Background: an optimization exercise with open tools, aiming at small area and a short achievable clock period. Do not read the settings as production practice.
At most, simulation tests tie the RTL to the original design; equivalence was not proved.
The series may have gaps, and a smaller design here may also do less where the tests do not look.
Function not checked in runs 3 and 4: the RTL went through the layout flow alone.
Power is estimated from default activity; no workload was simulated.

### flow/design.v
module mod3_1(
  input clk,
  input reset_n,
  input signed [22:0] a,
  input signed [22:0] b,
  input signed [16:0] c,
  output signed [39:0] y
);
  reg [23:0] d1, d2;
  reg r1q, f1q;
  reg [8:0] one_q, two_q, neg_q;
  reg [39:0] r0;
  reg [39:0] r1;
  reg kq;
  wire kill = ~reset_n | f1q;
  wire [8:0] one_w, two_w, neg_w;
  wire [16:0] c1 = c;
  assign one_w[0] = c1[0] ^ 1'b0;
  assign two_w[0] = (c1[1] & ~c1[0] & ~1'b0) | (~c1[1] & c1[0] & 1'b0);
  assign neg_w[0] = c1[1];
  assign one_w[1] = c1[2] ^ c1[1];
  assign two_w[1] = (c1[3] & ~c1[2] & ~c1[1]) | (~c1[3] & c1[2] & c1[1]);
  assign neg_w[1] = c1[3];
  assign one_w[2] = c1[4] ^ c1[3];
  assign two_w[2] = (c1[5] & ~c1[4] & ~c1[3]) | (~c1[5] & c1[4] & c1[3]);
  assign neg_w[2] = c1[5];
  assign one_w[3] = c1[6] ^ c1[5];
  assign two_w[3] = (c1[7] & ~c1[6] & ~c1[5]) | (~c1[7] & c1[6] & c1[5]);
  assign neg_w[3] = c1[7];
  assign one_w[4] = c1[8] ^ c1[7];
  assign two_w[4] = (c1[9] & ~c1[8] & ~c1[7]) | (~c1[9] & c1[8] & c1[7]);
  assign neg_w[4] = c1[9];
  assign one_w[5] = c1[10] ^ c1[9];
  assign two_w[5] = (c1[11] & ~c1[10] & ~c1[9]) | (~c1[11] & c1[10] & c1[9]);
  assign neg_w[5] = c1[11];
  assign one_w[6] = c1[12] ^ c1[11];
  assign two_w[6] = (c1[13] & ~c1[12] & ~c1[11]) | (~c1[13] & c1[12] & c1[11]);
  assign neg_w[6] = c1[13];
  assign one_w[7] = c1[14] ^ c1[13];
  assign two_w[7] = (c1[15] & ~c1[14] & ~c1[13]) | (~c1[15] & c1[14] & c1[13]);
  assign neg_w[7] = c1[15];
  assign one_w[8] = c1[16] ^ c1[15];
  assign two_w[8] = (c1[16] & ~c1[16] & ~c1[15]) | (~c1[16] & c1[16] & c1[15]);
  assign neg_w[8] = c1[16];
  wire one0 = one_q[0], two0 = two_q[0], neg0 = neg_q[0];
  wire one1 = one_q[1], two1 = two_q[1], neg1 = neg_q[1];
  wire one2 = one_q[2], two2 = two_q[2], neg2 = neg_q[2];
  wire one3 = one_q[3], two3 = two_q[3], neg3 = neg_q[3];
  wire one4 = one_q[4], two4 = two_q[4], neg4 = neg_q[4];
  wire one5 = one_q[5], two5 = two_q[5], neg5 = neg_q[5];
  wire one6 = one_q[6], two6 = two_q[6], neg6 = neg_q[6];
  wire one7 = one_q[7], two7 = two_q[7], neg7 = neg_q[7];
  wire one8 = one_q[8], two8 = two_q[8], neg8 = neg_q[8];
  wire [23:0] dsub;
  wire pp1;
  wire pp2;
  wire pp3;
  wire pp4;
  wire pp5;
  wire pp6;
  wire pp7;
  wire pp8;
  wire pp9;
  wire pp10;
  wire pp11;
  wire pp12;
  wire pp13;
  wire pp14;
  wire pp15;
  wire pp16;
  wire pp17;
  wire pp18;
  wire pp19;
  wire pp20;
  wire pp21;
  wire pp22;
  wire pp23;
  wire pp24;
  wire pp25;
  wire pp26;
  wire pp27;
  wire pp28;
  wire pp29;
  wire pp30;
  wire pp31;
  wire pp32;
  wire pp33;
  wire pp34;
  wire pp35;
  wire pp36;
  wire pp37;
  wire pp38;
  wire pp39;
  wire pp40;
  wire pp41;
  wire pp42;
  wire pp43;
  wire pp44;
  wire pp45;
  wire pp46;
  wire pp47;
  wire pp48;
  wire pp49;
  wire pp50;
  wire pp51;
  wire pp52;
  wire pp53;
  wire pp54;
  wire pp55;
  wire pp56;
  wire pp57;
  wire pp58;
  wire pp59;
  wire pp60;
  wire pp61;
  wire pp62;
  wire pp63;
  wire pp64;
  wire pp65;
  wire pp66;
  wire pp67;
  wire pp68;
  wire pp69;
  wire pp70;
  wire pp71;
  wire pp72;
  wire pp73;
  wire pp74;
  wire pp75;
  wire pp76;
  wire pp77;
  wire pp78;
  wire pp79;
  wire pp80;
  wire pp81;
  wire pp82;
  wire pp83;
  wire pp84;
  wire pp85;
  wire pp86;
  wire pp87;
  wire pp88;
  wire pp89;
  wire pp90;
  wire pp91;
  wire pp92;
  wire pp93;
  wire pp94;
  wire pp95;
  wire pp96;
  wire pp97;
  wire pp98;
  wire pp99;
  wire pp100;
  wire pp101;
  wire pp102;
  wire pp103;
  wire pp104;
  wire pp105;
  wire pp106;
  wire pp107;
  wire pp108;
  wire pp109;
  wire pp110;
  wire pp111;
  wire pp112;
  wire pp113;
  wire pp114;
  wire pp115;
  wire pp116;
  wire pp117;
  wire pp118;
  wire pp119;
  wire pp120;
  wire pp121;
  wire pp122;
  wire pp123;
  wire pp124;
  wire pp125;
  wire pp126;
  wire pp127;
  wire pp128;
  wire pp129;
  wire pp130;
  wire pp131;
  wire pp132;
  wire pp133;
  wire pp134;
  wire pp135;
  wire pp136;
  wire pp137;
  wire pp138;
  wire pp139;
  wire pp140;
  wire pp141;
  wire pp142;
  wire pp143;
  wire pp144;
  wire pp145;
  wire pp146;
  wire pp147;
  wire pp148;
  wire pp149;
  wire pp150;
  wire pp151;
  wire pp152;
  wire pp153;
  wire pp154;
  wire pp155;
  wire pp156;
  wire pp157;
  wire pp158;
  wire pp159;
  wire pp160;
  wire pp161;
  wire pp162;
  wire pp163;
  wire pp164;
  wire pp165;
  wire pp166;
  wire pp167;
  wire pp168;
  wire pp169;
  wire pp170;
  wire pp171;
  wire pp172;
  wire pp173;
  wire pp174;
  wire pp175;
  wire pp176;
  wire pp177;
  wire pp178;
  wire pp179;
  wire pp180;
  wire pp181;
  wire pp182;
  wire pp183;
  wire pp184;
  wire pp185;
  wire pp186;
  wire pp187;
  wire pp188;
  wire pp189;
  wire pp190;
  wire pp191;
  wire pp192;
  wire pp193;
  wire pp194;
  wire pp195;
  wire pp196;
  wire pp197;
  wire pp198;
  wire pp199;
  wire pp200;
  wire pp201;
  wire pp202;
  wire pp203;
  wire pp204;
  wire pp205;
  wire pp206;
  wire pp207;
  wire pp208;
  wire pp209;
  wire pp210;
  wire pp211;
  wire pp212;
  wire pp213;
  wire pp214;
  wire pp215;
  wire pp216;
  wire pp217;
  wire pp218;
  wire pp219;
  wire pp220;
  wire pp221;
  wire pp222;
  wire pp223;
  wire pp224;
  wire ci225;
  wire ci226;
  wire ci227;
  wire ci228;
  wire ci229;
  wire ci230;
  wire ci231;
  wire ci232;
  wire ci233;
  wire s234;
  wire co235;
  wire s236;
  wire co237;
  wire s238;
  wire co239;
  wire s240;
  wire co241;
  wire s242;
  wire co243;
  wire s244;
  wire co245;
  wire s246;
  wire co247;
  wire s248;
  wire co249;
  wire s250;
  wire co251;
  wire s252;
  wire co253;
  wire s254;
  wire co255;
  wire s256;
  wire co257;
  wire s258;
  wire co259;
  wire s260;
  wire co261;
  wire s262;
  wire co263;
  wire s264;
  wire co265;
  wire s266;
  wire co267;
  wire s268;
  wire co269;
  wire s270;
  wire co271;
  wire s272;
  wire co273;
  wire s274;
  wire co275;
  wire s276;
  wire co277;
  wire s278;
  wire co279;
  wire s280;
  wire co281;
  wire s282;
  wire co283;
  wire s284;
  wire co285;
  wire s286;
  wire co287;
  wire s288;
  wire co289;
  wire s290;
  wire co291;
  wire s292;
  wire co293;
  wire s294;
  wire co295;
  wire s296;
  wire co297;
  wire s298;
  wire co299;
  wire s300;
  wire co301;
  wire s302;
  wire co303;
  wire s304;
  wire co305;
  wire s306;
  wire co307;
  wire s308;
  wire co309;
  wire s310;
  wire co311;
  wire s312;
  wire co313;
  wire s314;
  wire co315;
  wire s316;
  wire co317;
  wire s318;
  wire co319;
  wire s320;
  wire co321;
  wire s322;
  wire co323;
  wire s324;
  wire co325;
  wire s326;
  wire co327;
  wire s328;
  wire co329;
  wire s330;
  wire co331;
  wire s332;
  wire co333;
  wire s334;
  wire co335;
  wire s336;
  wire co337;
  wire s338;
  wire co339;
  wire s340;
  wire co341;
  wire s342;
  wire co343;
  wire s344;
  wire co345;
  wire s346;
  wire co347;
  wire s348;
  wire co349;
  wire s350;
  wire co351;
  wire s352;
  wire co353;
  wire s354;
  wire co355;
  wire s356;
  wire co357;
  wire s358;
  wire co359;
  wire s360;
  wire co361;
  wire s362;
  wire co363;
  wire s364;
  wire co365;
  wire s366;
  wire co367;
  wire s368;
  wire co369;
  wire s370;
  wire co371;
  wire s372;
  wire co373;
  wire s374;
  wire co375;
  wire s376;
  wire co377;
  wire s378;
  wire co379;
  wire s380;
  wire co381;
  wire s382;
  wire co383;
  wire s384;
  wire co385;
  wire s386;
  wire co387;
  wire s388;
  wire co389;
  wire s390;
  wire co391;
  wire s392;
  wire co393;
  wire s394;
  wire co395;
  wire s396;
  wire co397;
  wire s398;
  wire co399;
  wire s400;
  wire co401;
  wire s402;
  wire co403;
  wire s404;
  wire co405;
  wire s406;
  wire co407;
  wire s408;
  wire co409;
  wire s410;
  wire co411;
  wire s412;
  wire co413;
  wire s414;
  wire co415;
  wire s416;
  wire co417;
  wire s418;
  wire co419;
  wire s420;
  wire co421;
  wire s422;
  wire co423;
  wire s424;
  wire co425;
  wire s426;
  wire co427;
  wire s428;
  wire co429;
  wire s430;
  wire co431;
  wire s432;
  wire co433;
  wire s434;
  wire co435;
  wire s436;
  wire co437;
  wire s438;
  wire co439;
  wire s440;
  wire co441;
  wire s442;
  wire co443;
  wire s444;
  wire co445;
  wire s446;
  wire co447;
  wire s448;
  wire co449;
  wire s450;
  wire co451;
  wire s452;
  wire co453;
  wire s454;
  wire co455;
  wire s456;
  wire co457;
  wire s458;
  wire co459;
  wire s460;
  wire co461;
  wire s462;
  wire co463;
  wire s464;
  wire co465;
  wire s466;
  wire co467;
  wire s468;
  wire co469;
  wire s470;
  wire co471;
  wire s472;
  wire co473;
  wire s474;
  wire co475;
  wire s476;
  wire co477;
  wire s478;
  wire co479;
  wire s480;
  wire co481;
  wire s482;
  wire co483;
  wire s484;
  wire co485;
  wire s486;
  wire co487;
  wire s488;
  wire co489;
  wire s490;
  wire co491;
  wire s492;
  wire co493;
  wire s494;
  wire co495;
  wire s496;
  wire co497;
  wire s498;
  wire co499;
  wire s500;
  wire co501;
  wire s502;
  wire co503;
  wire s504;
  wire co505;
  wire s506;
  wire co507;
  wire s508;
  wire co509;
  wire s510;
  wire co511;
  wire s512;
  wire co513;
  wire s514;
  wire co515;
  wire s516;
  wire co517;
  wire s518;
  wire co519;
  wire s520;
  wire co521;
  wire s522;
  wire co523;
  wire s524;
  wire co525;
  wire s526;
  wire co527;
  wire s528;
  wire co529;
  wire s530;
  wire co531;
  wire s532;
  wire co533;
  wire s534;
  wire co535;
  wire s536;
  wire co537;
  wire s538;
  wire co539;
  wire s540;
  wire co541;
  wire s542;
  wire co543;
  wire s544;
  wire co545;
  wire s546;
  wire co547;
  wire s548;
  wire co549;
  wire s550;
  wire co551;
  wire s552;
  wire co553;
  wire s554;
  wire co555;
  wire s556;
  wire co557;
  wire s558;
  wire co559;
  wire s560;
  wire co561;
  wire s562;
  wire co563;
  wire s564;
  wire co565;
  wire s566;
  wire co567;
  wire s568;
  wire co569;
  wire s570;
  wire co571;
  wire s572;
  wire co573;
  wire s574;
  wire co575;
  wire s576;
  wire co577;
  wire s578;
  wire co579;
  wire s580;
  wire co581;
  wire s582;
  wire co583;
  wire s584;
  wire co585;
  wire s586;
  wire co587;
  wire s588;
  wire co589;
  wire s590;
  wire co591;
  wire s592;
  wire co593;
  wire s594;
  wire co595;
  wire s596;
  wire co597;
  wire s598;
  wire co599;
  wire s600;
  wire co601;
  wire s602;
  wire co603;
  wire s604;
  wire co605;
  wire s606;
  wire co607;
  wire s608;
  wire co609;
  wire s610;
  wire co611;
  wire s612;
  wire co613;
  wire s614;
  wire co615;
  wire s616;
  wire co617;
  wire s618;
  wire co619;
  wire s620;
  wire co621;
  wire s622;
  wire co623;
  wire s624;
  wire co625;
  wire s626;
  wire co627;
  wire s628;
  wire co629;
  wire s630;
  wire co631;
  wire sp632;
  wire sg633;
  wire sp634;
  wire sg635;
  wire sp636;
  wire sg637;
  wire sp638;
  wire sg639;
  wire sp640;
  wire sg641;
  wire sp642;
  wire sg643;
  wire sp644;
  wire sg645;
  wire sp646;
  wire sg647;
  wire sp648;
  wire sg649;
  wire sp650;
  wire sg651;
  wire sp652;
  wire sg653;
  wire sp654;
  wire sg655;
  wire sp656;
  wire sg657;
  wire sp658;
  wire sg659;
  wire sp660;
  wire sg661;
  wire sp662;
  wire sg663;
  wire sp664;
  wire sg665;
  wire sp666;
  wire sg667;
  wire sp668;
  wire sg669;
  wire sp670;
  wire sg671;
  wire sp672;
  wire sg673;
  wire sp674;
  wire sg675;
  wire sp676;
  wire sg677;
  wire sp678;
  wire sg679;
  wire pg680;
  wire pp681;
  wire pg682;
  wire pp683;
  wire pg684;
  wire pp685;
  wire pg686;
  wire pp687;
  wire pg688;
  wire pp689;
  wire pg690;
  wire pp691;
  wire pg692;
  wire pp693;
  wire pg694;
  wire pp695;
  wire pg696;
  wire pp697;
  wire pg698;
  wire pp699;
  wire pg700;
  wire pp701;
  wire pg702;
  wire pp703;
  wire pg704;
  wire pp705;
  wire pg706;
  wire pp707;
  wire pg708;
  wire pp709;
  wire pg710;
  wire pp711;
  wire pg712;
  wire pp713;
  wire pg714;
  wire pp715;
  wire pg716;
  wire pp717;
  wire pg718;
  wire pp719;
  wire pg720;
  wire pp721;
  wire pg722;
  wire pp723;
  wire pg724;
  wire pp725;
  wire pg726;
  wire pp727;
  wire pg728;
  wire pp729;
  wire pg730;
  wire pp731;
  wire pg732;
  wire pp733;
  wire pg734;
  wire pp735;
  wire pg736;
  wire pp737;
  wire pg738;
  wire pp739;
  wire pg740;
  wire pp741;
  wire pg742;
  wire pp743;
  wire pg744;
  wire pp745;
  wire pg746;
  wire pp747;
  wire pg748;
  wire pp749;
  wire pg750;
  wire pp751;
  wire pg752;
  wire pp753;
  assign pp1 = ((one0 & d2[0])) ^ neg0;
  assign pp2 = ((one0 & d2[1]) | (two0 & d2[0])) ^ neg0;
  assign pp3 = ((one0 & d2[2]) | (two0 & d2[1])) ^ neg0;
  assign pp4 = ((one0 & d2[3]) | (two0 & d2[2])) ^ neg0;
  assign pp5 = ((one0 & d2[4]) | (two0 & d2[3])) ^ neg0;
  assign pp6 = ((one0 & d2[5]) | (two0 & d2[4])) ^ neg0;
  assign pp7 = ((one0 & d2[6]) | (two0 & d2[5])) ^ neg0;
  assign pp8 = ((one0 & d2[7]) | (two0 & d2[6])) ^ neg0;
  assign pp9 = ((one0 & d2[8]) | (two0 & d2[7])) ^ neg0;
  assign pp10 = ((one0 & d2[9]) | (two0 & d2[8])) ^ neg0;
  assign pp11 = ((one0 & d2[10]) | (two0 & d2[9])) ^ neg0;
  assign pp12 = ((one0 & d2[11]) | (two0 & d2[10])) ^ neg0;
  assign pp13 = ((one0 & d2[12]) | (two0 & d2[11])) ^ neg0;
  assign pp14 = ((one0 & d2[13]) | (two0 & d2[12])) ^ neg0;
  assign pp15 = ((one0 & d2[14]) | (two0 & d2[13])) ^ neg0;
  assign pp16 = ((one0 & d2[15]) | (two0 & d2[14])) ^ neg0;
  assign pp17 = ((one0 & d2[16]) | (two0 & d2[15])) ^ neg0;
  assign pp18 = ((one0 & d2[17]) | (two0 & d2[16])) ^ neg0;
  assign pp19 = ((one0 & d2[18]) | (two0 & d2[17])) ^ neg0;
  assign pp20 = ((one0 & d2[19]) | (two0 & d2[18])) ^ neg0;
  assign pp21 = ((one0 & d2[20]) | (two0 & d2[19])) ^ neg0;
  assign pp22 = ((one0 & d2[21]) | (two0 & d2[20])) ^ neg0;
  assign pp23 = ((one0 & d2[22]) | (two0 & d2[21])) ^ neg0;
  assign pp24 = ((one0 & d2[23]) | (two0 & d2[22])) ^ neg0;
  assign pp25 = ~(((one0 & d2[23]) | (two0 & d2[23])) ^ neg0);
  assign pp26 = ((one1 & d2[0])) ^ neg1;
  assign pp27 = ((one1 & d2[1]) | (two1 & d2[0])) ^ neg1;
  assign pp28 = ((one1 & d2[2]) | (two1 & d2[1])) ^ neg1;
  assign pp29 = ((one1 & d2[3]) | (two1 & d2[2])) ^ neg1;
  assign pp30 = ((one1 & d2[4]) | (two1 & d2[3])) ^ neg1;
  assign pp31 = ((one1 & d2[5]) | (two1 & d2[4])) ^ neg1;
  assign pp32 = ((one1 & d2[6]) | (two1 & d2[5])) ^ neg1;
  assign pp33 = ((one1 & d2[7]) | (two1 & d2[6])) ^ neg1;
  assign pp34 = ((one1 & d2[8]) | (two1 & d2[7])) ^ neg1;
  assign pp35 = ((one1 & d2[9]) | (two1 & d2[8])) ^ neg1;
  assign pp36 = ((one1 & d2[10]) | (two1 & d2[9])) ^ neg1;
  assign pp37 = ((one1 & d2[11]) | (two1 & d2[10])) ^ neg1;
  assign pp38 = ((one1 & d2[12]) | (two1 & d2[11])) ^ neg1;
  assign pp39 = ((one1 & d2[13]) | (two1 & d2[12])) ^ neg1;
  assign pp40 = ((one1 & d2[14]) | (two1 & d2[13])) ^ neg1;
  assign pp41 = ((one1 & d2[15]) | (two1 & d2[14])) ^ neg1;
  assign pp42 = ((one1 & d2[16]) | (two1 & d2[15])) ^ neg1;
  assign pp43 = ((one1 & d2[17]) | (two1 & d2[16])) ^ neg1;
  assign pp44 = ((one1 & d2[18]) | (two1 & d2[17])) ^ neg1;
  assign pp45 = ((one1 & d2[19]) | (two1 & d2[18])) ^ neg1;
  assign pp46 = ((one1 & d2[20]) | (two1 & d2[19])) ^ neg1;
  assign pp47 = ((one1 & d2[21]) | (two1 & d2[20])) ^ neg1;
  assign pp48 = ((one1 & d2[22]) | (two1 & d2[21])) ^ neg1;
  assign pp49 = ((one1 & d2[23]) | (two1 & d2[22])) ^ neg1;
  assign pp50 = ~(((one1 & d2[23]) | (two1 & d2[23])) ^ neg1);
  assign pp51 = ((one2 & d2[0])) ^ neg2;
  assign pp52 = ((one2 & d2[1]) | (two2 & d2[0])) ^ neg2;
  assign pp53 = ((one2 & d2[2]) | (two2 & d2[1])) ^ neg2;
  assign pp54 = ((one2 & d2[3]) | (two2 & d2[2])) ^ neg2;
  assign pp55 = ((one2 & d2[4]) | (two2 & d2[3])) ^ neg2;
  assign pp56 = ((one2 & d2[5]) | (two2 & d2[4])) ^ neg2;
  assign pp57 = ((one2 & d2[6]) | (two2 & d2[5])) ^ neg2;
  assign pp58 = ((one2 & d2[7]) | (two2 & d2[6])) ^ neg2;
  assign pp59 = ((one2 & d2[8]) | (two2 & d2[7])) ^ neg2;
  assign pp60 = ((one2 & d2[9]) | (two2 & d2[8])) ^ neg2;
  assign pp61 = ((one2 & d2[10]) | (two2 & d2[9])) ^ neg2;
  assign pp62 = ((one2 & d2[11]) | (two2 & d2[10])) ^ neg2;
  assign pp63 = ((one2 & d2[12]) | (two2 & d2[11])) ^ neg2;
  assign pp64 = ((one2 & d2[13]) | (two2 & d2[12])) ^ neg2;
  assign pp65 = ((one2 & d2[14]) | (two2 & d2[13])) ^ neg2;
  assign pp66 = ((one2 & d2[15]) | (two2 & d2[14])) ^ neg2;
  assign pp67 = ((one2 & d2[16]) | (two2 & d2[15])) ^ neg2;
  assign pp68 = ((one2 & d2[17]) | (two2 & d2[16])) ^ neg2;
  assign pp69 = ((one2 & d2[18]) | (two2 & d2[17])) ^ neg2;
  assign pp70 = ((one2 & d2[19]) | (two2 & d2[18])) ^ neg2;
  assign pp71 = ((one2 & d2[20]) | (two2 & d2[19])) ^ neg2;
  assign pp72 = ((one2 & d2[21]) | (two2 & d2[20])) ^ neg2;
  assign pp73 = ((one2 & d2[22]) | (two2 & d2[21])) ^ neg2;
  assign pp74 = ((one2 & d2[23]) | (two2 & d2[22])) ^ neg2;
  assign pp75 = ~(((one2 & d2[23]) | (two2 & d2[23])) ^ neg2);
  assign pp76 = ((one3 & d2[0])) ^ neg3;
  assign pp77 = ((one3 & d2[1]) | (two3 & d2[0])) ^ neg3;
  assign pp78 = ((one3 & d2[2]) | (two3 & d2[1])) ^ neg3;
  assign pp79 = ((one3 & d2[3]) | (two3 & d2[2])) ^ neg3;
  assign pp80 = ((one3 & d2[4]) | (two3 & d2[3])) ^ neg3;
  assign pp81 = ((one3 & d2[5]) | (two3 & d2[4])) ^ neg3;
  assign pp82 = ((one3 & d2[6]) | (two3 & d2[5])) ^ neg3;
  assign pp83 = ((one3 & d2[7]) | (two3 & d2[6])) ^ neg3;
  assign pp84 = ((one3 & d2[8]) | (two3 & d2[7])) ^ neg3;
  assign pp85 = ((one3 & d2[9]) | (two3 & d2[8])) ^ neg3;
  assign pp86 = ((one3 & d2[10]) | (two3 & d2[9])) ^ neg3;
  assign pp87 = ((one3 & d2[11]) | (two3 & d2[10])) ^ neg3;
  assign pp88 = ((one3 & d2[12]) | (two3 & d2[11])) ^ neg3;
  assign pp89 = ((one3 & d2[13]) | (two3 & d2[12])) ^ neg3;
  assign pp90 = ((one3 & d2[14]) | (two3 & d2[13])) ^ neg3;
  assign pp91 = ((one3 & d2[15]) | (two3 & d2[14])) ^ neg3;
  assign pp92 = ((one3 & d2[16]) | (two3 & d2[15])) ^ neg3;
  assign pp93 = ((one3 & d2[17]) | (two3 & d2[16])) ^ neg3;
  assign pp94 = ((one3 & d2[18]) | (two3 & d2[17])) ^ neg3;
  assign pp95 = ((one3 & d2[19]) | (two3 & d2[18])) ^ neg3;
  assign pp96 = ((one3 & d2[20]) | (two3 & d2[19])) ^ neg3;
  assign pp97 = ((one3 & d2[21]) | (two3 & d2[20])) ^ neg3;
  assign pp98 = ((one3 & d2[22]) | (two3 & d2[21])) ^ neg3;
  assign pp99 = ((one3 & d2[23]) | (two3 & d2[22])) ^ neg3;
  assign pp100 = ~(((one3 & d2[23]) | (two3 & d2[23])) ^ neg3);
  assign pp101 = ((one4 & d2[0])) ^ neg4;
  assign pp102 = ((one4 & d2[1]) | (two4 & d2[0])) ^ neg4;
  assign pp103 = ((one4 & d2[2]) | (two4 & d2[1])) ^ neg4;
  assign pp104 = ((one4 & d2[3]) | (two4 & d2[2])) ^ neg4;
  assign pp105 = ((one4 & d2[4]) | (two4 & d2[3])) ^ neg4;
  assign pp106 = ((one4 & d2[5]) | (two4 & d2[4])) ^ neg4;
  assign pp107 = ((one4 & d2[6]) | (two4 & d2[5])) ^ neg4;
  assign pp108 = ((one4 & d2[7]) | (two4 & d2[6])) ^ neg4;
  assign pp109 = ((one4 & d2[8]) | (two4 & d2[7])) ^ neg4;
  assign pp110 = ((one4 & d2[9]) | (two4 & d2[8])) ^ neg4;
  assign pp111 = ((one4 & d2[10]) | (two4 & d2[9])) ^ neg4;
  assign pp112 = ((one4 & d2[11]) | (two4 & d2[10])) ^ neg4;
  assign pp113 = ((one4 & d2[12]) | (two4 & d2[11])) ^ neg4;
  assign pp114 = ((one4 & d2[13]) | (two4 & d2[12])) ^ neg4;
  assign pp115 = ((one4 & d2[14]) | (two4 & d2[13])) ^ neg4;
  assign pp116 = ((one4 & d2[15]) | (two4 & d2[14])) ^ neg4;
  assign pp117 = ((one4 & d2[16]) | (two4 & d2[15])) ^ neg4;
  assign pp118 = ((one4 & d2[17]) | (two4 & d2[16])) ^ neg4;
  assign pp119 = ((one4 & d2[18]) | (two4 & d2[17])) ^ neg4;
  assign pp120 = ((one4 & d2[19]) | (two4 & d2[18])) ^ neg4;
  assign pp121 = ((one4 & d2[20]) | (two4 & d2[19])) ^ neg4;
  assign pp122 = ((one4 & d2[21]) | (two4 & d2[20])) ^ neg4;
  assign pp123 = ((one4 & d2[22]) | (two4 & d2[21])) ^ neg4;
  assign pp124 = ((one4 & d2[23]) | (two4 & d2[22])) ^ neg4;
  assign pp125 = ~(((one4 & d2[23]) | (two4 & d2[23])) ^ neg4);
  assign pp126 = ((one5 & d2[0])) ^ neg5;
  assign pp127 = ((one5 & d2[1]) | (two5 & d2[0])) ^ neg5;
  assign pp128 = ((one5 & d2[2]) | (two5 & d2[1])) ^ neg5;
  assign pp129 = ((one5 & d2[3]) | (two5 & d2[2])) ^ neg5;
  assign pp130 = ((one5 & d2[4]) | (two5 & d2[3])) ^ neg5;
  assign pp131 = ((one5 & d2[5]) | (two5 & d2[4])) ^ neg5;
  assign pp132 = ((one5 & d2[6]) | (two5 & d2[5])) ^ neg5;
  assign pp133 = ((one5 & d2[7]) | (two5 & d2[6])) ^ neg5;
  assign pp134 = ((one5 & d2[8]) | (two5 & d2[7])) ^ neg5;
  assign pp135 = ((one5 & d2[9]) | (two5 & d2[8])) ^ neg5;
  assign pp136 = ((one5 & d2[10]) | (two5 & d2[9])) ^ neg5;
  assign pp137 = ((one5 & d2[11]) | (two5 & d2[10])) ^ neg5;
  assign pp138 = ((one5 & d2[12]) | (two5 & d2[11])) ^ neg5;
  assign pp139 = ((one5 & d2[13]) | (two5 & d2[12])) ^ neg5;
  assign pp140 = ((one5 & d2[14]) | (two5 & d2[13])) ^ neg5;
  assign pp141 = ((one5 & d2[15]) | (two5 & d2[14])) ^ neg5;
  assign pp142 = ((one5 & d2[16]) | (two5 & d2[15])) ^ neg5;
  assign pp143 = ((one5 & d2[17]) | (two5 & d2[16])) ^ neg5;
  assign pp144 = ((one5 & d2[18]) | (two5 & d2[17])) ^ neg5;
  assign pp145 = ((one5 & d2[19]) | (two5 & d2[18])) ^ neg5;
  assign pp146 = ((one5 & d2[20]) | (two5 & d2[19])) ^ neg5;
  assign pp147 = ((one5 & d2[21]) | (two5 & d2[20])) ^ neg5;
  assign pp148 = ((one5 & d2[22]) | (two5 & d2[21])) ^ neg5;
  assign pp149 = ((one5 & d2[23]) | (two5 & d2[22])) ^ neg5;
  assign pp150 = ~(((one5 & d2[23]) | (two5 & d2[23])) ^ neg5);
  assign pp151 = ((one6 & d2[0])) ^ neg6;
  assign pp152 = ((one6 & d2[1]) | (two6 & d2[0])) ^ neg6;
  assign pp153 = ((one6 & d2[2]) | (two6 & d2[1])) ^ neg6;
  assign pp154 = ((one6 & d2[3]) | (two6 & d2[2])) ^ neg6;
  assign pp155 = ((one6 & d2[4]) | (two6 & d2[3])) ^ neg6;
  assign pp156 = ((one6 & d2[5]) | (two6 & d2[4])) ^ neg6;
  assign pp157 = ((one6 & d2[6]) | (two6 & d2[5])) ^ neg6;
  assign pp158 = ((one6 & d2[7]) | (two6 & d2[6])) ^ neg6;
  assign pp159 = ((one6 & d2[8]) | (two6 & d2[7])) ^ neg6;
  assign pp160 = ((one6 & d2[9]) | (two6 & d2[8])) ^ neg6;
  assign pp161 = ((one6 & d2[10]) | (two6 & d2[9])) ^ neg6;
  assign pp162 = ((one6 & d2[11]) | (two6 & d2[10])) ^ neg6;
  assign pp163 = ((one6 & d2[12]) | (two6 & d2[11])) ^ neg6;
  assign pp164 = ((one6 & d2[13]) | (two6 & d2[12])) ^ neg6;
  assign pp165 = ((one6 & d2[14]) | (two6 & d2[13])) ^ neg6;
  assign pp166 = ((one6 & d2[15]) | (two6 & d2[14])) ^ neg6;
  assign pp167 = ((one6 & d2[16]) | (two6 & d2[15])) ^ neg6;
  assign pp168 = ((one6 & d2[17]) | (two6 & d2[16])) ^ neg6;
  assign pp169 = ((one6 & d2[18]) | (two6 & d2[17])) ^ neg6;
  assign pp170 = ((one6 & d2[19]) | (two6 & d2[18])) ^ neg6;
  assign pp171 = ((one6 & d2[20]) | (two6 & d2[19])) ^ neg6;
  assign pp172 = ((one6 & d2[21]) | (two6 & d2[20])) ^ neg6;
  assign pp173 = ((one6 & d2[22]) | (two6 & d2[21])) ^ neg6;
  assign pp174 = ((one6 & d2[23]) | (two6 & d2[22])) ^ neg6;
  assign pp175 = ~(((one6 & d2[23]) | (two6 & d2[23])) ^ neg6);
  assign pp176 = ((one7 & d2[0])) ^ neg7;
  assign pp177 = ((one7 & d2[1]) | (two7 & d2[0])) ^ neg7;
  assign pp178 = ((one7 & d2[2]) | (two7 & d2[1])) ^ neg7;
  assign pp179 = ((one7 & d2[3]) | (two7 & d2[2])) ^ neg7;
  assign pp180 = ((one7 & d2[4]) | (two7 & d2[3])) ^ neg7;
  assign pp181 = ((one7 & d2[5]) | (two7 & d2[4])) ^ neg7;
  assign pp182 = ((one7 & d2[6]) | (two7 & d2[5])) ^ neg7;
  assign pp183 = ((one7 & d2[7]) | (two7 & d2[6])) ^ neg7;
  assign pp184 = ((one7 & d2[8]) | (two7 & d2[7])) ^ neg7;
  assign pp185 = ((one7 & d2[9]) | (two7 & d2[8])) ^ neg7;
  assign pp186 = ((one7 & d2[10]) | (two7 & d2[9])) ^ neg7;
  assign pp187 = ((one7 & d2[11]) | (two7 & d2[10])) ^ neg7;
  assign pp188 = ((one7 & d2[12]) | (two7 & d2[11])) ^ neg7;
  assign pp189 = ((one7 & d2[13]) | (two7 & d2[12])) ^ neg7;
  assign pp190 = ((one7 & d2[14]) | (two7 & d2[13])) ^ neg7;
  assign pp191 = ((one7 & d2[15]) | (two7 & d2[14])) ^ neg7;
  assign pp192 = ((one7 & d2[16]) | (two7 & d2[15])) ^ neg7;
  assign pp193 = ((one7 & d2[17]) | (two7 & d2[16])) ^ neg7;
  assign pp194 = ((one7 & d2[18]) | (two7 & d2[17])) ^ neg7;
  assign pp195 = ((one7 & d2[19]) | (two7 & d2[18])) ^ neg7;
  assign pp196 = ((one7 & d2[20]) | (two7 & d2[19])) ^ neg7;
  assign pp197 = ((one7 & d2[21]) | (two7 & d2[20])) ^ neg7;
  assign pp198 = ((one7 & d2[22]) | (two7 & d2[21])) ^ neg7;
  assign pp199 = ((one7 & d2[23]) | (two7 & d2[22])) ^ neg7;
  assign pp200 = ~(((one7 & d2[23]) | (two7 & d2[23])) ^ neg7);
  assign pp201 = ((one8 & d2[0])) ^ neg8;
  assign pp202 = ((one8 & d2[1]) | (two8 & d2[0])) ^ neg8;
  assign pp203 = ((one8 & d2[2]) | (two8 & d2[1])) ^ neg8;
  assign pp204 = ((one8 & d2[3]) | (two8 & d2[2])) ^ neg8;
  assign pp205 = ((one8 & d2[4]) | (two8 & d2[3])) ^ neg8;
  assign pp206 = ((one8 & d2[5]) | (two8 & d2[4])) ^ neg8;
  assign pp207 = ((one8 & d2[6]) | (two8 & d2[5])) ^ neg8;
  assign pp208 = ((one8 & d2[7]) | (two8 & d2[6])) ^ neg8;
  assign pp209 = ((one8 & d2[8]) | (two8 & d2[7])) ^ neg8;
  assign pp210 = ((one8 & d2[9]) | (two8 & d2[8])) ^ neg8;
  assign pp211 = ((one8 & d2[10]) | (two8 & d2[9])) ^ neg8;
  assign pp212 = ((one8 & d2[11]) | (two8 & d2[10])) ^ neg8;
  assign pp213 = ((one8 & d2[12]) | (two8 & d2[11])) ^ neg8;
  assign pp214 = ((one8 & d2[13]) | (two8 & d2[12])) ^ neg8;
  assign pp215 = ((one8 & d2[14]) | (two8 & d2[13])) ^ neg8;
  assign pp216 = ((one8 & d2[15]) | (two8 & d2[14])) ^ neg8;
  assign pp217 = ((one8 & d2[16]) | (two8 & d2[15])) ^ neg8;
  assign pp218 = ((one8 & d2[17]) | (two8 & d2[16])) ^ neg8;
  assign pp219 = ((one8 & d2[18]) | (two8 & d2[17])) ^ neg8;
  assign pp220 = ((one8 & d2[19]) | (two8 & d2[18])) ^ neg8;
  assign pp221 = ((one8 & d2[20]) | (two8 & d2[19])) ^ neg8;
  assign pp222 = ((one8 & d2[21]) | (two8 & d2[20])) ^ neg8;
  assign pp223 = ((one8 & d2[22]) | (two8 & d2[21])) ^ neg8;
  assign pp224 = ((one8 & d2[23]) | (two8 & d2[22])) ^ neg8;
  assign ci225 = ~pp25;
  assign ci226 = ~pp49;
  assign ci227 = ~pp74;
  assign ci228 = ~pp99;
  assign ci229 = ~pp124;
  assign ci230 = ~pp149;
  assign ci231 = ~pp174;
  assign ci232 = ~pp199;
  assign ci233 = ~pp224;
  assign s234 = neg8 ^ pp17;
  assign co235 = neg8 & pp17;
  assign s236 = pp18 ^ pp41;
  assign co237 = pp18 & pp41;
  assign s238 = pp19 ^ pp42;
  assign co239 = pp19 & pp42;
  assign s240 = pp20 ^ pp43;
  assign co241 = pp20 & pp43;
  assign s242 = pp21 ^ pp44;
  assign co243 = pp21 & pp44;
  assign s244 = pp22 ^ pp45;
  assign co245 = pp22 & pp45;
  assign s246 = pp23 ^ pp46;
  assign co247 = pp23 & pp46;
  assign s248 = pp24 ^ pp47;
  assign co249 = pp24 & pp47;
  assign s250 = pp48 ^ pp71;
  assign co251 = pp48 & pp71;
  assign s252 = pp72 ^ pp95;
  assign co253 = pp72 & pp95;
  assign s254 = pp50 ^ pp73;
  assign co255 = pp50 & pp73;
  assign s256 = neg5 ^ pp11;
  assign co257 = neg5 & pp11;
  assign s258 = pp12 ^ pp35;
  assign co259 = pp12 & pp35;
  assign s260 = neg6 ^ pp13 ^ pp36;
  assign co261 = (neg6 & pp13) | (neg6 & pp36) | (pp13 & pp36);
  assign s262 = pp59 ^ pp82;
  assign co263 = pp59 & pp82;
  assign s264 = pp14 ^ pp37 ^ pp60;
  assign co265 = (pp14 & pp37) | (pp14 & pp60) | (pp37 & pp60);
  assign s266 = pp83 ^ pp106;
  assign co267 = pp83 & pp106;
  assign s268 = neg7 ^ pp15 ^ pp38;
  assign co269 = (neg7 & pp15) | (neg7 & pp38) | (pp15 & pp38);
  assign s270 = pp61 ^ pp84 ^ pp107;
  assign co271 = (pp61 & pp84) | (pp61 & pp107) | (pp84 & pp107);
  assign s272 = pp130 ^ pp153;
  assign co273 = pp130 & pp153;
  assign s274 = pp16 ^ pp39 ^ pp62;
  assign co275 = (pp16 & pp39) | (pp16 & pp62) | (pp39 & pp62);
  assign s276 = pp85 ^ pp108 ^ pp131;
  assign co277 = (pp85 & pp108) | (pp85 & pp131) | (pp108 & pp131);
  assign s278 = pp154 ^ pp177;
  assign co279 = pp154 & pp177;
  assign s280 = pp40 ^ pp63 ^ pp86;
  assign co281 = (pp40 & pp63) | (pp40 & pp86) | (pp63 & pp86);
  assign s282 = pp109 ^ pp132 ^ pp155;
  assign co283 = (pp109 & pp132) | (pp109 & pp155) | (pp132 & pp155);
  assign s284 = pp178 ^ pp201 ^ s234;
  assign co285 = (pp178 & pp201) | (pp178 & s234) | (pp201 & s234);
  assign s286 = pp64 ^ pp87 ^ pp110;
  assign co287 = (pp64 & pp87) | (pp64 & pp110) | (pp87 & pp110);
  assign s288 = pp133 ^ pp156 ^ pp179;
  assign co289 = (pp133 & pp156) | (pp133 & pp179) | (pp156 & pp179);
  assign s290 = pp202 ^ co235 ^ s236;
  assign co291 = (pp202 & co235) | (pp202 & s236) | (co235 & s236);
  assign s292 = pp65 ^ pp88 ^ pp111;
  assign co293 = (pp65 & pp88) | (pp65 & pp111) | (pp88 & pp111);
  assign s294 = pp134 ^ pp157 ^ pp180;
  assign co295 = (pp134 & pp157) | (pp134 & pp180) | (pp157 & pp180);
  assign s296 = pp203 ^ co237 ^ s238;
  assign co297 = (pp203 & co237) | (pp203 & s238) | (co237 & s238);
  assign s298 = pp66 ^ pp89 ^ pp112;
  assign co299 = (pp66 & pp89) | (pp66 & pp112) | (pp89 & pp112);
  assign s300 = pp135 ^ pp158 ^ pp181;
  assign co301 = (pp135 & pp158) | (pp135 & pp181) | (pp158 & pp181);
  assign s302 = pp204 ^ co239 ^ s240;
  assign co303 = (pp204 & co239) | (pp204 & s240) | (co239 & s240);
  assign s304 = pp67 ^ pp90 ^ pp113;
  assign co305 = (pp67 & pp90) | (pp67 & pp113) | (pp90 & pp113);
  assign s306 = pp136 ^ pp159 ^ pp182;
  assign co307 = (pp136 & pp159) | (pp136 & pp182) | (pp159 & pp182);
  assign s308 = pp205 ^ co241 ^ s242;
  assign co309 = (pp205 & co241) | (pp205 & s242) | (co241 & s242);
  assign s310 = pp68 ^ pp91 ^ pp114;
  assign co311 = (pp68 & pp91) | (pp68 & pp114) | (pp91 & pp114);
  assign s312 = pp137 ^ pp160 ^ pp183;
  assign co313 = (pp137 & pp160) | (pp137 & pp183) | (pp160 & pp183);
  assign s314 = pp206 ^ co243 ^ s244;
  assign co315 = (pp206 & co243) | (pp206 & s244) | (co243 & s244);
  assign s316 = pp69 ^ pp92 ^ pp115;
  assign co317 = (pp69 & pp92) | (pp69 & pp115) | (pp92 & pp115);
  assign s318 = pp138 ^ pp161 ^ pp184;
  assign co319 = (pp138 & pp161) | (pp138 & pp184) | (pp161 & pp184);
  assign s320 = pp207 ^ co245 ^ s246;
  assign co321 = (pp207 & co245) | (pp207 & s246) | (co245 & s246);
  assign s322 = pp70 ^ pp93 ^ pp116;
  assign co323 = (pp70 & pp93) | (pp70 & pp116) | (pp93 & pp116);
  assign s324 = pp139 ^ pp162 ^ pp185;
  assign co325 = (pp139 & pp162) | (pp139 & pp185) | (pp162 & pp185);
  assign s326 = pp208 ^ co247 ^ s248;
  assign co327 = (pp208 & co247) | (pp208 & s248) | (co247 & s248);
  assign s328 = pp94 ^ pp117 ^ pp140;
  assign co329 = (pp94 & pp117) | (pp94 & pp140) | (pp117 & pp140);
  assign s330 = pp163 ^ pp186 ^ pp209;
  assign co331 = (pp163 & pp186) | (pp163 & pp209) | (pp186 & pp209);
  assign s332 = ci225 ^ co249 ^ s250;
  assign co333 = (ci225 & co249) | (ci225 & s250) | (co249 & s250);
  assign s334 = pp118 ^ pp141 ^ pp164;
  assign co335 = (pp118 & pp141) | (pp118 & pp164) | (pp141 & pp164);
  assign s336 = pp187 ^ pp210 ^ pp25;
  assign co337 = (pp187 & pp210) | (pp187 & pp25) | (pp210 & pp25);
  assign s338 = ci226 ^ co251 ^ s252;
  assign co339 = (ci226 & co251) | (ci226 & s252) | (co251 & s252);
  assign s340 = pp96 ^ pp119 ^ pp142;
  assign co341 = (pp96 & pp119) | (pp96 & pp142) | (pp119 & pp142);
  assign s342 = pp165 ^ pp188 ^ pp211;
  assign co343 = (pp165 & pp188) | (pp165 & pp211) | (pp188 & pp211);
  assign s344 = pp49 ^ co253 ^ s254;
  assign co345 = (pp49 & co253) | (pp49 & s254) | (co253 & s254);
  assign s346 = pp97 ^ pp120 ^ pp143;
  assign co347 = (pp97 & pp120) | (pp97 & pp143) | (pp120 & pp143);
  assign s348 = pp166 ^ pp189 ^ pp212;
  assign co349 = (pp166 & pp189) | (pp166 & pp212) | (pp189 & pp212);
  assign s350 = ci227 ^ co255;
  assign co351 = ci227 & co255;
  assign s352 = pp75 ^ pp98 ^ pp121;
  assign co353 = (pp75 & pp98) | (pp75 & pp121) | (pp98 & pp121);
  assign s354 = pp144 ^ pp167 ^ pp190;
  assign co355 = (pp144 & pp167) | (pp144 & pp190) | (pp167 & pp190);
  assign s356 = pp213 ^ pp74;
  assign co357 = pp213 & pp74;
  assign s358 = pp122 ^ pp145 ^ pp168;
  assign co359 = (pp122 & pp145) | (pp122 & pp168) | (pp145 & pp168);
  assign s360 = pp191 ^ pp214;
  assign co361 = pp191 & pp214;
  assign s362 = pp100 ^ pp123 ^ pp146;
  assign co363 = (pp100 & pp123) | (pp100 & pp146) | (pp123 & pp146);
  assign s364 = pp169 ^ pp192;
  assign co365 = pp169 & pp192;
  assign s366 = pp147 ^ pp170;
  assign co367 = pp147 & pp170;
  assign s368 = pp125 ^ pp148;
  assign co369 = pp125 & pp148;
  assign s370 = neg3 ^ pp7;
  assign co371 = neg3 & pp7;
  assign s372 = pp8 ^ pp31;
  assign co373 = pp8 & pp31;
  assign s374 = neg4 ^ pp9 ^ pp32;
  assign co375 = (neg4 & pp9) | (neg4 & pp32) | (pp9 & pp32);
  assign s376 = pp55 ^ pp78;
  assign co377 = pp55 & pp78;
  assign s378 = pp10 ^ pp33 ^ pp56;
  assign co379 = (pp10 & pp33) | (pp10 & pp56) | (pp33 & pp56);
  assign s380 = pp79 ^ pp102;
  assign co381 = pp79 & pp102;
  assign s382 = pp34 ^ pp57 ^ pp80;
  assign co383 = (pp34 & pp57) | (pp34 & pp80) | (pp57 & pp80);
  assign s384 = pp103 ^ pp126 ^ s256;
  assign co385 = (pp103 & pp126) | (pp103 & s256) | (pp126 & s256);
  assign s386 = pp58 ^ pp81 ^ pp104;
  assign co387 = (pp58 & pp81) | (pp58 & pp104) | (pp81 & pp104);
  assign s388 = pp127 ^ co257 ^ s258;
  assign co389 = (pp127 & co257) | (pp127 & s258) | (co257 & s258);
  assign s390 = pp105 ^ pp128 ^ pp151;
  assign co391 = (pp105 & pp128) | (pp105 & pp151) | (pp128 & pp151);
  assign s392 = co259 ^ s262 ^ s260;
  assign co393 = (co259 & s262) | (co259 & s260) | (s262 & s260);
  assign s394 = pp129 ^ pp152 ^ co263;
  assign co395 = (pp129 & pp152) | (pp129 & co263) | (pp152 & co263);
  assign s396 = s266 ^ co261 ^ s264;
  assign co397 = (s266 & co261) | (s266 & s264) | (co261 & s264);
  assign s398 = pp176 ^ co267 ^ s272;
  assign co399 = (pp176 & co267) | (pp176 & s272) | (co267 & s272);
  assign s400 = co265 ^ s268 ^ s270;
  assign co401 = (co265 & s268) | (co265 & s270) | (s268 & s270);
  assign s402 = co273 ^ s278 ^ co269;
  assign co403 = (co273 & s278) | (co273 & co269) | (s278 & co269);
  assign s404 = co271 ^ s274 ^ s276;
  assign co405 = (co271 & s274) | (co271 & s276) | (s274 & s276);
  assign s406 = co279 ^ co275 ^ co277;
  assign co407 = (co279 & co275) | (co279 & co277) | (co275 & co277);
  assign s408 = s280 ^ s282 ^ s284;
  assign co409 = (s280 & s282) | (s280 & s284) | (s282 & s284);
  assign s410 = co281 ^ co283 ^ s286;
  assign co411 = (co281 & co283) | (co281 & s286) | (co283 & s286);
  assign s412 = s288 ^ co285 ^ s290;
  assign co413 = (s288 & co285) | (s288 & s290) | (co285 & s290);
  assign s414 = co287 ^ co289 ^ s292;
  assign co415 = (co287 & co289) | (co287 & s292) | (co289 & s292);
  assign s416 = s294 ^ co291 ^ s296;
  assign co417 = (s294 & co291) | (s294 & s296) | (co291 & s296);
  assign s418 = co293 ^ co295 ^ s298;
  assign co419 = (co293 & co295) | (co293 & s298) | (co295 & s298);
  assign s420 = s300 ^ co297 ^ s302;
  assign co421 = (s300 & co297) | (s300 & s302) | (co297 & s302);
  assign s422 = co299 ^ co301 ^ s304;
  assign co423 = (co299 & co301) | (co299 & s304) | (co301 & s304);
  assign s424 = s306 ^ co303 ^ s308;
  assign co425 = (s306 & co303) | (s306 & s308) | (co303 & s308);
  assign s426 = co305 ^ co307 ^ s310;
  assign co427 = (co305 & co307) | (co305 & s310) | (co307 & s310);
  assign s428 = s312 ^ co309 ^ s314;
  assign co429 = (s312 & co309) | (s312 & s314) | (co309 & s314);
  assign s430 = co311 ^ co313 ^ s316;
  assign co431 = (co311 & co313) | (co311 & s316) | (co313 & s316);
  assign s432 = s318 ^ co315 ^ s320;
  assign co433 = (s318 & co315) | (s318 & s320) | (co315 & s320);
  assign s434 = co317 ^ co319 ^ s322;
  assign co435 = (co317 & co319) | (co317 & s322) | (co319 & s322);
  assign s436 = s324 ^ co321 ^ s326;
  assign co437 = (s324 & co321) | (s324 & s326) | (co321 & s326);
  assign s438 = co323 ^ co325 ^ s328;
  assign co439 = (co323 & co325) | (co323 & s328) | (co325 & s328);
  assign s440 = s330 ^ co327 ^ s332;
  assign co441 = (s330 & co327) | (s330 & s332) | (co327 & s332);
  assign s442 = co329 ^ co331 ^ s334;
  assign co443 = (co329 & co331) | (co329 & s334) | (co331 & s334);
  assign s444 = s336 ^ co333 ^ s338;
  assign co445 = (s336 & co333) | (s336 & s338) | (co333 & s338);
  assign s446 = co335 ^ co337 ^ s340;
  assign co447 = (co335 & co337) | (co335 & s340) | (co337 & s340);
  assign s448 = s342 ^ co339 ^ s344;
  assign co449 = (s342 & co339) | (s342 & s344) | (co339 & s344);
  assign s450 = co341 ^ co343 ^ s346;
  assign co451 = (co341 & co343) | (co341 & s346) | (co343 & s346);
  assign s452 = s348 ^ s350 ^ co345;
  assign co453 = (s348 & s350) | (s348 & co345) | (s350 & co345);
  assign s454 = s356 ^ co347 ^ co349;
  assign co455 = (s356 & co347) | (s356 & co349) | (co347 & co349);
  assign s456 = co351 ^ s352 ^ s354;
  assign co457 = (co351 & s352) | (co351 & s354) | (s352 & s354);
  assign s458 = ci228 ^ co357 ^ s360;
  assign co459 = (ci228 & co357) | (ci228 & s360) | (co357 & s360);
  assign s460 = co353 ^ co355 ^ s358;
  assign co461 = (co353 & co355) | (co353 & s358) | (co355 & s358);
  assign s462 = pp215 ^ pp99 ^ co361;
  assign co463 = (pp215 & pp99) | (pp215 & co361) | (pp99 & co361);
  assign s464 = s364 ^ co359 ^ s362;
  assign co465 = (s364 & co359) | (s364 & s362) | (co359 & s362);
  assign s466 = pp193 ^ pp216 ^ ci229;
  assign co467 = (pp193 & pp216) | (pp193 & ci229) | (pp216 & ci229);
  assign s468 = co365 ^ s366 ^ co363;
  assign co469 = (co365 & s366) | (co365 & co363) | (s366 & co363);
  assign s470 = pp171 ^ pp194 ^ pp217;
  assign co471 = (pp171 & pp194) | (pp171 & pp217) | (pp194 & pp217);
  assign s472 = pp124 ^ co367 ^ s368;
  assign co473 = (pp124 & co367) | (pp124 & s368) | (co367 & s368);
  assign s474 = pp172 ^ pp195 ^ pp218;
  assign co475 = (pp172 & pp195) | (pp172 & pp218) | (pp195 & pp218);
  assign s476 = ci230 ^ co369;
  assign co477 = ci230 & co369;
  assign s478 = pp150 ^ pp173 ^ pp196;
  assign co479 = (pp150 & pp173) | (pp150 & pp196) | (pp173 & pp196);
  assign s480 = pp219 ^ pp149;
  assign co481 = pp219 & pp149;
  assign s482 = pp197 ^ pp220;
  assign co483 = pp197 & pp220;
  assign s484 = pp175 ^ pp198;
  assign co485 = pp175 & pp198;
  assign s486 = neg2 ^ pp5;
  assign co487 = neg2 & pp5;
  assign s488 = pp6 ^ pp29;
  assign co489 = pp6 & pp29;
  assign s490 = pp30 ^ pp53 ^ pp76;
  assign co491 = (pp30 & pp53) | (pp30 & pp76) | (pp53 & pp76);
  assign s492 = pp54 ^ pp77 ^ co371;
  assign co493 = (pp54 & pp77) | (pp54 & co371) | (pp77 & co371);
  assign s494 = pp101 ^ co373 ^ s376;
  assign co495 = (pp101 & co373) | (pp101 & s376) | (co373 & s376);
  assign s496 = co377 ^ s380 ^ co375;
  assign co497 = (co377 & s380) | (co377 & co375) | (s380 & co375);
  assign s498 = co381 ^ co379 ^ s382;
  assign co499 = (co381 & co379) | (co381 & s382) | (co379 & s382);
  assign s500 = co383 ^ s386 ^ co385;
  assign co501 = (co383 & s386) | (co383 & co385) | (s386 & co385);
  assign s502 = co387 ^ s390 ^ co389;
  assign co503 = (co387 & s390) | (co387 & co389) | (s390 & co389);
  assign s504 = co391 ^ s394 ^ co393;
  assign co505 = (co391 & s394) | (co391 & co393) | (s394 & co393);
  assign s506 = co395 ^ s398 ^ co397;
  assign co507 = (co395 & s398) | (co395 & co397) | (s398 & co397);
  assign s508 = co399 ^ co401 ^ s402;
  assign co509 = (co399 & co401) | (co399 & s402) | (co401 & s402);
  assign s510 = co403 ^ co405 ^ s406;
  assign co511 = (co403 & co405) | (co403 & s406) | (co405 & s406);
  assign s512 = co407 ^ s410 ^ co409;
  assign co513 = (co407 & s410) | (co407 & co409) | (s410 & co409);
  assign s514 = co411 ^ s414 ^ co413;
  assign co515 = (co411 & s414) | (co411 & co413) | (s414 & co413);
  assign s516 = co415 ^ s418 ^ co417;
  assign co517 = (co415 & s418) | (co415 & co417) | (s418 & co417);
  assign s518 = co419 ^ s422 ^ co421;
  assign co519 = (co419 & s422) | (co419 & co421) | (s422 & co421);
  assign s520 = co423 ^ s426 ^ co425;
  assign co521 = (co423 & s426) | (co423 & co425) | (s426 & co425);
  assign s522 = co427 ^ s430 ^ co429;
  assign co523 = (co427 & s430) | (co427 & co429) | (s430 & co429);
  assign s524 = co431 ^ s434 ^ co433;
  assign co525 = (co431 & s434) | (co431 & co433) | (s434 & co433);
  assign s526 = co435 ^ s438 ^ co437;
  assign co527 = (co435 & s438) | (co435 & co437) | (s438 & co437);
  assign s528 = co439 ^ s442 ^ co441;
  assign co529 = (co439 & s442) | (co439 & co441) | (s442 & co441);
  assign s530 = co443 ^ s446 ^ co445;
  assign co531 = (co443 & s446) | (co443 & co445) | (s446 & co445);
  assign s532 = co447 ^ s450 ^ co449;
  assign co533 = (co447 & s450) | (co447 & co449) | (s450 & co449);
  assign s534 = co451 ^ s454 ^ s456;
  assign co535 = (co451 & s454) | (co451 & s456) | (s454 & s456);
  assign s536 = s458 ^ co455 ^ co457;
  assign co537 = (s458 & co455) | (s458 & co457) | (co455 & co457);
  assign s538 = co459 ^ s462 ^ co461;
  assign co539 = (co459 & s462) | (co459 & co461) | (s462 & co461);
  assign s540 = s466 ^ co463 ^ co465;
  assign co541 = (s466 & co463) | (s466 & co465) | (co463 & co465);
  assign s542 = co467 ^ s470 ^ s472;
  assign co543 = (co467 & s470) | (co467 & s472) | (s470 & s472);
  assign s544 = co471 ^ s474 ^ s476;
  assign co545 = (co471 & s474) | (co471 & s476) | (s474 & s476);
  assign s546 = s480 ^ co475 ^ co477;
  assign co547 = (s480 & co475) | (s480 & co477) | (co475 & co477);
  assign s548 = ci231 ^ co481 ^ s482;
  assign co549 = (ci231 & co481) | (ci231 & s482) | (co481 & s482);
  assign s550 = pp221 ^ pp174 ^ co483;
  assign co551 = (pp221 & pp174) | (pp221 & co483) | (pp174 & co483);
  assign s552 = pp222 ^ ci232;
  assign co553 = pp222 & ci232;
  assign s554 = pp200 ^ pp223;
  assign co555 = pp200 & pp223;
  assign s556 = neg1 ^ pp3;
  assign co557 = neg1 & pp3;
  assign s558 = pp4 ^ pp27;
  assign co559 = pp4 & pp27;
  assign s560 = pp28 ^ pp51 ^ s486;
  assign co561 = (pp28 & pp51) | (pp28 & s486) | (pp51 & s486);
  assign s562 = pp52 ^ co487 ^ s488;
  assign co563 = (pp52 & co487) | (pp52 & s488) | (co487 & s488);
  assign s564 = co489 ^ s370 ^ s490;
  assign co565 = (co489 & s370) | (co489 & s490) | (s370 & s490);
  assign s566 = s372 ^ co491 ^ s492;
  assign co567 = (s372 & co491) | (s372 & s492) | (co491 & s492);
  assign s568 = s374 ^ co493 ^ s494;
  assign co569 = (s374 & co493) | (s374 & s494) | (co493 & s494);
  assign s570 = s378 ^ co495 ^ s496;
  assign co571 = (s378 & co495) | (s378 & s496) | (co495 & s496);
  assign s572 = s384 ^ co497 ^ s498;
  assign co573 = (s384 & co497) | (s384 & s498) | (co497 & s498);
  assign s574 = s388 ^ co499 ^ s500;
  assign co575 = (s388 & co499) | (s388 & s500) | (co499 & s500);
  assign s576 = s392 ^ co501 ^ s502;
  assign co577 = (s392 & co501) | (s392 & s502) | (co501 & s502);
  assign s578 = s396 ^ co503 ^ s504;
  assign co579 = (s396 & co503) | (s396 & s504) | (co503 & s504);
  assign s580 = s400 ^ co505 ^ s506;
  assign co581 = (s400 & co505) | (s400 & s506) | (co505 & s506);
  assign s582 = s404 ^ co507 ^ s508;
  assign co583 = (s404 & co507) | (s404 & s508) | (co507 & s508);
  assign s584 = s408 ^ co509 ^ s510;
  assign co585 = (s408 & co509) | (s408 & s510) | (co509 & s510);
  assign s586 = s412 ^ co511 ^ s512;
  assign co587 = (s412 & co511) | (s412 & s512) | (co511 & s512);
  assign s588 = s416 ^ co513 ^ s514;
  assign co589 = (s416 & co513) | (s416 & s514) | (co513 & s514);
  assign s590 = s420 ^ co515 ^ s516;
  assign co591 = (s420 & co515) | (s420 & s516) | (co515 & s516);
  assign s592 = s424 ^ co517 ^ s518;
  assign co593 = (s424 & co517) | (s424 & s518) | (co517 & s518);
  assign s594 = s428 ^ co519 ^ s520;
  assign co595 = (s428 & co519) | (s428 & s520) | (co519 & s520);
  assign s596 = s432 ^ co521 ^ s522;
  assign co597 = (s432 & co521) | (s432 & s522) | (co521 & s522);
  assign s598 = s436 ^ co523 ^ s524;
  assign co599 = (s436 & co523) | (s436 & s524) | (co523 & s524);
  assign s600 = s440 ^ co525 ^ s526;
  assign co601 = (s440 & co525) | (s440 & s526) | (co525 & s526);
  assign s602 = s444 ^ co527 ^ s528;
  assign co603 = (s444 & co527) | (s444 & s528) | (co527 & s528);
  assign s604 = s448 ^ co529 ^ s530;
  assign co605 = (s448 & co529) | (s448 & s530) | (co529 & s530);
  assign s606 = s452 ^ co531 ^ s532;
  assign co607 = (s452 & co531) | (s452 & s532) | (co531 & s532);
  assign s608 = co453 ^ s534 ^ co533;
  assign co609 = (co453 & s534) | (co453 & co533) | (s534 & co533);
  assign s610 = s460 ^ co535 ^ s536;
  assign co611 = (s460 & co535) | (s460 & s536) | (co535 & s536);
  assign s612 = s464 ^ co537 ^ s538;
  assign co613 = (s464 & co537) | (s464 & s538) | (co537 & s538);
  assign s614 = s468 ^ co539 ^ s540;
  assign co615 = (s468 & co539) | (s468 & s540) | (co539 & s540);
  assign s616 = co469 ^ s542 ^ co541;
  assign co617 = (co469 & s542) | (co469 & co541) | (s542 & co541);
  assign s618 = co473 ^ s544 ^ co543;
  assign co619 = (co473 & s544) | (co473 & co543) | (s544 & co543);
  assign s620 = s478 ^ co545 ^ s546;
  assign co621 = (s478 & co545) | (s478 & s546) | (co545 & s546);
  assign s622 = co479 ^ s548 ^ co547;
  assign co623 = (co479 & s548) | (co479 & co547) | (s548 & co547);
  assign s624 = s484 ^ co549 ^ s550;
  assign co625 = (s484 & co549) | (s484 & s550) | (co549 & s550);
  assign s626 = co485 ^ s552 ^ co551;
  assign co627 = (co485 & s552) | (co485 & co551) | (s552 & co551);
  assign s628 = pp199 ^ co553 ^ s554;
  assign co629 = (pp199 & co553) | (pp199 & s554) | (co553 & s554);
  assign s630 = ci233 ^ co555;
  assign co631 = ci233 & co555;
  assign sp632 = ~(a[0] ^ b[0]);
  assign sg633 = a[0] | ~b[0];
  assign sp634 = ~(a[1] ^ b[1]);
  assign sg635 = a[1] & ~b[1];
  assign sp636 = ~(a[2] ^ b[2]);
  assign sg637 = a[2] & ~b[2];
  assign sp638 = ~(a[3] ^ b[3]);
  assign sg639 = a[3] & ~b[3];
  assign sp640 = ~(a[4] ^ b[4]);
  assign sg641 = a[4] & ~b[4];
  assign sp642 = ~(a[5] ^ b[5]);
  assign sg643 = a[5] & ~b[5];
  assign sp644 = ~(a[6] ^ b[6]);
  assign sg645 = a[6] & ~b[6];
  assign sp646 = ~(a[7] ^ b[7]);
  assign sg647 = a[7] & ~b[7];
  assign sp648 = ~(a[8] ^ b[8]);
  assign sg649 = a[8] & ~b[8];
  assign sp650 = ~(a[9] ^ b[9]);
  assign sg651 = a[9] & ~b[9];
  assign sp652 = ~(a[10] ^ b[10]);
  assign sg653 = a[10] & ~b[10];
  assign sp654 = ~(a[11] ^ b[11]);
  assign sg655 = a[11] & ~b[11];
  assign sp656 = ~(a[12] ^ b[12]);
  assign sg657 = a[12] & ~b[12];
  assign sp658 = ~(a[13] ^ b[13]);
  assign sg659 = a[13] & ~b[13];
  assign sp660 = ~(a[14] ^ b[14]);
  assign sg661 = a[14] & ~b[14];
  assign sp662 = ~(a[15] ^ b[15]);
  assign sg663 = a[15] & ~b[15];
  assign sp664 = ~(a[16] ^ b[16]);
  assign sg665 = a[16] & ~b[16];
  assign sp666 = ~(a[17] ^ b[17]);
  assign sg667 = a[17] & ~b[17];
  assign sp668 = ~(a[18] ^ b[18]);
  assign sg669 = a[18] & ~b[18];
  assign sp670 = ~(a[19] ^ b[19]);
  assign sg671 = a[19] & ~b[19];
  assign sp672 = ~(a[20] ^ b[20]);
  assign sg673 = a[20] & ~b[20];
  assign sp674 = ~(a[21] ^ b[21]);
  assign sg675 = a[21] & ~b[21];
  assign sp676 = ~(a[22] ^ b[22]);
  assign sg677 = a[22] & ~b[22];
  assign sp678 = ~(a[22] ^ b[22]);
  assign sg679 = a[22] & ~b[22];
  assign pg680 = sg635 | (sp634 & sg633);
  assign pp681 = sp634 & sp632;
  assign pg682 = sg639 | (sp638 & sg637);
  assign pp683 = sp638 & sp636;
  assign pg684 = sg643 | (sp642 & sg641);
  assign pp685 = sp642 & sp640;
  assign pg686 = sg647 | (sp646 & sg645);
  assign pp687 = sp646 & sp644;
  assign pg688 = sg651 | (sp650 & sg649);
  assign pp689 = sp650 & sp648;
  assign pg690 = sg655 | (sp654 & sg653);
  assign pp691 = sp654 & sp652;
  assign pg692 = sg659 | (sp658 & sg657);
  assign pp693 = sp658 & sp656;
  assign pg694 = sg663 | (sp662 & sg661);
  assign pp695 = sp662 & sp660;
  assign pg696 = sg667 | (sp666 & sg665);
  assign pp697 = sp666 & sp664;
  assign pg698 = sg671 | (sp670 & sg669);
  assign pp699 = sp670 & sp668;
  assign pg700 = sg675 | (sp674 & sg673);
  assign pp701 = sp674 & sp672;
  assign pg702 = pg682 | (pp683 & pg680);
  assign pp703 = pp683 & pp681;
  assign pg704 = pg686 | (pp687 & pg684);
  assign pp705 = pp687 & pp685;
  assign pg706 = pg690 | (pp691 & pg688);
  assign pp707 = pp691 & pp689;
  assign pg708 = pg694 | (pp695 & pg692);
  assign pp709 = pp695 & pp693;
  assign pg710 = pg698 | (pp699 & pg696);
  assign pp711 = pp699 & pp697;
  assign pg712 = pg704 | (pp705 & pg702);
  assign pp713 = pp705 & pp703;
  assign pg714 = pg708 | (pp709 & pg706);
  assign pp715 = pp709 & pp707;
  assign pg716 = pg714 | (pp715 & pg712);
  assign pp717 = pp715 & pp713;
  assign pg718 = pg706 | (pp707 & pg712);
  assign pp719 = pp707 & pp713;
  assign pg720 = pg710 | (pp711 & pg716);
  assign pp721 = pp711 & pp717;
  assign pg722 = pg684 | (pp685 & pg702);
  assign pp723 = pp685 & pp703;
  assign pg724 = pg688 | (pp689 & pg712);
  assign pp725 = pp689 & pp713;
  assign pg726 = pg692 | (pp693 & pg718);
  assign pp727 = pp693 & pp719;
  assign pg728 = pg696 | (pp697 & pg716);
  assign pp729 = pp697 & pp717;
  assign pg730 = pg700 | (pp701 & pg720);
  assign pp731 = pp701 & pp721;
  assign pg732 = sg637 | (sp636 & pg680);
  assign pp733 = sp636 & pp681;
  assign pg734 = sg641 | (sp640 & pg702);
  assign pp735 = sp640 & pp703;
  assign pg736 = sg645 | (sp644 & pg722);
  assign pp737 = sp644 & pp723;
  assign pg738 = sg649 | (sp648 & pg712);
  assign pp739 = sp648 & pp713;
  assign pg740 = sg653 | (sp652 & pg724);
  assign pp741 = sp652 & pp725;
  assign pg742 = sg657 | (sp656 & pg718);
  assign pp743 = sp656 & pp719;
  assign pg744 = sg661 | (sp660 & pg726);
  assign pp745 = sp660 & pp727;
  assign pg746 = sg665 | (sp664 & pg716);
  assign pp747 = sp664 & pp717;
  assign pg748 = sg669 | (sp668 & pg728);
  assign pp749 = sp668 & pp729;
  assign pg750 = sg673 | (sp672 & pg720);
  assign pp751 = sp672 & pp721;
  assign pg752 = sg677 | (sp676 & pg730);
  assign pp753 = sp676 & pp731;
  assign dsub[0] = ~sp632;
  assign dsub[1] = sp634 ^ sg633;
  assign dsub[2] = sp636 ^ pg680;
  assign dsub[3] = sp638 ^ pg732;
  assign dsub[4] = sp640 ^ pg702;
  assign dsub[5] = sp642 ^ pg734;
  assign dsub[6] = sp644 ^ pg722;
  assign dsub[7] = sp646 ^ pg736;
  assign dsub[8] = sp648 ^ pg712;
  assign dsub[9] = sp650 ^ pg738;
  assign dsub[10] = sp652 ^ pg724;
  assign dsub[11] = sp654 ^ pg740;
  assign dsub[12] = sp656 ^ pg718;
  assign dsub[13] = sp658 ^ pg742;
  assign dsub[14] = sp660 ^ pg726;
  assign dsub[15] = sp662 ^ pg744;
  assign dsub[16] = sp664 ^ pg716;
  assign dsub[17] = sp666 ^ pg746;
  assign dsub[18] = sp668 ^ pg728;
  assign dsub[19] = sp670 ^ pg748;
  assign dsub[20] = sp672 ^ pg720;
  assign dsub[21] = sp674 ^ pg750;
  assign dsub[22] = sp676 ^ pg730;
  assign dsub[23] = sp678 ^ pg752;
  wire [39:0] r0_d, r1_d;
  assign r0_d[0] = neg0;
  assign r1_d[0] = pp1;
  assign r0_d[1] = pp2;
  assign r1_d[1] = 1'b0;
  assign r0_d[2] = s556;
  assign r1_d[2] = pp26;
  assign r0_d[3] = co557;
  assign r1_d[3] = s558;
  assign r0_d[4] = co559;
  assign r1_d[4] = s560;
  assign r0_d[5] = co561;
  assign r1_d[5] = s562;
  assign r0_d[6] = co563;
  assign r1_d[6] = s564;
  assign r0_d[7] = co565;
  assign r1_d[7] = s566;
  assign r0_d[8] = co567;
  assign r1_d[8] = s568;
  assign r0_d[9] = co569;
  assign r1_d[9] = s570;
  assign r0_d[10] = co571;
  assign r1_d[10] = s572;
  assign r0_d[11] = co573;
  assign r1_d[11] = s574;
  assign r0_d[12] = co575;
  assign r1_d[12] = s576;
  assign r0_d[13] = co577;
  assign r1_d[13] = s578;
  assign r0_d[14] = co579;
  assign r1_d[14] = s580;
  assign r0_d[15] = co581;
  assign r1_d[15] = s582;
  assign r0_d[16] = co583;
  assign r1_d[16] = s584;
  assign r0_d[17] = co585;
  assign r1_d[17] = s586;
  assign r0_d[18] = co587;
  assign r1_d[18] = s588;
  assign r0_d[19] = co589;
  assign r1_d[19] = s590;
  assign r0_d[20] = co591;
  assign r1_d[20] = s592;
  assign r0_d[21] = co593;
  assign r1_d[21] = s594;
  assign r0_d[22] = co595;
  assign r1_d[22] = s596;
  assign r0_d[23] = co597;
  assign r1_d[23] = s598;
  assign r0_d[24] = co599;
  assign r1_d[24] = s600;
  assign r0_d[25] = co601;
  assign r1_d[25] = s602;
  assign r0_d[26] = co603;
  assign r1_d[26] = s604;
  assign r0_d[27] = co605;
  assign r1_d[27] = s606;
  assign r0_d[28] = co607;
  assign r1_d[28] = s608;
  assign r0_d[29] = co609;
  assign r1_d[29] = s610;
  assign r0_d[30] = co611;
  assign r1_d[30] = s612;
  assign r0_d[31] = co613;
  assign r1_d[31] = s614;
  assign r0_d[32] = co615;
  assign r1_d[32] = s616;
  assign r0_d[33] = co617;
  assign r1_d[33] = s618;
  assign r0_d[34] = co619;
  assign r1_d[34] = s620;
  assign r0_d[35] = co621;
  assign r1_d[35] = s622;
  assign r0_d[36] = co623;
  assign r1_d[36] = s624;
  assign r0_d[37] = co625;
  assign r1_d[37] = s626;
  assign r0_d[38] = co627;
  assign r1_d[38] = s628;
  assign r0_d[39] = co629;
  assign r1_d[39] = s630;
  wire [39:0] sum;
  assign sum = r0 + r1;
  assign y = sum & {40{~kq}};
  always @(posedge clk) begin
    d1 <= dsub;
    r1q <= ~reset_n;
    d2 <= d1;
    f1q <= ~reset_n | r1q;
    one_q <= one_w;
    two_q <= two_w;
    neg_q <= neg_w;
    r0 <= r0_d;
    r1 <= r1_d;
    kq <= kill;
  end
endmodule
### flow/run.sh
#!/bin/bash
# synth_recipe.tcl (not shown) runs the flow's synth.tcl, then flattens the netlist and writes it again
# the make line also repeats each setting of config.mk as NAME=value (left out here)
make -C /OpenROAD-flow-scripts/flow DESIGN_CONFIG=/design/flow/config.mk WORK_HOME=/design/flow/orfs CLKGATE_MAP_FILE= SYNTH_SCRIPT=/design/flow/synth_recipe.tcl finish
### flow/config.mk
export PLATFORM = sky130hd
export DESIGN_NAME = mod3_1
export DESIGN_NICKNAME = mod3_1
export VERILOG_FILES = /design/flow/design.v
export SDC_FILE = /design/flow/constraint.sdc
export NUM_CORES = 4
export LEC_CHECK = 0
export ABC_AREA = 1
export CAP_MARGIN = 20
export CORE_MARGIN = 2
export CORE_UTILIZATION = 40
export SLEW_MARGIN = 20
### flow/constraint.sdc
create_clock -name core_clock -period 7.0 [get_ports {clk}]
set_input_delay 1.4000 -clock core_clock [delete_from_list [all_inputs] [get_ports {clk}]]
set_output_delay 1.4000 -clock core_clock [all_outputs]
set_load 0.01 [all_outputs]
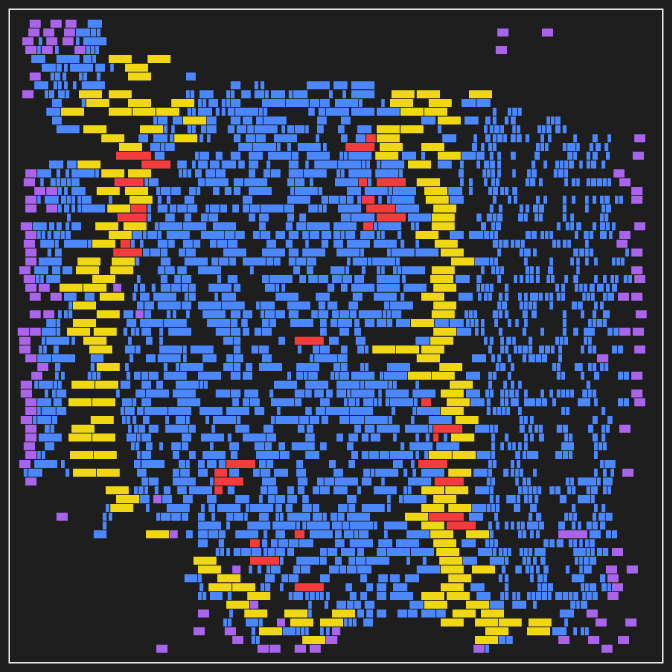
Fig. 1. Cells coloured by class (run 1).
- blue: combinational and other logic (cells 1694)
- yellow: flops (cells 156)
- red: clock drivers and dummy loads (cells 31)
- purple: other buffers and delay cells (cells 113)

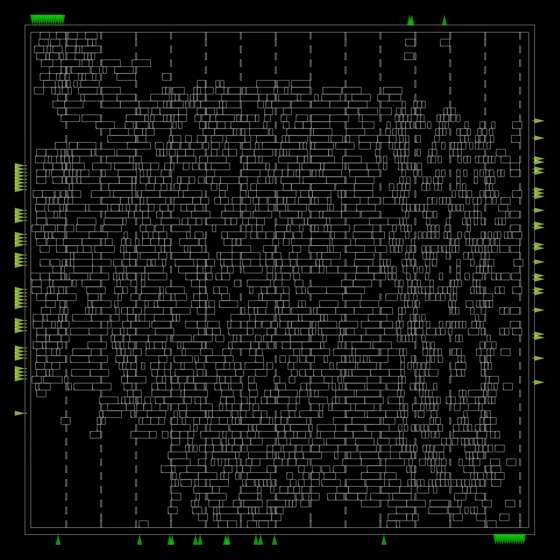
Fig. 2. Cell placement (run 1).
row count: 72
Final Util: 45.7%
sequential cell area share: 17.7%
fin cells: 2512

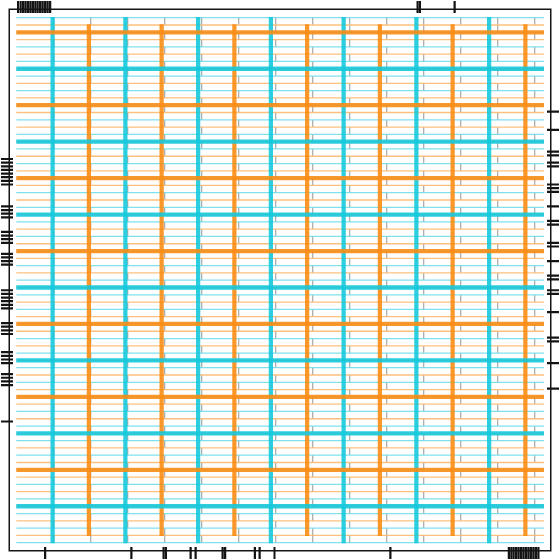
Fig. 3. Power grid (run 1).
Pins as bars on the die edge. Tap cells in grey.
- cyan: VSS
- orange: VDD
- met4 straps: 14
- met5 straps: 14
- signal pins: 105
- tap cells: 518

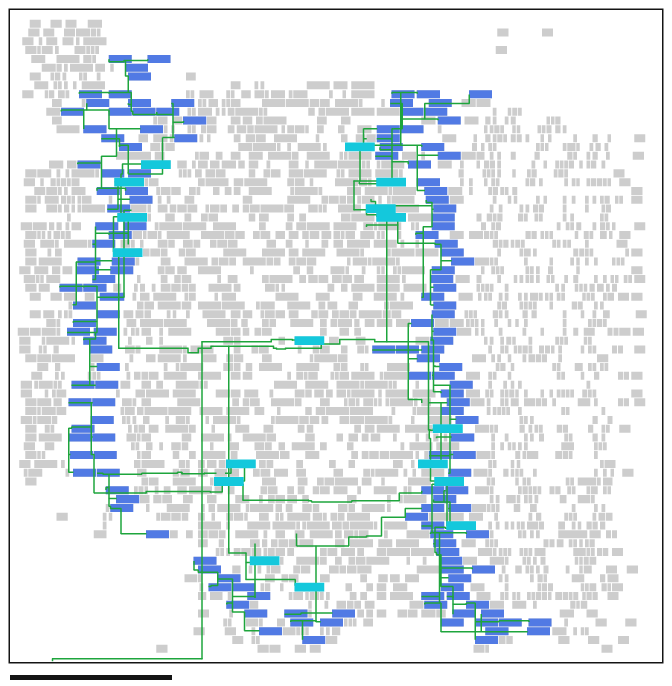
Fig. 4. Routed clock nets over the placement (run 1).
Scale bar: 50 um.
- green: clock wires (length 2120 um)
- blue: flip-flops (count 156)
- cyan: clock drivers (count 17)
- routed clock nets: 18

==> impl_metrics.tcl, run 1 <==
set metrics [dict create \
    drv_cap 0 \
    power_switching_uw 4620 \
    worstRegToRegCells 10 \
    met3_usage_pct 4.60 \
    period_needed_ns 4.51 \
    cts_resized 0 \
    antenna_found_initial 0 \
    p_clk_share_pct 10.5 \
    fin_crit_sh_pct 64.5 \
    hold_viol_final 0 \
    rrSetupSlack_ns 2.99 \
    root_buffer "clkbuf_16" \
    status "complete, no violations" \
    nFlopsAndLatches 156 \
    clk_share_pct 3.37 \
    wl_met2_mm 19.9 \
    tap_cells 518 \
    synthMuxAreaShare_pct 0.506 \
    syn2layout_area_growth_pct 13.1 \
    final-nonclk-buf-share_pct 6.39 \
    use_met1_pct 29.0 \
    fp.dieW_um 201 \
    ant_nets 0 \
    yosysSeqAreaShare_pct 20.0 \
    dr.pass1.iters 5 \
    clk_pin_slew_ns 0.07 \
    nFillCells 3931 \
    end_kind "output port" \
    vias_per_cell 5.11 \
    cp_max_fo 5 \
    synth_top_family_by_area "adder cells" \
    max_stage_delay_ns 0.54 \
    setup_violations 0 \
    fmax_mhz 222 \
    largest_cell_class "multi-input gates" \
    drt-initial-drc-count 870 \
    grt_first_pass_wirelength_mm 70.7 \
    top_layer_used "met4" \
    total_leakage_power_uw 0.00865 \
    hpwl_mm 34.1 \
    cts_tree "done" \
    maxSlewViolCount 0 \
    synth_cells 1931 \
    cp_slowest_cell "clkdlybuf4s50_1" \
    cp.required_ns 5.60 \
    finalPower_uw 8970 \
    globalplace.congestion 0.926 \
    fin_worst_skew_ns 0.0177 \
    clockBufferDepth 2 \
    synthAdderAreaFrac_pct 30.0 \
    hold_start "d1[17]$_DFF_P_" \
    cts_buffers 17 \
    path_class "register to output port" \
    cp.arrival_ns 3.11 \
    p_seq_share_pct 15.8 \
    wl_met1_mm 19.5 \
    grt_pass1_vias 13058 \
    tightestPinTransition_ns 1.09 \
    synthesis.nets 2267 \
    pin_count 105 \
    holdPathEnd "d2[17]$_DFF_P_" \
    layout-drive-gt1-share_pct 4.26 \
    core_sq_um 38600 \
    nClkBuffers 18 \
    initial_core_util_pct 40.4 \
    yosys_warnings 1 \
    synth.avg_cell_area_sq_um 8.07 \
    power.density_nw_per_um2 509 \
    synth-seq-cells 156 \
    p_int_uw 4340 \
    final_nets 2318 \
    multi_input_area_share_pct 60.5 \
    crit_chain "ha_1, nand2_1, nor2_1, nand2_1, nor2_1, nand4_1, nand4_1, nand2_1, nor2_1, clkdlybuf4s50_1" \
    slew_headroom_pct 27.4 \
    met2_usage_pct 35.5 \
    hp-class "register to register" \
    grt_max_degree 37 \
    swShare_pct 51.6 \
    fin_setup_tns_ns 0 \
    clkSinkCount 156 \
    grt_util_all_layers_pct 22.3 \
    comb.multi_input.count 1303 \
    synth_compound_area_share_pct 11.5 \
    n_all_buffers 113 \
    htree_levels 4 \
    grt_overflow 0 \
    routed-via-count 12845 \
    cts_setup_buffers 0 \
    synth_area_sq_um 15600 \
    yosysUniqueCellTypes 38 \
    dr_wl_met3_mm 3.59 \
    hold_buffers 0 \
    port_buffers 104 \
    multi_input_area_sq_um 10700 \
    worstSetupStartpointType "register" \
    rsz0062_at_grt "no" \
    grt.busiest_layer "met2" \
    seqCellArea_sq_um 3120 \
    hold-worst-slack_ns 0.322 \
    die_area_sq_um 40600 \
    cp-startpoint "r0[21]$_DFF_P_" \
    max-vdd-ir-drop_mv 0.225 \
    r2r_end "r1[17]$_DFF_P_" \
    nNonClkInverters 391 \
    wirelength_mm 44.8 \
    comb_power_share_pct 73.7 \
    die_h_um 201 \
    wire_per_inst_um 17.8 \
    synth_xor_area_share_pct 13.5 \
    n_antenna_cell 0 \
    synth_simple_gate_area_share_pct 12.8 \
    whs_path_depth 0 \
    regToRegStartpoint "one_q[0]$_DFF_P_" \
    drc 0 \
    worst_skew_pair.late_latency_ns 0.45 \
]
==> run 1: power groups by stage <==
stage / sequential [uW] / clock [uW] / combinational (uW)
floorplan: 1390 / 0 / 4400
global placement: 1430 / 0 / 6440
detailed placement: 1440 / 0 / 6500
CTS: 1420 / 963 / 6520
global route: 1450 / 1000 / 7520
finish: 1420 / 939 / 6610
==> run 1: critical path: cells and delay by family (launching register included) <==
kind                       cells  cell delay [ns]
and+or+nand+nor                8             1.46
buffers and inverters          1             0.54
adders and majority gates      1             0.38
DFF                            1             0.30
==> run 1: metrics by stage <==
step / cell area, sq um / cells / worst slack, ns / utilization, %
final: 17600 / 2512 / 2.49 / 45.7
after global routing: 17600 / 2512 / 2.39 / 45.7
after CTS: 17600 / 2511 / 2.46 / 45.7
after detailed placement: 17000 / 2480 / 2.81 / 44.1
after global placement: 17000 / 2480 / 2.85 / 44.1
after floorplan: 15600 / 1931 / 3.55 / -
==> run 1: synth_stat cells, drive strengths merged <==
cell    instances  area, sq um
or2             3         18.8
o21bai          4         30.0
fa            172         3440
nor2          116          468
a31oi           3         18.8
o21ai          41          205
mux2            7         78.8
a21o            3         22.5
nand3          42          245
nand3b          1         7.51
xor2          231         2020
clkinv          4         15.0
nor3b           1         7.51
buf            23          116
o22ai         184         1150
a21oi          69          349
dfxtp         156         3120
nor3            8         51.3
clkbuf         58          218
nor4            1         6.26
nand2         301         1170
ha             99         1240
a31o            1         8.76
a21boi          1         7.51
inv           387         1450
xnor2          10         87.6
nand4           5         31.3
==> run 1: layout by cell type, fill, tap and decap left out, types with 35 or more instances in the layout <==
cell type        instances
fa_1                   172
o22ai_1                184
ha_1                    99
nor2_1                 111
xor2_1                 231
o21ai_0                 41
nand2_1                288
clkdlybuf4s50_1        104
a21oi_1                 68
dfxtp_1                155
inv_1                  379
nand3_1                 35
==> run 1: sequential cells by signal, indices dropped and copies added (netlist names) <==
name / flops
neg_q: 9
r1: 39
two_q: 8
f1q: 1
d1: 24
d2: 24
one_q: 9
r0: 40
r1q: 1
kq: 1
==> run 1: worst max-delay path by stage <==
stage                           to  slack [ns]  cells after the start
floorplan           r1[17]$_DFF_P_        3.55                     11
global placement    d1[22]$_DFF_P_        2.85                     16
detailed placement  d1[22]$_DFF_P_        2.81                     16
CTS                          y[33]        2.46                     10
global route                 y[33]        2.39                     10
finish                       y[33]        2.49                     10
Fig. 5: run 1, signal wires by layer
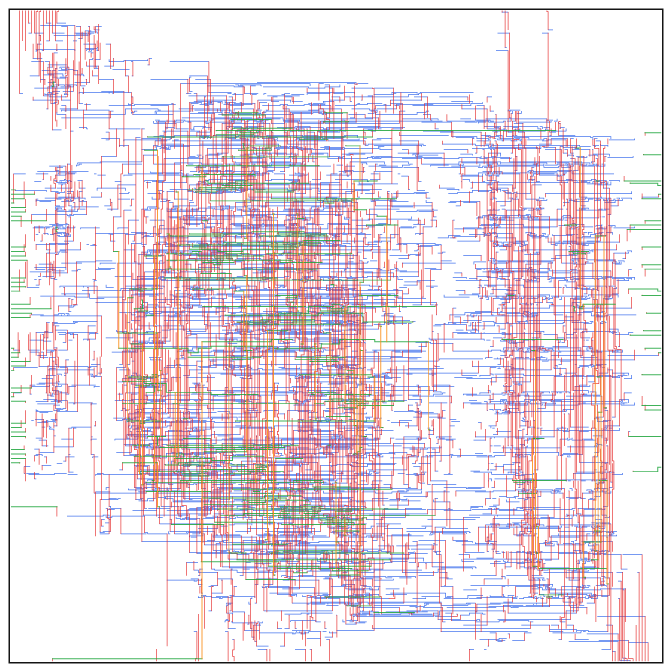

## Run 2: what changed since run 1
--- a/flow/config.mk
+++ b/flow/config.mk
@@ -9,4 +9,5 @@
 export CAP_MARGIN = 20
 export CORE_MARGIN = 2
 export CORE_UTILIZATION = 40
+export SETUP_SLACK_MARGIN = 2.5
 export SLEW_MARGIN = 20
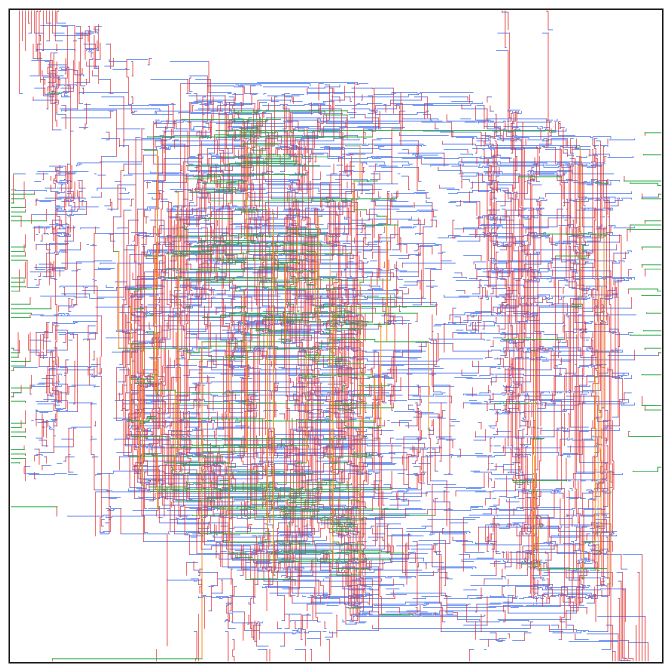
Fig. 6. Signal wires by layer (run 2).
- green: metal 3 (wire length 3710 um)
- orange: metal 4 (wire length 1810 um)
- red: metal 2 (wire length 19800 um)
- blue: metal 1 (wire length 19500 um)

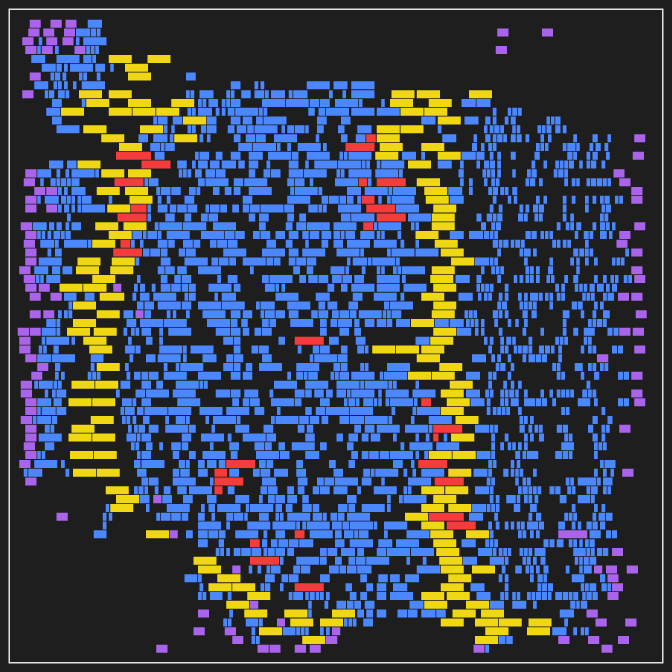
Fig. 7. Cells coloured by class (run 2).
- red: clock drivers and dummy loads (cells 31)
- blue: combinational and other logic (cells 1694)
- yellow: flops (cells 156)
- purple: other buffers and delay cells (cells 114)

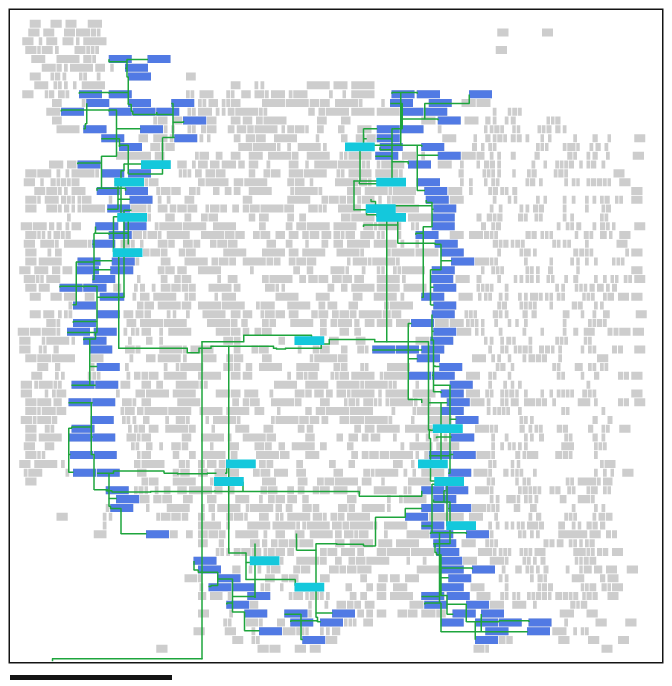
Fig. 8. Routed clock nets over the placement (run 2).
Scale bar: 50 um.
- green: clock wires (length 2120 um)
- blue: flip-flops (count 156)
- cyan: clock drivers (count 17)
- routed clock nets: 18

==> run 2 against run 1 <==
- first-iteration DRC count is 2.0% higher
- still clean
- largest cell class unchanged
- critical path depth is 1 higher
- combinational power hardly changed
==> impl_metrics.tcl, run 2 <==
set metrics [dict create \
    drc 0 \
    num_rows 72 \
    grt_max_degree 37 \
    total_leakage_power_uw 0.00866 \
    clockBufferDepth 2 \
    cp_max_fo 5 \
    multi_input_area_sq_um 10700 \
    worst_skew_pair.late_latency_ns 0.45 \
    ys.flop_type "dfxtp_1" \
    tightestPinTransition_ns 1.08 \
    end_kind "output port" \
    path_buf_inv 2 \
    slew_headroom_pct 27.8 \
    setup_violations 0 \
    grt_util_all_layers_pct 22.3 \
    regToRegStartpoint "one_q[0]$_DFF_P_" \
    status "complete, no violations" \
    p_int_uw 4340 \
    power.density_nw_per_um2 508 \
    final_nets 2319 \
    initial_core_util_pct 40.4 \
    dp_slack_ns 2.81 \
    synth_edf_count 0 \
    rsz0062_at_grt "no" \
    hp-class "register to register" \
    largest_reg_flops 40 \
    hold_viol_final 0 \
    clkSinkCount 156 \
    wire_per_inst_um 17.8 \
    n_antenna_cell 0 \
    power_switching_uw 4620 \
    htree_levels 4 \
    seqCellArea_sq_um 3120 \
    ant_nets 0 \
    crit_chain "ha_1, nand2_1, nor2_1, nand2_1, nor2_1, nand4_1, buf_4, nand4_1, nand2_1, nor2_1, clkdlybuf4s50_1" \
    grt_pass1_vias 13058 \
    comb_power_share_pct 73.7 \
    final_common_cell "inv_1" \
    synth_top_cell_area_share_pct 22.1 \
    cts_buffers 17 \
    globalplace.congestion 0.926 \
    wirelength_mm 44.8 \
    core_sq_um 38600 \
    grt_first_pass_wirelength_mm 70.7 \
    dr.pass1.iters 5 \
    hpwl_mm 34.1 \
    reg_top3 "r0: 40 flops, r1: 39 flops" \
    clk_pin_slew_ns 0.06 \
    fin_worst_skew_ns 0.0179 \
    synth-seq-cells 156 \
    synthesis.nets 2267 \
    synth_area_sq_um 15600 \
    cp.required_ns 5.60 \
    grt_overflow 0 \
    yosys.area.top_type "fa_1" \
    path_class "register to output port" \
    synth_area_leaders "fa_1 (22%), dfxtp_1 (20%), xor2_1 (13%)" \
    pin_count 105 \
    swShare_pct 51.6 \
    synth.avg_cell_area_sq_um 8.07 \
    period_needed_ns 4.33 \
    hold_start "d1[11]$_DFF_P_" \
    drv_cap 0 \
    antenna_found_initial 0 \
    root_buffer "clkbuf_16" \
    path_delay_family "simple AND/OR/NAND/NOR gates" \
    nFillCells 3932 \
    synth_common_cells "inv_1 (380), nand2_1 (288), xor2_1 (231)" \
    cts_tree "done" \
    drt-initial-drc-count 887 \
    async_reset_ff_share_pct 0 \
    synth_cells 1931 \
    vias_per_cell 5.14 \
    max-vdd-ir-drop_mv 0.227 \
    layout-drive-gt1-share_pct 4.36 \
    p_seq_share_pct 15.8 \
    final_cell_mix "inv_1 (379), nand2_1 (288), xor2_1 (231)" \
    fp.dieW_um 201 \
    die_h_um 201 \
    yosysSeqAreaShare_pct 20.0 \
    cp-startpoint "r0[29]$_DFF_P_" \
    layout_setup_ws_ns 2.67 \
    maxSlewViolCount 0 \
    largest_register "r0" \
    fin_crit_sh_pct 61.8 \
    yosys_warnings 1 \
    cp_slowest_cell "clkdlybuf4s50_1" \
    yosysMostFrequentCell "inv_1" \
    die_area_sq_um 40600 \
    max_stage_delay_ns 0.54 \
    fmax_mhz 231 \
    p_clk_share_pct 10.5 \
    routed-via-count 12922 \
    cp.arrival_ns 2.93 \
    worstSetupStartpointType "register" \
    syn2layout_area_growth_pct 13.1 \
    port_buffers 104 \
    fin_setup_tns_ns 0 \
    yosysUniqueCellTypes 38 \
]
==> run 2: cell types whose count changed in the layout (fill, tap and decap cells not counted) <==
cell | previous run | this run
buf_4 | 8 | 9
nor2_1 | 111 | 110
nor2_2 | 1 | 2
==> run 2: power by group through the flow <==
stage | logic (uW) | registers (uW) | clock network (uW)
after floorplan | 4400 | 1390 | 0
final | 6610 | 1420 | 938
after global placement | 6440 | 1430 | 0
after CTS | 6520 | 1420 | 963
after detailed placement | 6500 | 1440 | 0
after global routing | 7520 | 1450 | 1000
==> run 2: repair_timing <==
item	in CTS	in global routing
endpoints found under the hold margin	0	0
hold buffers	0	0
setup endpoints to repair	1	1
gates cloned	0	0
buffers inserted	1	0
pin swaps	1	0
resized for setup	0	1
==> run 2: worst paths after layout <==
path | to | slack, ns | cells after the start
max | y[33] | 2.67 | 11
min | d2[11]$_DFF_P_ | 0.32 | 0
max reg2reg | r1[17]$_DFF_P_ | 2.98 | 10
min reg2reg | d2[11]$_DFF_P_ | 0.32 | 0
==> run 2: layout make-up <==
type                            count  share of cell area [%]
Clock inverter                     13                   0.880
Inverter                          391                    8.32
Clock buffer                       18                    2.49
Timing Repair Buffer              114                    6.43
Sequential cell                   156                    17.7
Multi-Input combinational cell   1303                    60.5
Tap cell                          518                    3.67
==> run 2: per-stage QoR <==
stage | power [uW] | instance area (sq um) | cells | hold slack [ns] | util, %
after CTS | 8910 | 17600 | 2512 | 0.324 | 45.7
final | 8960 | 17600 | 2513 | 0.323 | 45.7
after global placement | 7870 | 17000 | 2480 | 0.311 | 44.1
after global routing | 9970 | 17600 | 2513 | 0.325 | 45.7
after detailed placement | 7940 | 17000 | 2480 | 0.312 | 44.1
after floorplan | 5800 | 15600 | 1931 | 0.310 | -
==> run 2: per-layer routing <==
metal	routed length (um)	vias to the layer above	GRT usage, %
li1	-	6148	-
met1	19500	6080	29.0
met2	19800	584	35.5
met3	3710	110	4.60
met4	1810	0	10.3
met5	0	-	0
==> run 2: kinds of logic after synthesis <==
kind of cell	Yosys count	synth area share (%)
fa+ha+maj	271	30.0
compound gates	306	11.5
mux	7	0.506
simple gates	478	12.8
buf+inv	472	11.6
flops	156	20.0
xor+xnor	241	13.5
Fig. 9: run 2, cell placement
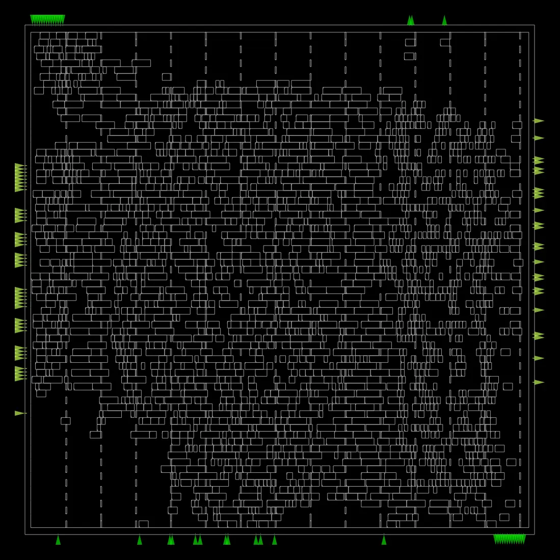

==> run 3: a larger rewrite; changed files in full <==
removed: flow/run.sh
==> flow/design.v <==
module mod3_1(
  input clk,
  input reset_n,
  input signed [22:0] a,
  input signed [22:0] b,
  input signed [16:0] c,
  output signed [39:0] y
);
  reg [23:0] d1n, d2n;
  reg r1q, f1q;
  reg [8:0] one_q, two_q, neg_q, onen_q, twon_q;
  reg [39:0] h0;
  reg [39:0] h1;
  reg kq;
  wire kill = ~reset_n | f1q;
  wire [8:0] one_w, two_w, neg_w;
  wire [16:0] c1 = c;
  assign one_w[0] = c1[0] ^ 1'b0;
  assign two_w[0] = (c1[1] & ~c1[0] & ~1'b0) | (~c1[1] & c1[0] & 1'b0);
  assign neg_w[0] = c1[1];
  assign one_w[1] = c1[2] ^ c1[1];
  assign two_w[1] = (c1[3] & ~c1[2] & ~c1[1]) | (~c1[3] & c1[2] & c1[1]);
  assign neg_w[1] = c1[3];
  assign one_w[2] = c1[4] ^ c1[3];
  assign two_w[2] = (c1[5] & ~c1[4] & ~c1[3]) | (~c1[5] & c1[4] & c1[3]);
  assign neg_w[2] = c1[5];
  assign one_w[3] = c1[6] ^ c1[5];
  assign two_w[3] = (c1[7] & ~c1[6] & ~c1[5]) | (~c1[7] & c1[6] & c1[5]);
  assign neg_w[3] = c1[7];
  assign one_w[4] = c1[8] ^ c1[7];
  assign two_w[4] = (c1[9] & ~c1[8] & ~c1[7]) | (~c1[9] & c1[8] & c1[7]);
  assign neg_w[4] = c1[9];
  assign one_w[5] = c1[10] ^ c1[9];
  assign two_w[5] = (c1[11] & ~c1[10] & ~c1[9]) | (~c1[11] & c1[10] & c1[9]);
  assign neg_w[5] = c1[11];
  assign one_w[6] = c1[12] ^ c1[11];
  assign two_w[6] = (c1[13] & ~c1[12] & ~c1[11]) | (~c1[13] & c1[12] & c1[11]);
  assign neg_w[6] = c1[13];
  assign one_w[7] = c1[14] ^ c1[13];
  assign two_w[7] = (c1[15] & ~c1[14] & ~c1[13]) | (~c1[15] & c1[14] & c1[13]);
  assign neg_w[7] = c1[15];
  assign one_w[8] = c1[16] ^ c1[15];
  assign two_w[8] = (c1[16] & ~c1[16] & ~c1[15]) | (~c1[16] & c1[16] & c1[15]);
  assign neg_w[8] = c1[16];
  wire one0 = ~onen_q[0], two0 = ~twon_q[0], neg0 = neg_q[0];
  wire one1 = ~onen_q[1], two1 = ~twon_q[1], neg1 = neg_q[1];
  wire one2 = ~onen_q[2], two2 = ~twon_q[2], neg2 = neg_q[2];
  wire one3 = ~onen_q[3], two3 = ~twon_q[3], neg3 = neg_q[3];
  wire one4 = ~onen_q[4], two4 = ~twon_q[4], neg4 = neg_q[4];
  wire one5 = ~onen_q[5], two5 = ~twon_q[5], neg5 = neg_q[5];
  wire one6 = ~onen_q[6], two6 = ~twon_q[6], neg6 = neg_q[6];
  wire one7 = ~onen_q[7], two7 = ~twon_q[7], neg7 = neg_q[7];
  wire one8 = ~onen_q[8], two8 = ~twon_q[8], neg8 = neg_q[8];
  wire [23:0] dsub;
  wire pp1;
  wire pp2;
  wire pp3;
  wire pp4;
  wire pp5;
  wire pp6;
  wire pp7;
  wire pp8;
  wire pp9;
  wire pp10;
  wire pp11;
  wire pp12;
  wire pp13;
  wire pp14;
  wire pp15;
  wire pp16;
  wire pp17;
  wire pp18;
  wire pp19;
  wire pp20;
  wire pp21;
  wire pp22;
  wire pp23;
  wire pp24;
  wire pp25;
  wire pp26;
  wire pp27;
  wire pp28;
  wire pp29;
  wire pp30;
  wire pp31;
  wire pp32;
  wire pp33;
  wire pp34;
  wire pp35;
  wire pp36;
  wire pp37;
  wire pp38;
  wire pp39;
  wire pp40;
  wire pp41;
  wire pp42;
  wire pp43;
  wire pp44;
  wire pp45;
  wire pp46;
  wire pp47;
  wire pp48;
  wire pp49;
  wire pp50;
  wire pp51;
  wire pp52;
  wire pp53;
  wire pp54;
  wire pp55;
  wire pp56;
  wire pp57;
  wire pp58;
  wire pp59;
  wire pp60;
  wire pp61;
  wire pp62;
  wire pp63;
  wire pp64;
  wire pp65;
  wire pp66;
  wire pp67;
  wire pp68;
  wire pp69;
  wire pp70;
  wire pp71;
  wire pp72;
  wire pp73;
  wire pp74;
  wire pp75;
  wire pp76;
  wire pp77;
  wire pp78;
  wire pp79;
  wire pp80;
  wire pp81;
  wire pp82;
  wire pp83;
  wire pp84;
  wire pp85;
  wire pp86;
  wire pp87;
  wire pp88;
  wire pp89;
  wire pp90;
  wire pp91;
  wire pp92;
  wire pp93;
  wire pp94;
  wire pp95;
  wire pp96;
  wire pp97;
  wire pp98;
  wire pp99;
  wire pp100;
  wire pp101;
  wire pp102;
  wire pp103;
  wire pp104;
  wire pp105;
  wire pp106;
  wire pp107;
  wire pp108;
  wire pp109;
  wire pp110;
  wire pp111;
  wire pp112;
  wire pp113;
  wire pp114;
  wire pp115;
  wire pp116;
  wire pp117;
  wire pp118;
  wire pp119;
  wire pp120;
  wire pp121;
  wire pp122;
  wire pp123;
  wire pp124;
  wire pp125;
  wire pp126;
  wire pp127;
  wire pp128;
  wire pp129;
  wire pp130;
  wire pp131;
  wire pp132;
  wire pp133;
  wire pp134;
  wire pp135;
  wire pp136;
  wire pp137;
  wire pp138;
  wire pp139;
  wire pp140;
  wire pp141;
  wire pp142;
  wire pp143;
  wire pp144;
  wire pp145;
  wire pp146;
  wire pp147;
  wire pp148;
  wire pp149;
  wire pp150;
  wire pp151;
  wire pp152;
  wire pp153;
  wire pp154;
  wire pp155;
  wire pp156;
  wire pp157;
  wire pp158;
  wire pp159;
  wire pp160;
  wire pp161;
  wire pp162;
  wire pp163;
  wire pp164;
  wire pp165;
  wire pp166;
  wire pp167;
  wire pp168;
  wire pp169;
  wire pp170;
  wire pp171;
  wire pp172;
  wire pp173;
  wire pp174;
  wire pp175;
  wire pp176;
  wire pp177;
  wire pp178;
  wire pp179;
  wire pp180;
  wire pp181;
  wire pp182;
  wire pp183;
  wire pp184;
  wire pp185;
  wire pp186;
  wire pp187;
  wire pp188;
  wire pp189;
  wire pp190;
  wire pp191;
  wire pp192;
  wire pp193;
  wire pp194;
  wire pp195;
  wire pp196;
  wire pp197;
  wire pp198;
  wire pp199;
  wire pp200;
  wire pp201;
  wire pp202;
  wire pp203;
  wire pp204;
  wire pp205;
  wire pp206;
  wire pp207;
  wire pp208;
  wire pp209;
  wire pp210;
  wire pp211;
  wire pp212;
  wire pp213;
  wire pp214;
  wire pp215;
  wire pp216;
  wire pp217;
  wire pp218;
  wire pp219;
  wire pp220;
  wire pp221;
  wire pp222;
  wire pp223;
  wire pp224;
  wire ci225;
  wire ci226;
  wire ci227;
  wire ci228;
  wire ci229;
  wire ci230;
  wire ci231;
  wire ci232;
  wire ci233;
  wire s234;
  wire co235;
  wire s236;
  wire co237;
  wire s238;
  wire co239;
  wire s240;
  wire co241;
  wire s242;
  wire co243;
  wire s244;
  wire co245;
  wire s246;
  wire co247;
  wire s248;
  wire co249;
  wire s250;
  wire co251;
  wire s252;
  wire co253;
  wire s254;
  wire co255;
  wire s256;
  wire co257;
  wire s258;
  wire co259;
  wire s260;
  wire co261;
  wire s262;
  wire co263;
  wire s264;
  wire co265;
  wire s266;
  wire co267;
  wire s268;
  wire co269;
  wire s270;
  wire co271;
  wire s272;
  wire co273;
  wire s274;
  wire co275;
  wire s276;
  wire co277;
  wire s278;
  wire co279;
  wire s280;
  wire co281;
  wire s282;
  wire co283;
  wire s284;
  wire co285;
  wire s286;
  wire co287;
  wire s288;
  wire co289;
  wire s290;
  wire co291;
  wire s292;
  wire co293;
  wire s294;
  wire co295;
  wire s296;
  wire co297;
  wire s298;
  wire co299;
  wire s300;
  wire co301;
  wire s302;
  wire co303;
  wire s304;
  wire co305;
  wire s306;
  wire co307;
  wire s308;
  wire co309;
  wire s310;
  wire co311;
  wire s312;
  wire co313;
  wire s314;
  wire co315;
  wire s316;
  wire co317;
  wire s318;
  wire co319;
  wire s320;
  wire co321;
  wire s322;
  wire co323;
  wire s324;
  wire co325;
  wire s326;
  wire co327;
  wire s328;
  wire co329;
  wire s330;
  wire co331;
  wire s332;
  wire co333;
  wire s334;
  wire co335;
  wire s336;
  wire co337;
  wire s338;
  wire co339;
  wire s340;
  wire co341;
  wire s342;
  wire co343;
  wire s344;
  wire co345;
  wire s346;
  wire co347;
  wire s348;
  wire co349;
  wire s350;
  wire co351;
  wire s352;
  wire co353;
  wire s354;
  wire co355;
  wire s356;
  wire co357;
  wire s358;
  wire co359;
  wire s360;
  wire co361;
  wire s362;
  wire co363;
  wire s364;
  wire co365;
  wire s366;
  wire co367;
  wire s368;
  wire co369;
  wire s370;
  wire co371;
  wire s372;
  wire co373;
  wire s374;
  wire co375;
  wire s376;
  wire co377;
  wire s378;
  wire co379;
  wire s380;
  wire co381;
  wire s382;
  wire co383;
  wire s384;
  wire co385;
  wire s386;
  wire co387;
  wire s388;
  wire co389;
  wire s390;
  wire co391;
  wire s392;
  wire co393;
  wire s394;
  wire co395;
  wire s396;
  wire co397;
  wire s398;
  wire co399;
  wire s400;
  wire co401;
  wire s402;
  wire co403;
  wire s404;
  wire co405;
  wire s406;
  wire co407;
  wire s408;
  wire co409;
  wire s410;
  wire co411;
  wire s412;
  wire co413;
  wire s414;
  wire co415;
  wire s416;
  wire co417;
  wire s418;
  wire co419;
  wire s420;
  wire co421;
  wire s422;
  wire co423;
  wire s424;
  wire co425;
  wire s426;
  wire co427;
  wire s428;
  wire co429;
  wire s430;
  wire co431;
  wire s432;
  wire co433;
  wire s434;
  wire co435;
  wire s436;
  wire co437;
  wire s438;
  wire co439;
  wire s440;
  wire co441;
  wire s442;
  wire co443;
  wire s444;
  wire co445;
  wire s446;
  wire co447;
  wire s448;
  wire co449;
  wire s450;
  wire co451;
  wire s452;
  wire co453;
  wire s454;
  wire co455;
  wire s456;
  wire co457;
  wire s458;
  wire co459;
  wire s460;
  wire co461;
  wire s462;
  wire co463;
  wire s464;
  wire co465;
  wire s466;
  wire co467;
  wire s468;
  wire co469;
  wire s470;
  wire co471;
  wire s472;
  wire co473;
  wire s474;
  wire co475;
  wire s476;
  wire co477;
  wire s478;
  wire co479;
  wire s480;
  wire co481;
  wire s482;
  wire co483;
  wire s484;
  wire co485;
  wire s486;
  wire co487;
  wire s488;
  wire co489;
  wire s490;
  wire co491;
  wire s492;
  wire co493;
  wire s494;
  wire co495;
  wire s496;
  wire co497;
  wire s498;
  wire co499;
  wire s500;
  wire co501;
  wire s502;
  wire co503;
  wire s504;
  wire co505;
  wire s506;
  wire co507;
  wire s508;
  wire co509;
  wire s510;
  wire co511;
  wire s512;
  wire co513;
  wire s514;
  wire co515;
  wire s516;
  wire co517;
  wire s518;
  wire co519;
  wire s520;
  wire co521;
  wire s522;
  wire co523;
  wire s524;
  wire co525;
  wire s526;
  wire co527;
  wire s528;
  wire co529;
  wire s530;
  wire co531;
  wire s532;
  wire co533;
  wire s534;
  wire co535;
  wire s536;
  wire co537;
  wire s538;
  wire co539;
  wire s540;
  wire co541;
  wire s542;
  wire co543;
  wire s544;
  wire co545;
  wire s546;
  wire co547;
  wire s548;
  wire co549;
  wire s550;
  wire co551;
  wire s552;
  wire co553;
  wire s554;
  wire co555;
  wire s556;
  wire co557;
  wire s558;
  wire co559;
  wire s560;
  wire co561;
  wire s562;
  wire co563;
  wire s564;
  wire co565;
  wire s566;
  wire co567;
  wire s568;
  wire co569;
  wire s570;
  wire co571;
  wire s572;
  wire co573;
  wire s574;
  wire co575;
  wire s576;
  wire co577;
  wire s578;
  wire co579;
  wire s580;
  wire co581;
  wire s582;
  wire co583;
  wire s584;
  wire co585;
  wire s586;
  wire co587;
  wire s588;
  wire co589;
  wire s590;
  wire co591;
  wire s592;
  wire co593;
  wire s594;
  wire co595;
  wire s596;
  wire co597;
  wire s598;
  wire co599;
  wire s600;
  wire co601;
  wire s602;
  wire co603;
  wire s604;
  wire co605;
  wire s606;
  wire co607;
  wire s608;
  wire co609;
  wire s610;
  wire co611;
  wire s612;
  wire co613;
  wire s614;
  wire co615;
  wire s616;
  wire co617;
  wire s618;
  wire co619;
  wire s620;
  wire co621;
  wire s622;
  wire co623;
  wire s624;
  wire co625;
  wire s626;
  wire co627;
  wire s628;
  wire co629;
  wire s630;
  wire co631;
  wire fp632;
  wire fg633;
  wire fp634;
  wire fg635;
  wire fp636;
  wire fg637;
  wire fp638;
  wire fg639;
  wire fp640;
  wire fg641;
  wire fp642;
  wire fg643;
  wire fp644;
  wire fg645;
  wire fp646;
  wire fg647;
  wire fp648;
  wire fg649;
  wire fp650;
  wire fg651;
  wire fp652;
  wire fg653;
  wire fp654;
  wire fg655;
  wire fp656;
  wire fg657;
  wire fp658;
  wire fg659;
  wire fp660;
  wire fg661;
  wire fp662;
  wire fg663;
  wire fp664;
  wire fg665;
  wire fp666;
  wire fg667;
  wire fp668;
  wire fg669;
  wire fp670;
  wire fg671;
  wire fp672;
  wire fg673;
  wire fp674;
  wire fg675;
  wire fp676;
  wire fg677;
  wire fp678;
  wire fg679;
  wire fp680;
  wire fg681;
  wire fp682;
  wire fg683;
  wire fp684;
  wire fg685;
  wire fp686;
  wire fg687;
  wire fp688;
  wire fg689;
  wire fp690;
  wire fg691;
  wire fp692;
  wire fg693;
  wire fp694;
  wire fg695;
  wire fp696;
  wire fg697;
  wire fp698;
  wire fg699;
  wire fp700;
  wire fg701;
  wire fp702;
  wire fg703;
  wire fp704;
  wire fg705;
  wire fp706;
  wire fg707;
  wire fp708;
  wire fg709;
  wire fp710;
  wire fg711;
  wire pg712;
  wire pp713;
  wire pg714;
  wire pp715;
  wire pg716;
  wire pp717;
  wire pg718;
  wire pp719;
  wire pg720;
  wire pp721;
  wire pg722;
  wire pp723;
  wire pg724;
  wire pp725;
  wire pg726;
  wire pp727;
  wire pg728;
  wire pp729;
  wire pg730;
  wire pp731;
  wire pg732;
  wire pp733;
  wire pg734;
  wire pp735;
  wire pg736;
  wire pp737;
  wire pg738;
  wire pp739;
  wire pg740;
  wire pp741;
  wire pg742;
  wire pp743;
  wire pg744;
  wire pp745;
  wire pg746;
  wire pp747;
  wire pg748;
  wire pp749;
  wire pg750;
  wire pp751;
  wire pg752;
  wire pp753;
  wire pg754;
  wire pp755;
  wire pg756;
  wire pp757;
  wire pg758;
  wire pp759;
  wire pg760;
  wire pp761;
  wire pg762;
  wire pp763;
  wire pg764;
  wire pp765;
  wire pg766;
  wire pp767;
  wire pg768;
  wire pp769;
  wire pg770;
  wire pp771;
  wire pg772;
  wire pp773;
  wire pg774;
  wire pp775;
  wire pg776;
  wire pp777;
  wire pg778;
  wire pp779;
  wire pg780;
  wire pp781;
  wire pg782;
  wire pp783;
  wire pg784;
  wire pp785;
  wire pg786;
  wire pp787;
  wire pg788;
  wire pp789;
  wire pg790;
  wire pp791;
  wire pg792;
  wire pp793;
  wire pg794;
  wire pp795;
  wire pg796;
  wire pp797;
  wire pg798;
  wire pp799;
  wire pg800;
  wire pp801;
  wire pg802;
  wire pp803;
  wire pg804;
  wire pp805;
  wire pg806;
  wire pp807;
  wire pg808;
  wire pp809;
  wire pg810;
  wire pp811;
  wire pg812;
  wire pp813;
  wire pg814;
  wire pp815;
  wire pg816;
  wire pp817;
  wire pg818;
  wire pp819;
  wire pg820;
  wire pp821;
  wire pg822;
  wire pp823;
  wire pg824;
  wire pp825;
  wire pg826;
  wire pp827;
  wire pg828;
  wire pp829;
  wire pg830;
  wire pp831;
  wire pg832;
  wire pp833;
  wire pg834;
  wire pp835;
  wire pg836;
  wire pp837;
  wire pg838;
  wire pp839;
  wire pg840;
  wire pp841;
  wire pg842;
  wire pp843;
  wire pg844;
  wire pp845;
  wire pg846;
  wire pp847;
  wire pg848;
  wire pp849;
  wire pg850;
  wire pp851;
  wire pg852;
  wire pp853;
  wire pg854;
  wire pp855;
  wire sp856;
  wire sg857;
  wire sp858;
  wire sg859;
  wire sp860;
  wire sg861;
  wire sp862;
  wire sg863;
  wire sp864;
  wire sg865;
  wire sp866;
  wire sg867;
  wire sp868;
  wire sg869;
  wire sp870;
  wire sg871;
  wire sp872;
  wire sg873;
  wire sp874;
  wire sg875;
  wire sp876;
  wire sg877;
  wire sp878;
  wire sg879;
  wire sp880;
  wire sg881;
  wire sp882;
  wire sg883;
  wire sp884;
  wire sg885;
  wire sp886;
  wire sg887;
  wire sp888;
  wire sg889;
  wire sp890;
  wire sg891;
  wire sp892;
  wire sg893;
  wire sp894;
  wire sg895;
  wire sp896;
  wire sg897;
  wire sp898;
  wire sg899;
  wire sp900;
  wire sg901;
  wire sp902;
  wire sg903;
  wire pg904;
  wire pp905;
  wire pg906;
  wire pp907;
  wire pg908;
  wire pp909;
  wire pg910;
  wire pp911;
  wire pg912;
  wire pp913;
  wire pg914;
  wire pp915;
  wire pg916;
  wire pp917;
  wire pg918;
  wire pp919;
  wire pg920;
  wire pp921;
  wire pg922;
  wire pp923;
  wire pg924;
  wire pp925;
  wire pg926;
  wire pp927;
  wire pg928;
  wire pp929;
  wire pg930;
  wire pp931;
  wire pg932;
  wire pp933;
  wire pg934;
  wire pp935;
  wire pg936;
  wire pp937;
  wire pg938;
  wire pp939;
  wire pg940;
  wire pp941;
  wire pg942;
  wire pp943;
  wire pg944;
  wire pp945;
  wire pg946;
  wire pp947;
  wire pg948;
  wire pp949;
  wire pg950;
  wire pp951;
  wire pg952;
  wire pp953;
  wire pg954;
  wire pp955;
  wire pg956;
  wire pp957;
  wire pg958;
  wire pp959;
  wire pg960;
  wire pp961;
  wire pg962;
  wire pp963;
  wire pg964;
  wire pp965;
  wire pg966;
  wire pp967;
  wire pg968;
  wire pp969;
  wire pg970;
  wire pp971;
  wire pg972;
  wire pp973;
  wire pg974;
  wire pp975;
  wire pg976;
  wire pp977;
  assign pp1 = ((one0 & ~d2n[0])) ^ neg0;
  assign pp2 = ((one0 & ~d2n[1]) | (two0 & ~d2n[0])) ^ neg0;
  assign pp3 = ((one0 & ~d2n[2]) | (two0 & ~d2n[1])) ^ neg0;
  assign pp4 = ((one0 & ~d2n[3]) | (two0 & ~d2n[2])) ^ neg0;
  assign pp5 = ((one0 & ~d2n[4]) | (two0 & ~d2n[3])) ^ neg0;
  assign pp6 = ((one0 & ~d2n[5]) | (two0 & ~d2n[4])) ^ neg0;
  assign pp7 = ((one0 & ~d2n[6]) | (two0 & ~d2n[5])) ^ neg0;
  assign pp8 = ((one0 & ~d2n[7]) | (two0 & ~d2n[6])) ^ neg0;
  assign pp9 = ((one0 & ~d2n[8]) | (two0 & ~d2n[7])) ^ neg0;
  assign pp10 = ((one0 & ~d2n[9]) | (two0 & ~d2n[8])) ^ neg0;
  assign pp11 = ((one0 & ~d2n[10]) | (two0 & ~d2n[9])) ^ neg0;
  assign pp12 = ((one0 & ~d2n[11]) | (two0 & ~d2n[10])) ^ neg0;
  assign pp13 = ((one0 & ~d2n[12]) | (two0 & ~d2n[11])) ^ neg0;
  assign pp14 = ((one0 & ~d2n[13]) | (two0 & ~d2n[12])) ^ neg0;
  assign pp15 = ((one0 & ~d2n[14]) | (two0 & ~d2n[13])) ^ neg0;
  assign pp16 = ((one0 & ~d2n[15]) | (two0 & ~d2n[14])) ^ neg0;
  assign pp17 = ((one0 & ~d2n[16]) | (two0 & ~d2n[15])) ^ neg0;
  assign pp18 = ((one0 & ~d2n[17]) | (two0 & ~d2n[16])) ^ neg0;
  assign pp19 = ((one0 & ~d2n[18]) | (two0 & ~d2n[17])) ^ neg0;
  assign pp20 = ((one0 & ~d2n[19]) | (two0 & ~d2n[18])) ^ neg0;
  assign pp21 = ((one0 & ~d2n[20]) | (two0 & ~d2n[19])) ^ neg0;
  assign pp22 = ((one0 & ~d2n[21]) | (two0 & ~d2n[20])) ^ neg0;
  assign pp23 = ((one0 & ~d2n[22]) | (two0 & ~d2n[21])) ^ neg0;
  assign pp24 = ((one0 & ~d2n[23]) | (two0 & ~d2n[22])) ^ neg0;
  assign pp25 = ~(((one0 & ~d2n[23]) | (two0 & ~d2n[23])) ^ neg0);
  assign pp26 = ((one1 & ~d2n[0])) ^ neg1;
  assign pp27 = ((one1 & ~d2n[1]) | (two1 & ~d2n[0])) ^ neg1;
  assign pp28 = ((one1 & ~d2n[2]) | (two1 & ~d2n[1])) ^ neg1;
  assign pp29 = ((one1 & ~d2n[3]) | (two1 & ~d2n[2])) ^ neg1;
  assign pp30 = ((one1 & ~d2n[4]) | (two1 & ~d2n[3])) ^ neg1;
  assign pp31 = ((one1 & ~d2n[5]) | (two1 & ~d2n[4])) ^ neg1;
  assign pp32 = ((one1 & ~d2n[6]) | (two1 & ~d2n[5])) ^ neg1;
  assign pp33 = ((one1 & ~d2n[7]) | (two1 & ~d2n[6])) ^ neg1;
  assign pp34 = ((one1 & ~d2n[8]) | (two1 & ~d2n[7])) ^ neg1;
  assign pp35 = ((one1 & ~d2n[9]) | (two1 & ~d2n[8])) ^ neg1;
  assign pp36 = ((one1 & ~d2n[10]) | (two1 & ~d2n[9])) ^ neg1;
  assign pp37 = ((one1 & ~d2n[11]) | (two1 & ~d2n[10])) ^ neg1;
  assign pp38 = ((one1 & ~d2n[12]) | (two1 & ~d2n[11])) ^ neg1;
  assign pp39 = ((one1 & ~d2n[13]) | (two1 & ~d2n[12])) ^ neg1;
  assign pp40 = ((one1 & ~d2n[14]) | (two1 & ~d2n[13])) ^ neg1;
  assign pp41 = ((one1 & ~d2n[15]) | (two1 & ~d2n[14])) ^ neg1;
  assign pp42 = ((one1 & ~d2n[16]) | (two1 & ~d2n[15])) ^ neg1;
  assign pp43 = ((one1 & ~d2n[17]) | (two1 & ~d2n[16])) ^ neg1;
  assign pp44 = ((one1 & ~d2n[18]) | (two1 & ~d2n[17])) ^ neg1;
  assign pp45 = ((one1 & ~d2n[19]) | (two1 & ~d2n[18])) ^ neg1;
  assign pp46 = ((one1 & ~d2n[20]) | (two1 & ~d2n[19])) ^ neg1;
  assign pp47 = ((one1 & ~d2n[21]) | (two1 & ~d2n[20])) ^ neg1;
  assign pp48 = ((one1 & ~d2n[22]) | (two1 & ~d2n[21])) ^ neg1;
  assign pp49 = ((one1 & ~d2n[23]) | (two1 & ~d2n[22])) ^ neg1;
  assign pp50 = ~(((one1 & ~d2n[23]) | (two1 & ~d2n[23])) ^ neg1);
  assign pp51 = ((one2 & ~d2n[0])) ^ neg2;
  assign pp52 = ((one2 & ~d2n[1]) | (two2 & ~d2n[0])) ^ neg2;
  assign pp53 = ((one2 & ~d2n[2]) | (two2 & ~d2n[1])) ^ neg2;
  assign pp54 = ((one2 & ~d2n[3]) | (two2 & ~d2n[2])) ^ neg2;
  assign pp55 = ((one2 & ~d2n[4]) | (two2 & ~d2n[3])) ^ neg2;
  assign pp56 = ((one2 & ~d2n[5]) | (two2 & ~d2n[4])) ^ neg2;
  assign pp57 = ((one2 & ~d2n[6]) | (two2 & ~d2n[5])) ^ neg2;
  assign pp58 = ((one2 & ~d2n[7]) | (two2 & ~d2n[6])) ^ neg2;
  assign pp59 = ((one2 & ~d2n[8]) | (two2 & ~d2n[7])) ^ neg2;
  assign pp60 = ((one2 & ~d2n[9]) | (two2 & ~d2n[8])) ^ neg2;
  assign pp61 = ((one2 & ~d2n[10]) | (two2 & ~d2n[9])) ^ neg2;
  assign pp62 = ((one2 & ~d2n[11]) | (two2 & ~d2n[10])) ^ neg2;
  assign pp63 = ((one2 & ~d2n[12]) | (two2 & ~d2n[11])) ^ neg2;
  assign pp64 = ((one2 & ~d2n[13]) | (two2 & ~d2n[12])) ^ neg2;
  assign pp65 = ((one2 & ~d2n[14]) | (two2 & ~d2n[13])) ^ neg2;
  assign pp66 = ((one2 & ~d2n[15]) | (two2 & ~d2n[14])) ^ neg2;
  assign pp67 = ((one2 & ~d2n[16]) | (two2 & ~d2n[15])) ^ neg2;
  assign pp68 = ((one2 & ~d2n[17]) | (two2 & ~d2n[16])) ^ neg2;
  assign pp69 = ((one2 & ~d2n[18]) | (two2 & ~d2n[17])) ^ neg2;
  assign pp70 = ((one2 & ~d2n[19]) | (two2 & ~d2n[18])) ^ neg2;
  assign pp71 = ((one2 & ~d2n[20]) | (two2 & ~d2n[19])) ^ neg2;
  assign pp72 = ((one2 & ~d2n[21]) | (two2 & ~d2n[20])) ^ neg2;
  assign pp73 = ((one2 & ~d2n[22]) | (two2 & ~d2n[21])) ^ neg2;
  assign pp74 = ((one2 & ~d2n[23]) | (two2 & ~d2n[22])) ^ neg2;
  assign pp75 = ~(((one2 & ~d2n[23]) | (two2 & ~d2n[23])) ^ neg2);
  assign pp76 = ((one3 & ~d2n[0])) ^ neg3;
  assign pp77 = ((one3 & ~d2n[1]) | (two3 & ~d2n[0])) ^ neg3;
  assign pp78 = ((one3 & ~d2n[2]) | (two3 & ~d2n[1])) ^ neg3;
  assign pp79 = ((one3 & ~d2n[3]) | (two3 & ~d2n[2])) ^ neg3;
  assign pp80 = ((one3 & ~d2n[4]) | (two3 & ~d2n[3])) ^ neg3;
  assign pp81 = ((one3 & ~d2n[5]) | (two3 & ~d2n[4])) ^ neg3;
  assign pp82 = ((one3 & ~d2n[6]) | (two3 & ~d2n[5])) ^ neg3;
  assign pp83 = ((one3 & ~d2n[7]) | (two3 & ~d2n[6])) ^ neg3;
  assign pp84 = ((one3 & ~d2n[8]) | (two3 & ~d2n[7])) ^ neg3;
  assign pp85 = ((one3 & ~d2n[9]) | (two3 & ~d2n[8])) ^ neg3;
  assign pp86 = ((one3 & ~d2n[10]) | (two3 & ~d2n[9])) ^ neg3;
  assign pp87 = ((one3 & ~d2n[11]) | (two3 & ~d2n[10])) ^ neg3;
  assign pp88 = ((one3 & ~d2n[12]) | (two3 & ~d2n[11])) ^ neg3;
  assign pp89 = ((one3 & ~d2n[13]) | (two3 & ~d2n[12])) ^ neg3;
  assign pp90 = ((one3 & ~d2n[14]) | (two3 & ~d2n[13])) ^ neg3;
  assign pp91 = ((one3 & ~d2n[15]) | (two3 & ~d2n[14])) ^ neg3;
  assign pp92 = ((one3 & ~d2n[16]) | (two3 & ~d2n[15])) ^ neg3;
  assign pp93 = ((one3 & ~d2n[17]) | (two3 & ~d2n[16])) ^ neg3;
  assign pp94 = ((one3 & ~d2n[18]) | (two3 & ~d2n[17])) ^ neg3;
  assign pp95 = ((one3 & ~d2n[19]) | (two3 & ~d2n[18])) ^ neg3;
  assign pp96 = ((one3 & ~d2n[20]) | (two3 & ~d2n[19])) ^ neg3;
  assign pp97 = ((one3 & ~d2n[21]) | (two3 & ~d2n[20])) ^ neg3;
  assign pp98 = ((one3 & ~d2n[22]) | (two3 & ~d2n[21])) ^ neg3;
  assign pp99 = ((one3 & ~d2n[23]) | (two3 & ~d2n[22])) ^ neg3;
  assign pp100 = ~(((one3 & ~d2n[23]) | (two3 & ~d2n[23])) ^ neg3);
  assign pp101 = ((one4 & ~d2n[0])) ^ neg4;
  assign pp102 = ((one4 & ~d2n[1]) | (two4 & ~d2n[0])) ^ neg4;
  assign pp103 = ((one4 & ~d2n[2]) | (two4 & ~d2n[1])) ^ neg4;
  assign pp104 = ((one4 & ~d2n[3]) | (two4 & ~d2n[2])) ^ neg4;
  assign pp105 = ((one4 & ~d2n[4]) | (two4 & ~d2n[3])) ^ neg4;
  assign pp106 = ((one4 & ~d2n[5]) | (two4 & ~d2n[4])) ^ neg4;
  assign pp107 = ((one4 & ~d2n[6]) | (two4 & ~d2n[5])) ^ neg4;
  assign pp108 = ((one4 & ~d2n[7]) | (two4 & ~d2n[6])) ^ neg4;
  assign pp109 = ((one4 & ~d2n[8]) | (two4 & ~d2n[7])) ^ neg4;
  assign pp110 = ((one4 & ~d2n[9]) | (two4 & ~d2n[8])) ^ neg4;
  assign pp111 = ((one4 & ~d2n[10]) | (two4 & ~d2n[9])) ^ neg4;
  assign pp112 = ((one4 & ~d2n[11]) | (two4 & ~d2n[10])) ^ neg4;
  assign pp113 = ((one4 & ~d2n[12]) | (two4 & ~d2n[11])) ^ neg4;
  assign pp114 = ((one4 & ~d2n[13]) | (two4 & ~d2n[12])) ^ neg4;
  assign pp115 = ((one4 & ~d2n[14]) | (two4 & ~d2n[13])) ^ neg4;
  assign pp116 = ((one4 & ~d2n[15]) | (two4 & ~d2n[14])) ^ neg4;
  assign pp117 = ((one4 & ~d2n[16]) | (two4 & ~d2n[15])) ^ neg4;
  assign pp118 = ((one4 & ~d2n[17]) | (two4 & ~d2n[16])) ^ neg4;
  assign pp119 = ((one4 & ~d2n[18]) | (two4 & ~d2n[17])) ^ neg4;
  assign pp120 = ((one4 & ~d2n[19]) | (two4 & ~d2n[18])) ^ neg4;
  assign pp121 = ((one4 & ~d2n[20]) | (two4 & ~d2n[19])) ^ neg4;
  assign pp122 = ((one4 & ~d2n[21]) | (two4 & ~d2n[20])) ^ neg4;
  assign pp123 = ((one4 & ~d2n[22]) | (two4 & ~d2n[21])) ^ neg4;
  assign pp124 = ((one4 & ~d2n[23]) | (two4 & ~d2n[22])) ^ neg4;
  assign pp125 = ~(((one4 & ~d2n[23]) | (two4 & ~d2n[23])) ^ neg4);
  assign pp126 = ((one5 & ~d2n[0])) ^ neg5;
  assign pp127 = ((one5 & ~d2n[1]) | (two5 & ~d2n[0])) ^ neg5;
  assign pp128 = ((one5 & ~d2n[2]) | (two5 & ~d2n[1])) ^ neg5;
  assign pp129 = ((one5 & ~d2n[3]) | (two5 & ~d2n[2])) ^ neg5;
  assign pp130 = ((one5 & ~d2n[4]) | (two5 & ~d2n[3])) ^ neg5;
  assign pp131 = ((one5 & ~d2n[5]) | (two5 & ~d2n[4])) ^ neg5;
  assign pp132 = ((one5 & ~d2n[6]) | (two5 & ~d2n[5])) ^ neg5;
  assign pp133 = ((one5 & ~d2n[7]) | (two5 & ~d2n[6])) ^ neg5;
  assign pp134 = ((one5 & ~d2n[8]) | (two5 & ~d2n[7])) ^ neg5;
  assign pp135 = ((one5 & ~d2n[9]) | (two5 & ~d2n[8])) ^ neg5;
  assign pp136 = ((one5 & ~d2n[10]) | (two5 & ~d2n[9])) ^ neg5;
  assign pp137 = ((one5 & ~d2n[11]) | (two5 & ~d2n[10])) ^ neg5;
  assign pp138 = ((one5 & ~d2n[12]) | (two5 & ~d2n[11])) ^ neg5;
  assign pp139 = ((one5 & ~d2n[13]) | (two5 & ~d2n[12])) ^ neg5;
  assign pp140 = ((one5 & ~d2n[14]) | (two5 & ~d2n[13])) ^ neg5;
  assign pp141 = ((one5 & ~d2n[15]) | (two5 & ~d2n[14])) ^ neg5;
  assign pp142 = ((one5 & ~d2n[16]) | (two5 & ~d2n[15])) ^ neg5;
  assign pp143 = ((one5 & ~d2n[17]) | (two5 & ~d2n[16])) ^ neg5;
  assign pp144 = ((one5 & ~d2n[18]) | (two5 & ~d2n[17])) ^ neg5;
  assign pp145 = ((one5 & ~d2n[19]) | (two5 & ~d2n[18])) ^ neg5;
  assign pp146 = ((one5 & ~d2n[20]) | (two5 & ~d2n[19])) ^ neg5;
  assign pp147 = ((one5 & ~d2n[21]) | (two5 & ~d2n[20])) ^ neg5;
  assign pp148 = ((one5 & ~d2n[22]) | (two5 & ~d2n[21])) ^ neg5;
  assign pp149 = ((one5 & ~d2n[23]) | (two5 & ~d2n[22])) ^ neg5;
  assign pp150 = ~(((one5 & ~d2n[23]) | (two5 & ~d2n[23])) ^ neg5);
  assign pp151 = ((one6 & ~d2n[0])) ^ neg6;
  assign pp152 = ((one6 & ~d2n[1]) | (two6 & ~d2n[0])) ^ neg6;
  assign pp153 = ((one6 & ~d2n[2]) | (two6 & ~d2n[1])) ^ neg6;
  assign pp154 = ((one6 & ~d2n[3]) | (two6 & ~d2n[2])) ^ neg6;
  assign pp155 = ((one6 & ~d2n[4]) | (two6 & ~d2n[3])) ^ neg6;
  assign pp156 = ((one6 & ~d2n[5]) | (two6 & ~d2n[4])) ^ neg6;
  assign pp157 = ((one6 & ~d2n[6]) | (two6 & ~d2n[5])) ^ neg6;
  assign pp158 = ((one6 & ~d2n[7]) | (two6 & ~d2n[6])) ^ neg6;
  assign pp159 = ((one6 & ~d2n[8]) | (two6 & ~d2n[7])) ^ neg6;
  assign pp160 = ((one6 & ~d2n[9]) | (two6 & ~d2n[8])) ^ neg6;
  assign pp161 = ((one6 & ~d2n[10]) | (two6 & ~d2n[9])) ^ neg6;
  assign pp162 = ((one6 & ~d2n[11]) | (two6 & ~d2n[10])) ^ neg6;
  assign pp163 = ((one6 & ~d2n[12]) | (two6 & ~d2n[11])) ^ neg6;
  assign pp164 = ((one6 & ~d2n[13]) | (two6 & ~d2n[12])) ^ neg6;
  assign pp165 = ((one6 & ~d2n[14]) | (two6 & ~d2n[13])) ^ neg6;
  assign pp166 = ((one6 & ~d2n[15]) | (two6 & ~d2n[14])) ^ neg6;
  assign pp167 = ((one6 & ~d2n[16]) | (two6 & ~d2n[15])) ^ neg6;
  assign pp168 = ((one6 & ~d2n[17]) | (two6 & ~d2n[16])) ^ neg6;
  assign pp169 = ((one6 & ~d2n[18]) | (two6 & ~d2n[17])) ^ neg6;
  assign pp170 = ((one6 & ~d2n[19]) | (two6 & ~d2n[18])) ^ neg6;
  assign pp171 = ((one6 & ~d2n[20]) | (two6 & ~d2n[19])) ^ neg6;
  assign pp172 = ((one6 & ~d2n[21]) | (two6 & ~d2n[20])) ^ neg6;
  assign pp173 = ((one6 & ~d2n[22]) | (two6 & ~d2n[21])) ^ neg6;
  assign pp174 = ((one6 & ~d2n[23]) | (two6 & ~d2n[22])) ^ neg6;
  assign pp175 = ~(((one6 & ~d2n[23]) | (two6 & ~d2n[23])) ^ neg6);
  assign pp176 = ((one7 & ~d2n[0])) ^ neg7;
  assign pp177 = ((one7 & ~d2n[1]) | (two7 & ~d2n[0])) ^ neg7;
  assign pp178 = ((one7 & ~d2n[2]) | (two7 & ~d2n[1])) ^ neg7;
  assign pp179 = ((one7 & ~d2n[3]) | (two7 & ~d2n[2])) ^ neg7;
  assign pp180 = ((one7 & ~d2n[4]) | (two7 & ~d2n[3])) ^ neg7;
  assign pp181 = ((one7 & ~d2n[5]) | (two7 & ~d2n[4])) ^ neg7;
  assign pp182 = ((one7 & ~d2n[6]) | (two7 & ~d2n[5])) ^ neg7;
  assign pp183 = ((one7 & ~d2n[7]) | (two7 & ~d2n[6])) ^ neg7;
  assign pp184 = ((one7 & ~d2n[8]) | (two7 & ~d2n[7])) ^ neg7;
  assign pp185 = ((one7 & ~d2n[9]) | (two7 & ~d2n[8])) ^ neg7;
  assign pp186 = ((one7 & ~d2n[10]) | (two7 & ~d2n[9])) ^ neg7;
  assign pp187 = ((one7 & ~d2n[11]) | (two7 & ~d2n[10])) ^ neg7;
  assign pp188 = ((one7 & ~d2n[12]) | (two7 & ~d2n[11])) ^ neg7;
  assign pp189 = ((one7 & ~d2n[13]) | (two7 & ~d2n[12])) ^ neg7;
  assign pp190 = ((one7 & ~d2n[14]) | (two7 & ~d2n[13])) ^ neg7;
  assign pp191 = ((one7 & ~d2n[15]) | (two7 & ~d2n[14])) ^ neg7;
  assign pp192 = ((one7 & ~d2n[16]) | (two7 & ~d2n[15])) ^ neg7;
  assign pp193 = ((one7 & ~d2n[17]) | (two7 & ~d2n[16])) ^ neg7;
  assign pp194 = ((one7 & ~d2n[18]) | (two7 & ~d2n[17])) ^ neg7;
  assign pp195 = ((one7 & ~d2n[19]) | (two7 & ~d2n[18])) ^ neg7;
  assign pp196 = ((one7 & ~d2n[20]) | (two7 & ~d2n[19])) ^ neg7;
  assign pp197 = ((one7 & ~d2n[21]) | (two7 & ~d2n[20])) ^ neg7;
  assign pp198 = ((one7 & ~d2n[22]) | (two7 & ~d2n[21])) ^ neg7;
  assign pp199 = ((one7 & ~d2n[23]) | (two7 & ~d2n[22])) ^ neg7;
  assign pp200 = ~(((one7 & ~d2n[23]) | (two7 & ~d2n[23])) ^ neg7);
  assign pp201 = ((one8 & ~d2n[0])) ^ neg8;
  assign pp202 = ((one8 & ~d2n[1]) | (two8 & ~d2n[0])) ^ neg8;
  assign pp203 = ((one8 & ~d2n[2]) | (two8 & ~d2n[1])) ^ neg8;
  assign pp204 = ((one8 & ~d2n[3]) | (two8 & ~d2n[2])) ^ neg8;
  assign pp205 = ((one8 & ~d2n[4]) | (two8 & ~d2n[3])) ^ neg8;
  assign pp206 = ((one8 & ~d2n[5]) | (two8 & ~d2n[4])) ^ neg8;
  assign pp207 = ((one8 & ~d2n[6]) | (two8 & ~d2n[5])) ^ neg8;
  assign pp208 = ((one8 & ~d2n[7]) | (two8 & ~d2n[6])) ^ neg8;
  assign pp209 = ((one8 & ~d2n[8]) | (two8 & ~d2n[7])) ^ neg8;
  assign pp210 = ((one8 & ~d2n[9]) | (two8 & ~d2n[8])) ^ neg8;
  assign pp211 = ((one8 & ~d2n[10]) | (two8 & ~d2n[9])) ^ neg8;
  assign pp212 = ((one8 & ~d2n[11]) | (two8 & ~d2n[10])) ^ neg8;
  assign pp213 = ((one8 & ~d2n[12]) | (two8 & ~d2n[11])) ^ neg8;
  assign pp214 = ((one8 & ~d2n[13]) | (two8 & ~d2n[12])) ^ neg8;
  assign pp215 = ((one8 & ~d2n[14]) | (two8 & ~d2n[13])) ^ neg8;
  assign pp216 = ((one8 & ~d2n[15]) | (two8 & ~d2n[14])) ^ neg8;
  assign pp217 = ((one8 & ~d2n[16]) | (two8 & ~d2n[15])) ^ neg8;
  assign pp218 = ((one8 & ~d2n[17]) | (two8 & ~d2n[16])) ^ neg8;
  assign pp219 = ((one8 & ~d2n[18]) | (two8 & ~d2n[17])) ^ neg8;
  assign pp220 = ((one8 & ~d2n[19]) | (two8 & ~d2n[18])) ^ neg8;
  assign pp221 = ((one8 & ~d2n[20]) | (two8 & ~d2n[19])) ^ neg8;
  assign pp222 = ((one8 & ~d2n[21]) | (two8 & ~d2n[20])) ^ neg8;
  assign pp223 = ((one8 & ~d2n[22]) | (two8 & ~d2n[21])) ^ neg8;
  assign pp224 = ((one8 & ~d2n[23]) | (two8 & ~d2n[22])) ^ neg8;
  assign ci225 = ~pp25;
  assign ci226 = ~pp49;
  assign ci227 = ~pp74;
  assign ci228 = ~pp99;
  assign ci229 = ~pp124;
  assign ci230 = ~pp149;
  assign ci231 = ~pp174;
  assign ci232 = ~pp199;
  assign ci233 = ~pp224;
  assign s234 = neg8 ^ pp17;
  assign co235 = neg8 & pp17;
  assign s236 = pp18 ^ pp41;
  assign co237 = pp18 & pp41;
  assign s238 = pp19 ^ pp42;
  assign co239 = pp19 & pp42;
  assign s240 = pp20 ^ pp43;
  assign co241 = pp20 & pp43;
  assign s242 = pp21 ^ pp44;
  assign co243 = pp21 & pp44;
  assign s244 = pp22 ^ pp45;
  assign co245 = pp22 & pp45;
  assign s246 = pp23 ^ pp46;
  assign co247 = pp23 & pp46;
  assign s248 = pp24 ^ pp47;
  assign co249 = pp24 & pp47;
  assign s250 = pp48 ^ pp71;
  assign co251 = pp48 & pp71;
  assign s252 = pp72 ^ pp95;
  assign co253 = pp72 & pp95;
  assign s254 = pp50 ^ pp73;
  assign co255 = pp50 & pp73;
  assign s256 = neg5 ^ pp11;
  assign co257 = neg5 & pp11;
  assign s258 = pp12 ^ pp35;
  assign co259 = pp12 & pp35;
  assign s260 = neg6 ^ pp13 ^ pp36;
  assign co261 = (neg6 & pp13) | (neg6 & pp36) | (pp13 & pp36);
  assign s262 = pp59 ^ pp82;
  assign co263 = pp59 & pp82;
  assign s264 = pp14 ^ pp37 ^ pp60;
  assign co265 = (pp14 & pp37) | (pp14 & pp60) | (pp37 & pp60);
  assign s266 = pp83 ^ pp106;
  assign co267 = pp83 & pp106;
  assign s268 = neg7 ^ pp15 ^ pp38;
  assign co269 = (neg7 & pp15) | (neg7 & pp38) | (pp15 & pp38);
  assign s270 = pp61 ^ pp84 ^ pp107;
  assign co271 = (pp61 & pp84) | (pp61 & pp107) | (pp84 & pp107);
  assign s272 = pp130 ^ pp153;
  assign co273 = pp130 & pp153;
  assign s274 = pp16 ^ pp39 ^ pp62;
  assign co275 = (pp16 & pp39) | (pp16 & pp62) | (pp39 & pp62);
  assign s276 = pp85 ^ pp108 ^ pp131;
  assign co277 = (pp85 & pp108) | (pp85 & pp131) | (pp108 & pp131);
  assign s278 = pp154 ^ pp177;
  assign co279 = pp154 & pp177;
  assign s280 = pp40 ^ pp63 ^ pp86;
  assign co281 = (pp40 & pp63) | (pp40 & pp86) | (pp63 & pp86);
  assign s282 = pp109 ^ pp132 ^ pp155;
  assign co283 = (pp109 & pp132) | (pp109 & pp155) | (pp132 & pp155);
  assign s284 = pp178 ^ pp201 ^ s234;
  assign co285 = (pp178 & pp201) | (pp178 & s234) | (pp201 & s234);
  assign s286 = pp64 ^ pp87 ^ pp110;
  assign co287 = (pp64 & pp87) | (pp64 & pp110) | (pp87 & pp110);
  assign s288 = pp133 ^ pp156 ^ pp179;
  assign co289 = (pp133 & pp156) | (pp133 & pp179) | (pp156 & pp179);
  assign s290 = pp202 ^ co235 ^ s236;
  assign co291 = (pp202 & co235) | (pp202 & s236) | (co235 & s236);
  assign s292 = pp65 ^ pp88 ^ pp111;
  assign co293 = (pp65 & pp88) | (pp65 & pp111) | (pp88 & pp111);
  assign s294 = pp134 ^ pp157 ^ pp180;
  assign co295 = (pp134 & pp157) | (pp134 & pp180) | (pp157 & pp180);
  assign s296 = pp203 ^ co237 ^ s238;
  assign co297 = (pp203 & co237) | (pp203 & s238) | (co237 & s238);
  assign s298 = pp66 ^ pp89 ^ pp112;
  assign co299 = (pp66 & pp89) | (pp66 & pp112) | (pp89 & pp112);
  assign s300 = pp135 ^ pp158 ^ pp181;
  assign co301 = (pp135 & pp158) | (pp135 & pp181) | (pp158 & pp181);
  assign s302 = pp204 ^ co239 ^ s240;
  assign co303 = (pp204 & co239) | (pp204 & s240) | (co239 & s240);
  assign s304 = pp67 ^ pp90 ^ pp113;
  assign co305 = (pp67 & pp90) | (pp67 & pp113) | (pp90 & pp113);
  assign s306 = pp136 ^ pp159 ^ pp182;
  assign co307 = (pp136 & pp159) | (pp136 & pp182) | (pp159 & pp182);
  assign s308 = pp205 ^ co241 ^ s242;
  assign co309 = (pp205 & co241) | (pp205 & s242) | (co241 & s242);
  assign s310 = pp68 ^ pp91 ^ pp114;
  assign co311 = (pp68 & pp91) | (pp68 & pp114) | (pp91 & pp114);
  assign s312 = pp137 ^ pp160 ^ pp183;
  assign co313 = (pp137 & pp160) | (pp137 & pp183) | (pp160 & pp183);
  assign s314 = pp206 ^ co243 ^ s244;
  assign co315 = (pp206 & co243) | (pp206 & s244) | (co243 & s244);
  assign s316 = pp69 ^ pp92 ^ pp115;
  assign co317 = (pp69 & pp92) | (pp69 & pp115) | (pp92 & pp115);
  assign s318 = pp138 ^ pp161 ^ pp184;
  assign co319 = (pp138 & pp161) | (pp138 & pp184) | (pp161 & pp184);
  assign s320 = pp207 ^ co245 ^ s246;
  assign co321 = (pp207 & co245) | (pp207 & s246) | (co245 & s246);
  assign s322 = pp70 ^ pp93 ^ pp116;
  assign co323 = (pp70 & pp93) | (pp70 & pp116) | (pp93 & pp116);
  assign s324 = pp139 ^ pp162 ^ pp185;
  assign co325 = (pp139 & pp162) | (pp139 & pp185) | (pp162 & pp185);
  assign s326 = pp208 ^ co247 ^ s248;
  assign co327 = (pp208 & co247) | (pp208 & s248) | (co247 & s248);
  assign s328 = pp94 ^ pp117 ^ pp140;
  assign co329 = (pp94 & pp117) | (pp94 & pp140) | (pp117 & pp140);
  assign s330 = pp163 ^ pp186 ^ pp209;
  assign co331 = (pp163 & pp186) | (pp163 & pp209) | (pp186 & pp209);
  assign s332 = ci225 ^ co249 ^ s250;
  assign co333 = (ci225 & co249) | (ci225 & s250) | (co249 & s250);
  assign s334 = pp118 ^ pp141 ^ pp164;
  assign co335 = (pp118 & pp141) | (pp118 & pp164) | (pp141 & pp164);
  assign s336 = pp187 ^ pp210 ^ pp25;
  assign co337 = (pp187 & pp210) | (pp187 & pp25) | (pp210 & pp25);
  assign s338 = ci226 ^ co251 ^ s252;
  assign co339 = (ci226 & co251) | (ci226 & s252) | (co251 & s252);
  assign s340 = pp96 ^ pp119 ^ pp142;
  assign co341 = (pp96 & pp119) | (pp96 & pp142) | (pp119 & pp142);
  assign s342 = pp165 ^ pp188 ^ pp211;
  assign co343 = (pp165 & pp188) | (pp165 & pp211) | (pp188 & pp211);
  assign s344 = pp49 ^ co253 ^ s254;
  assign co345 = (pp49 & co253) | (pp49 & s254) | (co253 & s254);
  assign s346 = pp97 ^ pp120 ^ pp143;
  assign co347 = (pp97 & pp120) | (pp97 & pp143) | (pp120 & pp143);
  assign s348 = pp166 ^ pp189 ^ pp212;
  assign co349 = (pp166 & pp189) | (pp166 & pp212) | (pp189 & pp212);
  assign s350 = ci227 ^ co255;
  assign co351 = ci227 & co255;
  assign s352 = pp75 ^ pp98 ^ pp121;
  assign co353 = (pp75 & pp98) | (pp75 & pp121) | (pp98 & pp121);
  assign s354 = pp144 ^ pp167 ^ pp190;
  assign co355 = (pp144 & pp167) | (pp144 & pp190) | (pp167 & pp190);
  assign s356 = pp213 ^ pp74;
  assign co357 = pp213 & pp74;
  assign s358 = pp122 ^ pp145 ^ pp168;
  assign co359 = (pp122 & pp145) | (pp122 & pp168) | (pp145 & pp168);
  assign s360 = pp191 ^ pp214;
  assign co361 = pp191 & pp214;
  assign s362 = pp100 ^ pp123 ^ pp146;
  assign co363 = (pp100 & pp123) | (pp100 & pp146) | (pp123 & pp146);
  assign s364 = pp169 ^ pp192;
  assign co365 = pp169 & pp192;
  assign s366 = pp147 ^ pp170;
  assign co367 = pp147 & pp170;
  assign s368 = pp125 ^ pp148;
  assign co369 = pp125 & pp148;
  assign s370 = neg3 ^ pp7;
  assign co371 = neg3 & pp7;
  assign s372 = pp8 ^ pp31;
  assign co373 = pp8 & pp31;
  assign s374 = neg4 ^ pp9 ^ pp32;
  assign co375 = (neg4 & pp9) | (neg4 & pp32) | (pp9 & pp32);
  assign s376 = pp55 ^ pp78;
  assign co377 = pp55 & pp78;
  assign s378 = pp10 ^ pp33 ^ pp56;
  assign co379 = (pp10 & pp33) | (pp10 & pp56) | (pp33 & pp56);
  assign s380 = pp79 ^ pp102;
  assign co381 = pp79 & pp102;
  assign s382 = pp34 ^ pp57 ^ pp80;
  assign co383 = (pp34 & pp57) | (pp34 & pp80) | (pp57 & pp80);
  assign s384 = pp103 ^ pp126 ^ s256;
  assign co385 = (pp103 & pp126) | (pp103 & s256) | (pp126 & s256);
  assign s386 = pp58 ^ pp81 ^ pp104;
  assign co387 = (pp58 & pp81) | (pp58 & pp104) | (pp81 & pp104);
  assign s388 = pp127 ^ co257 ^ s258;
  assign co389 = (pp127 & co257) | (pp127 & s258) | (co257 & s258);
  assign s390 = pp105 ^ pp128 ^ pp151;
  assign co391 = (pp105 & pp128) | (pp105 & pp151) | (pp128 & pp151);
  assign s392 = co259 ^ s262 ^ s260;
  assign co393 = (co259 & s262) | (co259 & s260) | (s262 & s260);
  assign s394 = pp129 ^ pp152 ^ co263;
  assign co395 = (pp129 & pp152) | (pp129 & co263) | (pp152 & co263);
  assign s396 = s266 ^ co261 ^ s264;
  assign co397 = (s266 & co261) | (s266 & s264) | (co261 & s264);
  assign s398 = pp176 ^ co267 ^ s272;
  assign co399 = (pp176 & co267) | (pp176 & s272) | (co267 & s272);
  assign s400 = co265 ^ s268 ^ s270;
  assign co401 = (co265 & s268) | (co265 & s270) | (s268 & s270);
  assign s402 = co273 ^ s278 ^ co269;
  assign co403 = (co273 & s278) | (co273 & co269) | (s278 & co269);
  assign s404 = co271 ^ s274 ^ s276;
  assign co405 = (co271 & s274) | (co271 & s276) | (s274 & s276);
  assign s406 = co279 ^ co275 ^ co277;
  assign co407 = (co279 & co275) | (co279 & co277) | (co275 & co277);
  assign s408 = s280 ^ s282 ^ s284;
  assign co409 = (s280 & s282) | (s280 & s284) | (s282 & s284);
  assign s410 = co281 ^ co283 ^ s286;
  assign co411 = (co281 & co283) | (co281 & s286) | (co283 & s286);
  assign s412 = s288 ^ co285 ^ s290;
  assign co413 = (s288 & co285) | (s288 & s290) | (co285 & s290);
  assign s414 = co287 ^ co289 ^ s292;
  assign co415 = (co287 & co289) | (co287 & s292) | (co289 & s292);
  assign s416 = s294 ^ co291 ^ s296;
  assign co417 = (s294 & co291) | (s294 & s296) | (co291 & s296);
  assign s418 = co293 ^ co295 ^ s298;
  assign co419 = (co293 & co295) | (co293 & s298) | (co295 & s298);
  assign s420 = s300 ^ co297 ^ s302;
  assign co421 = (s300 & co297) | (s300 & s302) | (co297 & s302);
  assign s422 = co299 ^ co301 ^ s304;
  assign co423 = (co299 & co301) | (co299 & s304) | (co301 & s304);
  assign s424 = s306 ^ co303 ^ s308;
  assign co425 = (s306 & co303) | (s306 & s308) | (co303 & s308);
  assign s426 = co305 ^ co307 ^ s310;
  assign co427 = (co305 & co307) | (co305 & s310) | (co307 & s310);
  assign s428 = s312 ^ co309 ^ s314;
  assign co429 = (s312 & co309) | (s312 & s314) | (co309 & s314);
  assign s430 = co311 ^ co313 ^ s316;
  assign co431 = (co311 & co313) | (co311 & s316) | (co313 & s316);
  assign s432 = s318 ^ co315 ^ s320;
  assign co433 = (s318 & co315) | (s318 & s320) | (co315 & s320);
  assign s434 = co317 ^ co319 ^ s322;
  assign co435 = (co317 & co319) | (co317 & s322) | (co319 & s322);
  assign s436 = s324 ^ co321 ^ s326;
  assign co437 = (s324 & co321) | (s324 & s326) | (co321 & s326);
  assign s438 = co323 ^ co325 ^ s328;
  assign co439 = (co323 & co325) | (co323 & s328) | (co325 & s328);
  assign s440 = s330 ^ co327 ^ s332;
  assign co441 = (s330 & co327) | (s330 & s332) | (co327 & s332);
  assign s442 = co329 ^ co331 ^ s334;
  assign co443 = (co329 & co331) | (co329 & s334) | (co331 & s334);
  assign s444 = s336 ^ co333 ^ s338;
  assign co445 = (s336 & co333) | (s336 & s338) | (co333 & s338);
  assign s446 = co335 ^ co337 ^ s340;
  assign co447 = (co335 & co337) | (co335 & s340) | (co337 & s340);
  assign s448 = s342 ^ co339 ^ s344;
  assign co449 = (s342 & co339) | (s342 & s344) | (co339 & s344);
  assign s450 = co341 ^ co343 ^ s346;
  assign co451 = (co341 & co343) | (co341 & s346) | (co343 & s346);
  assign s452 = s348 ^ s350 ^ co345;
  assign co453 = (s348 & s350) | (s348 & co345) | (s350 & co345);
  assign s454 = s356 ^ co347 ^ co349;
  assign co455 = (s356 & co347) | (s356 & co349) | (co347 & co349);
  assign s456 = co351 ^ s352 ^ s354;
  assign co457 = (co351 & s352) | (co351 & s354) | (s352 & s354);
  assign s458 = ci228 ^ co357 ^ s360;
  assign co459 = (ci228 & co357) | (ci228 & s360) | (co357 & s360);
  assign s460 = co353 ^ co355 ^ s358;
  assign co461 = (co353 & co355) | (co353 & s358) | (co355 & s358);
  assign s462 = pp215 ^ pp99 ^ co361;
  assign co463 = (pp215 & pp99) | (pp215 & co361) | (pp99 & co361);
  assign s464 = s364 ^ co359 ^ s362;
  assign co465 = (s364 & co359) | (s364 & s362) | (co359 & s362);
  assign s466 = pp193 ^ pp216 ^ ci229;
  assign co467 = (pp193 & pp216) | (pp193 & ci229) | (pp216 & ci229);
  assign s468 = co365 ^ s366 ^ co363;
  assign co469 = (co365 & s366) | (co365 & co363) | (s366 & co363);
  assign s470 = pp171 ^ pp194 ^ pp217;
  assign co471 = (pp171 & pp194) | (pp171 & pp217) | (pp194 & pp217);
  assign s472 = pp124 ^ co367 ^ s368;
  assign co473 = (pp124 & co367) | (pp124 & s368) | (co367 & s368);
  assign s474 = pp172 ^ pp195 ^ pp218;
  assign co475 = (pp172 & pp195) | (pp172 & pp218) | (pp195 & pp218);
  assign s476 = ci230 ^ co369;
  assign co477 = ci230 & co369;
  assign s478 = pp150 ^ pp173 ^ pp196;
  assign co479 = (pp150 & pp173) | (pp150 & pp196) | (pp173 & pp196);
  assign s480 = pp219 ^ pp149;
  assign co481 = pp219 & pp149;
  assign s482 = pp197 ^ pp220;
  assign co483 = pp197 & pp220;
  assign s484 = pp175 ^ pp198;
  assign co485 = pp175 & pp198;
  assign s486 = neg2 ^ pp5;
  assign co487 = neg2 & pp5;
  assign s488 = pp6 ^ pp29;
  assign co489 = pp6 & pp29;
  assign s490 = pp30 ^ pp53 ^ pp76;
  assign co491 = (pp30 & pp53) | (pp30 & pp76) | (pp53 & pp76);
  assign s492 = pp54 ^ pp77 ^ co371;
  assign co493 = (pp54 & pp77) | (pp54 & co371) | (pp77 & co371);
  assign s494 = pp101 ^ co373 ^ s376;
  assign co495 = (pp101 & co373) | (pp101 & s376) | (co373 & s376);
  assign s496 = co377 ^ s380 ^ co375;
  assign co497 = (co377 & s380) | (co377 & co375) | (s380 & co375);
  assign s498 = co381 ^ co379 ^ s382;
  assign co499 = (co381 & co379) | (co381 & s382) | (co379 & s382);
  assign s500 = co383 ^ s386 ^ co385;
  assign co501 = (co383 & s386) | (co383 & co385) | (s386 & co385);
  assign s502 = co387 ^ s390 ^ co389;
  assign co503 = (co387 & s390) | (co387 & co389) | (s390 & co389);
  assign s504 = co391 ^ s394 ^ co393;
  assign co505 = (co391 & s394) | (co391 & co393) | (s394 & co393);
  assign s506 = co395 ^ s398 ^ co397;
  assign co507 = (co395 & s398) | (co395 & co397) | (s398 & co397);
  assign s508 = co399 ^ co401 ^ s402;
  assign co509 = (co399 & co401) | (co399 & s402) | (co401 & s402);
  assign s510 = co403 ^ co405 ^ s406;
  assign co511 = (co403 & co405) | (co403 & s406) | (co405 & s406);
  assign s512 = co407 ^ s410 ^ co409;
  assign co513 = (co407 & s410) | (co407 & co409) | (s410 & co409);
  assign s514 = co411 ^ s414 ^ co413;
  assign co515 = (co411 & s414) | (co411 & co413) | (s414 & co413);
  assign s516 = co415 ^ s418 ^ co417;
  assign co517 = (co415 & s418) | (co415 & co417) | (s418 & co417);
  assign s518 = co419 ^ s422 ^ co421;
  assign co519 = (co419 & s422) | (co419 & co421) | (s422 & co421);
  assign s520 = co423 ^ s426 ^ co425;
  assign co521 = (co423 & s426) | (co423 & co425) | (s426 & co425);
  assign s522 = co427 ^ s430 ^ co429;
  assign co523 = (co427 & s430) | (co427 & co429) | (s430 & co429);
  assign s524 = co431 ^ s434 ^ co433;
  assign co525 = (co431 & s434) | (co431 & co433) | (s434 & co433);
  assign s526 = co435 ^ s438 ^ co437;
  assign co527 = (co435 & s438) | (co435 & co437) | (s438 & co437);
  assign s528 = co439 ^ s442 ^ co441;
  assign co529 = (co439 & s442) | (co439 & co441) | (s442 & co441);
  assign s530 = co443 ^ s446 ^ co445;
  assign co531 = (co443 & s446) | (co443 & co445) | (s446 & co445);
  assign s532 = co447 ^ s450 ^ co449;
  assign co533 = (co447 & s450) | (co447 & co449) | (s450 & co449);
  assign s534 = co451 ^ s454 ^ s456;
  assign co535 = (co451 & s454) | (co451 & s456) | (s454 & s456);
  assign s536 = s458 ^ co455 ^ co457;
  assign co537 = (s458 & co455) | (s458 & co457) | (co455 & co457);
  assign s538 = co459 ^ s462 ^ co461;
  assign co539 = (co459 & s462) | (co459 & co461) | (s462 & co461);
  assign s540 = s466 ^ co463 ^ co465;
  assign co541 = (s466 & co463) | (s466 & co465) | (co463 & co465);
  assign s542 = co467 ^ s470 ^ s472;
  assign co543 = (co467 & s470) | (co467 & s472) | (s470 & s472);
  assign s544 = co471 ^ s474 ^ s476;
  assign co545 = (co471 & s474) | (co471 & s476) | (s474 & s476);
  assign s546 = s480 ^ co475 ^ co477;
  assign co547 = (s480 & co475) | (s480 & co477) | (co475 & co477);
  assign s548 = ci231 ^ co481 ^ s482;
  assign co549 = (ci231 & co481) | (ci231 & s482) | (co481 & s482);
  assign s550 = pp221 ^ pp174 ^ co483;
  assign co551 = (pp221 & pp174) | (pp221 & co483) | (pp174 & co483);
  assign s552 = pp222 ^ ci232;
  assign co553 = pp222 & ci232;
  assign s554 = pp200 ^ pp223;
  assign co555 = pp200 & pp223;
  assign s556 = neg1 ^ pp3;
  assign co557 = neg1 & pp3;
  assign s558 = pp4 ^ pp27;
  assign co559 = pp4 & pp27;
  assign s560 = pp28 ^ pp51 ^ s486;
  assign co561 = (pp28 & pp51) | (pp28 & s486) | (pp51 & s486);
  assign s562 = pp52 ^ co487 ^ s488;
  assign co563 = (pp52 & co487) | (pp52 & s488) | (co487 & s488);
  assign s564 = co489 ^ s370 ^ s490;
  assign co565 = (co489 & s370) | (co489 & s490) | (s370 & s490);
  assign s566 = s372 ^ co491 ^ s492;
  assign co567 = (s372 & co491) | (s372 & s492) | (co491 & s492);
  assign s568 = s374 ^ co493 ^ s494;
  assign co569 = (s374 & co493) | (s374 & s494) | (co493 & s494);
  assign s570 = s378 ^ co495 ^ s496;
  assign co571 = (s378 & co495) | (s378 & s496) | (co495 & s496);
  assign s572 = s384 ^ co497 ^ s498;
  assign co573 = (s384 & co497) | (s384 & s498) | (co497 & s498);
  assign s574 = s388 ^ co499 ^ s500;
  assign co575 = (s388 & co499) | (s388 & s500) | (co499 & s500);
  assign s576 = s392 ^ co501 ^ s502;
  assign co577 = (s392 & co501) | (s392 & s502) | (co501 & s502);
  assign s578 = s396 ^ co503 ^ s504;
  assign co579 = (s396 & co503) | (s396 & s504) | (co503 & s504);
  assign s580 = s400 ^ co505 ^ s506;
  assign co581 = (s400 & co505) | (s400 & s506) | (co505 & s506);
  assign s582 = s404 ^ co507 ^ s508;
  assign co583 = (s404 & co507) | (s404 & s508) | (co507 & s508);
  assign s584 = s408 ^ co509 ^ s510;
  assign co585 = (s408 & co509) | (s408 & s510) | (co509 & s510);
  assign s586 = s412 ^ co511 ^ s512;
  assign co587 = (s412 & co511) | (s412 & s512) | (co511 & s512);
  assign s588 = s416 ^ co513 ^ s514;
  assign co589 = (s416 & co513) | (s416 & s514) | (co513 & s514);
  assign s590 = s420 ^ co515 ^ s516;
  assign co591 = (s420 & co515) | (s420 & s516) | (co515 & s516);
  assign s592 = s424 ^ co517 ^ s518;
  assign co593 = (s424 & co517) | (s424 & s518) | (co517 & s518);
  assign s594 = s428 ^ co519 ^ s520;
  assign co595 = (s428 & co519) | (s428 & s520) | (co519 & s520);
  assign s596 = s432 ^ co521 ^ s522;
  assign co597 = (s432 & co521) | (s432 & s522) | (co521 & s522);
  assign s598 = s436 ^ co523 ^ s524;
  assign co599 = (s436 & co523) | (s436 & s524) | (co523 & s524);
  assign s600 = s440 ^ co525 ^ s526;
  assign co601 = (s440 & co525) | (s440 & s526) | (co525 & s526);
  assign s602 = s444 ^ co527 ^ s528;
  assign co603 = (s444 & co527) | (s444 & s528) | (co527 & s528);
  assign s604 = s448 ^ co529 ^ s530;
  assign co605 = (s448 & co529) | (s448 & s530) | (co529 & s530);
  assign s606 = s452 ^ co531 ^ s532;
  assign co607 = (s452 & co531) | (s452 & s532) | (co531 & s532);
  assign s608 = co453 ^ s534 ^ co533;
  assign co609 = (co453 & s534) | (co453 & co533) | (s534 & co533);
  assign s610 = s460 ^ co535 ^ s536;
  assign co611 = (s460 & co535) | (s460 & s536) | (co535 & s536);
  assign s612 = s464 ^ co537 ^ s538;
  assign co613 = (s464 & co537) | (s464 & s538) | (co537 & s538);
  assign s614 = s468 ^ co539 ^ s540;
  assign co615 = (s468 & co539) | (s468 & s540) | (co539 & s540);
  assign s616 = co469 ^ s542 ^ co541;
  assign co617 = (co469 & s542) | (co469 & co541) | (s542 & co541);
  assign s618 = co473 ^ s544 ^ co543;
  assign co619 = (co473 & s544) | (co473 & co543) | (s544 & co543);
  assign s620 = s478 ^ co545 ^ s546;
  assign co621 = (s478 & co545) | (s478 & s546) | (co545 & s546);
  assign s622 = co479 ^ s548 ^ co547;
  assign co623 = (co479 & s548) | (co479 & co547) | (s548 & co547);
  assign s624 = s484 ^ co549 ^ s550;
  assign co625 = (s484 & co549) | (s484 & s550) | (co549 & s550);
  assign s626 = co485 ^ s552 ^ co551;
  assign co627 = (co485 & s552) | (co485 & co551) | (s552 & co551);
  assign s628 = pp199 ^ co553 ^ s554;
  assign co629 = (pp199 & co553) | (pp199 & s554) | (co553 & s554);
  assign s630 = ci233 ^ co555;
  assign co631 = ci233 & co555;
  assign sp856 = ~(a[0] ^ b[0]);
  assign sg857 = a[0] | ~b[0];
  assign sp858 = ~(a[1] ^ b[1]);
  assign sg859 = a[1] & ~b[1];
  assign sp860 = ~(a[2] ^ b[2]);
  assign sg861 = a[2] & ~b[2];
  assign sp862 = ~(a[3] ^ b[3]);
  assign sg863 = a[3] & ~b[3];
  assign sp864 = ~(a[4] ^ b[4]);
  assign sg865 = a[4] & ~b[4];
  assign sp866 = ~(a[5] ^ b[5]);
  assign sg867 = a[5] & ~b[5];
  assign sp868 = ~(a[6] ^ b[6]);
  assign sg869 = a[6] & ~b[6];
  assign sp870 = ~(a[7] ^ b[7]);
  assign sg871 = a[7] & ~b[7];
  assign sp872 = ~(a[8] ^ b[8]);
  assign sg873 = a[8] & ~b[8];
  assign sp874 = ~(a[9] ^ b[9]);
  assign sg875 = a[9] & ~b[9];
  assign sp876 = ~(a[10] ^ b[10]);
  assign sg877 = a[10] & ~b[10];
  assign sp878 = ~(a[11] ^ b[11]);
  assign sg879 = a[11] & ~b[11];
  assign sp880 = ~(a[12] ^ b[12]);
  assign sg881 = a[12] & ~b[12];
  assign sp882 = ~(a[13] ^ b[13]);
  assign sg883 = a[13] & ~b[13];
  assign sp884 = ~(a[14] ^ b[14]);
  assign sg885 = a[14] & ~b[14];
  assign sp886 = ~(a[15] ^ b[15]);
  assign sg887 = a[15] & ~b[15];
  assign sp888 = ~(a[16] ^ b[16]);
  assign sg889 = a[16] & ~b[16];
  assign sp890 = ~(a[17] ^ b[17]);
  assign sg891 = a[17] & ~b[17];
  assign sp892 = ~(a[18] ^ b[18]);
  assign sg893 = a[18] & ~b[18];
  assign sp894 = ~(a[19] ^ b[19]);
  assign sg895 = a[19] & ~b[19];
  assign sp896 = ~(a[20] ^ b[20]);
  assign sg897 = a[20] & ~b[20];
  assign sp898 = ~(a[21] ^ b[21]);
  assign sg899 = a[21] & ~b[21];
  assign sp900 = ~(a[22] ^ b[22]);
  assign sg901 = a[22] & ~b[22];
  assign sp902 = ~(a[22] ^ b[22]);
  assign sg903 = a[22] & ~b[22];
  assign pg904 = sg859 | (sp858 & sg857);
  assign pp905 = sp858 & sp856;
  assign pg906 = sg863 | (sp862 & sg861);
  assign pp907 = sp862 & sp860;
  assign pg908 = sg867 | (sp866 & sg865);
  assign pp909 = sp866 & sp864;
  assign pg910 = sg871 | (sp870 & sg869);
  assign pp911 = sp870 & sp868;
  assign pg912 = sg875 | (sp874 & sg873);
  assign pp913 = sp874 & sp872;
  assign pg914 = sg879 | (sp878 & sg877);
  assign pp915 = sp878 & sp876;
  assign pg916 = sg883 | (sp882 & sg881);
  assign pp917 = sp882 & sp880;
  assign pg918 = sg887 | (sp886 & sg885);
  assign pp919 = sp886 & sp884;
  assign pg920 = sg891 | (sp890 & sg889);
  assign pp921 = sp890 & sp888;
  assign pg922 = sg895 | (sp894 & sg893);
  assign pp923 = sp894 & sp892;
  assign pg924 = sg899 | (sp898 & sg897);
  assign pp925 = sp898 & sp896;
  assign pg926 = pg906 | (pp907 & pg904);
  assign pp927 = pp907 & pp905;
  assign pg928 = pg910 | (pp911 & pg908);
  assign pp929 = pp911 & pp909;
  assign pg930 = pg914 | (pp915 & pg912);
  assign pp931 = pp915 & pp913;
  assign pg932 = pg918 | (pp919 & pg916);
  assign pp933 = pp919 & pp917;
  assign pg934 = pg922 | (pp923 & pg920);
  assign pp935 = pp923 & pp921;
  assign pg936 = pg928 | (pp929 & pg926);
  assign pp937 = pp929 & pp927;
  assign pg938 = pg932 | (pp933 & pg930);
  assign pp939 = pp933 & pp931;
  assign pg940 = pg938 | (pp939 & pg936);
  assign pp941 = pp939 & pp937;
  assign pg942 = pg930 | (pp931 & pg936);
  assign pp943 = pp931 & pp937;
  assign pg944 = pg934 | (pp935 & pg940);
  assign pp945 = pp935 & pp941;
  assign pg946 = pg908 | (pp909 & pg926);
  assign pp947 = pp909 & pp927;
  assign pg948 = pg912 | (pp913 & pg936);
  assign pp949 = pp913 & pp937;
  assign pg950 = pg916 | (pp917 & pg942);
  assign pp951 = pp917 & pp943;
  assign pg952 = pg920 | (pp921 & pg940);
  assign pp953 = pp921 & pp941;
  assign pg954 = pg924 | (pp925 & pg944);
  assign pp955 = pp925 & pp945;
  assign pg956 = sg861 | (sp860 & pg904);
  assign pp957 = sp860 & pp905;
  assign pg958 = sg865 | (sp864 & pg926);
  assign pp959 = sp864 & pp927;
  assign pg960 = sg869 | (sp868 & pg946);
  assign pp961 = sp868 & pp947;
  assign pg962 = sg873 | (sp872 & pg936);
  assign pp963 = sp872 & pp937;
  assign pg964 = sg877 | (sp876 & pg948);
  assign pp965 = sp876 & pp949;
  assign pg966 = sg881 | (sp880 & pg942);
  assign pp967 = sp880 & pp943;
  assign pg968 = sg885 | (sp884 & pg950);
  assign pp969 = sp884 & pp951;
  assign pg970 = sg889 | (sp888 & pg940);
  assign pp971 = sp888 & pp941;
  assign pg972 = sg893 | (sp892 & pg952);
  assign pp973 = sp892 & pp953;
  assign pg974 = sg897 | (sp896 & pg944);
  assign pp975 = sp896 & pp945;
  assign pg976 = sg901 | (sp900 & pg954);
  assign pp977 = sp900 & pp955;
  assign dsub[0] = ~sp856;
  assign dsub[1] = sp858 ^ sg857;
  assign dsub[2] = sp860 ^ pg904;
  assign dsub[3] = sp862 ^ pg956;
  assign dsub[4] = sp864 ^ pg926;
  assign dsub[5] = sp866 ^ pg958;
  assign dsub[6] = sp868 ^ pg946;
  assign dsub[7] = sp870 ^ pg960;
  assign dsub[8] = sp872 ^ pg936;
  assign dsub[9] = sp874 ^ pg962;
  assign dsub[10] = sp876 ^ pg948;
  assign dsub[11] = sp878 ^ pg964;
  assign dsub[12] = sp880 ^ pg942;
  assign dsub[13] = sp882 ^ pg966;
  assign dsub[14] = sp884 ^ pg950;
  assign dsub[15] = sp886 ^ pg968;
  assign dsub[16] = sp888 ^ pg940;
  assign dsub[17] = sp890 ^ pg970;
  assign dsub[18] = sp892 ^ pg952;
  assign dsub[19] = sp894 ^ pg972;
  assign dsub[20] = sp896 ^ pg944;
  assign dsub[21] = sp898 ^ pg974;
  assign dsub[22] = sp900 ^ pg954;
  assign dsub[23] = sp902 ^ pg976;
  wire [39:0] h0_d, h1_d;
  assign h0_d[0] = neg0;
  assign h1_d[0] = pp1;
  assign h0_d[1] = pp2;
  assign h1_d[1] = 1'b0;
  assign h0_d[2] = s556;
  assign h1_d[2] = pp26;
  assign h0_d[3] = co557;
  assign h1_d[3] = s558;
  assign h0_d[4] = co559;
  assign h1_d[4] = s560;
  assign h0_d[5] = co561;
  assign h1_d[5] = s562;
  assign h0_d[6] = co563;
  assign h1_d[6] = s564;
  assign h0_d[7] = co565;
  assign h1_d[7] = s566;
  assign h0_d[8] = co567;
  assign h1_d[8] = s568;
  assign h0_d[9] = co569;
  assign h1_d[9] = s570;
  assign h0_d[10] = co571;
  assign h1_d[10] = s572;
  assign h0_d[11] = co573;
  assign h1_d[11] = s574;
  assign h0_d[12] = co575;
  assign h1_d[12] = s576;
  assign h0_d[13] = co577;
  assign h1_d[13] = s578;
  assign h0_d[14] = co579;
  assign h1_d[14] = s580;
  assign h0_d[15] = co581;
  assign h1_d[15] = s582;
  assign h0_d[16] = co583;
  assign h1_d[16] = s584;
  assign h0_d[17] = co585;
  assign h1_d[17] = s586;
  assign h0_d[18] = co587;
  assign h1_d[18] = s588;
  assign h0_d[19] = co589;
  assign h1_d[19] = s590;
  assign h0_d[20] = co591;
  assign h1_d[20] = s592;
  assign h0_d[21] = co593;
  assign h1_d[21] = s594;
  assign h0_d[22] = co595;
  assign h1_d[22] = s596;
  assign h0_d[23] = co597;
  assign h1_d[23] = s598;
  assign h0_d[24] = co599;
  assign h1_d[24] = s600;
  assign h0_d[25] = co601;
  assign h1_d[25] = s602;
  assign h0_d[26] = co603;
  assign h1_d[26] = s604;
  assign h0_d[27] = co605;
  assign h1_d[27] = s606;
  assign h0_d[28] = co607;
  assign h1_d[28] = s608;
  assign h0_d[29] = co609;
  assign h1_d[29] = s610;
  assign h0_d[30] = co611;
  assign h1_d[30] = s612;
  assign h0_d[31] = co613;
  assign h1_d[31] = s614;
  assign h0_d[32] = co615;
  assign h1_d[32] = s616;
  assign h0_d[33] = co617;
  assign h1_d[33] = s618;
  assign h0_d[34] = co619;
  assign h1_d[34] = s620;
  assign h0_d[35] = co621;
  assign h1_d[35] = s622;
  assign h0_d[36] = co623;
  assign h1_d[36] = s624;
  assign h0_d[37] = co625;
  assign h1_d[37] = s626;
  assign h0_d[38] = co627;
  assign h1_d[38] = s628;
  assign h0_d[39] = co629;
  assign h1_d[39] = s630;
  assign fp632 = h0[0] ^ h1[0];
  assign fg633 = h0[0] & h1[0];
  assign fp634 = h0[1];
  assign fg635 = 1'b0;
  assign fp636 = h0[2] ^ h1[2];
  assign fg637 = h0[2] & h1[2];
  assign fp638 = h0[3] ^ h1[3];
  assign fg639 = h0[3] & h1[3];
  assign fp640 = h0[4] ^ h1[4];
  assign fg641 = h0[4] & h1[4];
  assign fp642 = h0[5] ^ h1[5];
  assign fg643 = h0[5] & h1[5];
  assign fp644 = h0[6] ^ h1[6];
  assign fg645 = h0[6] & h1[6];
  assign fp646 = h0[7] ^ h1[7];
  assign fg647 = h0[7] & h1[7];
  assign fp648 = h0[8] ^ h1[8];
  assign fg649 = h0[8] & h1[8];
  assign fp650 = h0[9] ^ h1[9];
  assign fg651 = h0[9] & h1[9];
  assign fp652 = h0[10] ^ h1[10];
  assign fg653 = h0[10] & h1[10];
  assign fp654 = h0[11] ^ h1[11];
  assign fg655 = h0[11] & h1[11];
  assign fp656 = h0[12] ^ h1[12];
  assign fg657 = h0[12] & h1[12];
  assign fp658 = h0[13] ^ h1[13];
  assign fg659 = h0[13] & h1[13];
  assign fp660 = h0[14] ^ h1[14];
  assign fg661 = h0[14] & h1[14];
  assign fp662 = h0[15] ^ h1[15];
  assign fg663 = h0[15] & h1[15];
  assign fp664 = h0[16] ^ h1[16];
  assign fg665 = h0[16] & h1[16];
  assign fp666 = h0[17] ^ h1[17];
  assign fg667 = h0[17] & h1[17];
  assign fp668 = h0[18] ^ h1[18];
  assign fg669 = h0[18] & h1[18];
  assign fp670 = h0[19] ^ h1[19];
  assign fg671 = h0[19] & h1[19];
  assign fp672 = h0[20] ^ h1[20];
  assign fg673 = h0[20] & h1[20];
  assign fp674 = h0[21] ^ h1[21];
  assign fg675 = h0[21] & h1[21];
  assign fp676 = h0[22] ^ h1[22];
  assign fg677 = h0[22] & h1[22];
  assign fp678 = h0[23] ^ h1[23];
  assign fg679 = h0[23] & h1[23];
  assign fp680 = h0[24] ^ h1[24];
  assign fg681 = h0[24] & h1[24];
  assign fp682 = h0[25] ^ h1[25];
  assign fg683 = h0[25] & h1[25];
  assign fp684 = h0[26] ^ h1[26];
  assign fg685 = h0[26] & h1[26];
  assign fp686 = h0[27] ^ h1[27];
  assign fg687 = h0[27] & h1[27];
  assign fp688 = h0[28] ^ h1[28];
  assign fg689 = h0[28] & h1[28];
  assign fp690 = h0[29] ^ h1[29];
  assign fg691 = h0[29] & h1[29];
  assign fp692 = h0[30] ^ h1[30];
  assign fg693 = h0[30] & h1[30];
  assign fp694 = h0[31] ^ h1[31];
  assign fg695 = h0[31] & h1[31];
  assign fp696 = h0[32] ^ h1[32];
  assign fg697 = h0[32] & h1[32];
  assign fp698 = h0[33] ^ h1[33];
  assign fg699 = h0[33] & h1[33];
  assign fp700 = h0[34] ^ h1[34];
  assign fg701 = h0[34] & h1[34];
  assign fp702 = h0[35] ^ h1[35];
  assign fg703 = h0[35] & h1[35];
  assign fp704 = h0[36] ^ h1[36];
  assign fg705 = h0[36] & h1[36];
  assign fp706 = h0[37] ^ h1[37];
  assign fg707 = h0[37] & h1[37];
  assign fp708 = h0[38] ^ h1[38];
  assign fg709 = h0[38] & h1[38];
  assign fp710 = h0[39] ^ h1[39];
  assign fg711 = h0[39] & h1[39];
  assign pg712 = fg635 | (fp634 & fg633);
  assign pp713 = fp634 & fp632;
  assign pg714 = fg639 | (fp638 & fg637);
  assign pp715 = fp638 & fp636;
  assign pg716 = fg643 | (fp642 & fg641);
  assign pp717 = fp642 & fp640;
  assign pg718 = fg647 | (fp646 & fg645);
  assign pp719 = fp646 & fp644;
  assign pg720 = fg651 | (fp650 & fg649);
  assign pp721 = fp650 & fp648;
  assign pg722 = fg655 | (fp654 & fg653);
  assign pp723 = fp654 & fp652;
  assign pg724 = fg659 | (fp658 & fg657);
  assign pp725 = fp658 & fp656;
  assign pg726 = fg663 | (fp662 & fg661);
  assign pp727 = fp662 & fp660;
  assign pg728 = fg667 | (fp666 & fg665);
  assign pp729 = fp666 & fp664;
  assign pg730 = fg671 | (fp670 & fg669);
  assign pp731 = fp670 & fp668;
  assign pg732 = fg675 | (fp674 & fg673);
  assign pp733 = fp674 & fp672;
  assign pg734 = fg679 | (fp678 & fg677);
  assign pp735 = fp678 & fp676;
  assign pg736 = fg683 | (fp682 & fg681);
  assign pp737 = fp682 & fp680;
  assign pg738 = fg687 | (fp686 & fg685);
  assign pp739 = fp686 & fp684;
  assign pg740 = fg691 | (fp690 & fg689);
  assign pp741 = fp690 & fp688;
  assign pg742 = fg695 | (fp694 & fg693);
  assign pp743 = fp694 & fp692;
  assign pg744 = fg699 | (fp698 & fg697);
  assign pp745 = fp698 & fp696;
  assign pg746 = fg703 | (fp702 & fg701);
  assign pp747 = fp702 & fp700;
  assign pg748 = fg707 | (fp706 & fg705);
  assign pp749 = fp706 & fp704;
  assign pg750 = fg711 | (fp710 & fg709);
  assign pp751 = fp710 & fp708;
  assign pg752 = pg714 | (pp715 & pg712);
  assign pp753 = pp715 & pp713;
  assign pg754 = pg718 | (pp719 & pg716);
  assign pp755 = pp719 & pp717;
  assign pg756 = pg722 | (pp723 & pg720);
  assign pp757 = pp723 & pp721;
  assign pg758 = pg726 | (pp727 & pg724);
  assign pp759 = pp727 & pp725;
  assign pg760 = pg730 | (pp731 & pg728);
  assign pp761 = pp731 & pp729;
  assign pg762 = pg734 | (pp735 & pg732);
  assign pp763 = pp735 & pp733;
  assign pg764 = pg738 | (pp739 & pg736);
  assign pp765 = pp739 & pp737;
  assign pg766 = pg742 | (pp743 & pg740);
  assign pp767 = pp743 & pp741;
  assign pg768 = pg746 | (pp747 & pg744);
  assign pp769 = pp747 & pp745;
  assign pg770 = pg750 | (pp751 & pg748);
  assign pp771 = pp751 & pp749;
  assign pg772 = pg754 | (pp755 & pg752);
  assign pp773 = pp755 & pp753;
  assign pg774 = pg758 | (pp759 & pg756);
  assign pp775 = pp759 & pp757;
  assign pg776 = pg762 | (pp763 & pg760);
  assign pp777 = pp763 & pp761;
  assign pg778 = pg766 | (pp767 & pg764);
  assign pp779 = pp767 & pp765;
  assign pg780 = pg770 | (pp771 & pg768);
  assign pp781 = pp771 & pp769;
  assign pg782 = pg774 | (pp775 & pg772);
  assign pp783 = pp775 & pp773;
  assign pg784 = pg778 | (pp779 & pg776);
  assign pp785 = pp779 & pp777;
  assign pg786 = pg784 | (pp785 & pg782);
  assign pp787 = pp785 & pp783;
  assign pg788 = pg776 | (pp777 & pg782);
  assign pp789 = pp777 & pp783;
  assign pg790 = pg780 | (pp781 & pg786);
  assign pp791 = pp781 & pp787;
  assign pg792 = pg756 | (pp757 & pg772);
  assign pp793 = pp757 & pp773;
  assign pg794 = pg760 | (pp761 & pg782);
  assign pp795 = pp761 & pp783;
  assign pg796 = pg764 | (pp765 & pg788);
  assign pp797 = pp765 & pp789;
  assign pg798 = pg768 | (pp769 & pg786);
  assign pp799 = pp769 & pp787;
  assign pg800 = pg716 | (pp717 & pg752);
  assign pp801 = pp717 & pp753;
  assign pg802 = pg720 | (pp721 & pg772);
  assign pp803 = pp721 & pp773;
  assign pg804 = pg724 | (pp725 & pg792);
  assign pp805 = pp725 & pp793;
  assign pg806 = pg728 | (pp729 & pg782);
  assign pp807 = pp729 & pp783;
  assign pg808 = pg732 | (pp733 & pg794);
  assign pp809 = pp733 & pp795;
  assign pg810 = pg736 | (pp737 & pg788);
  assign pp811 = pp737 & pp789;
  assign pg812 = pg740 | (pp741 & pg796);
  assign pp813 = pp741 & pp797;
  assign pg814 = pg744 | (pp745 & pg786);
  assign pp815 = pp745 & pp787;
  assign pg816 = pg748 | (pp749 & pg798);
  assign pp817 = pp749 & pp799;
  assign pg818 = fg637 | (fp636 & pg712);
  assign pp819 = fp636 & pp713;
  assign pg820 = fg641 | (fp640 & pg752);
  assign pp821 = fp640 & pp753;
  assign pg822 = fg645 | (fp644 & pg800);
  assign pp823 = fp644 & pp801;
  assign pg824 = fg649 | (fp648 & pg772);
  assign pp825 = fp648 & pp773;
  assign pg826 = fg653 | (fp652 & pg802);
  assign pp827 = fp652 & pp803;
  assign pg828 = fg657 | (fp656 & pg792);
  assign pp829 = fp656 & pp793;
  assign pg830 = fg661 | (fp660 & pg804);
  assign pp831 = fp660 & pp805;
  assign pg832 = fg665 | (fp664 & pg782);
  assign pp833 = fp664 & pp783;
  assign pg834 = fg669 | (fp668 & pg806);
  assign pp835 = fp668 & pp807;
  assign pg836 = fg673 | (fp672 & pg794);
  assign pp837 = fp672 & pp795;
  assign pg838 = fg677 | (fp676 & pg808);
  assign pp839 = fp676 & pp809;
  assign pg840 = fg681 | (fp680 & pg788);
  assign pp841 = fp680 & pp789;
  assign pg842 = fg685 | (fp684 & pg810);
  assign pp843 = fp684 & pp811;
  assign pg844 = fg689 | (fp688 & pg796);
  assign pp845 = fp688 & pp797;
  assign pg846 = fg693 | (fp692 & pg812);
  assign pp847 = fp692 & pp813;
  assign pg848 = fg697 | (fp696 & pg786);
  assign pp849 = fp696 & pp787;
  assign pg850 = fg701 | (fp700 & pg814);
  assign pp851 = fp700 & pp815;
  assign pg852 = fg705 | (fp704 & pg798);
  assign pp853 = fp704 & pp799;
  assign pg854 = fg709 | (fp708 & pg816);
  assign pp855 = fp708 & pp817;
  wire [39:0] sum;
  assign sum[0] = fp632;
  assign sum[1] = fp634 ^ fg633;
  assign sum[2] = fp636 ^ pg712;
  assign sum[3] = fp638 ^ pg818;
  assign sum[4] = fp640 ^ pg752;
  assign sum[5] = fp642 ^ pg820;
  assign sum[6] = fp644 ^ pg800;
  assign sum[7] = fp646 ^ pg822;
  assign sum[8] = fp648 ^ pg772;
  assign sum[9] = fp650 ^ pg824;
  assign sum[10] = fp652 ^ pg802;
  assign sum[11] = fp654 ^ pg826;
  assign sum[12] = fp656 ^ pg792;
  assign sum[13] = fp658 ^ pg828;
  assign sum[14] = fp660 ^ pg804;
  assign sum[15] = fp662 ^ pg830;
  assign sum[16] = fp664 ^ pg782;
  assign sum[17] = fp666 ^ pg832;
  assign sum[18] = fp668 ^ pg806;
  assign sum[19] = fp670 ^ pg834;
  assign sum[20] = fp672 ^ pg794;
  assign sum[21] = fp674 ^ pg836;
  assign sum[22] = fp676 ^ pg808;
  assign sum[23] = fp678 ^ pg838;
  assign sum[24] = fp680 ^ pg788;
  assign sum[25] = fp682 ^ pg840;
  assign sum[26] = fp684 ^ pg810;
  assign sum[27] = fp686 ^ pg842;
  assign sum[28] = fp688 ^ pg796;
  assign sum[29] = fp690 ^ pg844;
  assign sum[30] = fp692 ^ pg812;
  assign sum[31] = fp694 ^ pg846;
  assign sum[32] = fp696 ^ pg786;
  assign sum[33] = fp698 ^ pg848;
  assign sum[34] = fp700 ^ pg814;
  assign sum[35] = fp702 ^ pg850;
  assign sum[36] = fp704 ^ pg798;
  assign sum[37] = fp706 ^ pg852;
  assign sum[38] = fp708 ^ pg816;
  assign sum[39] = fp710 ^ pg854;
  assign y = sum & {40{~kq}};
  always @(posedge clk) begin
    d1n <= ~dsub;
    r1q <= ~reset_n;
    d2n <= d1n;
    f1q <= ~reset_n | r1q;
    onen_q <= ~one_w;
    twon_q <= ~two_w;
    neg_q <= neg_w;
    h0 <= h0_d;
    h1 <= h1_d;
    kq <= kill;
  end
endmodule
==> flow/flow/run.sh <==
#!/bin/bash
# Layout flow: the standard layout (standard.sh) with two changes:
#  1. synthesis runs Yosys's synth with -noabc, so the generic "abc -fast" pass does not
#     restructure the design's adder cells before extract_fa; everything else in the
#     synthesis script (synth_recipe.tcl and ORFS synth.tcl) is unchanged.
#  2. the port buffers that place inserts are sky130_fd_sc_hd__buf_1 (buffer_ports
#     -buffer_cell) instead of the cell buffer_ports picks by default.
set -euo pipefail
work=$PWD
sed 's/synth -nofsm -noshare {\*}\$args/synth -nofsm -noshare -noabc {*}$args/' \
  synth_recipe.tcl > flow_synth.tcl
grep -q -- '-noabc' flow_synth.tcl
bash standard.sh "SYNTH_SCRIPT=$work/flow_synth.tcl" \
  "BUFFER_PORTS_ARGS=-buffer_cell ${PORT_BUF:-sky130_fd_sc_hd__buf_1}" finish \
  > flow_make.log 2>&1
==> flow/standard.sh <==
#!/bin/bash
# synth_recipe.tcl (not shown) runs the flow's synth.tcl, then flattens the netlist and writes it again
# the make line also repeats each setting of config.mk as NAME=value (left out here)
make -C /OpenROAD-flow-scripts/flow DESIGN_CONFIG=/design/flow/config.mk WORK_HOME=/design/flow/orfs CLKGATE_MAP_FILE= SYNTH_SCRIPT=/design/flow/synth_recipe.tcl "${@:-finish}"
==> flow/config.mk <==
export PLATFORM = sky130hd
export DESIGN_NAME = mod3_1
export DESIGN_NICKNAME = mod3_1
export VERILOG_FILES = /design/flow/design.v
export SDC_FILE = /design/flow/constraint.sdc
export NUM_CORES = 4
export LEC_CHECK = 0
export ABC_AREA = 1
export CAP_MARGIN = 20
export CORE_MARGIN = 2
export CORE_UTILIZATION = 40
export SLEW_MARGIN = 20
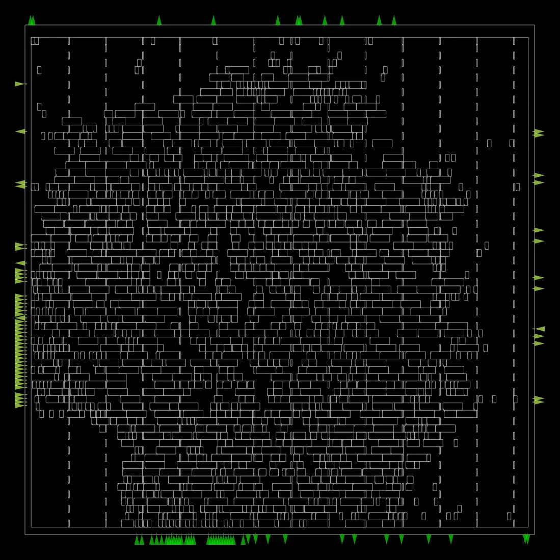
Fig. 10. Cell placement (run 3).
# fillers: 3277
Tap Cells: 448

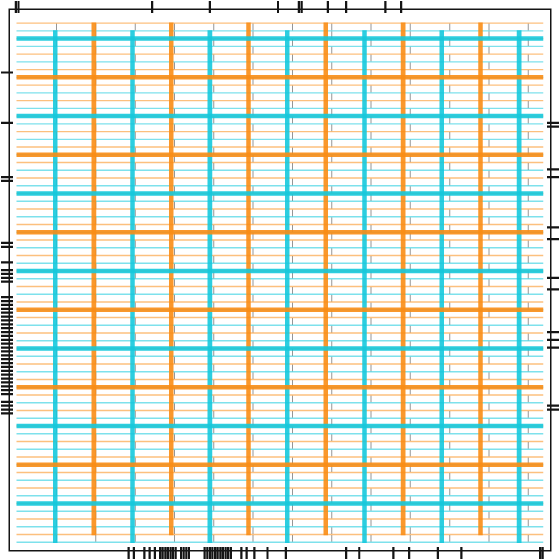
Fig. 11. Power grid (run 3).
Pins as bars on the die edge. Tap cells in grey.
- cyan: VSS
- orange: VDD
- met1 rails: 68
- signal pins: 105

==> run 3 against run 2 <==
- via count fell by 25%
- sequential cell count did not move
- still clean on timing, DRC and antenna
- largest power group unchanged
- setup slack got worse by 0.33 ns
- hold slack barely moved
- register-to-register slack improved by 0.40 ns
- final area fell by 15%
- die area fell by 11%
- global-route usage fell by 2.9 points
==> impl_metrics.tcl, run 3 <==
set metrics [dict create \
    status "complete, no violations" \
    async_reset_ff_share_pct 0 \
    hold-worst-slack_ns 0.323 \
    grt_util_all_layers_pct 19.4 \
    cp.required_ns 5.60 \
    dr.pass1.iters 5 \
    worstRegToRegCells 7 \
    die_h_um 190 \
    vias_per_cell 5.18 \
    worst_skew_pair.late_latency_ns 0.44 \
    yosysUniqueCellTypes 31 \
    fin_crit_sh_pct 66.5 \
    slew_headroom_pct 21.5 \
    drc 0 \
    pin_count 105 \
    routed-via-count 9734 \
    htree_levels 4 \
    placed_area_sq_um 14400 \
    end_kind "output port" \
    drt-initial-drc-count 684 \
    layout_setup_ws_ns 2.34 \
    rrSetupSlack_ns 3.38 \
    max-vdd-ir-drop_mv 0.209 \
    total_leakage_power_uw 0.00665 \
    setup_violations 0 \
    fp.dieW_um 190 \
    hold_viol_final 0 \
    reg_top3 "h0: 40 flops, h1: 39 flops" \
    yosys.area.top_type "fa_1" \
    largest_register "h0" \
    cp.arrival_ns 3.26 \
    fin_area_sq_um 15000 \
    clkSinkCount 156 \
    yosys_warnings 1 \
    crit_chain "ha_1, ha_1, nand3_1, nand3_2, nand2_2, nand2_2, nand2_1, nand2_4, nand2_2, nand2_2, nand2_2, nand2_2, nand2_1, nand2_1, fa_1, xor2_1, nor2_1, nor3b_1, buf_1" \
    cp-endpoint "y[39]" \
    cts_resized 0 \
    globalplace.congestion 0.856 \
    dr_wl_met3_mm 2.55 \
    ys.flop_type "dfxtp_1" \
    path_class "register to output port" \
    synthesis.nets 1753 \
    synth-seq-cells 156 \
    synth_area_sq_um 13800 \
    synth.avg_cell_area_sq_um 9.84 \
    cp_slowest_cell "fa_1" \
    max_stage_delay_ns 0.37 \
    syn2layout_area_growth_pct 8.84 \
    die_area_sq_um 35900 \
    worstSetupStartpointType "register" \
    port_buffers 104 \
    wirelength_mm 33.3 \
    final_cell_mix "xor2_1 (228), fa_1 (192), o22ai_1 (184)" \
    initial_core_util_pct 40.9 \
    hold_buffers 0 \
    clockBufferDepth 2 \
    rsz0062_at_grt "no" \
    dp_slack_ns 2.74 \
    drv_cap 0 \
    grt_overflow 0 \
    ant_nets 0 \
]
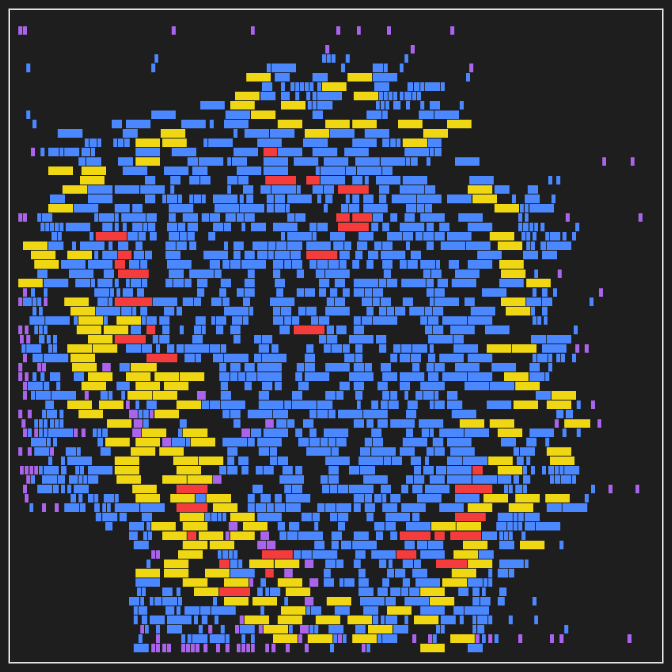
Fig. 12. Cells coloured by class (run 3).
- blue: combinational and other logic (cells 1122)
- yellow: flops (cells 156)
- red: clock drivers and dummy loads (cells 32)
- purple: other buffers and delay cells (cells 122)

[run 3: layout make-up]
class | count | area (sq um)
fillers | 3277 | 18700
multi-input cells | 993 | 9670
flip-flops and latches | 156 | 3130
well taps | 448 | 561
repair buffers | 122 | 526
inverters | 129 | 484
clock buffers | 17 | 425
clock inverters | 15 | 195
[run 3: per-stage QoR]
step                total power, uW  cells
floorplan                      5190   1399
global placement               6540   1848
detailed placement             6600   1848
CTS                            7600   1880
global route                   8450   1880
finish                         7480   1880
[run 3: worst min-delay path by stage]
stage,cells past startpoint,startpoint,endpoint,slack [ns]
after floorplan,0,d1n[0]$_DFF_P_,d2n[0]$_DFF_P_,0.31
after global placement,0,d1n[16]$_DFF_P_,d2n[16]$_DFF_P_,0.31
after detailed placement,0,d1n[16]$_DFF_P_,d2n[16]$_DFF_P_,0.31
after CTS,0,d1n[2]$_DFF_P_,d2n[2]$_DFF_P_,0.32
after global routing,0,d1n[2]$_DFF_P_,d2n[2]$_DFF_P_,0.33
final,0,d1n[2]$_DFF_P_,d2n[2]$_DFF_P_,0.32
[run 3: cell families (layout without fill, tap and decap cells)]
group | count (synthesis) | count (layout) | synth area share [%]
adders and majority gates | 289 | 289 | 36.7
muxes | 2 | 2 | 0.164
xor gates and xnor gates | 259 | 259 | 16.5
DFF | 156 | 156 | 22.7
buffers and inverters | 250 | 283 | 7.09
AOI/OAI and AO/OA | 232 | 232 | 10.4
and+or+nand+nor | 211 | 211 | 6.45
[run 3: power breakdown]
| group | total [uW] | switching (uW) | internal (uW) | leakage, uW |
|---|---|---|---|---|
| clock network | 968 | 423 | 545 | 0.000294 |
| registers | 1680 | 370 | 1310 | 0.00131 |
| logic | 4820 | 2600 | 2220 | 0.00504 |
| total | 7480 | 3400 | 4080 | 0.00665 |
[run 3: layer usage]
layer,vias to the layer above,track usage [%]
met1,4742,25.4
met5,-,0
met4,0,5.78
met2,382,31.8
li1,4566,-
met3,44,4.80
[run 3: worst max-delay path, delay by kind of cell (launching register included)]
family / cells / cell delay [ns]
XOR/XNOR: 1 / 0.19
flip-flops: 1 / 0.30
adder cells (fa/ha/maj): 3 / 0.78
AND/OR/NAND/NOR: 14 / 1.34
buffers and inverters: 1 / 0.18
Fig. 13: run 3, routed clock nets over the placement
Scale bar: 50 um.
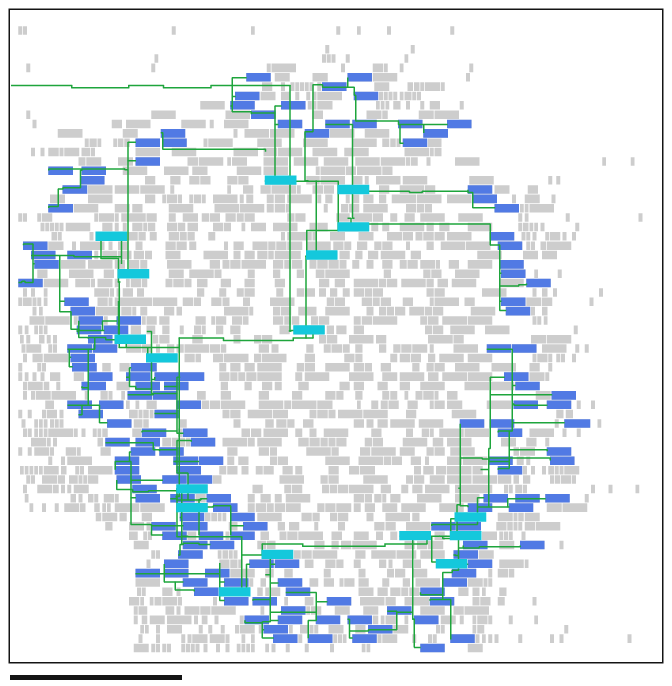

--- run 4: outline of the changes from run 3 ---
flow/design.v: 2168 -> 1801 lines; modules unchanged: 0
  mod3_1: edited, 2168 -> 1801 lines
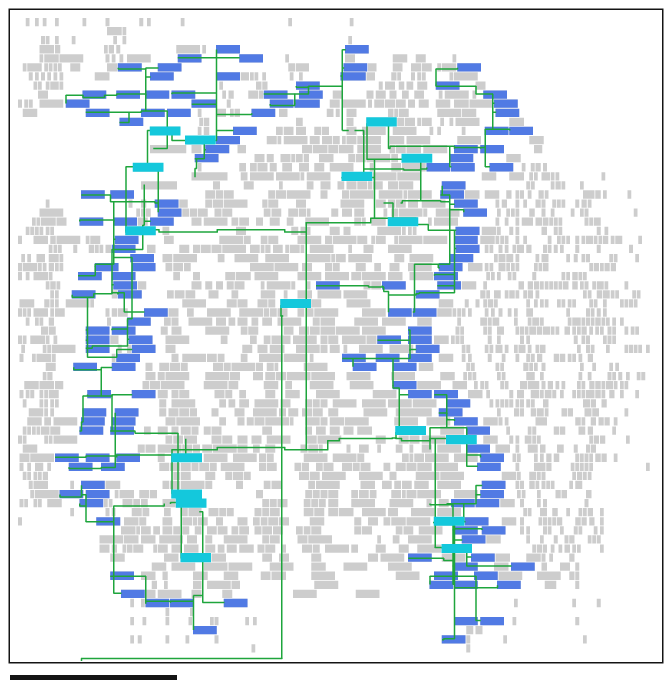
Fig. 14. Routed clock nets over the placement (run 4).
Scale bar: 50 um.
- cyan: clock drivers (count 17)
- blue: flip-flops (count 150)
- green: clock wires (length 2120 um)
- routed clock nets: 18

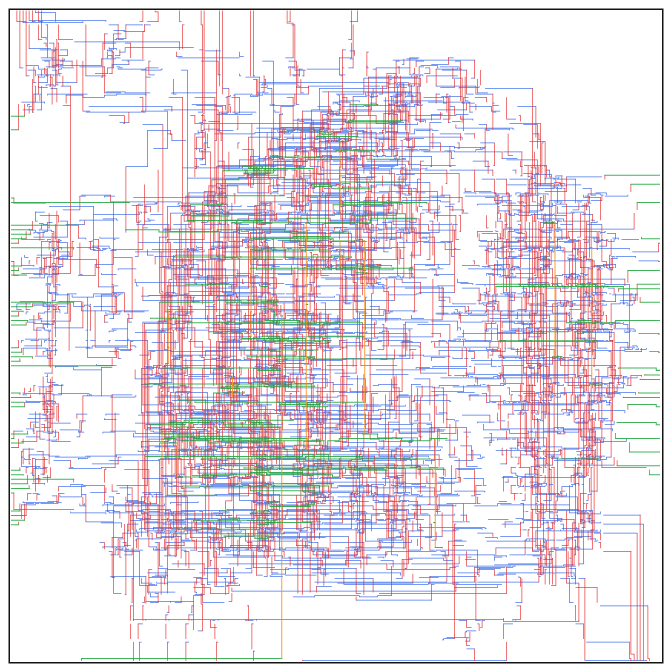
Fig. 15. Signal wires by layer (run 4).
- orange: metal 4 (wire length 491 um)
- green: metal 3 (wire length 3220 um)
- blue: metal 1 (wire length 17600 um)
- red: metal 2 (wire length 16500 um)

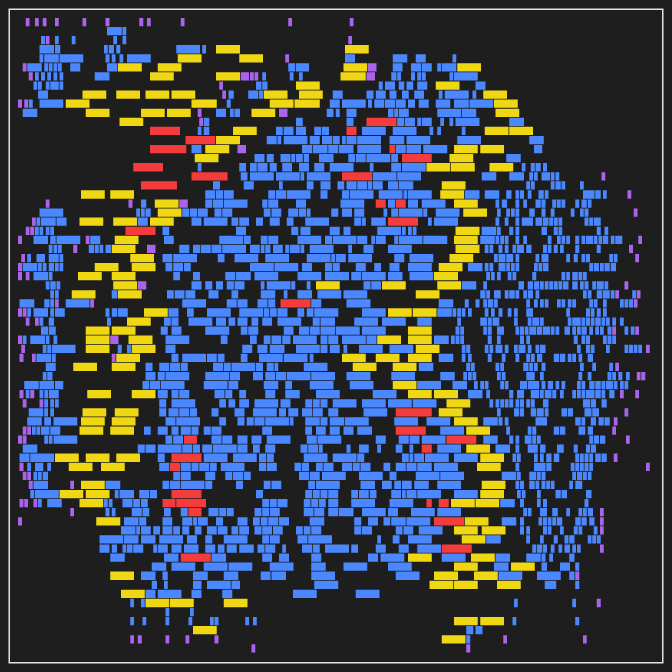
Fig. 16. Cells coloured by class (run 4).
- blue: combinational and other logic (cells 1424)
- red: clock drivers and dummy loads (cells 32)
- yellow: flops (cells 150)
- purple: other buffers and delay cells (cells 113)

==> run 4 against run 3 <==
- still clean
- synthesized area rose by 6.4%
- sequential cell count down 6
- total power increased by 12%
- clock skew down 0.0025 ns
- synthesized cell count increased by 21%
- utilization shrank 0.95 points
- sequential power is 3% lower
- clock-buffer cell count unchanged
- via count increased by 17%
- final area increased by 5.6%
- clock power about the same
- largest cell class unchanged
==> impl_metrics.tcl, run 4 <==
set metrics [dict create \
    yosysSeqAreaShare_pct 20.5 \
    final_cell_mix "nand2_1 (237), xor2_1 (232), inv_1 (195)" \
    layout-drive-gt1-share_pct 4.89 \
    use_met1_pct 29.5 \
    grt_pass1_vias 11411 \
    yosysMostFrequentCell "nand2_1" \
    worst_skew_pair.late_latency_ns 0.44 \
    clockBufferDepth 2 \
    cts_setup_buffers 0 \
    synth_cells 1695 \
    fp.dieW_um 195 \
    pin_count 105 \
    fin_worst_skew_ns 0.00955 \
    slew_headroom_pct 19.9 \
    synth_common_cells "nand2_1 (237), xor2_1 (232), inv_1 (195)" \
    whs_path_depth 0 \
    path_delay_family "adder cells" \
    routed-via-count 11392 \
    r2r_end "h1[18]$_DFF_P_" \
    cts_resized 0 \
    yosys.area.top_type "fa_1" \
    cts_tree "done" \
    fin_setup_tns_ns 0 \
    reg_top3 "h0: 32 flops, h1: 32 flops" \
    top_layer_used "met4" \
    grt_overflow 0 \
    final_nets 2046 \
    comb_power_share_pct 68.6 \
    nFillCells 3582 \
    maxSlewViolCount 0 \
    dr_wl_met3_mm 3.22 \
    synth_area_sq_um 14600 \
    met3_usage_pct 3.80 \
    synth-seq-cells 150 \
    regToRegStartpoint "twon_q[2]$_DFF_P_" \
    path_buf_inv 1 \
    path_class "register to output port" \
    grt_first_pass_wirelength_mm 61.8 \
    swShare_pct 48.9 \
    drt-initial-drc-count 1029 \
    die_area_sq_um 38200 \
    rsz0062_at_grt "no" \
    p_clk_share_pct 12.0 \
    max-vdd-ir-drop_mv 0.201 \
    status "complete, no violations" \
    met2_usage_pct 31.2 \
    grt_max_degree 30 \
    power_switching_uw 4100 \
    cp_slowest_cell "fa_1" \
    drc 0 \
    period_needed_ns 4.17 \
    cp_max_fo 4 \
    setup_violations 0 \
    synth_area_leaders "fa_1 (24%), dfxtp_1 (21%), xor2_1 (14%)" \
    p_seq_share_pct 19.4 \
    power.density_nw_per_um2 530 \
    hpwl_mm 28.3 \
    cts_buffers 17 \
    clk_pin_slew_ns 0.07 \
    async_reset_ff_share_pct 0 \
    fin_crit_sh_pct 59.5 \
    synth_edf_count 0 \
    final_common_cell "nand2_1" \
    ys.flop_type "dfxtp_1" \
    htree_levels 4 \
    core_sq_um 36300 \
    wl_met2_mm 16.5 \
    ant_nets 0 \
    hold_start "d1n[10]$_DFF_P_" \
    globalplace.congestion 0.909 \
    cp.required_ns 5.60 \
    grt_util_all_layers_pct 20.4 \
    num_rows 70 \
    rrSetupSlack_ns 3.24 \
    cp.arrival_ns 2.77 \
    vias_per_cell 5.21 \
    drv_cap 0 \
    finalPower_uw 8380 \
    yosys_warnings 1 \
    worstSetupStartpointType "register" \
    yosysUniqueCellTypes 30 \
    hold_buffers 0 \
    total_leakage_power_uw 0.00738 \
    holdPathEnd "d2n[10]$_DFF_P_" \
    crit_chain "fa_1, fa_1, nand3_1, nand3_1, nand3_1, nand3_1, nand2_1, nand2_1, nand2_1, nand2_1, nor2_1, buf_1" \
    antenna_found_initial 0 \
    port_buffers 104 \
    clkSinkCount 150 \
    dr.pass1.iters 5 \
    die_h_um 195 \
    n_antenna_cell 0 \
    wl_met1_mm 17.6 \
    p_int_uw 4280 \
    wire_per_inst_um 17.3 \
    initial_core_util_pct 40.3 \
    synth_top_cell_area_share_pct 24.2 \
    synth.avg_cell_area_sq_um 8.64 \
    worstRegToRegCells 9 \
    grt.busiest_layer "met2" \
    hp-class "register to register" \
    max_stage_delay_ns 0.49 \
    wirelength_mm 37.8 \
    synthesis.nets 2035 \
    fmax_mhz 240 \
    tightestPinTransition_ns 1.20 \
    end_kind "output port" \
    root_buffer "clkbuf_16" \
    syn2layout_area_growth_pct 8.02 \
    hold_viol_final 0 \
]
==> run 4: cell count changes in the layout (fill, tap and decap cells not counted), sizes merged, moves of 7 or more <==
cell   change
a21oi     +33
and2       +7
buf        -9
fa        -15
inv       +69
nand2    +154
nand3     +20
nor2      +20
o21ai     +15
xnor2     -16
==> run 4: how the worst max path moves through the flow <==
stage	startpoint	to	slack, ns	cells past startpoint
final	cyq$_DFF_P_	y[28]	2.83	12
after global placement	cyq$_DFF_P_	y[28]	3.30	12
after floorplan	cyq$_DFF_P_	y[32]	3.62	11
after global routing	cyq$_DFF_P_	y[28]	2.57	12
after detailed placement	cyq$_DFF_P_	y[28]	3.27	12
after CTS	cyq$_DFF_P_	y[28]	2.79	12
==> run 4: layout make-up <==
type | instances | area, sq um | share of cell area (%)
clock buffer | 17 | 425 | 2.69
tap | 468 | 586 | 3.70
multi-input combinational | 1224 | 10400 | 65.6
sequential | 150 | 3010 | 19.0
clock inverter | 15 | 216 | 1.37
inverter | 200 | 751 | 4.74
timing repair buffer | 113 | 458 | 2.89
==> run 4: power groups by stage <==
stage          sequential [uW]  clock, uW  combinational (uW)
3_5_place_dp              1630          0                5750
4_1_cts                   1620       1030                5770
2_1_floorplan             1370          0                4310
6_report                  1630       1000                5750
3_3_place_gp              1630          0                5520
5_1_grt                   1660       1060                6650
==> run 4: worst reg2reg max path: stages (launching register included) <==
cell,delay (ns)
dfxtp_1,1.02
o22ai_1,0.20
xor2_1,0.20
ha_1,0.30
inv_1,0.05
fa_1,0.48
inv_1,0.05
fa_1,0.38
fa_1,0.53
fa_1,0.42
==> run 4: stage by stage <==
stage	util [%]	cells	worst slack (ns)	hold WS (ns)	instance area, sq um
2_1_floorplan	-	1695	3.62	0.310	14600
3_3_place_gp	41.8	2155	3.30	0.310	15200
3_5_place_dp	41.8	2155	3.27	0.313	15200
4_1_cts	43.5	2187	2.79	0.324	15800
5_1_grt	43.5	2187	2.57	0.325	15800
6_report	43.5	2187	2.83	0.323	15800
==> run 4: logic make-up after synthesis <==
group	count (synthesis)	share of synthesized area, %
AND/OR/NAND/NOR	420	12.0
buffers and inverters	321	8.64
AO/OA/AOI/OAI	281	11.4
adder cells (fa/ha/maj)	275	32.6
XOR/XNOR	247	14.8
flip-flops	150	20.5
multiplexers	1	0.0769
Fig. 17: run 4, power grid
Pins as bars on the die edge. Tap cells in grey.
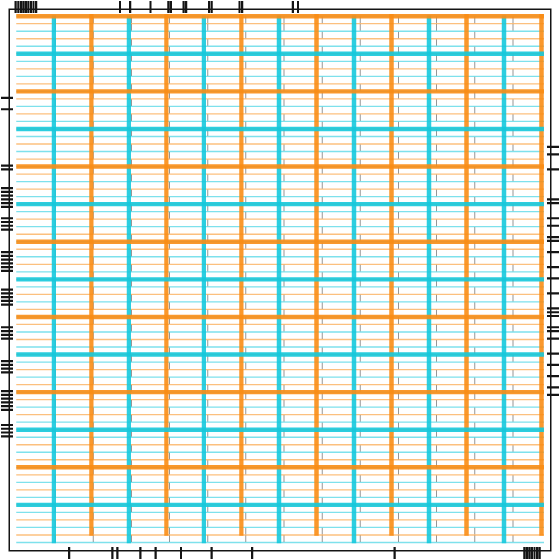

==> run 5: too many edits to list; what changed since run 4 <==
flow/design.v: 1801 -> 1845 lines; modules unchanged: 0
  mod3_1: edited, 1801 -> 1845 lines
--- a/flow/config.mk
+++ b/flow/config.mk
@@ -10,3 +10,4 @@
 export CORE_MARGIN = 2
 export CORE_UTILIZATION = 40
+export SETUP_SLACK_MARGIN = 4.0
 export SLEW_MARGIN = 20
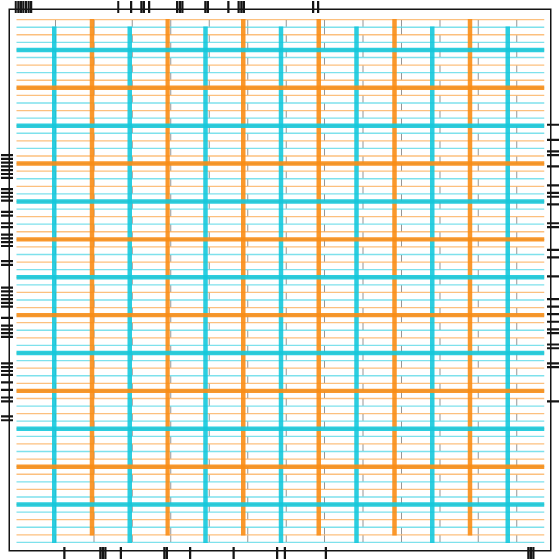
Fig. 18. Power grid (run 5).
Pins as bars on the die edge. Tap cells in grey.
- orange: VDD
- cyan: VSS
- tap cells: 461
- rows: 69
- met4 straps: 13
- signal pins: 105
- met5 straps: 13

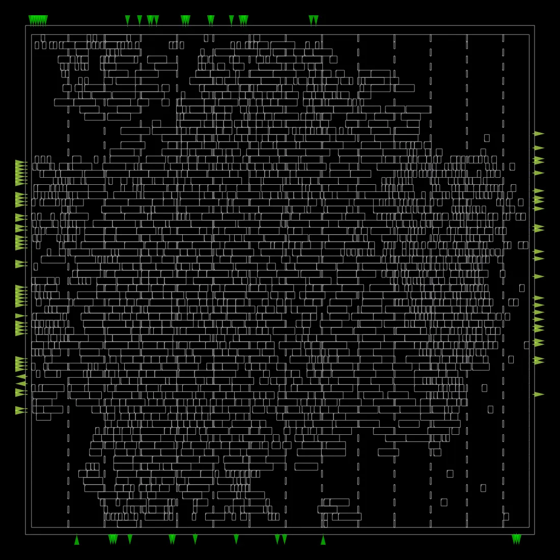
Fig. 19. Cell placement (run 5).
row count: 69
sequential cell area share: 16.2%
sequential cell count: 146
core area: 35600 sq um

==> run 5 against run 4 <==
- critical path type unchanged
- final area increased by 22%
- synthesized area fell by 1.6%
- clock-buffer cell count unchanged
- global-route usage up 1.9 points
- highest routed layer unchanged
- final cell count grew 5.5%
- still clean
- largest power group unchanged
==> impl_metrics.tcl, run 5 <==
set metrics [dict create \
    synth_cells 1664 \
    max_stage_delay_ns 0.40 \
    slew_headroom_pct 67.7 \
    grt_first_pass_wirelength_mm 66.6 \
    layout-drive-gt1-share_pct 36.3 \
    wirelength_mm 46.0 \
    clockBufferDepth 2 \
    die_h_um 194 \
    yosysSeqAreaShare_pct 20.3 \
    initial_core_util_pct 40.5 \
    synth_edf_count 0 \
    final_nets 2175 \
    n_antenna_cell 0 \
    path_class "register to output port" \
    end_kind "output port" \
    synth_area_sq_um 14400 \
    cp-endpoint "y[29]" \
    dpl.cell_count 2118 \
    fp.dieW_um 194 \
    clkSinkCount 146 \
    die_area_sq_um 37600 \
    maxSlewViolCount 0 \
    pin_count 105 \
    drt-initial-drc-count 1085 \
    cts_resized 338 \
    hpwl_mm 27.5 \
    final_cell_mix "xor2_1 (217), inv_1 (176), nand2_1 (173)" \
    r2r_end "h1[12]$_DFF_P_" \
    yosysUniqueCellTypes 28 \
    grt.busiest_layer "met2" \
    cp-startpoint "h1[0]$_DFF_P_" \
    yosysMostFrequentCell "nand2_1" \
    drv_cap 0 \
    path_buf_inv 3 \
    cp.required_ns 5.60 \
    comb_power_share_pct 75.5 \
    p_seq_share_pct 15.4 \
    grt_max_degree 27 \
    drc 0 \
    fin_crit_sh_pct 50.4 \
    rsz0062_at_grt "yes" \
    port_buffers 104 \
    dr_wl_met3_mm 4.13 \
    synth.avg_cell_area_sq_um 8.67 \
    cp.depth 10 \
    power.density_nw_per_um2 547 \
    grt_pass1_vias 12529 \
    setup_violations 0 \
    root_buffer "clkbuf_16" \
    use_met1_pct 29.4 \
    antenna_found_initial 0 \
    placed_area_sq_um 15100 \
    routed-via-count 12596 \
    cts_setup_buffers 89 \
    cts_tree "done" \
    p_int_uw 5520 \
    top_layer_used "met4" \
    cp_slowest_cell "fa_2" \
    wl_met2_mm 21.0 \
    crit_chain "fa_2, buf_4, buf_6, nand3_2, nand3_4, a21oi_2, nand2_1, nand2_1, nor2_1, buf_2" \
    total_leakage_power_uw 0.00857 \
    met3_usage_pct 4.77 \
    swShare_pct 47.8 \
    synthesis.nets 2005 \
    ys.flop_type "dfxtp_1" \
    p_clk_share_pct 9.1 \
    cp_max_fo 3 \
    worst_skew_pair.late_latency_ns 0.45 \
    path_common_cell "nand2_1" \
    async_reset_ff_share_pct 0 \
    rrSetupSlack_ns 3.73 \
    synth_common_cells "nand2_1 (241), xor2_1 (232), inv_1 (191)" \
    wire_per_inst_um 19.9 \
    path_delay_family "adder cells" \
    grt_overflow 0 \
    globalplace.congestion 0.906 \
    vias_per_cell 5.46 \
    synth_top_cell_area_share_pct 24.6 \
    fin_area_sq_um 19300 \
    clk_pin_slew_ns 0.07 \
    final_cells 2308 \
    htree_levels 4 \
    hold_buffers 0 \
    regToRegStartpoint "twon_q[1]$_DFF_P_" \
    final_common_cell "xor2_1" \
    hp-class "register to register" \
    yosys.area.top_type "fa_1" \
    worstRegToRegCells 9 \
    finalPower_uw 10600 \
    fin_setup_tns_ns 0 \
    tightestPinTransition_ns 0.485 \
    synth-seq-cells 146 \
    hold-worst-slack_ns 0.320 \
    synth_area_leaders "fa_1 (25%), dfxtp_1 (20%), xor2_1 (14%)" \
    wl_met1_mm 18.3 \
    status "complete, no violations" \
    power_switching_uw 5050 \
    syn2layout_area_growth_pct 33.9 \
    reg_top3 "h0: 28 flops, h1: 28 flops" \
    fin_worst_skew_ns 0.0143 \
    grt_util_all_layers_pct 22.3 \
    max-vdd-ir-drop_mv 0.304 \
    worstSetupStartpointType "register" \
    period_needed_ns 3.53 \
    hold_viol_final 0 \
    dr.pass1.iters 7 \
    fmax_mhz 283 \
    ant_nets 0 \
    cts_buffers 17 \
    yosys_warnings 1 \
    cp.arrival_ns 2.13 \
    met2_usage_pct 35.4 \
]
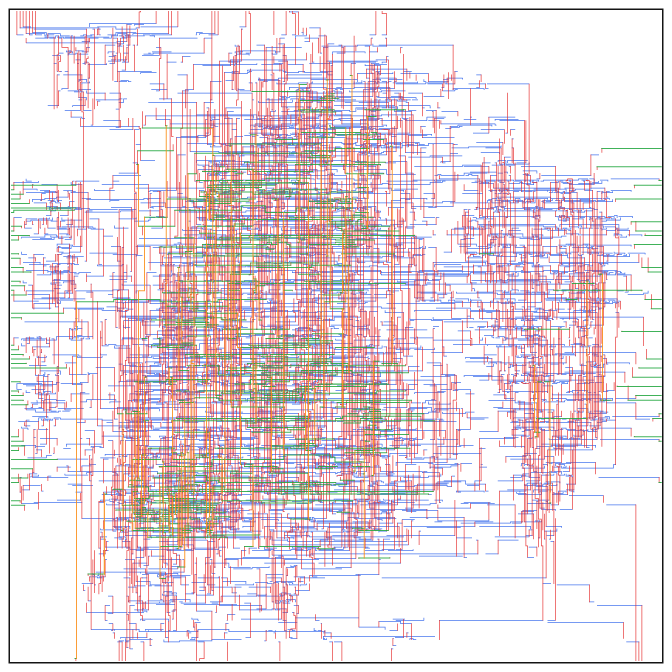
Fig. 20. Signal wires by layer (run 5).
- orange: metal 4 (wire length 2540 um)
- blue: metal 1 (wire length 18300 um)
- red: metal 2 (wire length 21.0 mm)
- green: metal 3 (wire length 4130 um)

## run 5: cell count changes in the layout (fill, tap and decap cells not counted), moves of 45 or more
cell / previous run / this run
buf_4: 9 / 110
fa_1: 177 / 103
dfxtp_1: 147 / 67
nand2_1: 237 / 173
dfxtp_4: 0 / 45
fa_2: 0 / 74
o22ai_1: 184 / 128
## run 5: through the flow
step	setup WS, ns	util, %
final	3.47	54.3
after global routing	3.38	54.3
after CTS	3.52	49.7
after detailed placement	3.26	42.4
after global placement	3.28	42.4
after floorplan	3.80	-
## run 5: power groups by stage
stage	sequential, uW	combinational, uW	clock, uW
2_1_floorplan	1330	4600	0
3_3_place_gp	1600	5750	0
3_5_place_dp	1600	5900	0
4_1_cts	1620	6980	986
5_1_grt	1650	8800	1020
6_report	1630	7980	964
## run 5: worst reg2reg max path: cells and delay by family, from the launching register on
kind / cells / cell delay, ns
flip-flops: 1 / 0.37
AO/OA/AOI/OAI: 1 / 0.15
XOR/XNOR: 1 / 0.20
buffers and inverters: 2 / 0.27
adder cells (fa/ha/maj): 5 / 2.17
## run 5: worst min-delay path by stage
stage	startpoint	endpoint	slack (ns)	cells past startpoint
floorplan	d1n[0]$_DFF_P_	d2n[0]$_DFF_P_	0.31	0
global placement	d1n[23]$_DFF_P_	d2n[23]$_DFF_P_	0.31	0
detailed placement	d1n[8]$_DFF_P_	d2n[8]$_DFF_P_	0.31	0
CTS	d1n[1]$_DFF_P_	d2n[1]$_DFF_P_	0.32	0
global route	d1n[1]$_DFF_P_	d2n[1]$_DFF_P_	0.32	0
finish	d1n[1]$_DFF_P_	d2n[1]$_DFF_P_	0.32	0
## run 5: area by class of cell
| type | instances | area [sq um] |
|---|---|---|
| timing repair buffer | 271 | 2180 |
| tap | 461 | 577 |
| inverter | 191 | 736 |
| timing repair inverter | 1 | 7.51 |
| sequential | 146 | 3130 |
| clock inverter | 15 | 188 |
| multi-input combinational | 1206 | 12100 |
| fill | 3094 | 16300 |
| clock buffer | 17 | 425 |
## run 5: logic make-up (layout without fill, tap and decap cells)
family | Yosys count | count (layout) | share of synthesized area, %
multiplexers | 2 | 2 | 0.156
flip-flops | 146 | 146 | 20.3
XOR/XNOR | 244 | 244 | 14.8
AO/OA/AOI/OAI | 266 | 266 | 11.0
AND/OR/NAND/NOR | 418 | 418 | 11.9
adder cells (fa/ha/maj) | 276 | 276 | 33.2
buffers and inverters | 312 | 495 | 8.67
Fig. 21: run 5, cells coloured by class
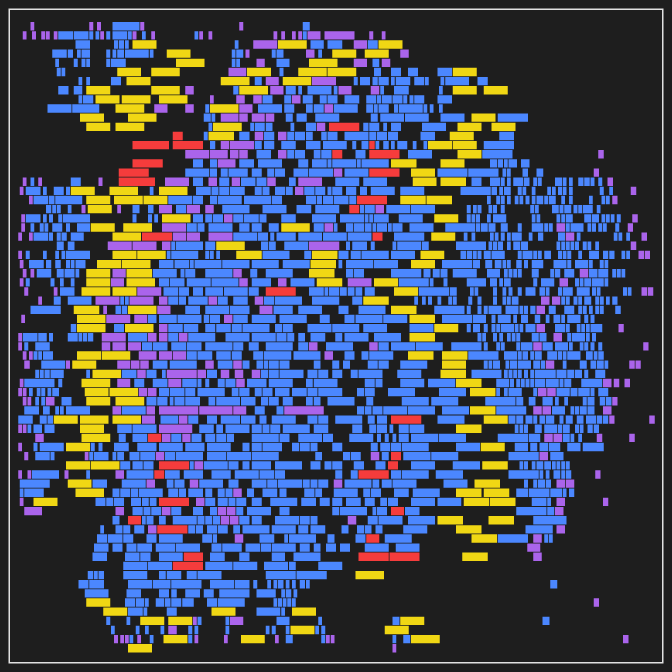

## Run 6: what changed since run 5
--- a/flow/config.mk
+++ b/flow/config.mk
@@ -9,5 +9,4 @@
 export CAP_MARGIN = 20
 export CORE_MARGIN = 2
 export CORE_UTILIZATION = 40
-export SETUP_SLACK_MARGIN = 4.0
 export SLEW_MARGIN = 20
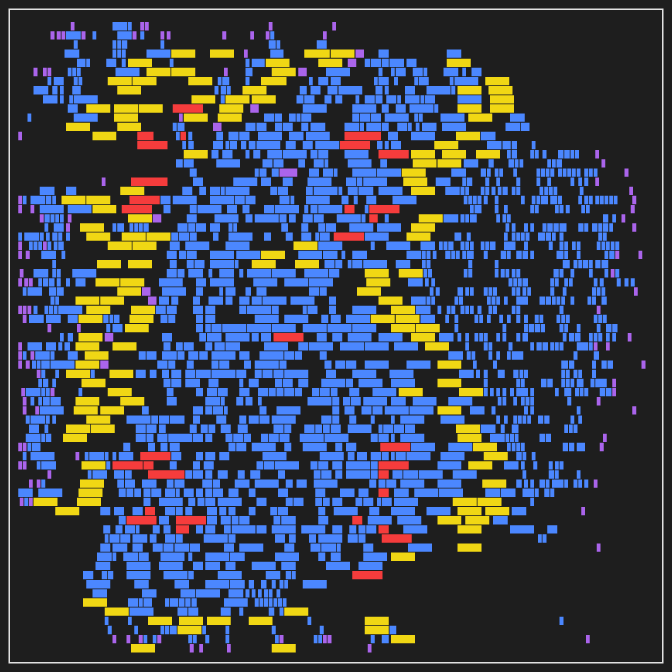
Fig. 22. Cells coloured by class (run 6).
- red: clock drivers and dummy loads (cells 31)
- yellow: flops (cells 146)
- blue: combinational and other logic (cells 1397)
- purple: other buffers and delay cells (cells 115)

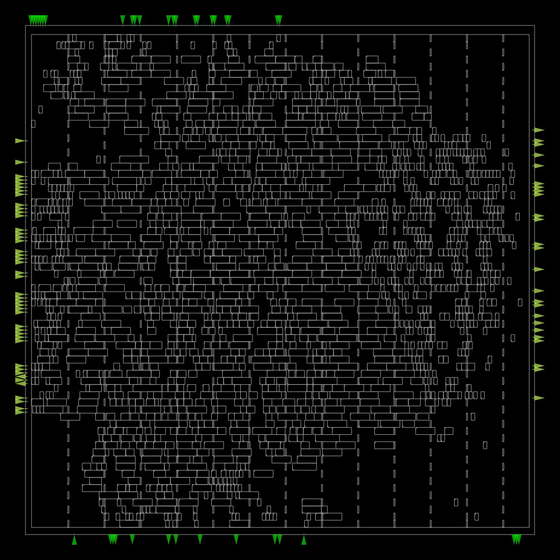
Fig. 23. Cell placement (run 6).
Tap Cells: 461
# fillers: 3573
sequential cell area share: 18.8%

==> run 6 against run 5 <==
- hold slack worse by 0.0057 ns
- setup slack worse by 0.22 ns
- critical path depth unchanged
- utilization down 11 points
- synthesized cell count unchanged
- clock skew up 0.0040 ns
- die area unchanged
- global-route usage down 2.7 points
- synthesized area unchanged
- wire length down 21%
- clock-buffer cell count up 1
- critical path type is now register to register
==> impl_metrics.tcl, run 6 <==
set metrics [dict create \
    status "complete, no violations" \
    use_met1_pct 27.6 \
    yosysSeqAreaShare_pct 20.3 \
    yosysUniqueCellTypes 28 \
    syn2layout_area_growth_pct 7.91 \
    wl_met2_mm 16.1 \
    fin_worst_skew_ns 0.0183 \
    wire_per_inst_um 16.9 \
    initial_core_util_pct 40.5 \
    synth_top_cell_area_share_pct 24.6 \
    path_class "register to register" \
    htree_levels 4 \
    dp_slack_ns 3.28 \
    r2r_end "ylo[9]$_DFF_P_" \
    max_stage_delay_ns 0.88 \
    core_sq_um 35600 \
    power.density_nw_per_um2 531 \
    synth_top_family_by_area "adder cells" \
    grt_util_all_layers_pct 19.6 \
    yosys_warnings 1 \
    rsz0062_at_grt "no" \
    die_area_sq_um 37600 \
    hold_buffers 0 \
    grt_max_degree 27 \
    synthMuxAreaShare_pct 0.156 \
    synth_area_sq_um 14400 \
    fin_setup_tns_ns 0 \
    drc 0 \
    dr_wl_met3_mm 2.66 \
    layout_setup_ws_ns 3.25 \
    max-vdd-ir-drop_mv 0.239 \
    grt.busiest_layer "met2" \
    period_needed_ns 3.75 \
    cts_setup_buffers 0 \
    rrSetupSlack_ns 3.25 \
    synth_simple_gate_area_share_pct 11.9 \
    wl_met1_mm 16.9 \
    fmax_mhz 267 \
    holdPathEnd "d2n[6]$_DFF_P_" \
    tightestPinTransition_ns 1.16 \
    final_cell_mix "nand2_1 (241), xor2_1 (232), inv_1 (191)" \
    cp_slowest_cell "dfxtp_1" \
    synth_common_cells "nand2_1 (241), xor2_1 (232), inv_1 (191)" \
    grt_first_pass_wirelength_mm 59.1 \
    fin_util_pct 43.7 \
    synthAdderAreaFrac_pct 33.2 \
    cts_buffers 17 \
    port_buffers 104 \
    dr.pass1.iters 5 \
    grt_pass1_vias 11067 \
    n_antenna_cell 0 \
    synth.avg_cell_area_sq_um 8.67 \
    routed-via-count 11062 \
    worst_skew_pair.late_latency_ns 0.45 \
    hold_viol_final 0 \
    fp.dieW_um 194 \
    antenna_found_initial 0 \
    fin_crit_sh_pct 53.6 \
    top_layer_used "met4" \
    yosysMostFrequentCell "nand2_1" \
    die_h_um 194 \
    synth_edf_count 0 \
    whs_path_depth 0 \
    grt_overflow 0 \
    clk_pin_slew_ns 0.07 \
    worstSetupStartpointType "register" \
    ys.flop_type "dfxtp_1" \
    met2_usage_pct 30.3 \
    reg_top3 "h0: 28 flops, h1: 28 flops" \
    globalplace.congestion 0.889 \
    cts_resized 0 \
    final_common_cell "nand2_1" \
    synth_xor_area_share_pct 14.8 \
    cp_max_fo 24 \
    total_leakage_power_uw 0.00729 \
    layout-drive-gt1-share_pct 4.56 \
    slew_headroom_pct 22.6 \
    synth_area_leaders "fa_1 (25%), dfxtp_1 (20%), xor2_1 (14%)" \
    num_rows 69 \
    wirelength_mm 36.3 \
    path_common_cell "fa_1" \
    ant_nets 0 \
    maxSlewViolCount 0 \
    hp-class "register to register" \
    crit_chain "o22ai_1, xor2_1, ha_1, fa_1, fa_1, ha_1, a21oi_1, nand3_1, fa_1, xor2_1" \
    met3_usage_pct 4.09 \
    vias_per_cell 5.15 \
    yosys.area.top_type "fa_1" \
    synth_cells 1664 \
    async_reset_ff_share_pct 0 \
    cp.arrival_ns 4.08 \
    worstRegToRegCells 10 \
    final_nets 2018 \
    root_buffer "clkbuf_16" \
    pin_count 105 \
    synth-seq-cells 146 \
    clkSinkCount 146 \
    synthesis.nets 2005 \
    end_kind "register" \
    drv_cap 0 \
    hold_start "d1n[6]$_DFF_P_" \
    cts_tree "done" \
    setup_violations 0 \
    cp.required_ns 7.32 \
    regToRegStartpoint "twon_q[0]$_DFF_P_" \
    synth_compound_area_share_pct 11.0 \
    drt-initial-drc-count 947 \
    clockBufferDepth 2 \
    hpwl_mm 27.4 \
]
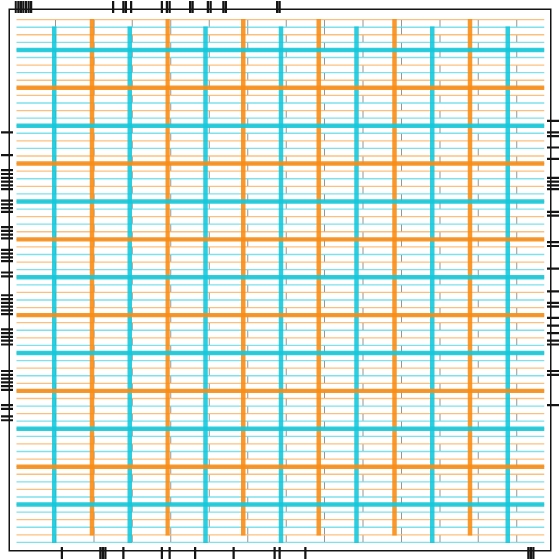
Fig. 24. Power grid (run 6).
Pins as bars on the die edge. Tap cells in grey.
- cyan: VSS
- orange: VDD
- met1 rails: 70
- met4 straps: 13

-- run 6: changes by cell type in the layout (fill, tap and decap cells not counted), moves of 36 or more --
cell,delta
nand2_1,+68
ha_1,+36
nand2_2,-51
o22ai_2,-40
o22ai_1,+56
buf_4,-100
fa_2,-74
dfxtp_1,+77
fa_1,+74
dfxtp_4,-45
-- run 6: kinds of logic (layout without fill, tap and decap cells) --
kind of cell,count (synthesis),after routing
adder cells (fa/ha/maj),276,276
flip-flops,146,146
buffers and inverters,312,337
AND/OR/NAND/NOR,418,418
XOR/XNOR,244,244
AO/OA/AOI/OAI,266,266
multiplexers,2,2
-- run 6: through the flow --
stage / hold WS, ns / power [uW] / instance area (sq um) / instances
floorplan: 0.310 / 5740 / 14400 / 1664
global route: 0.317 / 9290 / 15600 / 2150
global placement: 0.313 / 7160 / 14900 / 2118
detailed placement: 0.312 / 7340 / 14900 / 2118
finish: 0.314 / 8260 / 15600 / 2150
CTS: 0.318 / 8330 / 15500 / 2149
-- run 6: final cells by class --
| type | instances | area, sq um |
|---|---|---|
| multi-input cells | 1206 | 10200 |
| inverters | 191 | 717 |
| repair buffers | 115 | 480 |
| fillers | 3573 | 20000 |
| clock buffers | 18 | 439 |
| clock inverters | 13 | 175 |
| flip-flops and latches | 146 | 2930 |
| well taps | 461 | 577 |
-- run 6: worst max-delay path, delay by kind of cell, from the launching register on --
family	cells	cell delay, ns
compound gates	2	0.34
xor+xnor	2	0.34
fa+ha+maj	5	1.90
flops	1	0.88
simple gates	1	0.16
-- run 6: where the power goes --
part,switching (uW),internal (uW),total (uW)
registers,324,1250,1570
logic,3320,2410,5730
clock network,381,575,955
-- run 6: how the worst max path moves through the flow --
stage / slack, ns / start / cells after the start / endpoint
after detailed placement: 3.28 / d2n[10]$_DFF_P_ / 11 / cyq$_DFF_P_
final: 3.25 / twon_q[0]$_DFF_P_ / 10 / ylo[9]$_DFF_P_
after CTS: 3.22 / cyq$_DFF_P_ / 11 / y[33]
after global placement: 3.34 / a[0] / 14 / d1n[19]$_DFF_P_
after floorplan: 3.65 / onen_q[0]$_DFF_P_ / 14 / ylo[11]$_DFF_P_
after global routing: 3.06 / onen_q[0]$_DFF_P_ / 9 / cyq$_DFF_P_
Fig. 25: run 6, routed clock nets over the placement
Scale bar: 50 um.
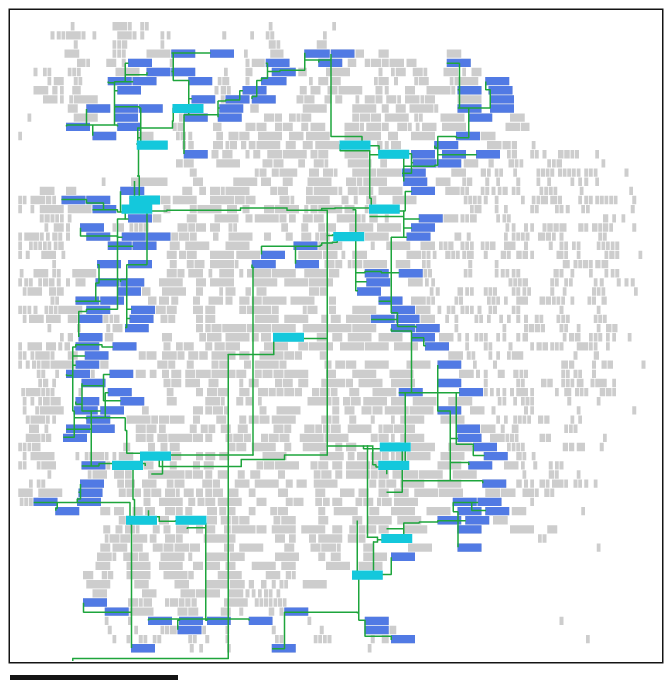

## Run 7: what changed since run 6
--- a/flow/config.mk
+++ b/flow/config.mk
@@ -9,4 +9,4 @@
 export CAP_MARGIN = 20
 export CORE_MARGIN = 2
 export CORE_UTILIZATION = 40
-export SLEW_MARGIN = 20
+export SLEW_MARGIN = 70
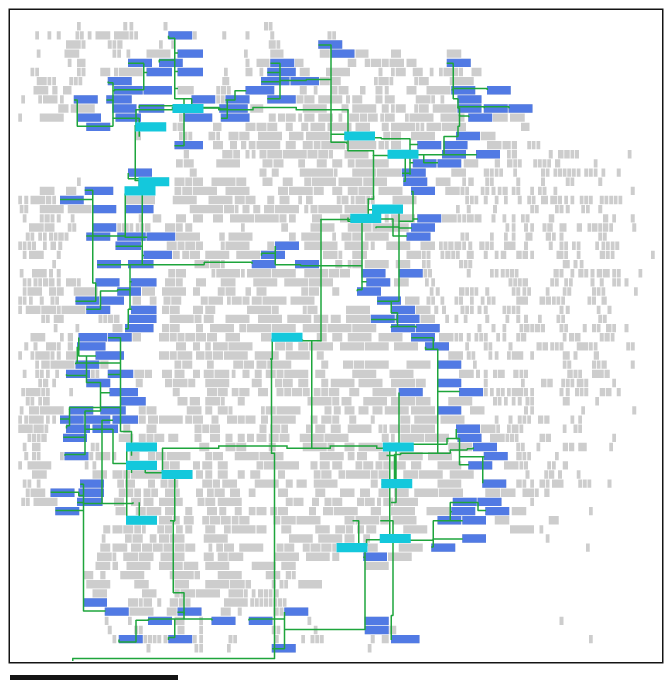
Fig. 26. Routed clock nets over the placement (run 7).
Scale bar: 50 um.
- blue: flip-flops (count 146)
- cyan: clock drivers (count 17)
- green: clock wires (length 2090 um)
- routed clock nets: 18

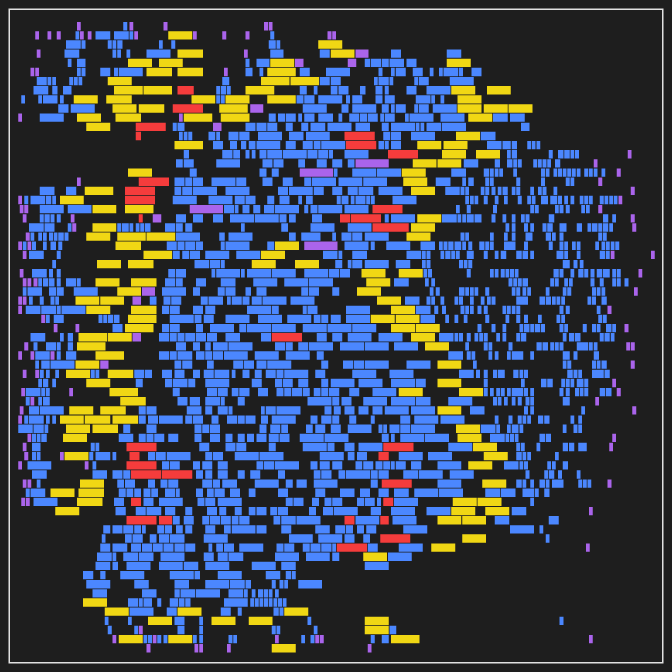
Fig. 27. Cells coloured by class (run 7).
- red: clock drivers and dummy loads (cells 32)
- purple: other buffers and delay cells (cells 118)
- yellow: flops (cells 146)
- blue: combinational and other logic (cells 1397)

==> run 7 against run 6 <==
- critical path depth increased by 1
- still clean on timing, DRC and antenna
- total power increased by 0.25%
- setup slack improved by 0.036 ns
- largest power group unchanged
- via count increased by 1.4%
- non-clock buffer count increased by 3
- first-iteration DRC count increased by 11%
==> impl_metrics.tcl, run 7 <==
set metrics [dict create \
    pin_count 105 \
    path_common_cell "nand2_1" \
    synthMuxAreaShare_pct 0.156 \
    fin_setup_tns_ns 0 \
    synth-seq-cells 146 \
    dp_slack_ns 3.30 \
    crit_chain "fa_1, nand3_1, nand3_2, nand2_1, nand2_1, nand2_1, nand3_1, nand2_1, nand2_1, nor2_1, buf_1" \
    worstSetupStartpointType "register" \
    synth_simple_gate_area_share_pct 11.9 \
    grt_util_all_layers_pct 19.8 \
    fmax_mhz 269 \
    yosysMostFrequentCell "nand2_1" \
    clkSinkCount 146 \
    final_nets 2021 \
    drc 0 \
    cts_buffers 17 \
    core_sq_um 35600 \
    yosysSeqAreaShare_pct 20.3 \
    finalPower_uw 8280 \
    regToRegStartpoint "d2n[6]$_DFF_P_" \
    drt-initial-drc-count 1050 \
    rsz0062_at_grt "no" \
    grt_first_pass_wirelength_mm 59.9 \
    max_stage_delay_ns 0.51 \
    final_common_cell "nand2_1" \
    cp_slowest_cell "fa_1" \
    worst_skew_pair.late_latency_ns 0.44 \
    yosys_warnings 1 \
    grt_max_degree 27 \
    synth_xor_area_share_pct 14.8 \
    fin_worst_skew_ns 0.0111 \
    initial_core_util_pct 40.5 \
    num_rows 69 \
    port_buffers 104 \
    synth_cells 1664 \
    hp-class "register to register" \
    die_h_um 194 \
    cts_tree "done" \
    clockBufferDepth 2 \
    hpwl_mm 27.6 \
    htree_levels 4 \
    layout-drive-gt1-share_pct 7.15 \
    synthesis.nets 2005 \
    wirelength_mm 36.4 \
    routed-via-count 11221 \
    antenna_found_initial 0 \
    synth_area_sq_um 14400 \
    max-vdd-ir-drop_mv 0.234 \
    yosysUniqueCellTypes 28 \
    synth_top_family_by_area "adder cells" \
    n_antenna_cell 0 \
    path_class "register to output port" \
    end_kind "output port" \
    fin_crit_sh_pct 53.1 \
    cp-startpoint "cyq$_DFF_P_" \
    hold_start "d1n[9]$_DFF_P_" \
    hold-worst-slack_ns 0.320 \
    layout_setup_ws_ns 3.28 \
    grt_pass1_vias 11277 \
    hold_viol_final 0 \
    reg_top3 "h0: 28 flops, h1: 28 flops" \
    async_reset_ff_share_pct 0 \
    tightestPinTransition_ns 0.436 \
    synth_compound_area_share_pct 11.0 \
    fp.dieW_um 194 \
    drv_cap 0 \
    synth_edf_count 0 \
    cp.required_ns 5.60 \
    ant_nets 0 \
    cp_max_fo 5 \
    cp.arrival_ns 2.32 \
    globalplace.congestion 0.889 \
    synth_top_cell_area_share_pct 24.6 \
    cts_setup_buffers 0 \
    clk_pin_slew_ns 0.07 \
    setup_violations 0 \
    slew_headroom_pct 70.7 \
    wire_per_inst_um 16.9 \
    synthAdderAreaFrac_pct 33.2 \
    synth_area_leaders "fa_1 (25%), dfxtp_1 (20%), xor2_1 (14%)" \
    final_cell_mix "nand2_1 (241), xor2_1 (231), inv_1 (190)" \
    path_delay_family "simple AND/OR/NAND/NOR gates" \
    ys.flop_type "dfxtp_1" \
    hold_buffers 0 \
    root_buffer "clkbuf_16" \
    total_leakage_power_uw 0.00735 \
    status "complete, no violations" \
    maxSlewViolCount 0 \
    path_buf_inv 1 \
    grt_overflow 0 \
    die_area_sq_um 37600 \
    dr.pass1.iters 5 \
    vias_per_cell 5.21 \
    cts_resized 0 \
    period_needed_ns 3.72 \
    power.density_nw_per_um2 524 \
    yosys.area.top_type "fa_1" \
    synth_common_cells "nand2_1 (241), xor2_1 (232), inv_1 (191)" \
    syn2layout_area_growth_pct 9.52 \
    synth.avg_cell_area_sq_um 8.67 \
]
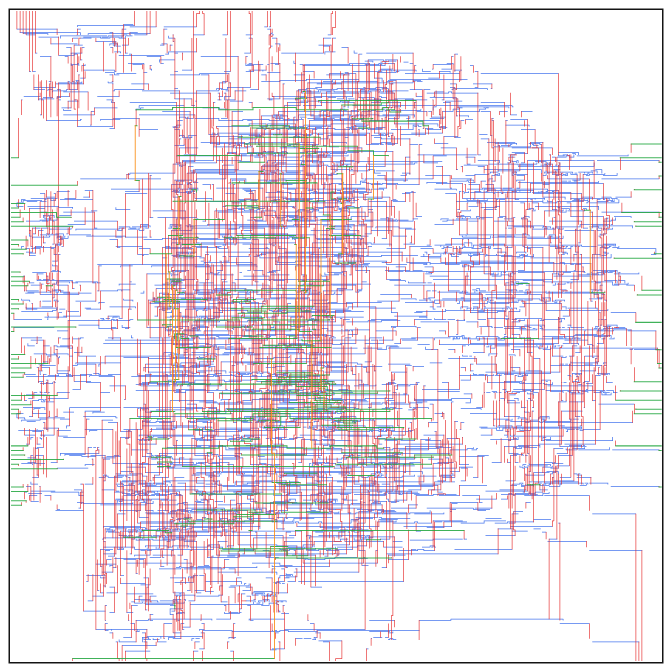
Fig. 28. Signal wires by layer (run 7).
- red: metal 2 (wire length 16400 um)
- blue: metal 1 (wire length 16800 um)
- green: metal 3 (wire length 2630 um)
- orange: metal 4 (wire length 589 um)

## run 7: changes by cell type in the layout (fill, tap and decap cells not counted), sizes merged
cell / change
clkbuf: +4
bufinv: -2
clkinv: -1
buf: +3
## run 7: metal layers
layer	global-route usage, %	up-vias	routed length [um]
met2	31.2	467	16400
met5	0	-	0
met4	5.67	0	589
li1	-	5360	-
met1	27.6	5344	16800
met3	3.90	50	2630
## run 7: final timing paths
kind | to | slack [ns] | cells after the start
worst max-delay path | y[33] | 3.28 | 11
worst min-delay path | d2n[9]$_DFF_P_ | 0.32 | 0
worst max register to register | ylo[9]$_DFF_P_ | 3.61 | 10
worst min register to register | d2n[9]$_DFF_P_ | 0.32 | 0
## run 7: cell families (layout without fill, tap and decap cells)
logic type,Yosys count,after routing
simple gates,418,418
flops,146,146
xor+xnor,244,244
compound gates,266,266
buf+inv,312,341
mux,2,2
fa+ha+maj,276,276
## run 7: cell type report
type,instances,area [sq um]
multi-input combinational,1206,10300
fill,3481,19800
clock buffer,22,518
inverter,191,718
timing repair buffer,118,587
sequential,146,3030
clock inverter,10,106
tap,461,577
## run 7: power breakdown
group | leakage, uW | internal [uW] | switching [uW]
registers | 0.00124 | 1260 | 320
logic | 0.00581 | 2420 | 3320
clock network | 0.000305 | 570 | 379
## run 7: metrics by stage
stage | instance area (sq um) | util, % | instances
floorplan | 14400 | - | 1664
global placement | 14900 | 42.0 | 2118
detailed placement | 15100 | 42.5 | 2122
CTS | 15800 | 44.3 | 2154
global route | 15800 | 44.4 | 2154
finish | 15800 | 44.4 | 2154
Fig. 29: run 7, cell placement
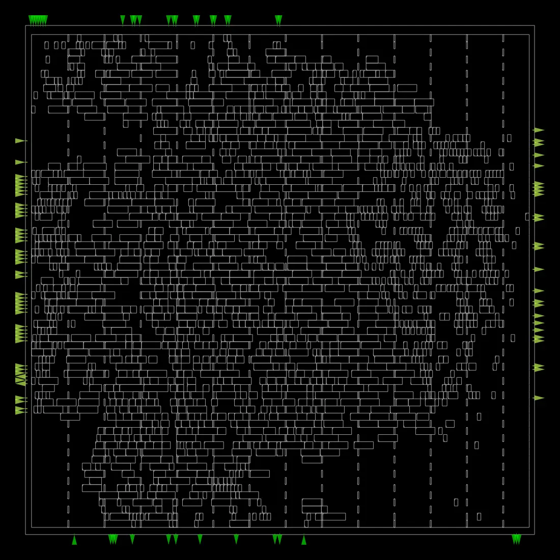

## Run 8: what changed since run 7
--- a/flow/config.mk
+++ b/flow/config.mk
@@ -9,4 +9,5 @@
 export CAP_MARGIN = 20
 export CORE_MARGIN = 2
 export CORE_UTILIZATION = 40
+export CTS_BUF_LIST = sky130_fd_sc_hd__clkbuf_8
 export SLEW_MARGIN = 70
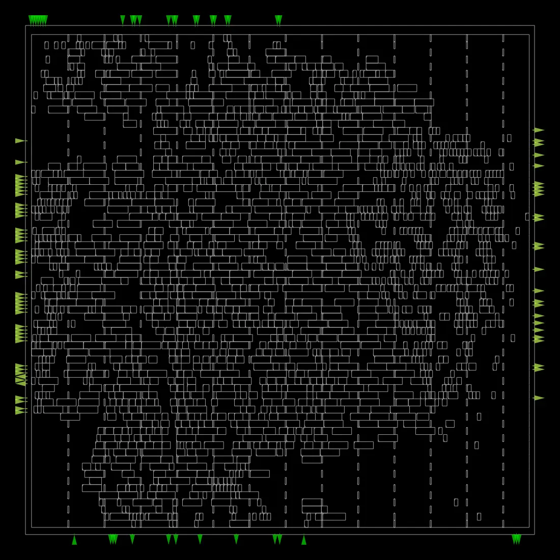
Fig. 30. Cell placement (run 8).
fin cells: 2154
# fillers: 3502
sequential cell area share: 19.4%

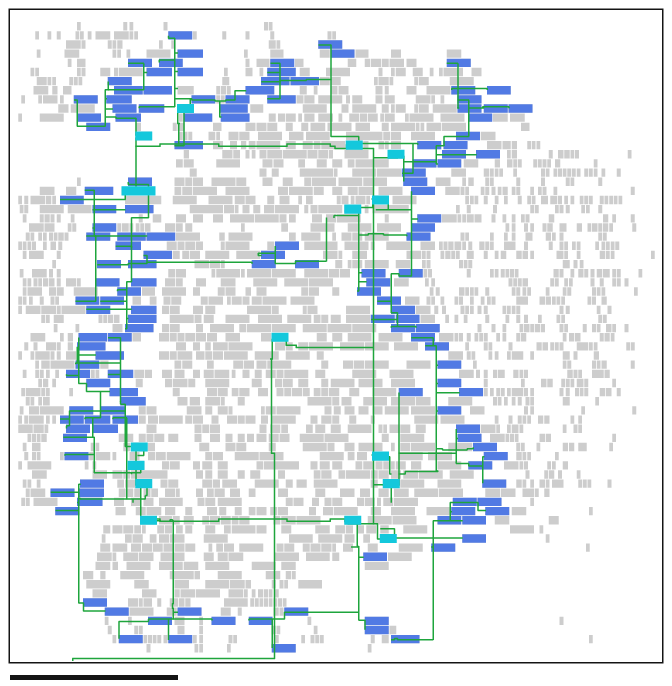
Fig. 31. Routed clock nets over the placement (run 8).
Scale bar: 50 um.
- blue: flip-flops (count 146)
- green: clock wires (length 2070 um)
- cyan: clock drivers (count 17)
- routed clock nets: 18

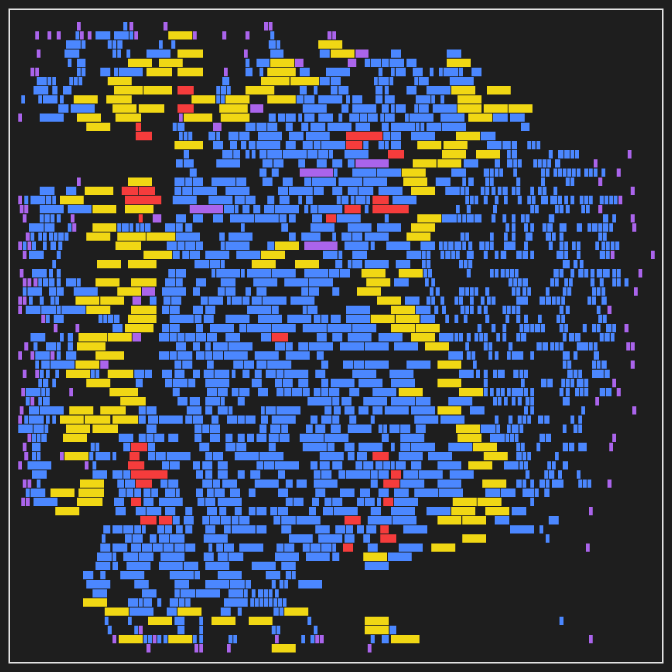
Fig. 32. Cells coloured by class (run 8).
- purple: other buffers and delay cells (cells 118)
- red: clock drivers and dummy loads (cells 32)
- blue: combinational and other logic (cells 1397)
- yellow: flops (cells 146)

==> run 8 against run 7 <==
- still clean on timing, DRC and antenna
- hold slack about the same
- combinational power about the same
- register-to-register slack about the same
- sequential share of layout area increased by 0.23 points
- final area decreased by 1.1%
- global-route usage decreased by 0.093 points
- setup slack got worse by 0.033 ns
- sequential power about the same
- critical path type unchanged
- largest cell class unchanged
- largest power group unchanged
==> impl_metrics.tcl, run 8 <==
set metrics [dict create \
    grt_pass1_vias 11256 \
    wirelength_mm 36.3 \
    grt_overflow 0 \
    cp_max_fo 5 \
    die_h_um 194 \
    holdPathEnd "d2n[11]$_DFF_P_" \
    synth.avg_cell_area_sq_um 8.67 \
    p_int_uw 4080 \
    clk_pin_slew_ns 0.09 \
    cts_resized 0 \
    final_cell_mix "nand2_1 (241), xor2_1 (231), inv_1 (191)" \
    layout-drive-gt1-share_pct 7.15 \
    reg_top3 "h0: 28 flops, h1: 28 flops" \
    n_antenna_cell 0 \
    synth_area_sq_um 14400 \
    die_area_sq_um 37600 \
    final_nets 2021 \
    port_buffers 104 \
    layout_setup_ws_ns 3.25 \
    synth_common_cells "nand2_1 (241), xor2_1 (232), inv_1 (191)" \
    clockBufferDepth 2 \
    max-vdd-ir-drop_mv 0.219 \
    grt_first_pass_wirelength_mm 59.6 \
    core_sq_um 35600 \
    placed_area_sq_um 15100 \
    syn2layout_area_growth_pct 8.31 \
    antenna_found_initial 0 \
    hold_buffers 0 \
    hold_viol_final 0 \
    ys.flop_type "dfxtp_1" \
    synth_top_cell_area_share_pct 24.6 \
    status "complete, no violations" \
    synth-seq-cells 146 \
    r2r_end "ylo[11]$_DFF_P_" \
    cts_buffers 17 \
    yosysUniqueCellTypes 28 \
    synth_cells 1664 \
    routed-via-count 11169 \
    fin_area_sq_um 15600 \
    cp_slowest_cell "fa_1" \
    num_rows 69 \
    slew_headroom_pct 70.9 \
    yosys.area.top_type "fa_1" \
    rrSetupSlack_ns 3.60 \
    setup_violations 0 \
    cts_tree "done" \
    swShare_pct 49.4 \
    regToRegStartpoint "d2n[8]$_DFF_P_" \
    fin_worst_skew_ns 0.0126 \
    total_leakage_power_uw 0.00727 \
    vias_per_cell 5.19 \
    comb_power_share_pct 71.1 \
    wire_per_inst_um 16.9 \
    crit_chain "fa_1, nand3_1, nand3_2, nand2_1, nand2_1, nand2_1, nand3_1, nand2_1, nand2_1, nor2_1, buf_1" \
    pin_count 105 \
    yosysSeqAreaShare_pct 20.3 \
    drc 0 \
    fin_setup_tns_ns 0 \
    fp.dieW_um 194 \
    final_common_cell "nand2_1" \
    ant_nets 0 \
    path_class "register to output port" \
    rsz0062_at_grt "no" \
    period_needed_ns 3.75 \
    worstSetupStartpointType "register" \
    dr.pass1.iters 5 \
    synthesis.nets 2005 \
    async_reset_ff_share_pct 0 \
    power_switching_uw 3990 \
    power.density_nw_per_um2 517 \
    drv_cap 0 \
    yosysMostFrequentCell "nand2_1" \
    yosys_warnings 1 \
    cp.required_ns 5.60 \
    p_clk_share_pct 9.3 \
    cts_setup_buffers 0 \
    globalplace.congestion 0.889 \
    p_seq_share_pct 19.6 \
    end_kind "output port" \
    hpwl_mm 27.6 \
    dpl.cell_count 2122 \
    fmax_mhz 267 \
    worst_skew_pair.late_latency_ns 0.46 \
    clkSinkCount 146 \
    cp.arrival_ns 2.35 \
    dp_slack_ns 3.30 \
    drt-initial-drc-count 991 \
    fin_crit_sh_pct 53.6 \
    root_buffer "clkbuf_8" \
    initial_core_util_pct 40.5 \
    tightestPinTransition_ns 0.433 \
    hp-class "register to register" \
    grt_util_all_layers_pct 19.7 \
    path_common_cell "nand2_1" \
    whs_path_depth 0 \
    grt_max_degree 27 \
    worstRegToRegCells 12 \
    synth_area_leaders "fa_1 (25%), dfxtp_1 (20%), xor2_1 (14%)" \
    hold_start "d1n[11]$_DFF_P_" \
    maxSlewViolCount 0 \
    htree_levels 4 \
    max_stage_delay_ns 0.51 \
    synth_edf_count 0 \
]
## run 8: cell counts after synthesis
No cell type changed its count.
## run 8: metrics by stage
stage,hold slack (ns),utilization [%],power [uW]
after floorplan,0.310,-,5740
after global placement,0.313,42.0,7160
after detailed placement,0.312,42.5,7340
after CTS,0.319,43.8,8140
after global routing,0.327,43.9,9120
final,0.320,43.9,8070
## run 8: layer usage
layer | track usage, % | share of wire [%] | routed length [um] | vias up
li1 | - | - | - | 5361
met1 | 27.6 | 46 | 16600 | 5296
met2 | 30.9 | 45 | 16400 | 450
met3 | 3.81 | 7.5 | 2720 | 62
met4 | 5.89 | 1.7 | 616 | 0
met5 | 0 | 0 | 0 | -
## run 8: critical path, delay by kind of cell (launching register included)
family	cells	cell delay, ns
buffers and inverters	1	0.16
and+or+nand+nor	9	0.85
DFF	1	0.37
adders and majority gates	1	0.51
## run 8: worst max path at each step
stage / start / slack (ns) / depth (start not counted) / end
final: cyq$_DFF_P_ / 3.25 / 11 / y[33]
after global routing: cyq$_DFF_P_ / 3.03 / 11 / y[31]
after CTS: cyq$_DFF_P_ / 3.18 / 11 / y[33]
after detailed placement: a[0] / 3.30 / 14 / d1n[19]$_DFF_P_
after global placement: a[0] / 3.34 / 14 / d1n[19]$_DFF_P_
after floorplan: onen_q[0]$_DFF_P_ / 3.65 / 14 / ylo[11]$_DFF_P_
## run 8: logic make-up (layout without fill, tap and decap cells)
group	after synthesis	in the layout	share of synthesized area [%]
XOR/XNOR	244	244	14.8
buffers and inverters	312	341	8.67
AO/OA/AOI/OAI	266	266	11.0
flip-flops	146	146	20.3
AND/OR/NAND/NOR	418	418	11.9
multiplexers	2	2	0.156
adder cells (fa/ha/maj)	276	276	33.2
## run 8: area by class of cell
type,instances,area [sq um],share of cell area [%]
inverter,191,718,4.60
multi-input combinational,1206,10300,65.7
clock buffer,18,248,1.59
tap,461,577,3.69
sequential,146,3030,19.4
timing repair buffer,118,587,3.76
clock inverter,14,200,1.28
## run 8: power groups by stage
| stage | logic (uW) | registers, uW | clock network, uW |
|---|---|---|---|
| after global placement | 5580 | 1580 | 0 |
| after detailed placement | 5750 | 1590 | 0 |
| after floorplan | 4410 | 1330 | 0 |
| after CTS | 5790 | 1570 | 779 |
| final | 5740 | 1580 | 750 |
| after global routing | 6690 | 1610 | 815 |
Fig. 33: run 8, signal wires by layer
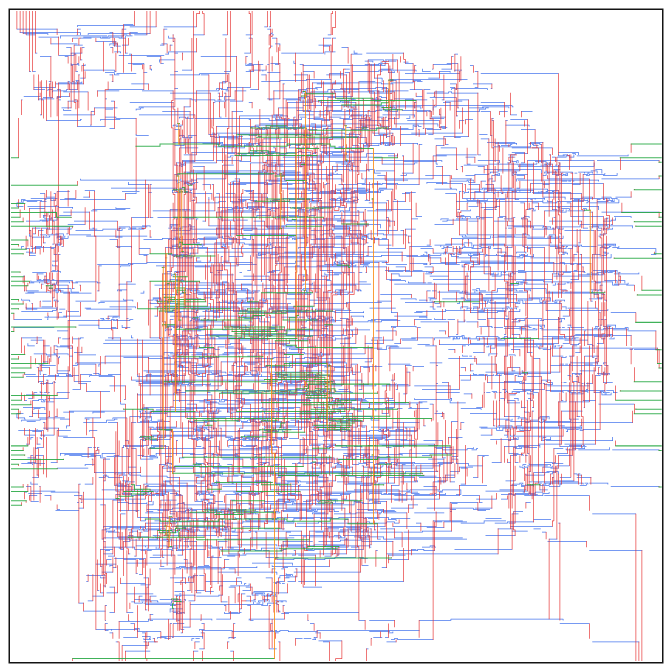

## Run 9: what changed since run 8
--- a/flow/config.mk
+++ b/flow/config.mk
@@ -10,4 +10,5 @@
 export CORE_MARGIN = 2
 export CORE_UTILIZATION = 40
 export CTS_BUF_LIST = sky130_fd_sc_hd__clkbuf_8
+export SETUP_SLACK_MARGIN = 3.4
 export SLEW_MARGIN = 70
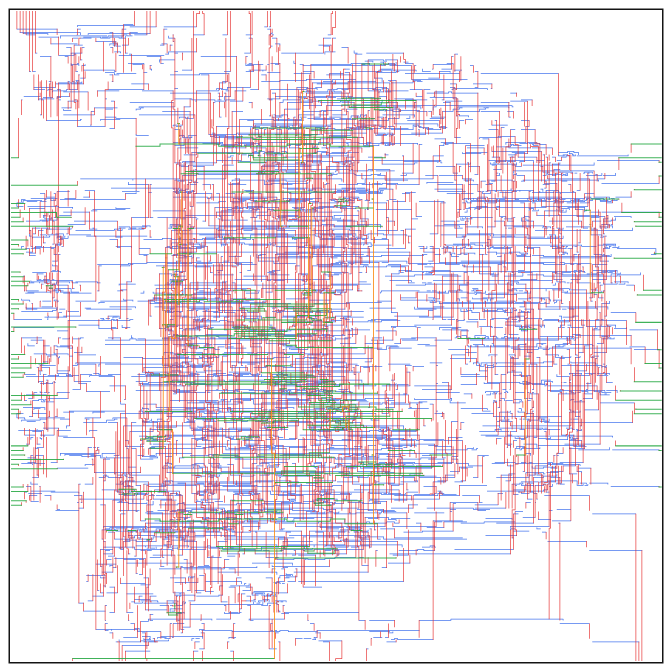
Fig. 34. Signal wires by layer (run 9).
- blue: metal 1 (wire length 16700 um)
- green: metal 3 (wire length 2720 um)
- orange: metal 4 (wire length 647 um)
- red: metal 2 (wire length 16900 um)

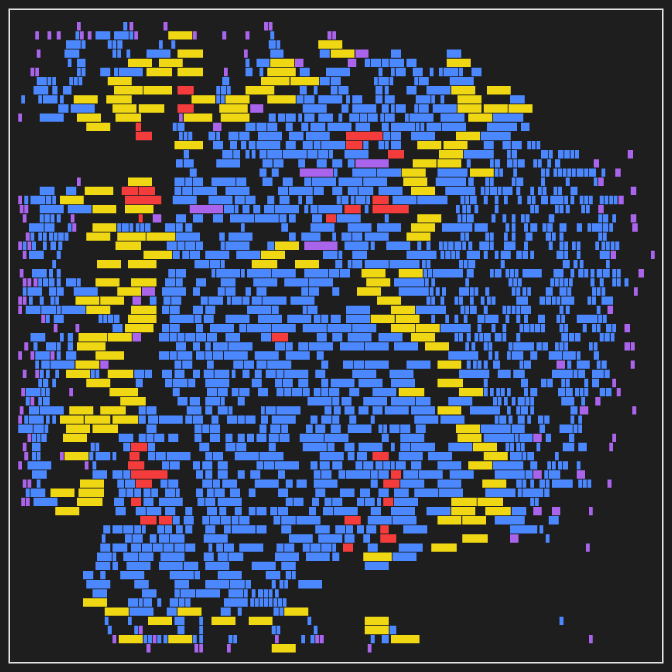
Fig. 35. Cells coloured by class (run 9).
- blue: combinational and other logic (cells 1397)
- red: clock drivers and dummy loads (cells 32)
- yellow: flops (cells 146)
- purple: other buffers and delay cells (cells 126)

==> run 9 against run 8 <==
- maximum frequency grew 6.0%
- combinational power increased by about 10%
- non-clock buffer count is 8 higher
- clock skew rose by 0.0014 ns
- die area did not move
- sequential cell count unchanged
- register-to-register slack is essentially flat
- via count up 1.5%
- sequential share of layout area is 0.74 points lower
- synthesized area unchanged
- first-iteration DRC count down 5.3%
- hold slack lost 0.0013 ns
- critical path type unchanged
- critical endpoint is now y[32]
- largest power group unchanged
==> impl_metrics.tcl, run 9 <==
set metrics [dict create \
    end_kind "output port" \
    power_switching_uw 4280 \
    synth_cells 1664 \
    yosysUniqueCellTypes 28 \
    async_reset_ff_share_pct 0 \
    path_delay_family "simple AND/OR/NAND/NOR gates" \
    clk_pin_slew_ns 0.09 \
    period_needed_ns 3.54 \
    whs_path_depth 0 \
    grt_first_pass_wirelength_mm 59.8 \
    yosys_warnings 1 \
    hold_viol_final 0 \
    regToRegStartpoint "d2n[8]$_DFF_P_" \
    dpl.cell_count 2122 \
    final_cells 2162 \
    wirelength_mm 37.0 \
    final_common_cell "xor2_1" \
    cts_buffers 17 \
    cp_max_fo 5 \
    synth_area_sq_um 14400 \
    slew_headroom_pct 70.3 \
    routed-via-count 11336 \
    synth_area_leaders "fa_1 (25%), dfxtp_1 (20%), xor2_1 (14%)" \
    grt_overflow 0 \
    p_int_uw 4460 \
    fin_setup_tns_ns 0 \
    power.density_nw_per_um2 536 \
    drt-initial-drc-count 938 \
    fp.dieW_um 194 \
    synth_top_cell_area_share_pct 24.6 \
    path_common_cell "nand2_1" \
    synthesis.nets 2005 \
    p_seq_share_pct 19.0 \
    grt_max_degree 27 \
    comb_power_share_pct 72.4 \
    rsz0062_at_grt "yes" \
    final_cell_mix "xor2_1 (231), nand2_1 (213), inv_1 (188)" \
    reg_top3 "h0: 28 flops, h1: 28 flops" \
    synth_edf_count 0 \
    tightestPinTransition_ns 0.442 \
    syn2layout_area_growth_pct 13.1 \
    worstRegToRegCells 12 \
    status "complete, no violations" \
    antenna_found_initial 0 \
    root_buffer "clkbuf_8" \
    p_clk_share_pct 8.6 \
    cp.required_ns 5.60 \
    synth_top_family_by_area "adder cells" \
    path_class "register to output port" \
    swShare_pct 49.0 \
    finalPower_uw 8750 \
    final_nets 2029 \
    max_stage_delay_ns 0.34 \
    crit_chain "ha_1, nand3_1, nand3_4, nand2_2, nand2_2, nand2_1, nand3_2, nand2_1, nand2_1, nor2_1, buf_2" \
    synth_xor_area_share_pct 14.8 \
    cp-endpoint "y[32]" \
    worstSetupStartpointType "register" \
    grt_util_all_layers_pct 19.7 \
    clockBufferDepth 2 \
    setup_violations 0 \
    dr.pass1.iters 7 \
    rrSetupSlack_ns 3.61 \
    fin_crit_sh_pct 50.5 \
    wire_per_inst_um 17.1 \
    cts_tree "done" \
    globalplace.congestion 0.889 \
    synth_compound_area_share_pct 11.0 \
    cp.depth 11 \
    yosysSeqAreaShare_pct 20.3 \
    n_antenna_cell 0 \
    port_buffers 104 \
    worst_skew_pair.late_latency_ns 0.46 \
    synth_simple_gate_area_share_pct 11.9 \
    die_area_sq_um 37600 \
    fin_worst_skew_ns 0.0140 \
    core_sq_um 35600 \
    synthMuxAreaShare_pct 0.156 \
    grt_pass1_vias 11262 \
    total_leakage_power_uw 0.00740 \
    cp-startpoint "h0[0]$_DFF_P_" \
    yosysMostFrequentCell "nand2_1" \
    synth-seq-cells 146 \
    synthAdderAreaFrac_pct 33.2 \
    die_h_um 194 \
    cp.arrival_ns 2.14 \
    initial_core_util_pct 40.5 \
    layout-drive-gt1-share_pct 14.2 \
    htree_levels 4 \
    maxSlewViolCount 0 \
    clkSinkCount 146 \
    num_rows 69 \
    vias_per_cell 5.24 \
    synth_common_cells "nand2_1 (241), xor2_1 (232), inv_1 (191)" \
    yosys.area.top_type "fa_1" \
    max-vdd-ir-drop_mv 0.218 \
    drv_cap 0 \
    path_buf_inv 1 \
    synth.avg_cell_area_sq_um 8.67 \
    hp-class "register to register" \
    ys.flop_type "dfxtp_1" \
    ant_nets 0 \
    pin_count 105 \
    drc 0 \
    hpwl_mm 27.6 \
    fmax_mhz 283 \
    r2r_end "ylo[11]$_DFF_P_" \
    cp_slowest_cell "dfxtp_2" \
]
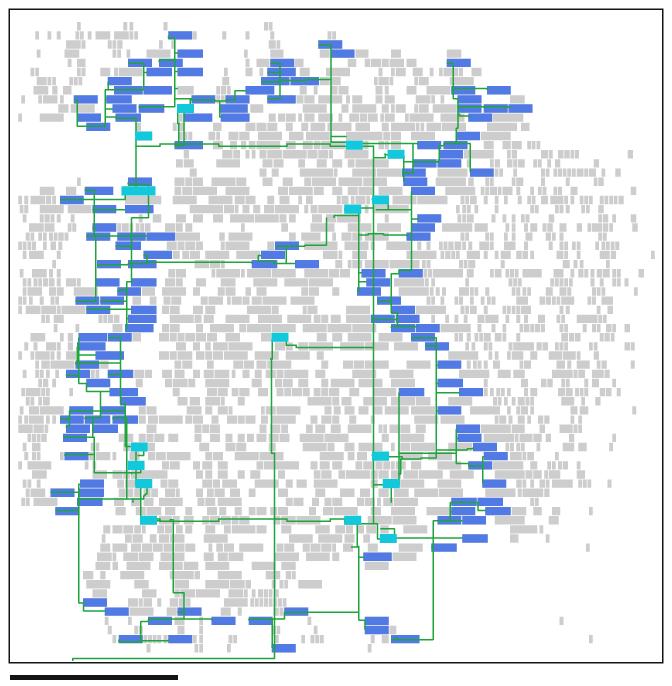
Fig. 36. Routed clock nets over the placement (run 9).
Scale bar: 50 um.
- green: clock wires (length 2070 um)
- cyan: clock drivers (count 17)
- blue: flip-flops (count 146)
- routed clock nets: 18

## run 9: cell counts after synthesis
Identical to the previous run, type by type.
## run 9: power groups by stage
| stage | sequential [uW] | clock, uW | combinational (uW) |
|---|---|---|---|
| finish | 1660 | 752 | 6330 |
| detailed placement | 1590 | 0 | 5750 |
| floorplan | 1330 | 0 | 4410 |
| global placement | 1580 | 0 | 5580 |
| CTS | 1590 | 779 | 5930 |
| global route | 1700 | 814 | 7290 |
## run 9: final cells by class
| class | count | area, sq um |
|---|---|---|
| clock buffers | 18 | 248 |
| clock inverters | 14 | 200 |
| well taps | 461 | 577 |
| flip-flops and latches | 146 | 3050 |
| fillers | 3446 | 19300 |
| multi-input cells | 1206 | 10900 |
| inverters | 191 | 718 |
| repair buffers | 126 | 666 |
## run 9: what timing repair did
item                       CTS  global route
gates resized for setup     46           105
pin swaps                    3            16
hold buffers                 0             0
buffers inserted             2             6
setup endpoints to repair   21            21
## run 9: worst min path at each step
stage / end / from
6_report: d2n[11]$_DFF_P_ / d1n[11]$_DFF_P_
5_1_grt: d2n[11]$_DFF_P_ / d1n[11]$_DFF_P_
4_1_cts: d2n[9]$_DFF_P_ / d1n[9]$_DFF_P_
3_5_place_dp: d2n[15]$_DFF_P_ / d1n[15]$_DFF_P_
3_3_place_gp: d2n[9]$_DFF_P_ / d1n[9]$_DFF_P_
2_1_floorplan: d2n[0]$_DFF_P_ / d1n[0]$_DFF_P_
## run 9: routing by layer
metal / track usage [%] / up-vias / part of all wire [%] / wire (um)
met2: 30.9 / 461 / 46 / 16900
met4: 5.89 / 0 / 1.7 / 647
met5: 0 / - / 0 / 0
met1: 27.7 / 5435 / 45 / 16700
li1: - / 5375 / - / -
met3: 3.81 / 65 / 7.4 / 2720
## run 9: stage by stage
| stage | setup slack (ns) | utilization (%) | area, sq um | hold slack [ns] |
|---|---|---|---|---|
| 2_1_floorplan | 3.65 | - | 14400 | 0.310 |
| 3_5_place_dp | 3.30 | 42.5 | 15100 | 0.312 |
| 5_1_grt | 3.33 | 45.9 | 16300 | 0.327 |
| 6_report | 3.46 | 45.9 | 16300 | 0.318 |
| 3_3_place_gp | 3.34 | 42.0 | 14900 | 0.313 |
| 4_1_cts | 3.38 | 44.3 | 15800 | 0.319 |
Fig. 37: run 9, cell placement
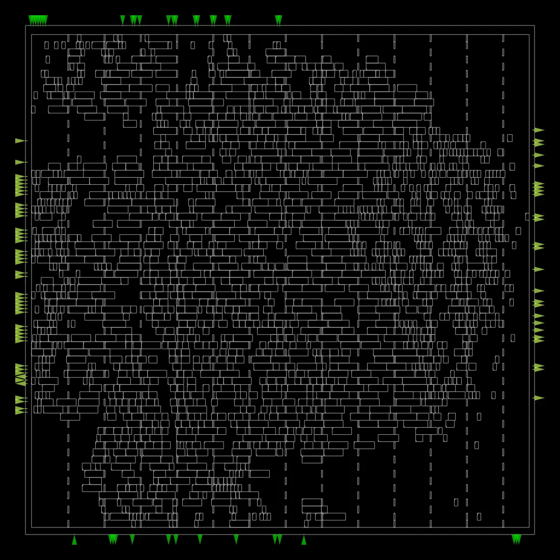

## Run 10: what changed since run 9
--- a/flow/config.mk
+++ b/flow/config.mk
@@ -10,5 +10,5 @@
 export CORE_MARGIN = 2
 export CORE_UTILIZATION = 40
 export CTS_BUF_LIST = sky130_fd_sc_hd__clkbuf_8
-export SETUP_SLACK_MARGIN = 3.4
+export SETUP_SLACK_MARGIN = 3.6
 export SLEW_MARGIN = 70
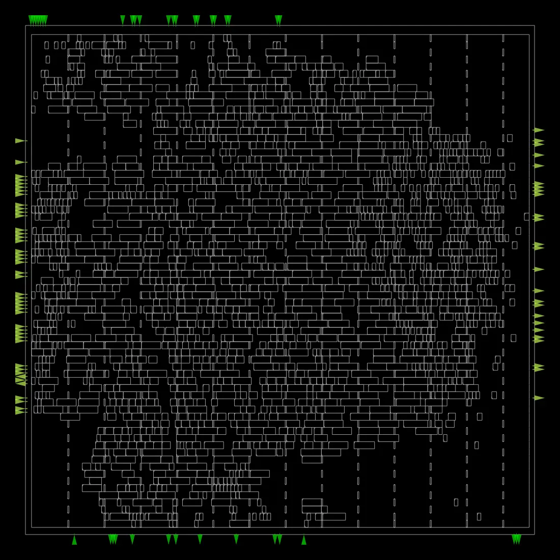
Fig. 38. Cell placement (run 10).
sequential cell area share: 18.4%
fin cells: 2181

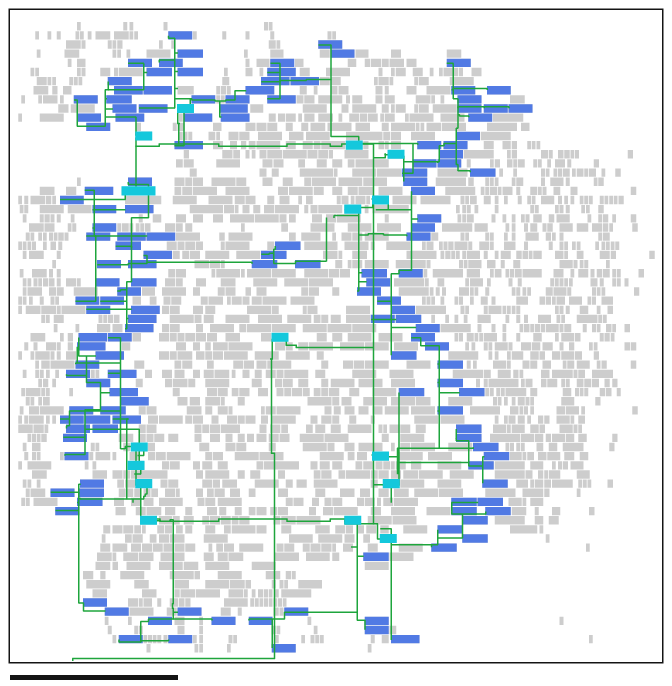
Fig. 39. Routed clock nets over the placement (run 10).
Scale bar: 50 um.
- blue: flip-flops (count 146)
- green: clock wires (length 2050 um)
- cyan: clock drivers (count 17)
- routed clock nets: 18

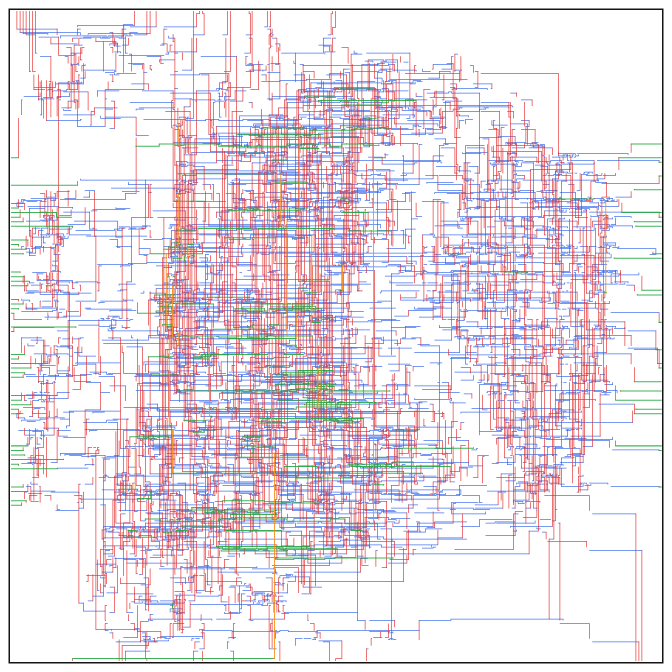
Fig. 40. Signal wires by layer (run 10).
- blue: metal 1 (wire length 17000 um)
- red: metal 2 (wire length 17300 um)
- orange: metal 4 (wire length 567 um)
- green: metal 3 (wire length 2480 um)

==> run 10 against run 9 <==
- via count rose by 1.0%
- utilization rose by 1.3 points
- clock-buffer cell count is the same
- maximum frequency up 1.3%
- die area unchanged
- sequential share of layout area decreased by 0.29 points
- final area increased by 2.8%
- clock power is essentially flat
- largest cell class unchanged
==> impl_metrics.tcl, run 10 <==
set metrics [dict create \
    clk_pin_slew_ns 0.09 \
    cp_slowest_cell "fa_2" \
    async_reset_ff_share_pct 0 \
    ys.flop_type "dfxtp_1" \
    cts_tree "done" \
    yosys.area.top_type "fa_1" \
    synth_top_cell_area_share_pct 24.6 \
    num_rows 69 \
    period_needed_ns 3.49 \
    cp-startpoint "h0[0]$_DFF_P_" \
    cp_max_fo 4 \
    cp.required_ns 5.60 \
    fmax_mhz 286 \
    hold_start "d1n[11]$_DFF_P_" \
    grt_first_pass_wirelength_mm 60.8 \
    dpl.cell_count 2122 \
    synthMuxAreaShare_pct 0.156 \
    whs_path_depth 0 \
    synth_xor_area_share_pct 14.8 \
    wire_per_inst_um 17.2 \
    antenna_found_initial 0 \
    synth_area_leaders "fa_1 (25%), dfxtp_1 (20%), xor2_1 (14%)" \
    wirelength_mm 37.4 \
    r2r_end "ylo[9]$_DFF_P_" \
    synthesis.nets 2005 \
    end_kind "output port" \
    crit_chain "fa_2, nand3_2, nand3_4, nand2_2, nand2_4, nand2_2, nand3_2, nand2_1, nand2_1, nor2_1, buf_2" \
    path_class "register to output port" \
    drv_cap 0 \
    syn2layout_area_growth_pct 16.3 \
    setup_violations 0 \
    die_area_sq_um 37600 \
    status "complete, no violations" \
    fin_util_pct 47.1 \
    yosys_warnings 1 \
    vias_per_cell 5.25 \
    layout_setup_ws_ns 3.51 \
    clockBufferDepth 2 \
    synth-seq-cells 146 \
    fin_worst_skew_ns 0.0138 \
    yosysMostFrequentCell "nand2_1" \
    root_buffer "clkbuf_8" \
    synth_compound_area_share_pct 11.0 \
    rsz0062_at_grt "yes" \
    tightestPinTransition_ns 0.442 \
    final_common_cell "xor2_1" \
    synth_common_cells "nand2_1 (241), xor2_1 (232), inv_1 (191)" \
    htree_levels 4 \
    cp.arrival_ns 2.09 \
    final_cell_mix "xor2_1 (230), nand2_1 (192), inv_1 (185)" \
    worst_skew_pair.late_latency_ns 0.47 \
    yosysSeqAreaShare_pct 20.3 \
    n_antenna_cell 0 \
    final_nets 2048 \
    grt_max_degree 27 \
    fin_setup_tns_ns 0 \
    path_buf_inv 1 \
    grt_util_all_layers_pct 20.1 \
    fin_crit_sh_pct 49.9 \
    cts_buffers 17 \
    power.density_nw_per_um2 551 \
    dp_slack_ns 3.30 \
    grt_pass1_vias 11500 \
    ant_nets 0 \
    hp-class "register to register" \
    synth.avg_cell_area_sq_um 8.67 \
]
## run 10: logic make-up after synthesis
family / after synthesis
AO/OA/AOI/OAI: 266
XOR/XNOR: 244
AND/OR/NAND/NOR: 418
adder cells (fa/ha/maj): 276
multiplexers: 2
flip-flops: 146
buffers and inverters: 312
## run 10: timing repair
action                     CTS  global route
setup endpoints to repair   27            33
pin swaps                   28            32
setup buffers               14            13
resized for setup          181            76
## run 10: worst max path at each step
stage,end,slack [ns],cells after the start
after floorplan,ylo[11]$_DFF_P_,3.65,14
after global placement,d1n[19]$_DFF_P_,3.34,14
after detailed placement,d1n[19]$_DFF_P_,3.30,14
after CTS,y[34],3.46,11
after global routing,y[35],3.35,11
final,y[35],3.51,11
## run 10: per-stage QoR
stage          hold slack (ns)  instance area, sq um  power, uW
2_1_floorplan            0.310                 14400       5740
3_3_place_gp             0.313                 14900       7160
3_5_place_dp             0.312                 15100       7340
4_1_cts                  0.319                 16400       8880
5_1_grt                  0.327                 16800      10300
6_report                 0.318                 16800       9240
## run 10: area by class of cell
type	instances	area [sq um]
multi-input cells	1206	11100
well taps	461	577
flip-flops and latches	146	3090
clock buffers	18	248
repair buffers	145	832
fillers	3407	18800
inverters	191	718
clock inverters	14	200
## run 10: routing by layer
metal | global-route usage, % | part of all wire, % | vias up
met5 | 0 | 0 | -
met2 | 31.7 | 46 | 463
met3 | 3.77 | 6.6 | 59
li1 | - | - | 5409
met1 | 28.0 | 45 | 5524
met4 | 5.89 | 1.5 | 0
## run 10: where the power goes
group	internal (uW)	switching, uW
Combinational	3050	3750
Sequential	1280	401
Clock	404	347
Total	4740	4500
## run 10: worst register-to-register path, stage by stage, from the launching register on
cell and delay (ns):
dfxtp_4 0.53, o22ai_1 0.15, xor2_1 0.16, ha_1 0.20, fa_1 0.52, fa_1 0.42
ha_1 0.35, a21oi_1 0.16, nand3_1 0.15, fa_1 0.40, xor2_1 0.15

==> separate check: timing with driven ports <==
No port has a modelled driver above. Below, the same layouts with a new extraction and two added sets of constraints. Step 1 (the two cells are an assumption about what drives the block):
set clk [get_ports {clk}]
set_driving_cell -lib_cell sky130_fd_sc_hd__clkbuf_16 $clk
set_driving_cell -lib_cell sky130_fd_sc_hd__buf_2 [delete_from_list [all_inputs] $clk]
Step 2, shift: input delay + t, output delay - t, t = (earliest + latest rising clock arrival at the registers) / 2. This alone moves slack from input paths to output paths. a / b / c = ideal / step 1 / step 2; a / b = the first two.
| run | t, ns | slack for setup (ns) | cell pins on the clock port's net |
|---|---|---|---|
| run 1 | 0.491 | 2.486 / 2.435 / 2.852 | 1 |
| run 2 | 0.492 | 2.674 / 2.621 / 2.853 | 1 |
| run 3 | 0.479 | 2.343 / 2.295 / 2.774 | 1 |
| run 4 | 0.483 | 2.833 / 2.785 / 3.243 | 1 |
| run 5 | 0.492 | 3.472 / 3.422 / 3.614 | 1 |
| run 6 | 0.483 | 3.248 / 3.223 / 3.248 | 1 |
| run 7 | 0.476 | 3.285 / 3.238 / 3.344 | 1 |
| run 8 | 0.502 | 3.251 / 3.209 / 3.343 | 1 |
| run 9 | 0.500 | 3.463 / 3.420 / 3.343 | 1 |
| run 10 | 0.501 | 3.507 / 3.464 / 3.345 | 1 |
After both steps every run listed still meets setup and hold. For run 10, which loses most, drivers alone change the setup slack by -0.043 ns; drivers and shift together by -0.162 ns.
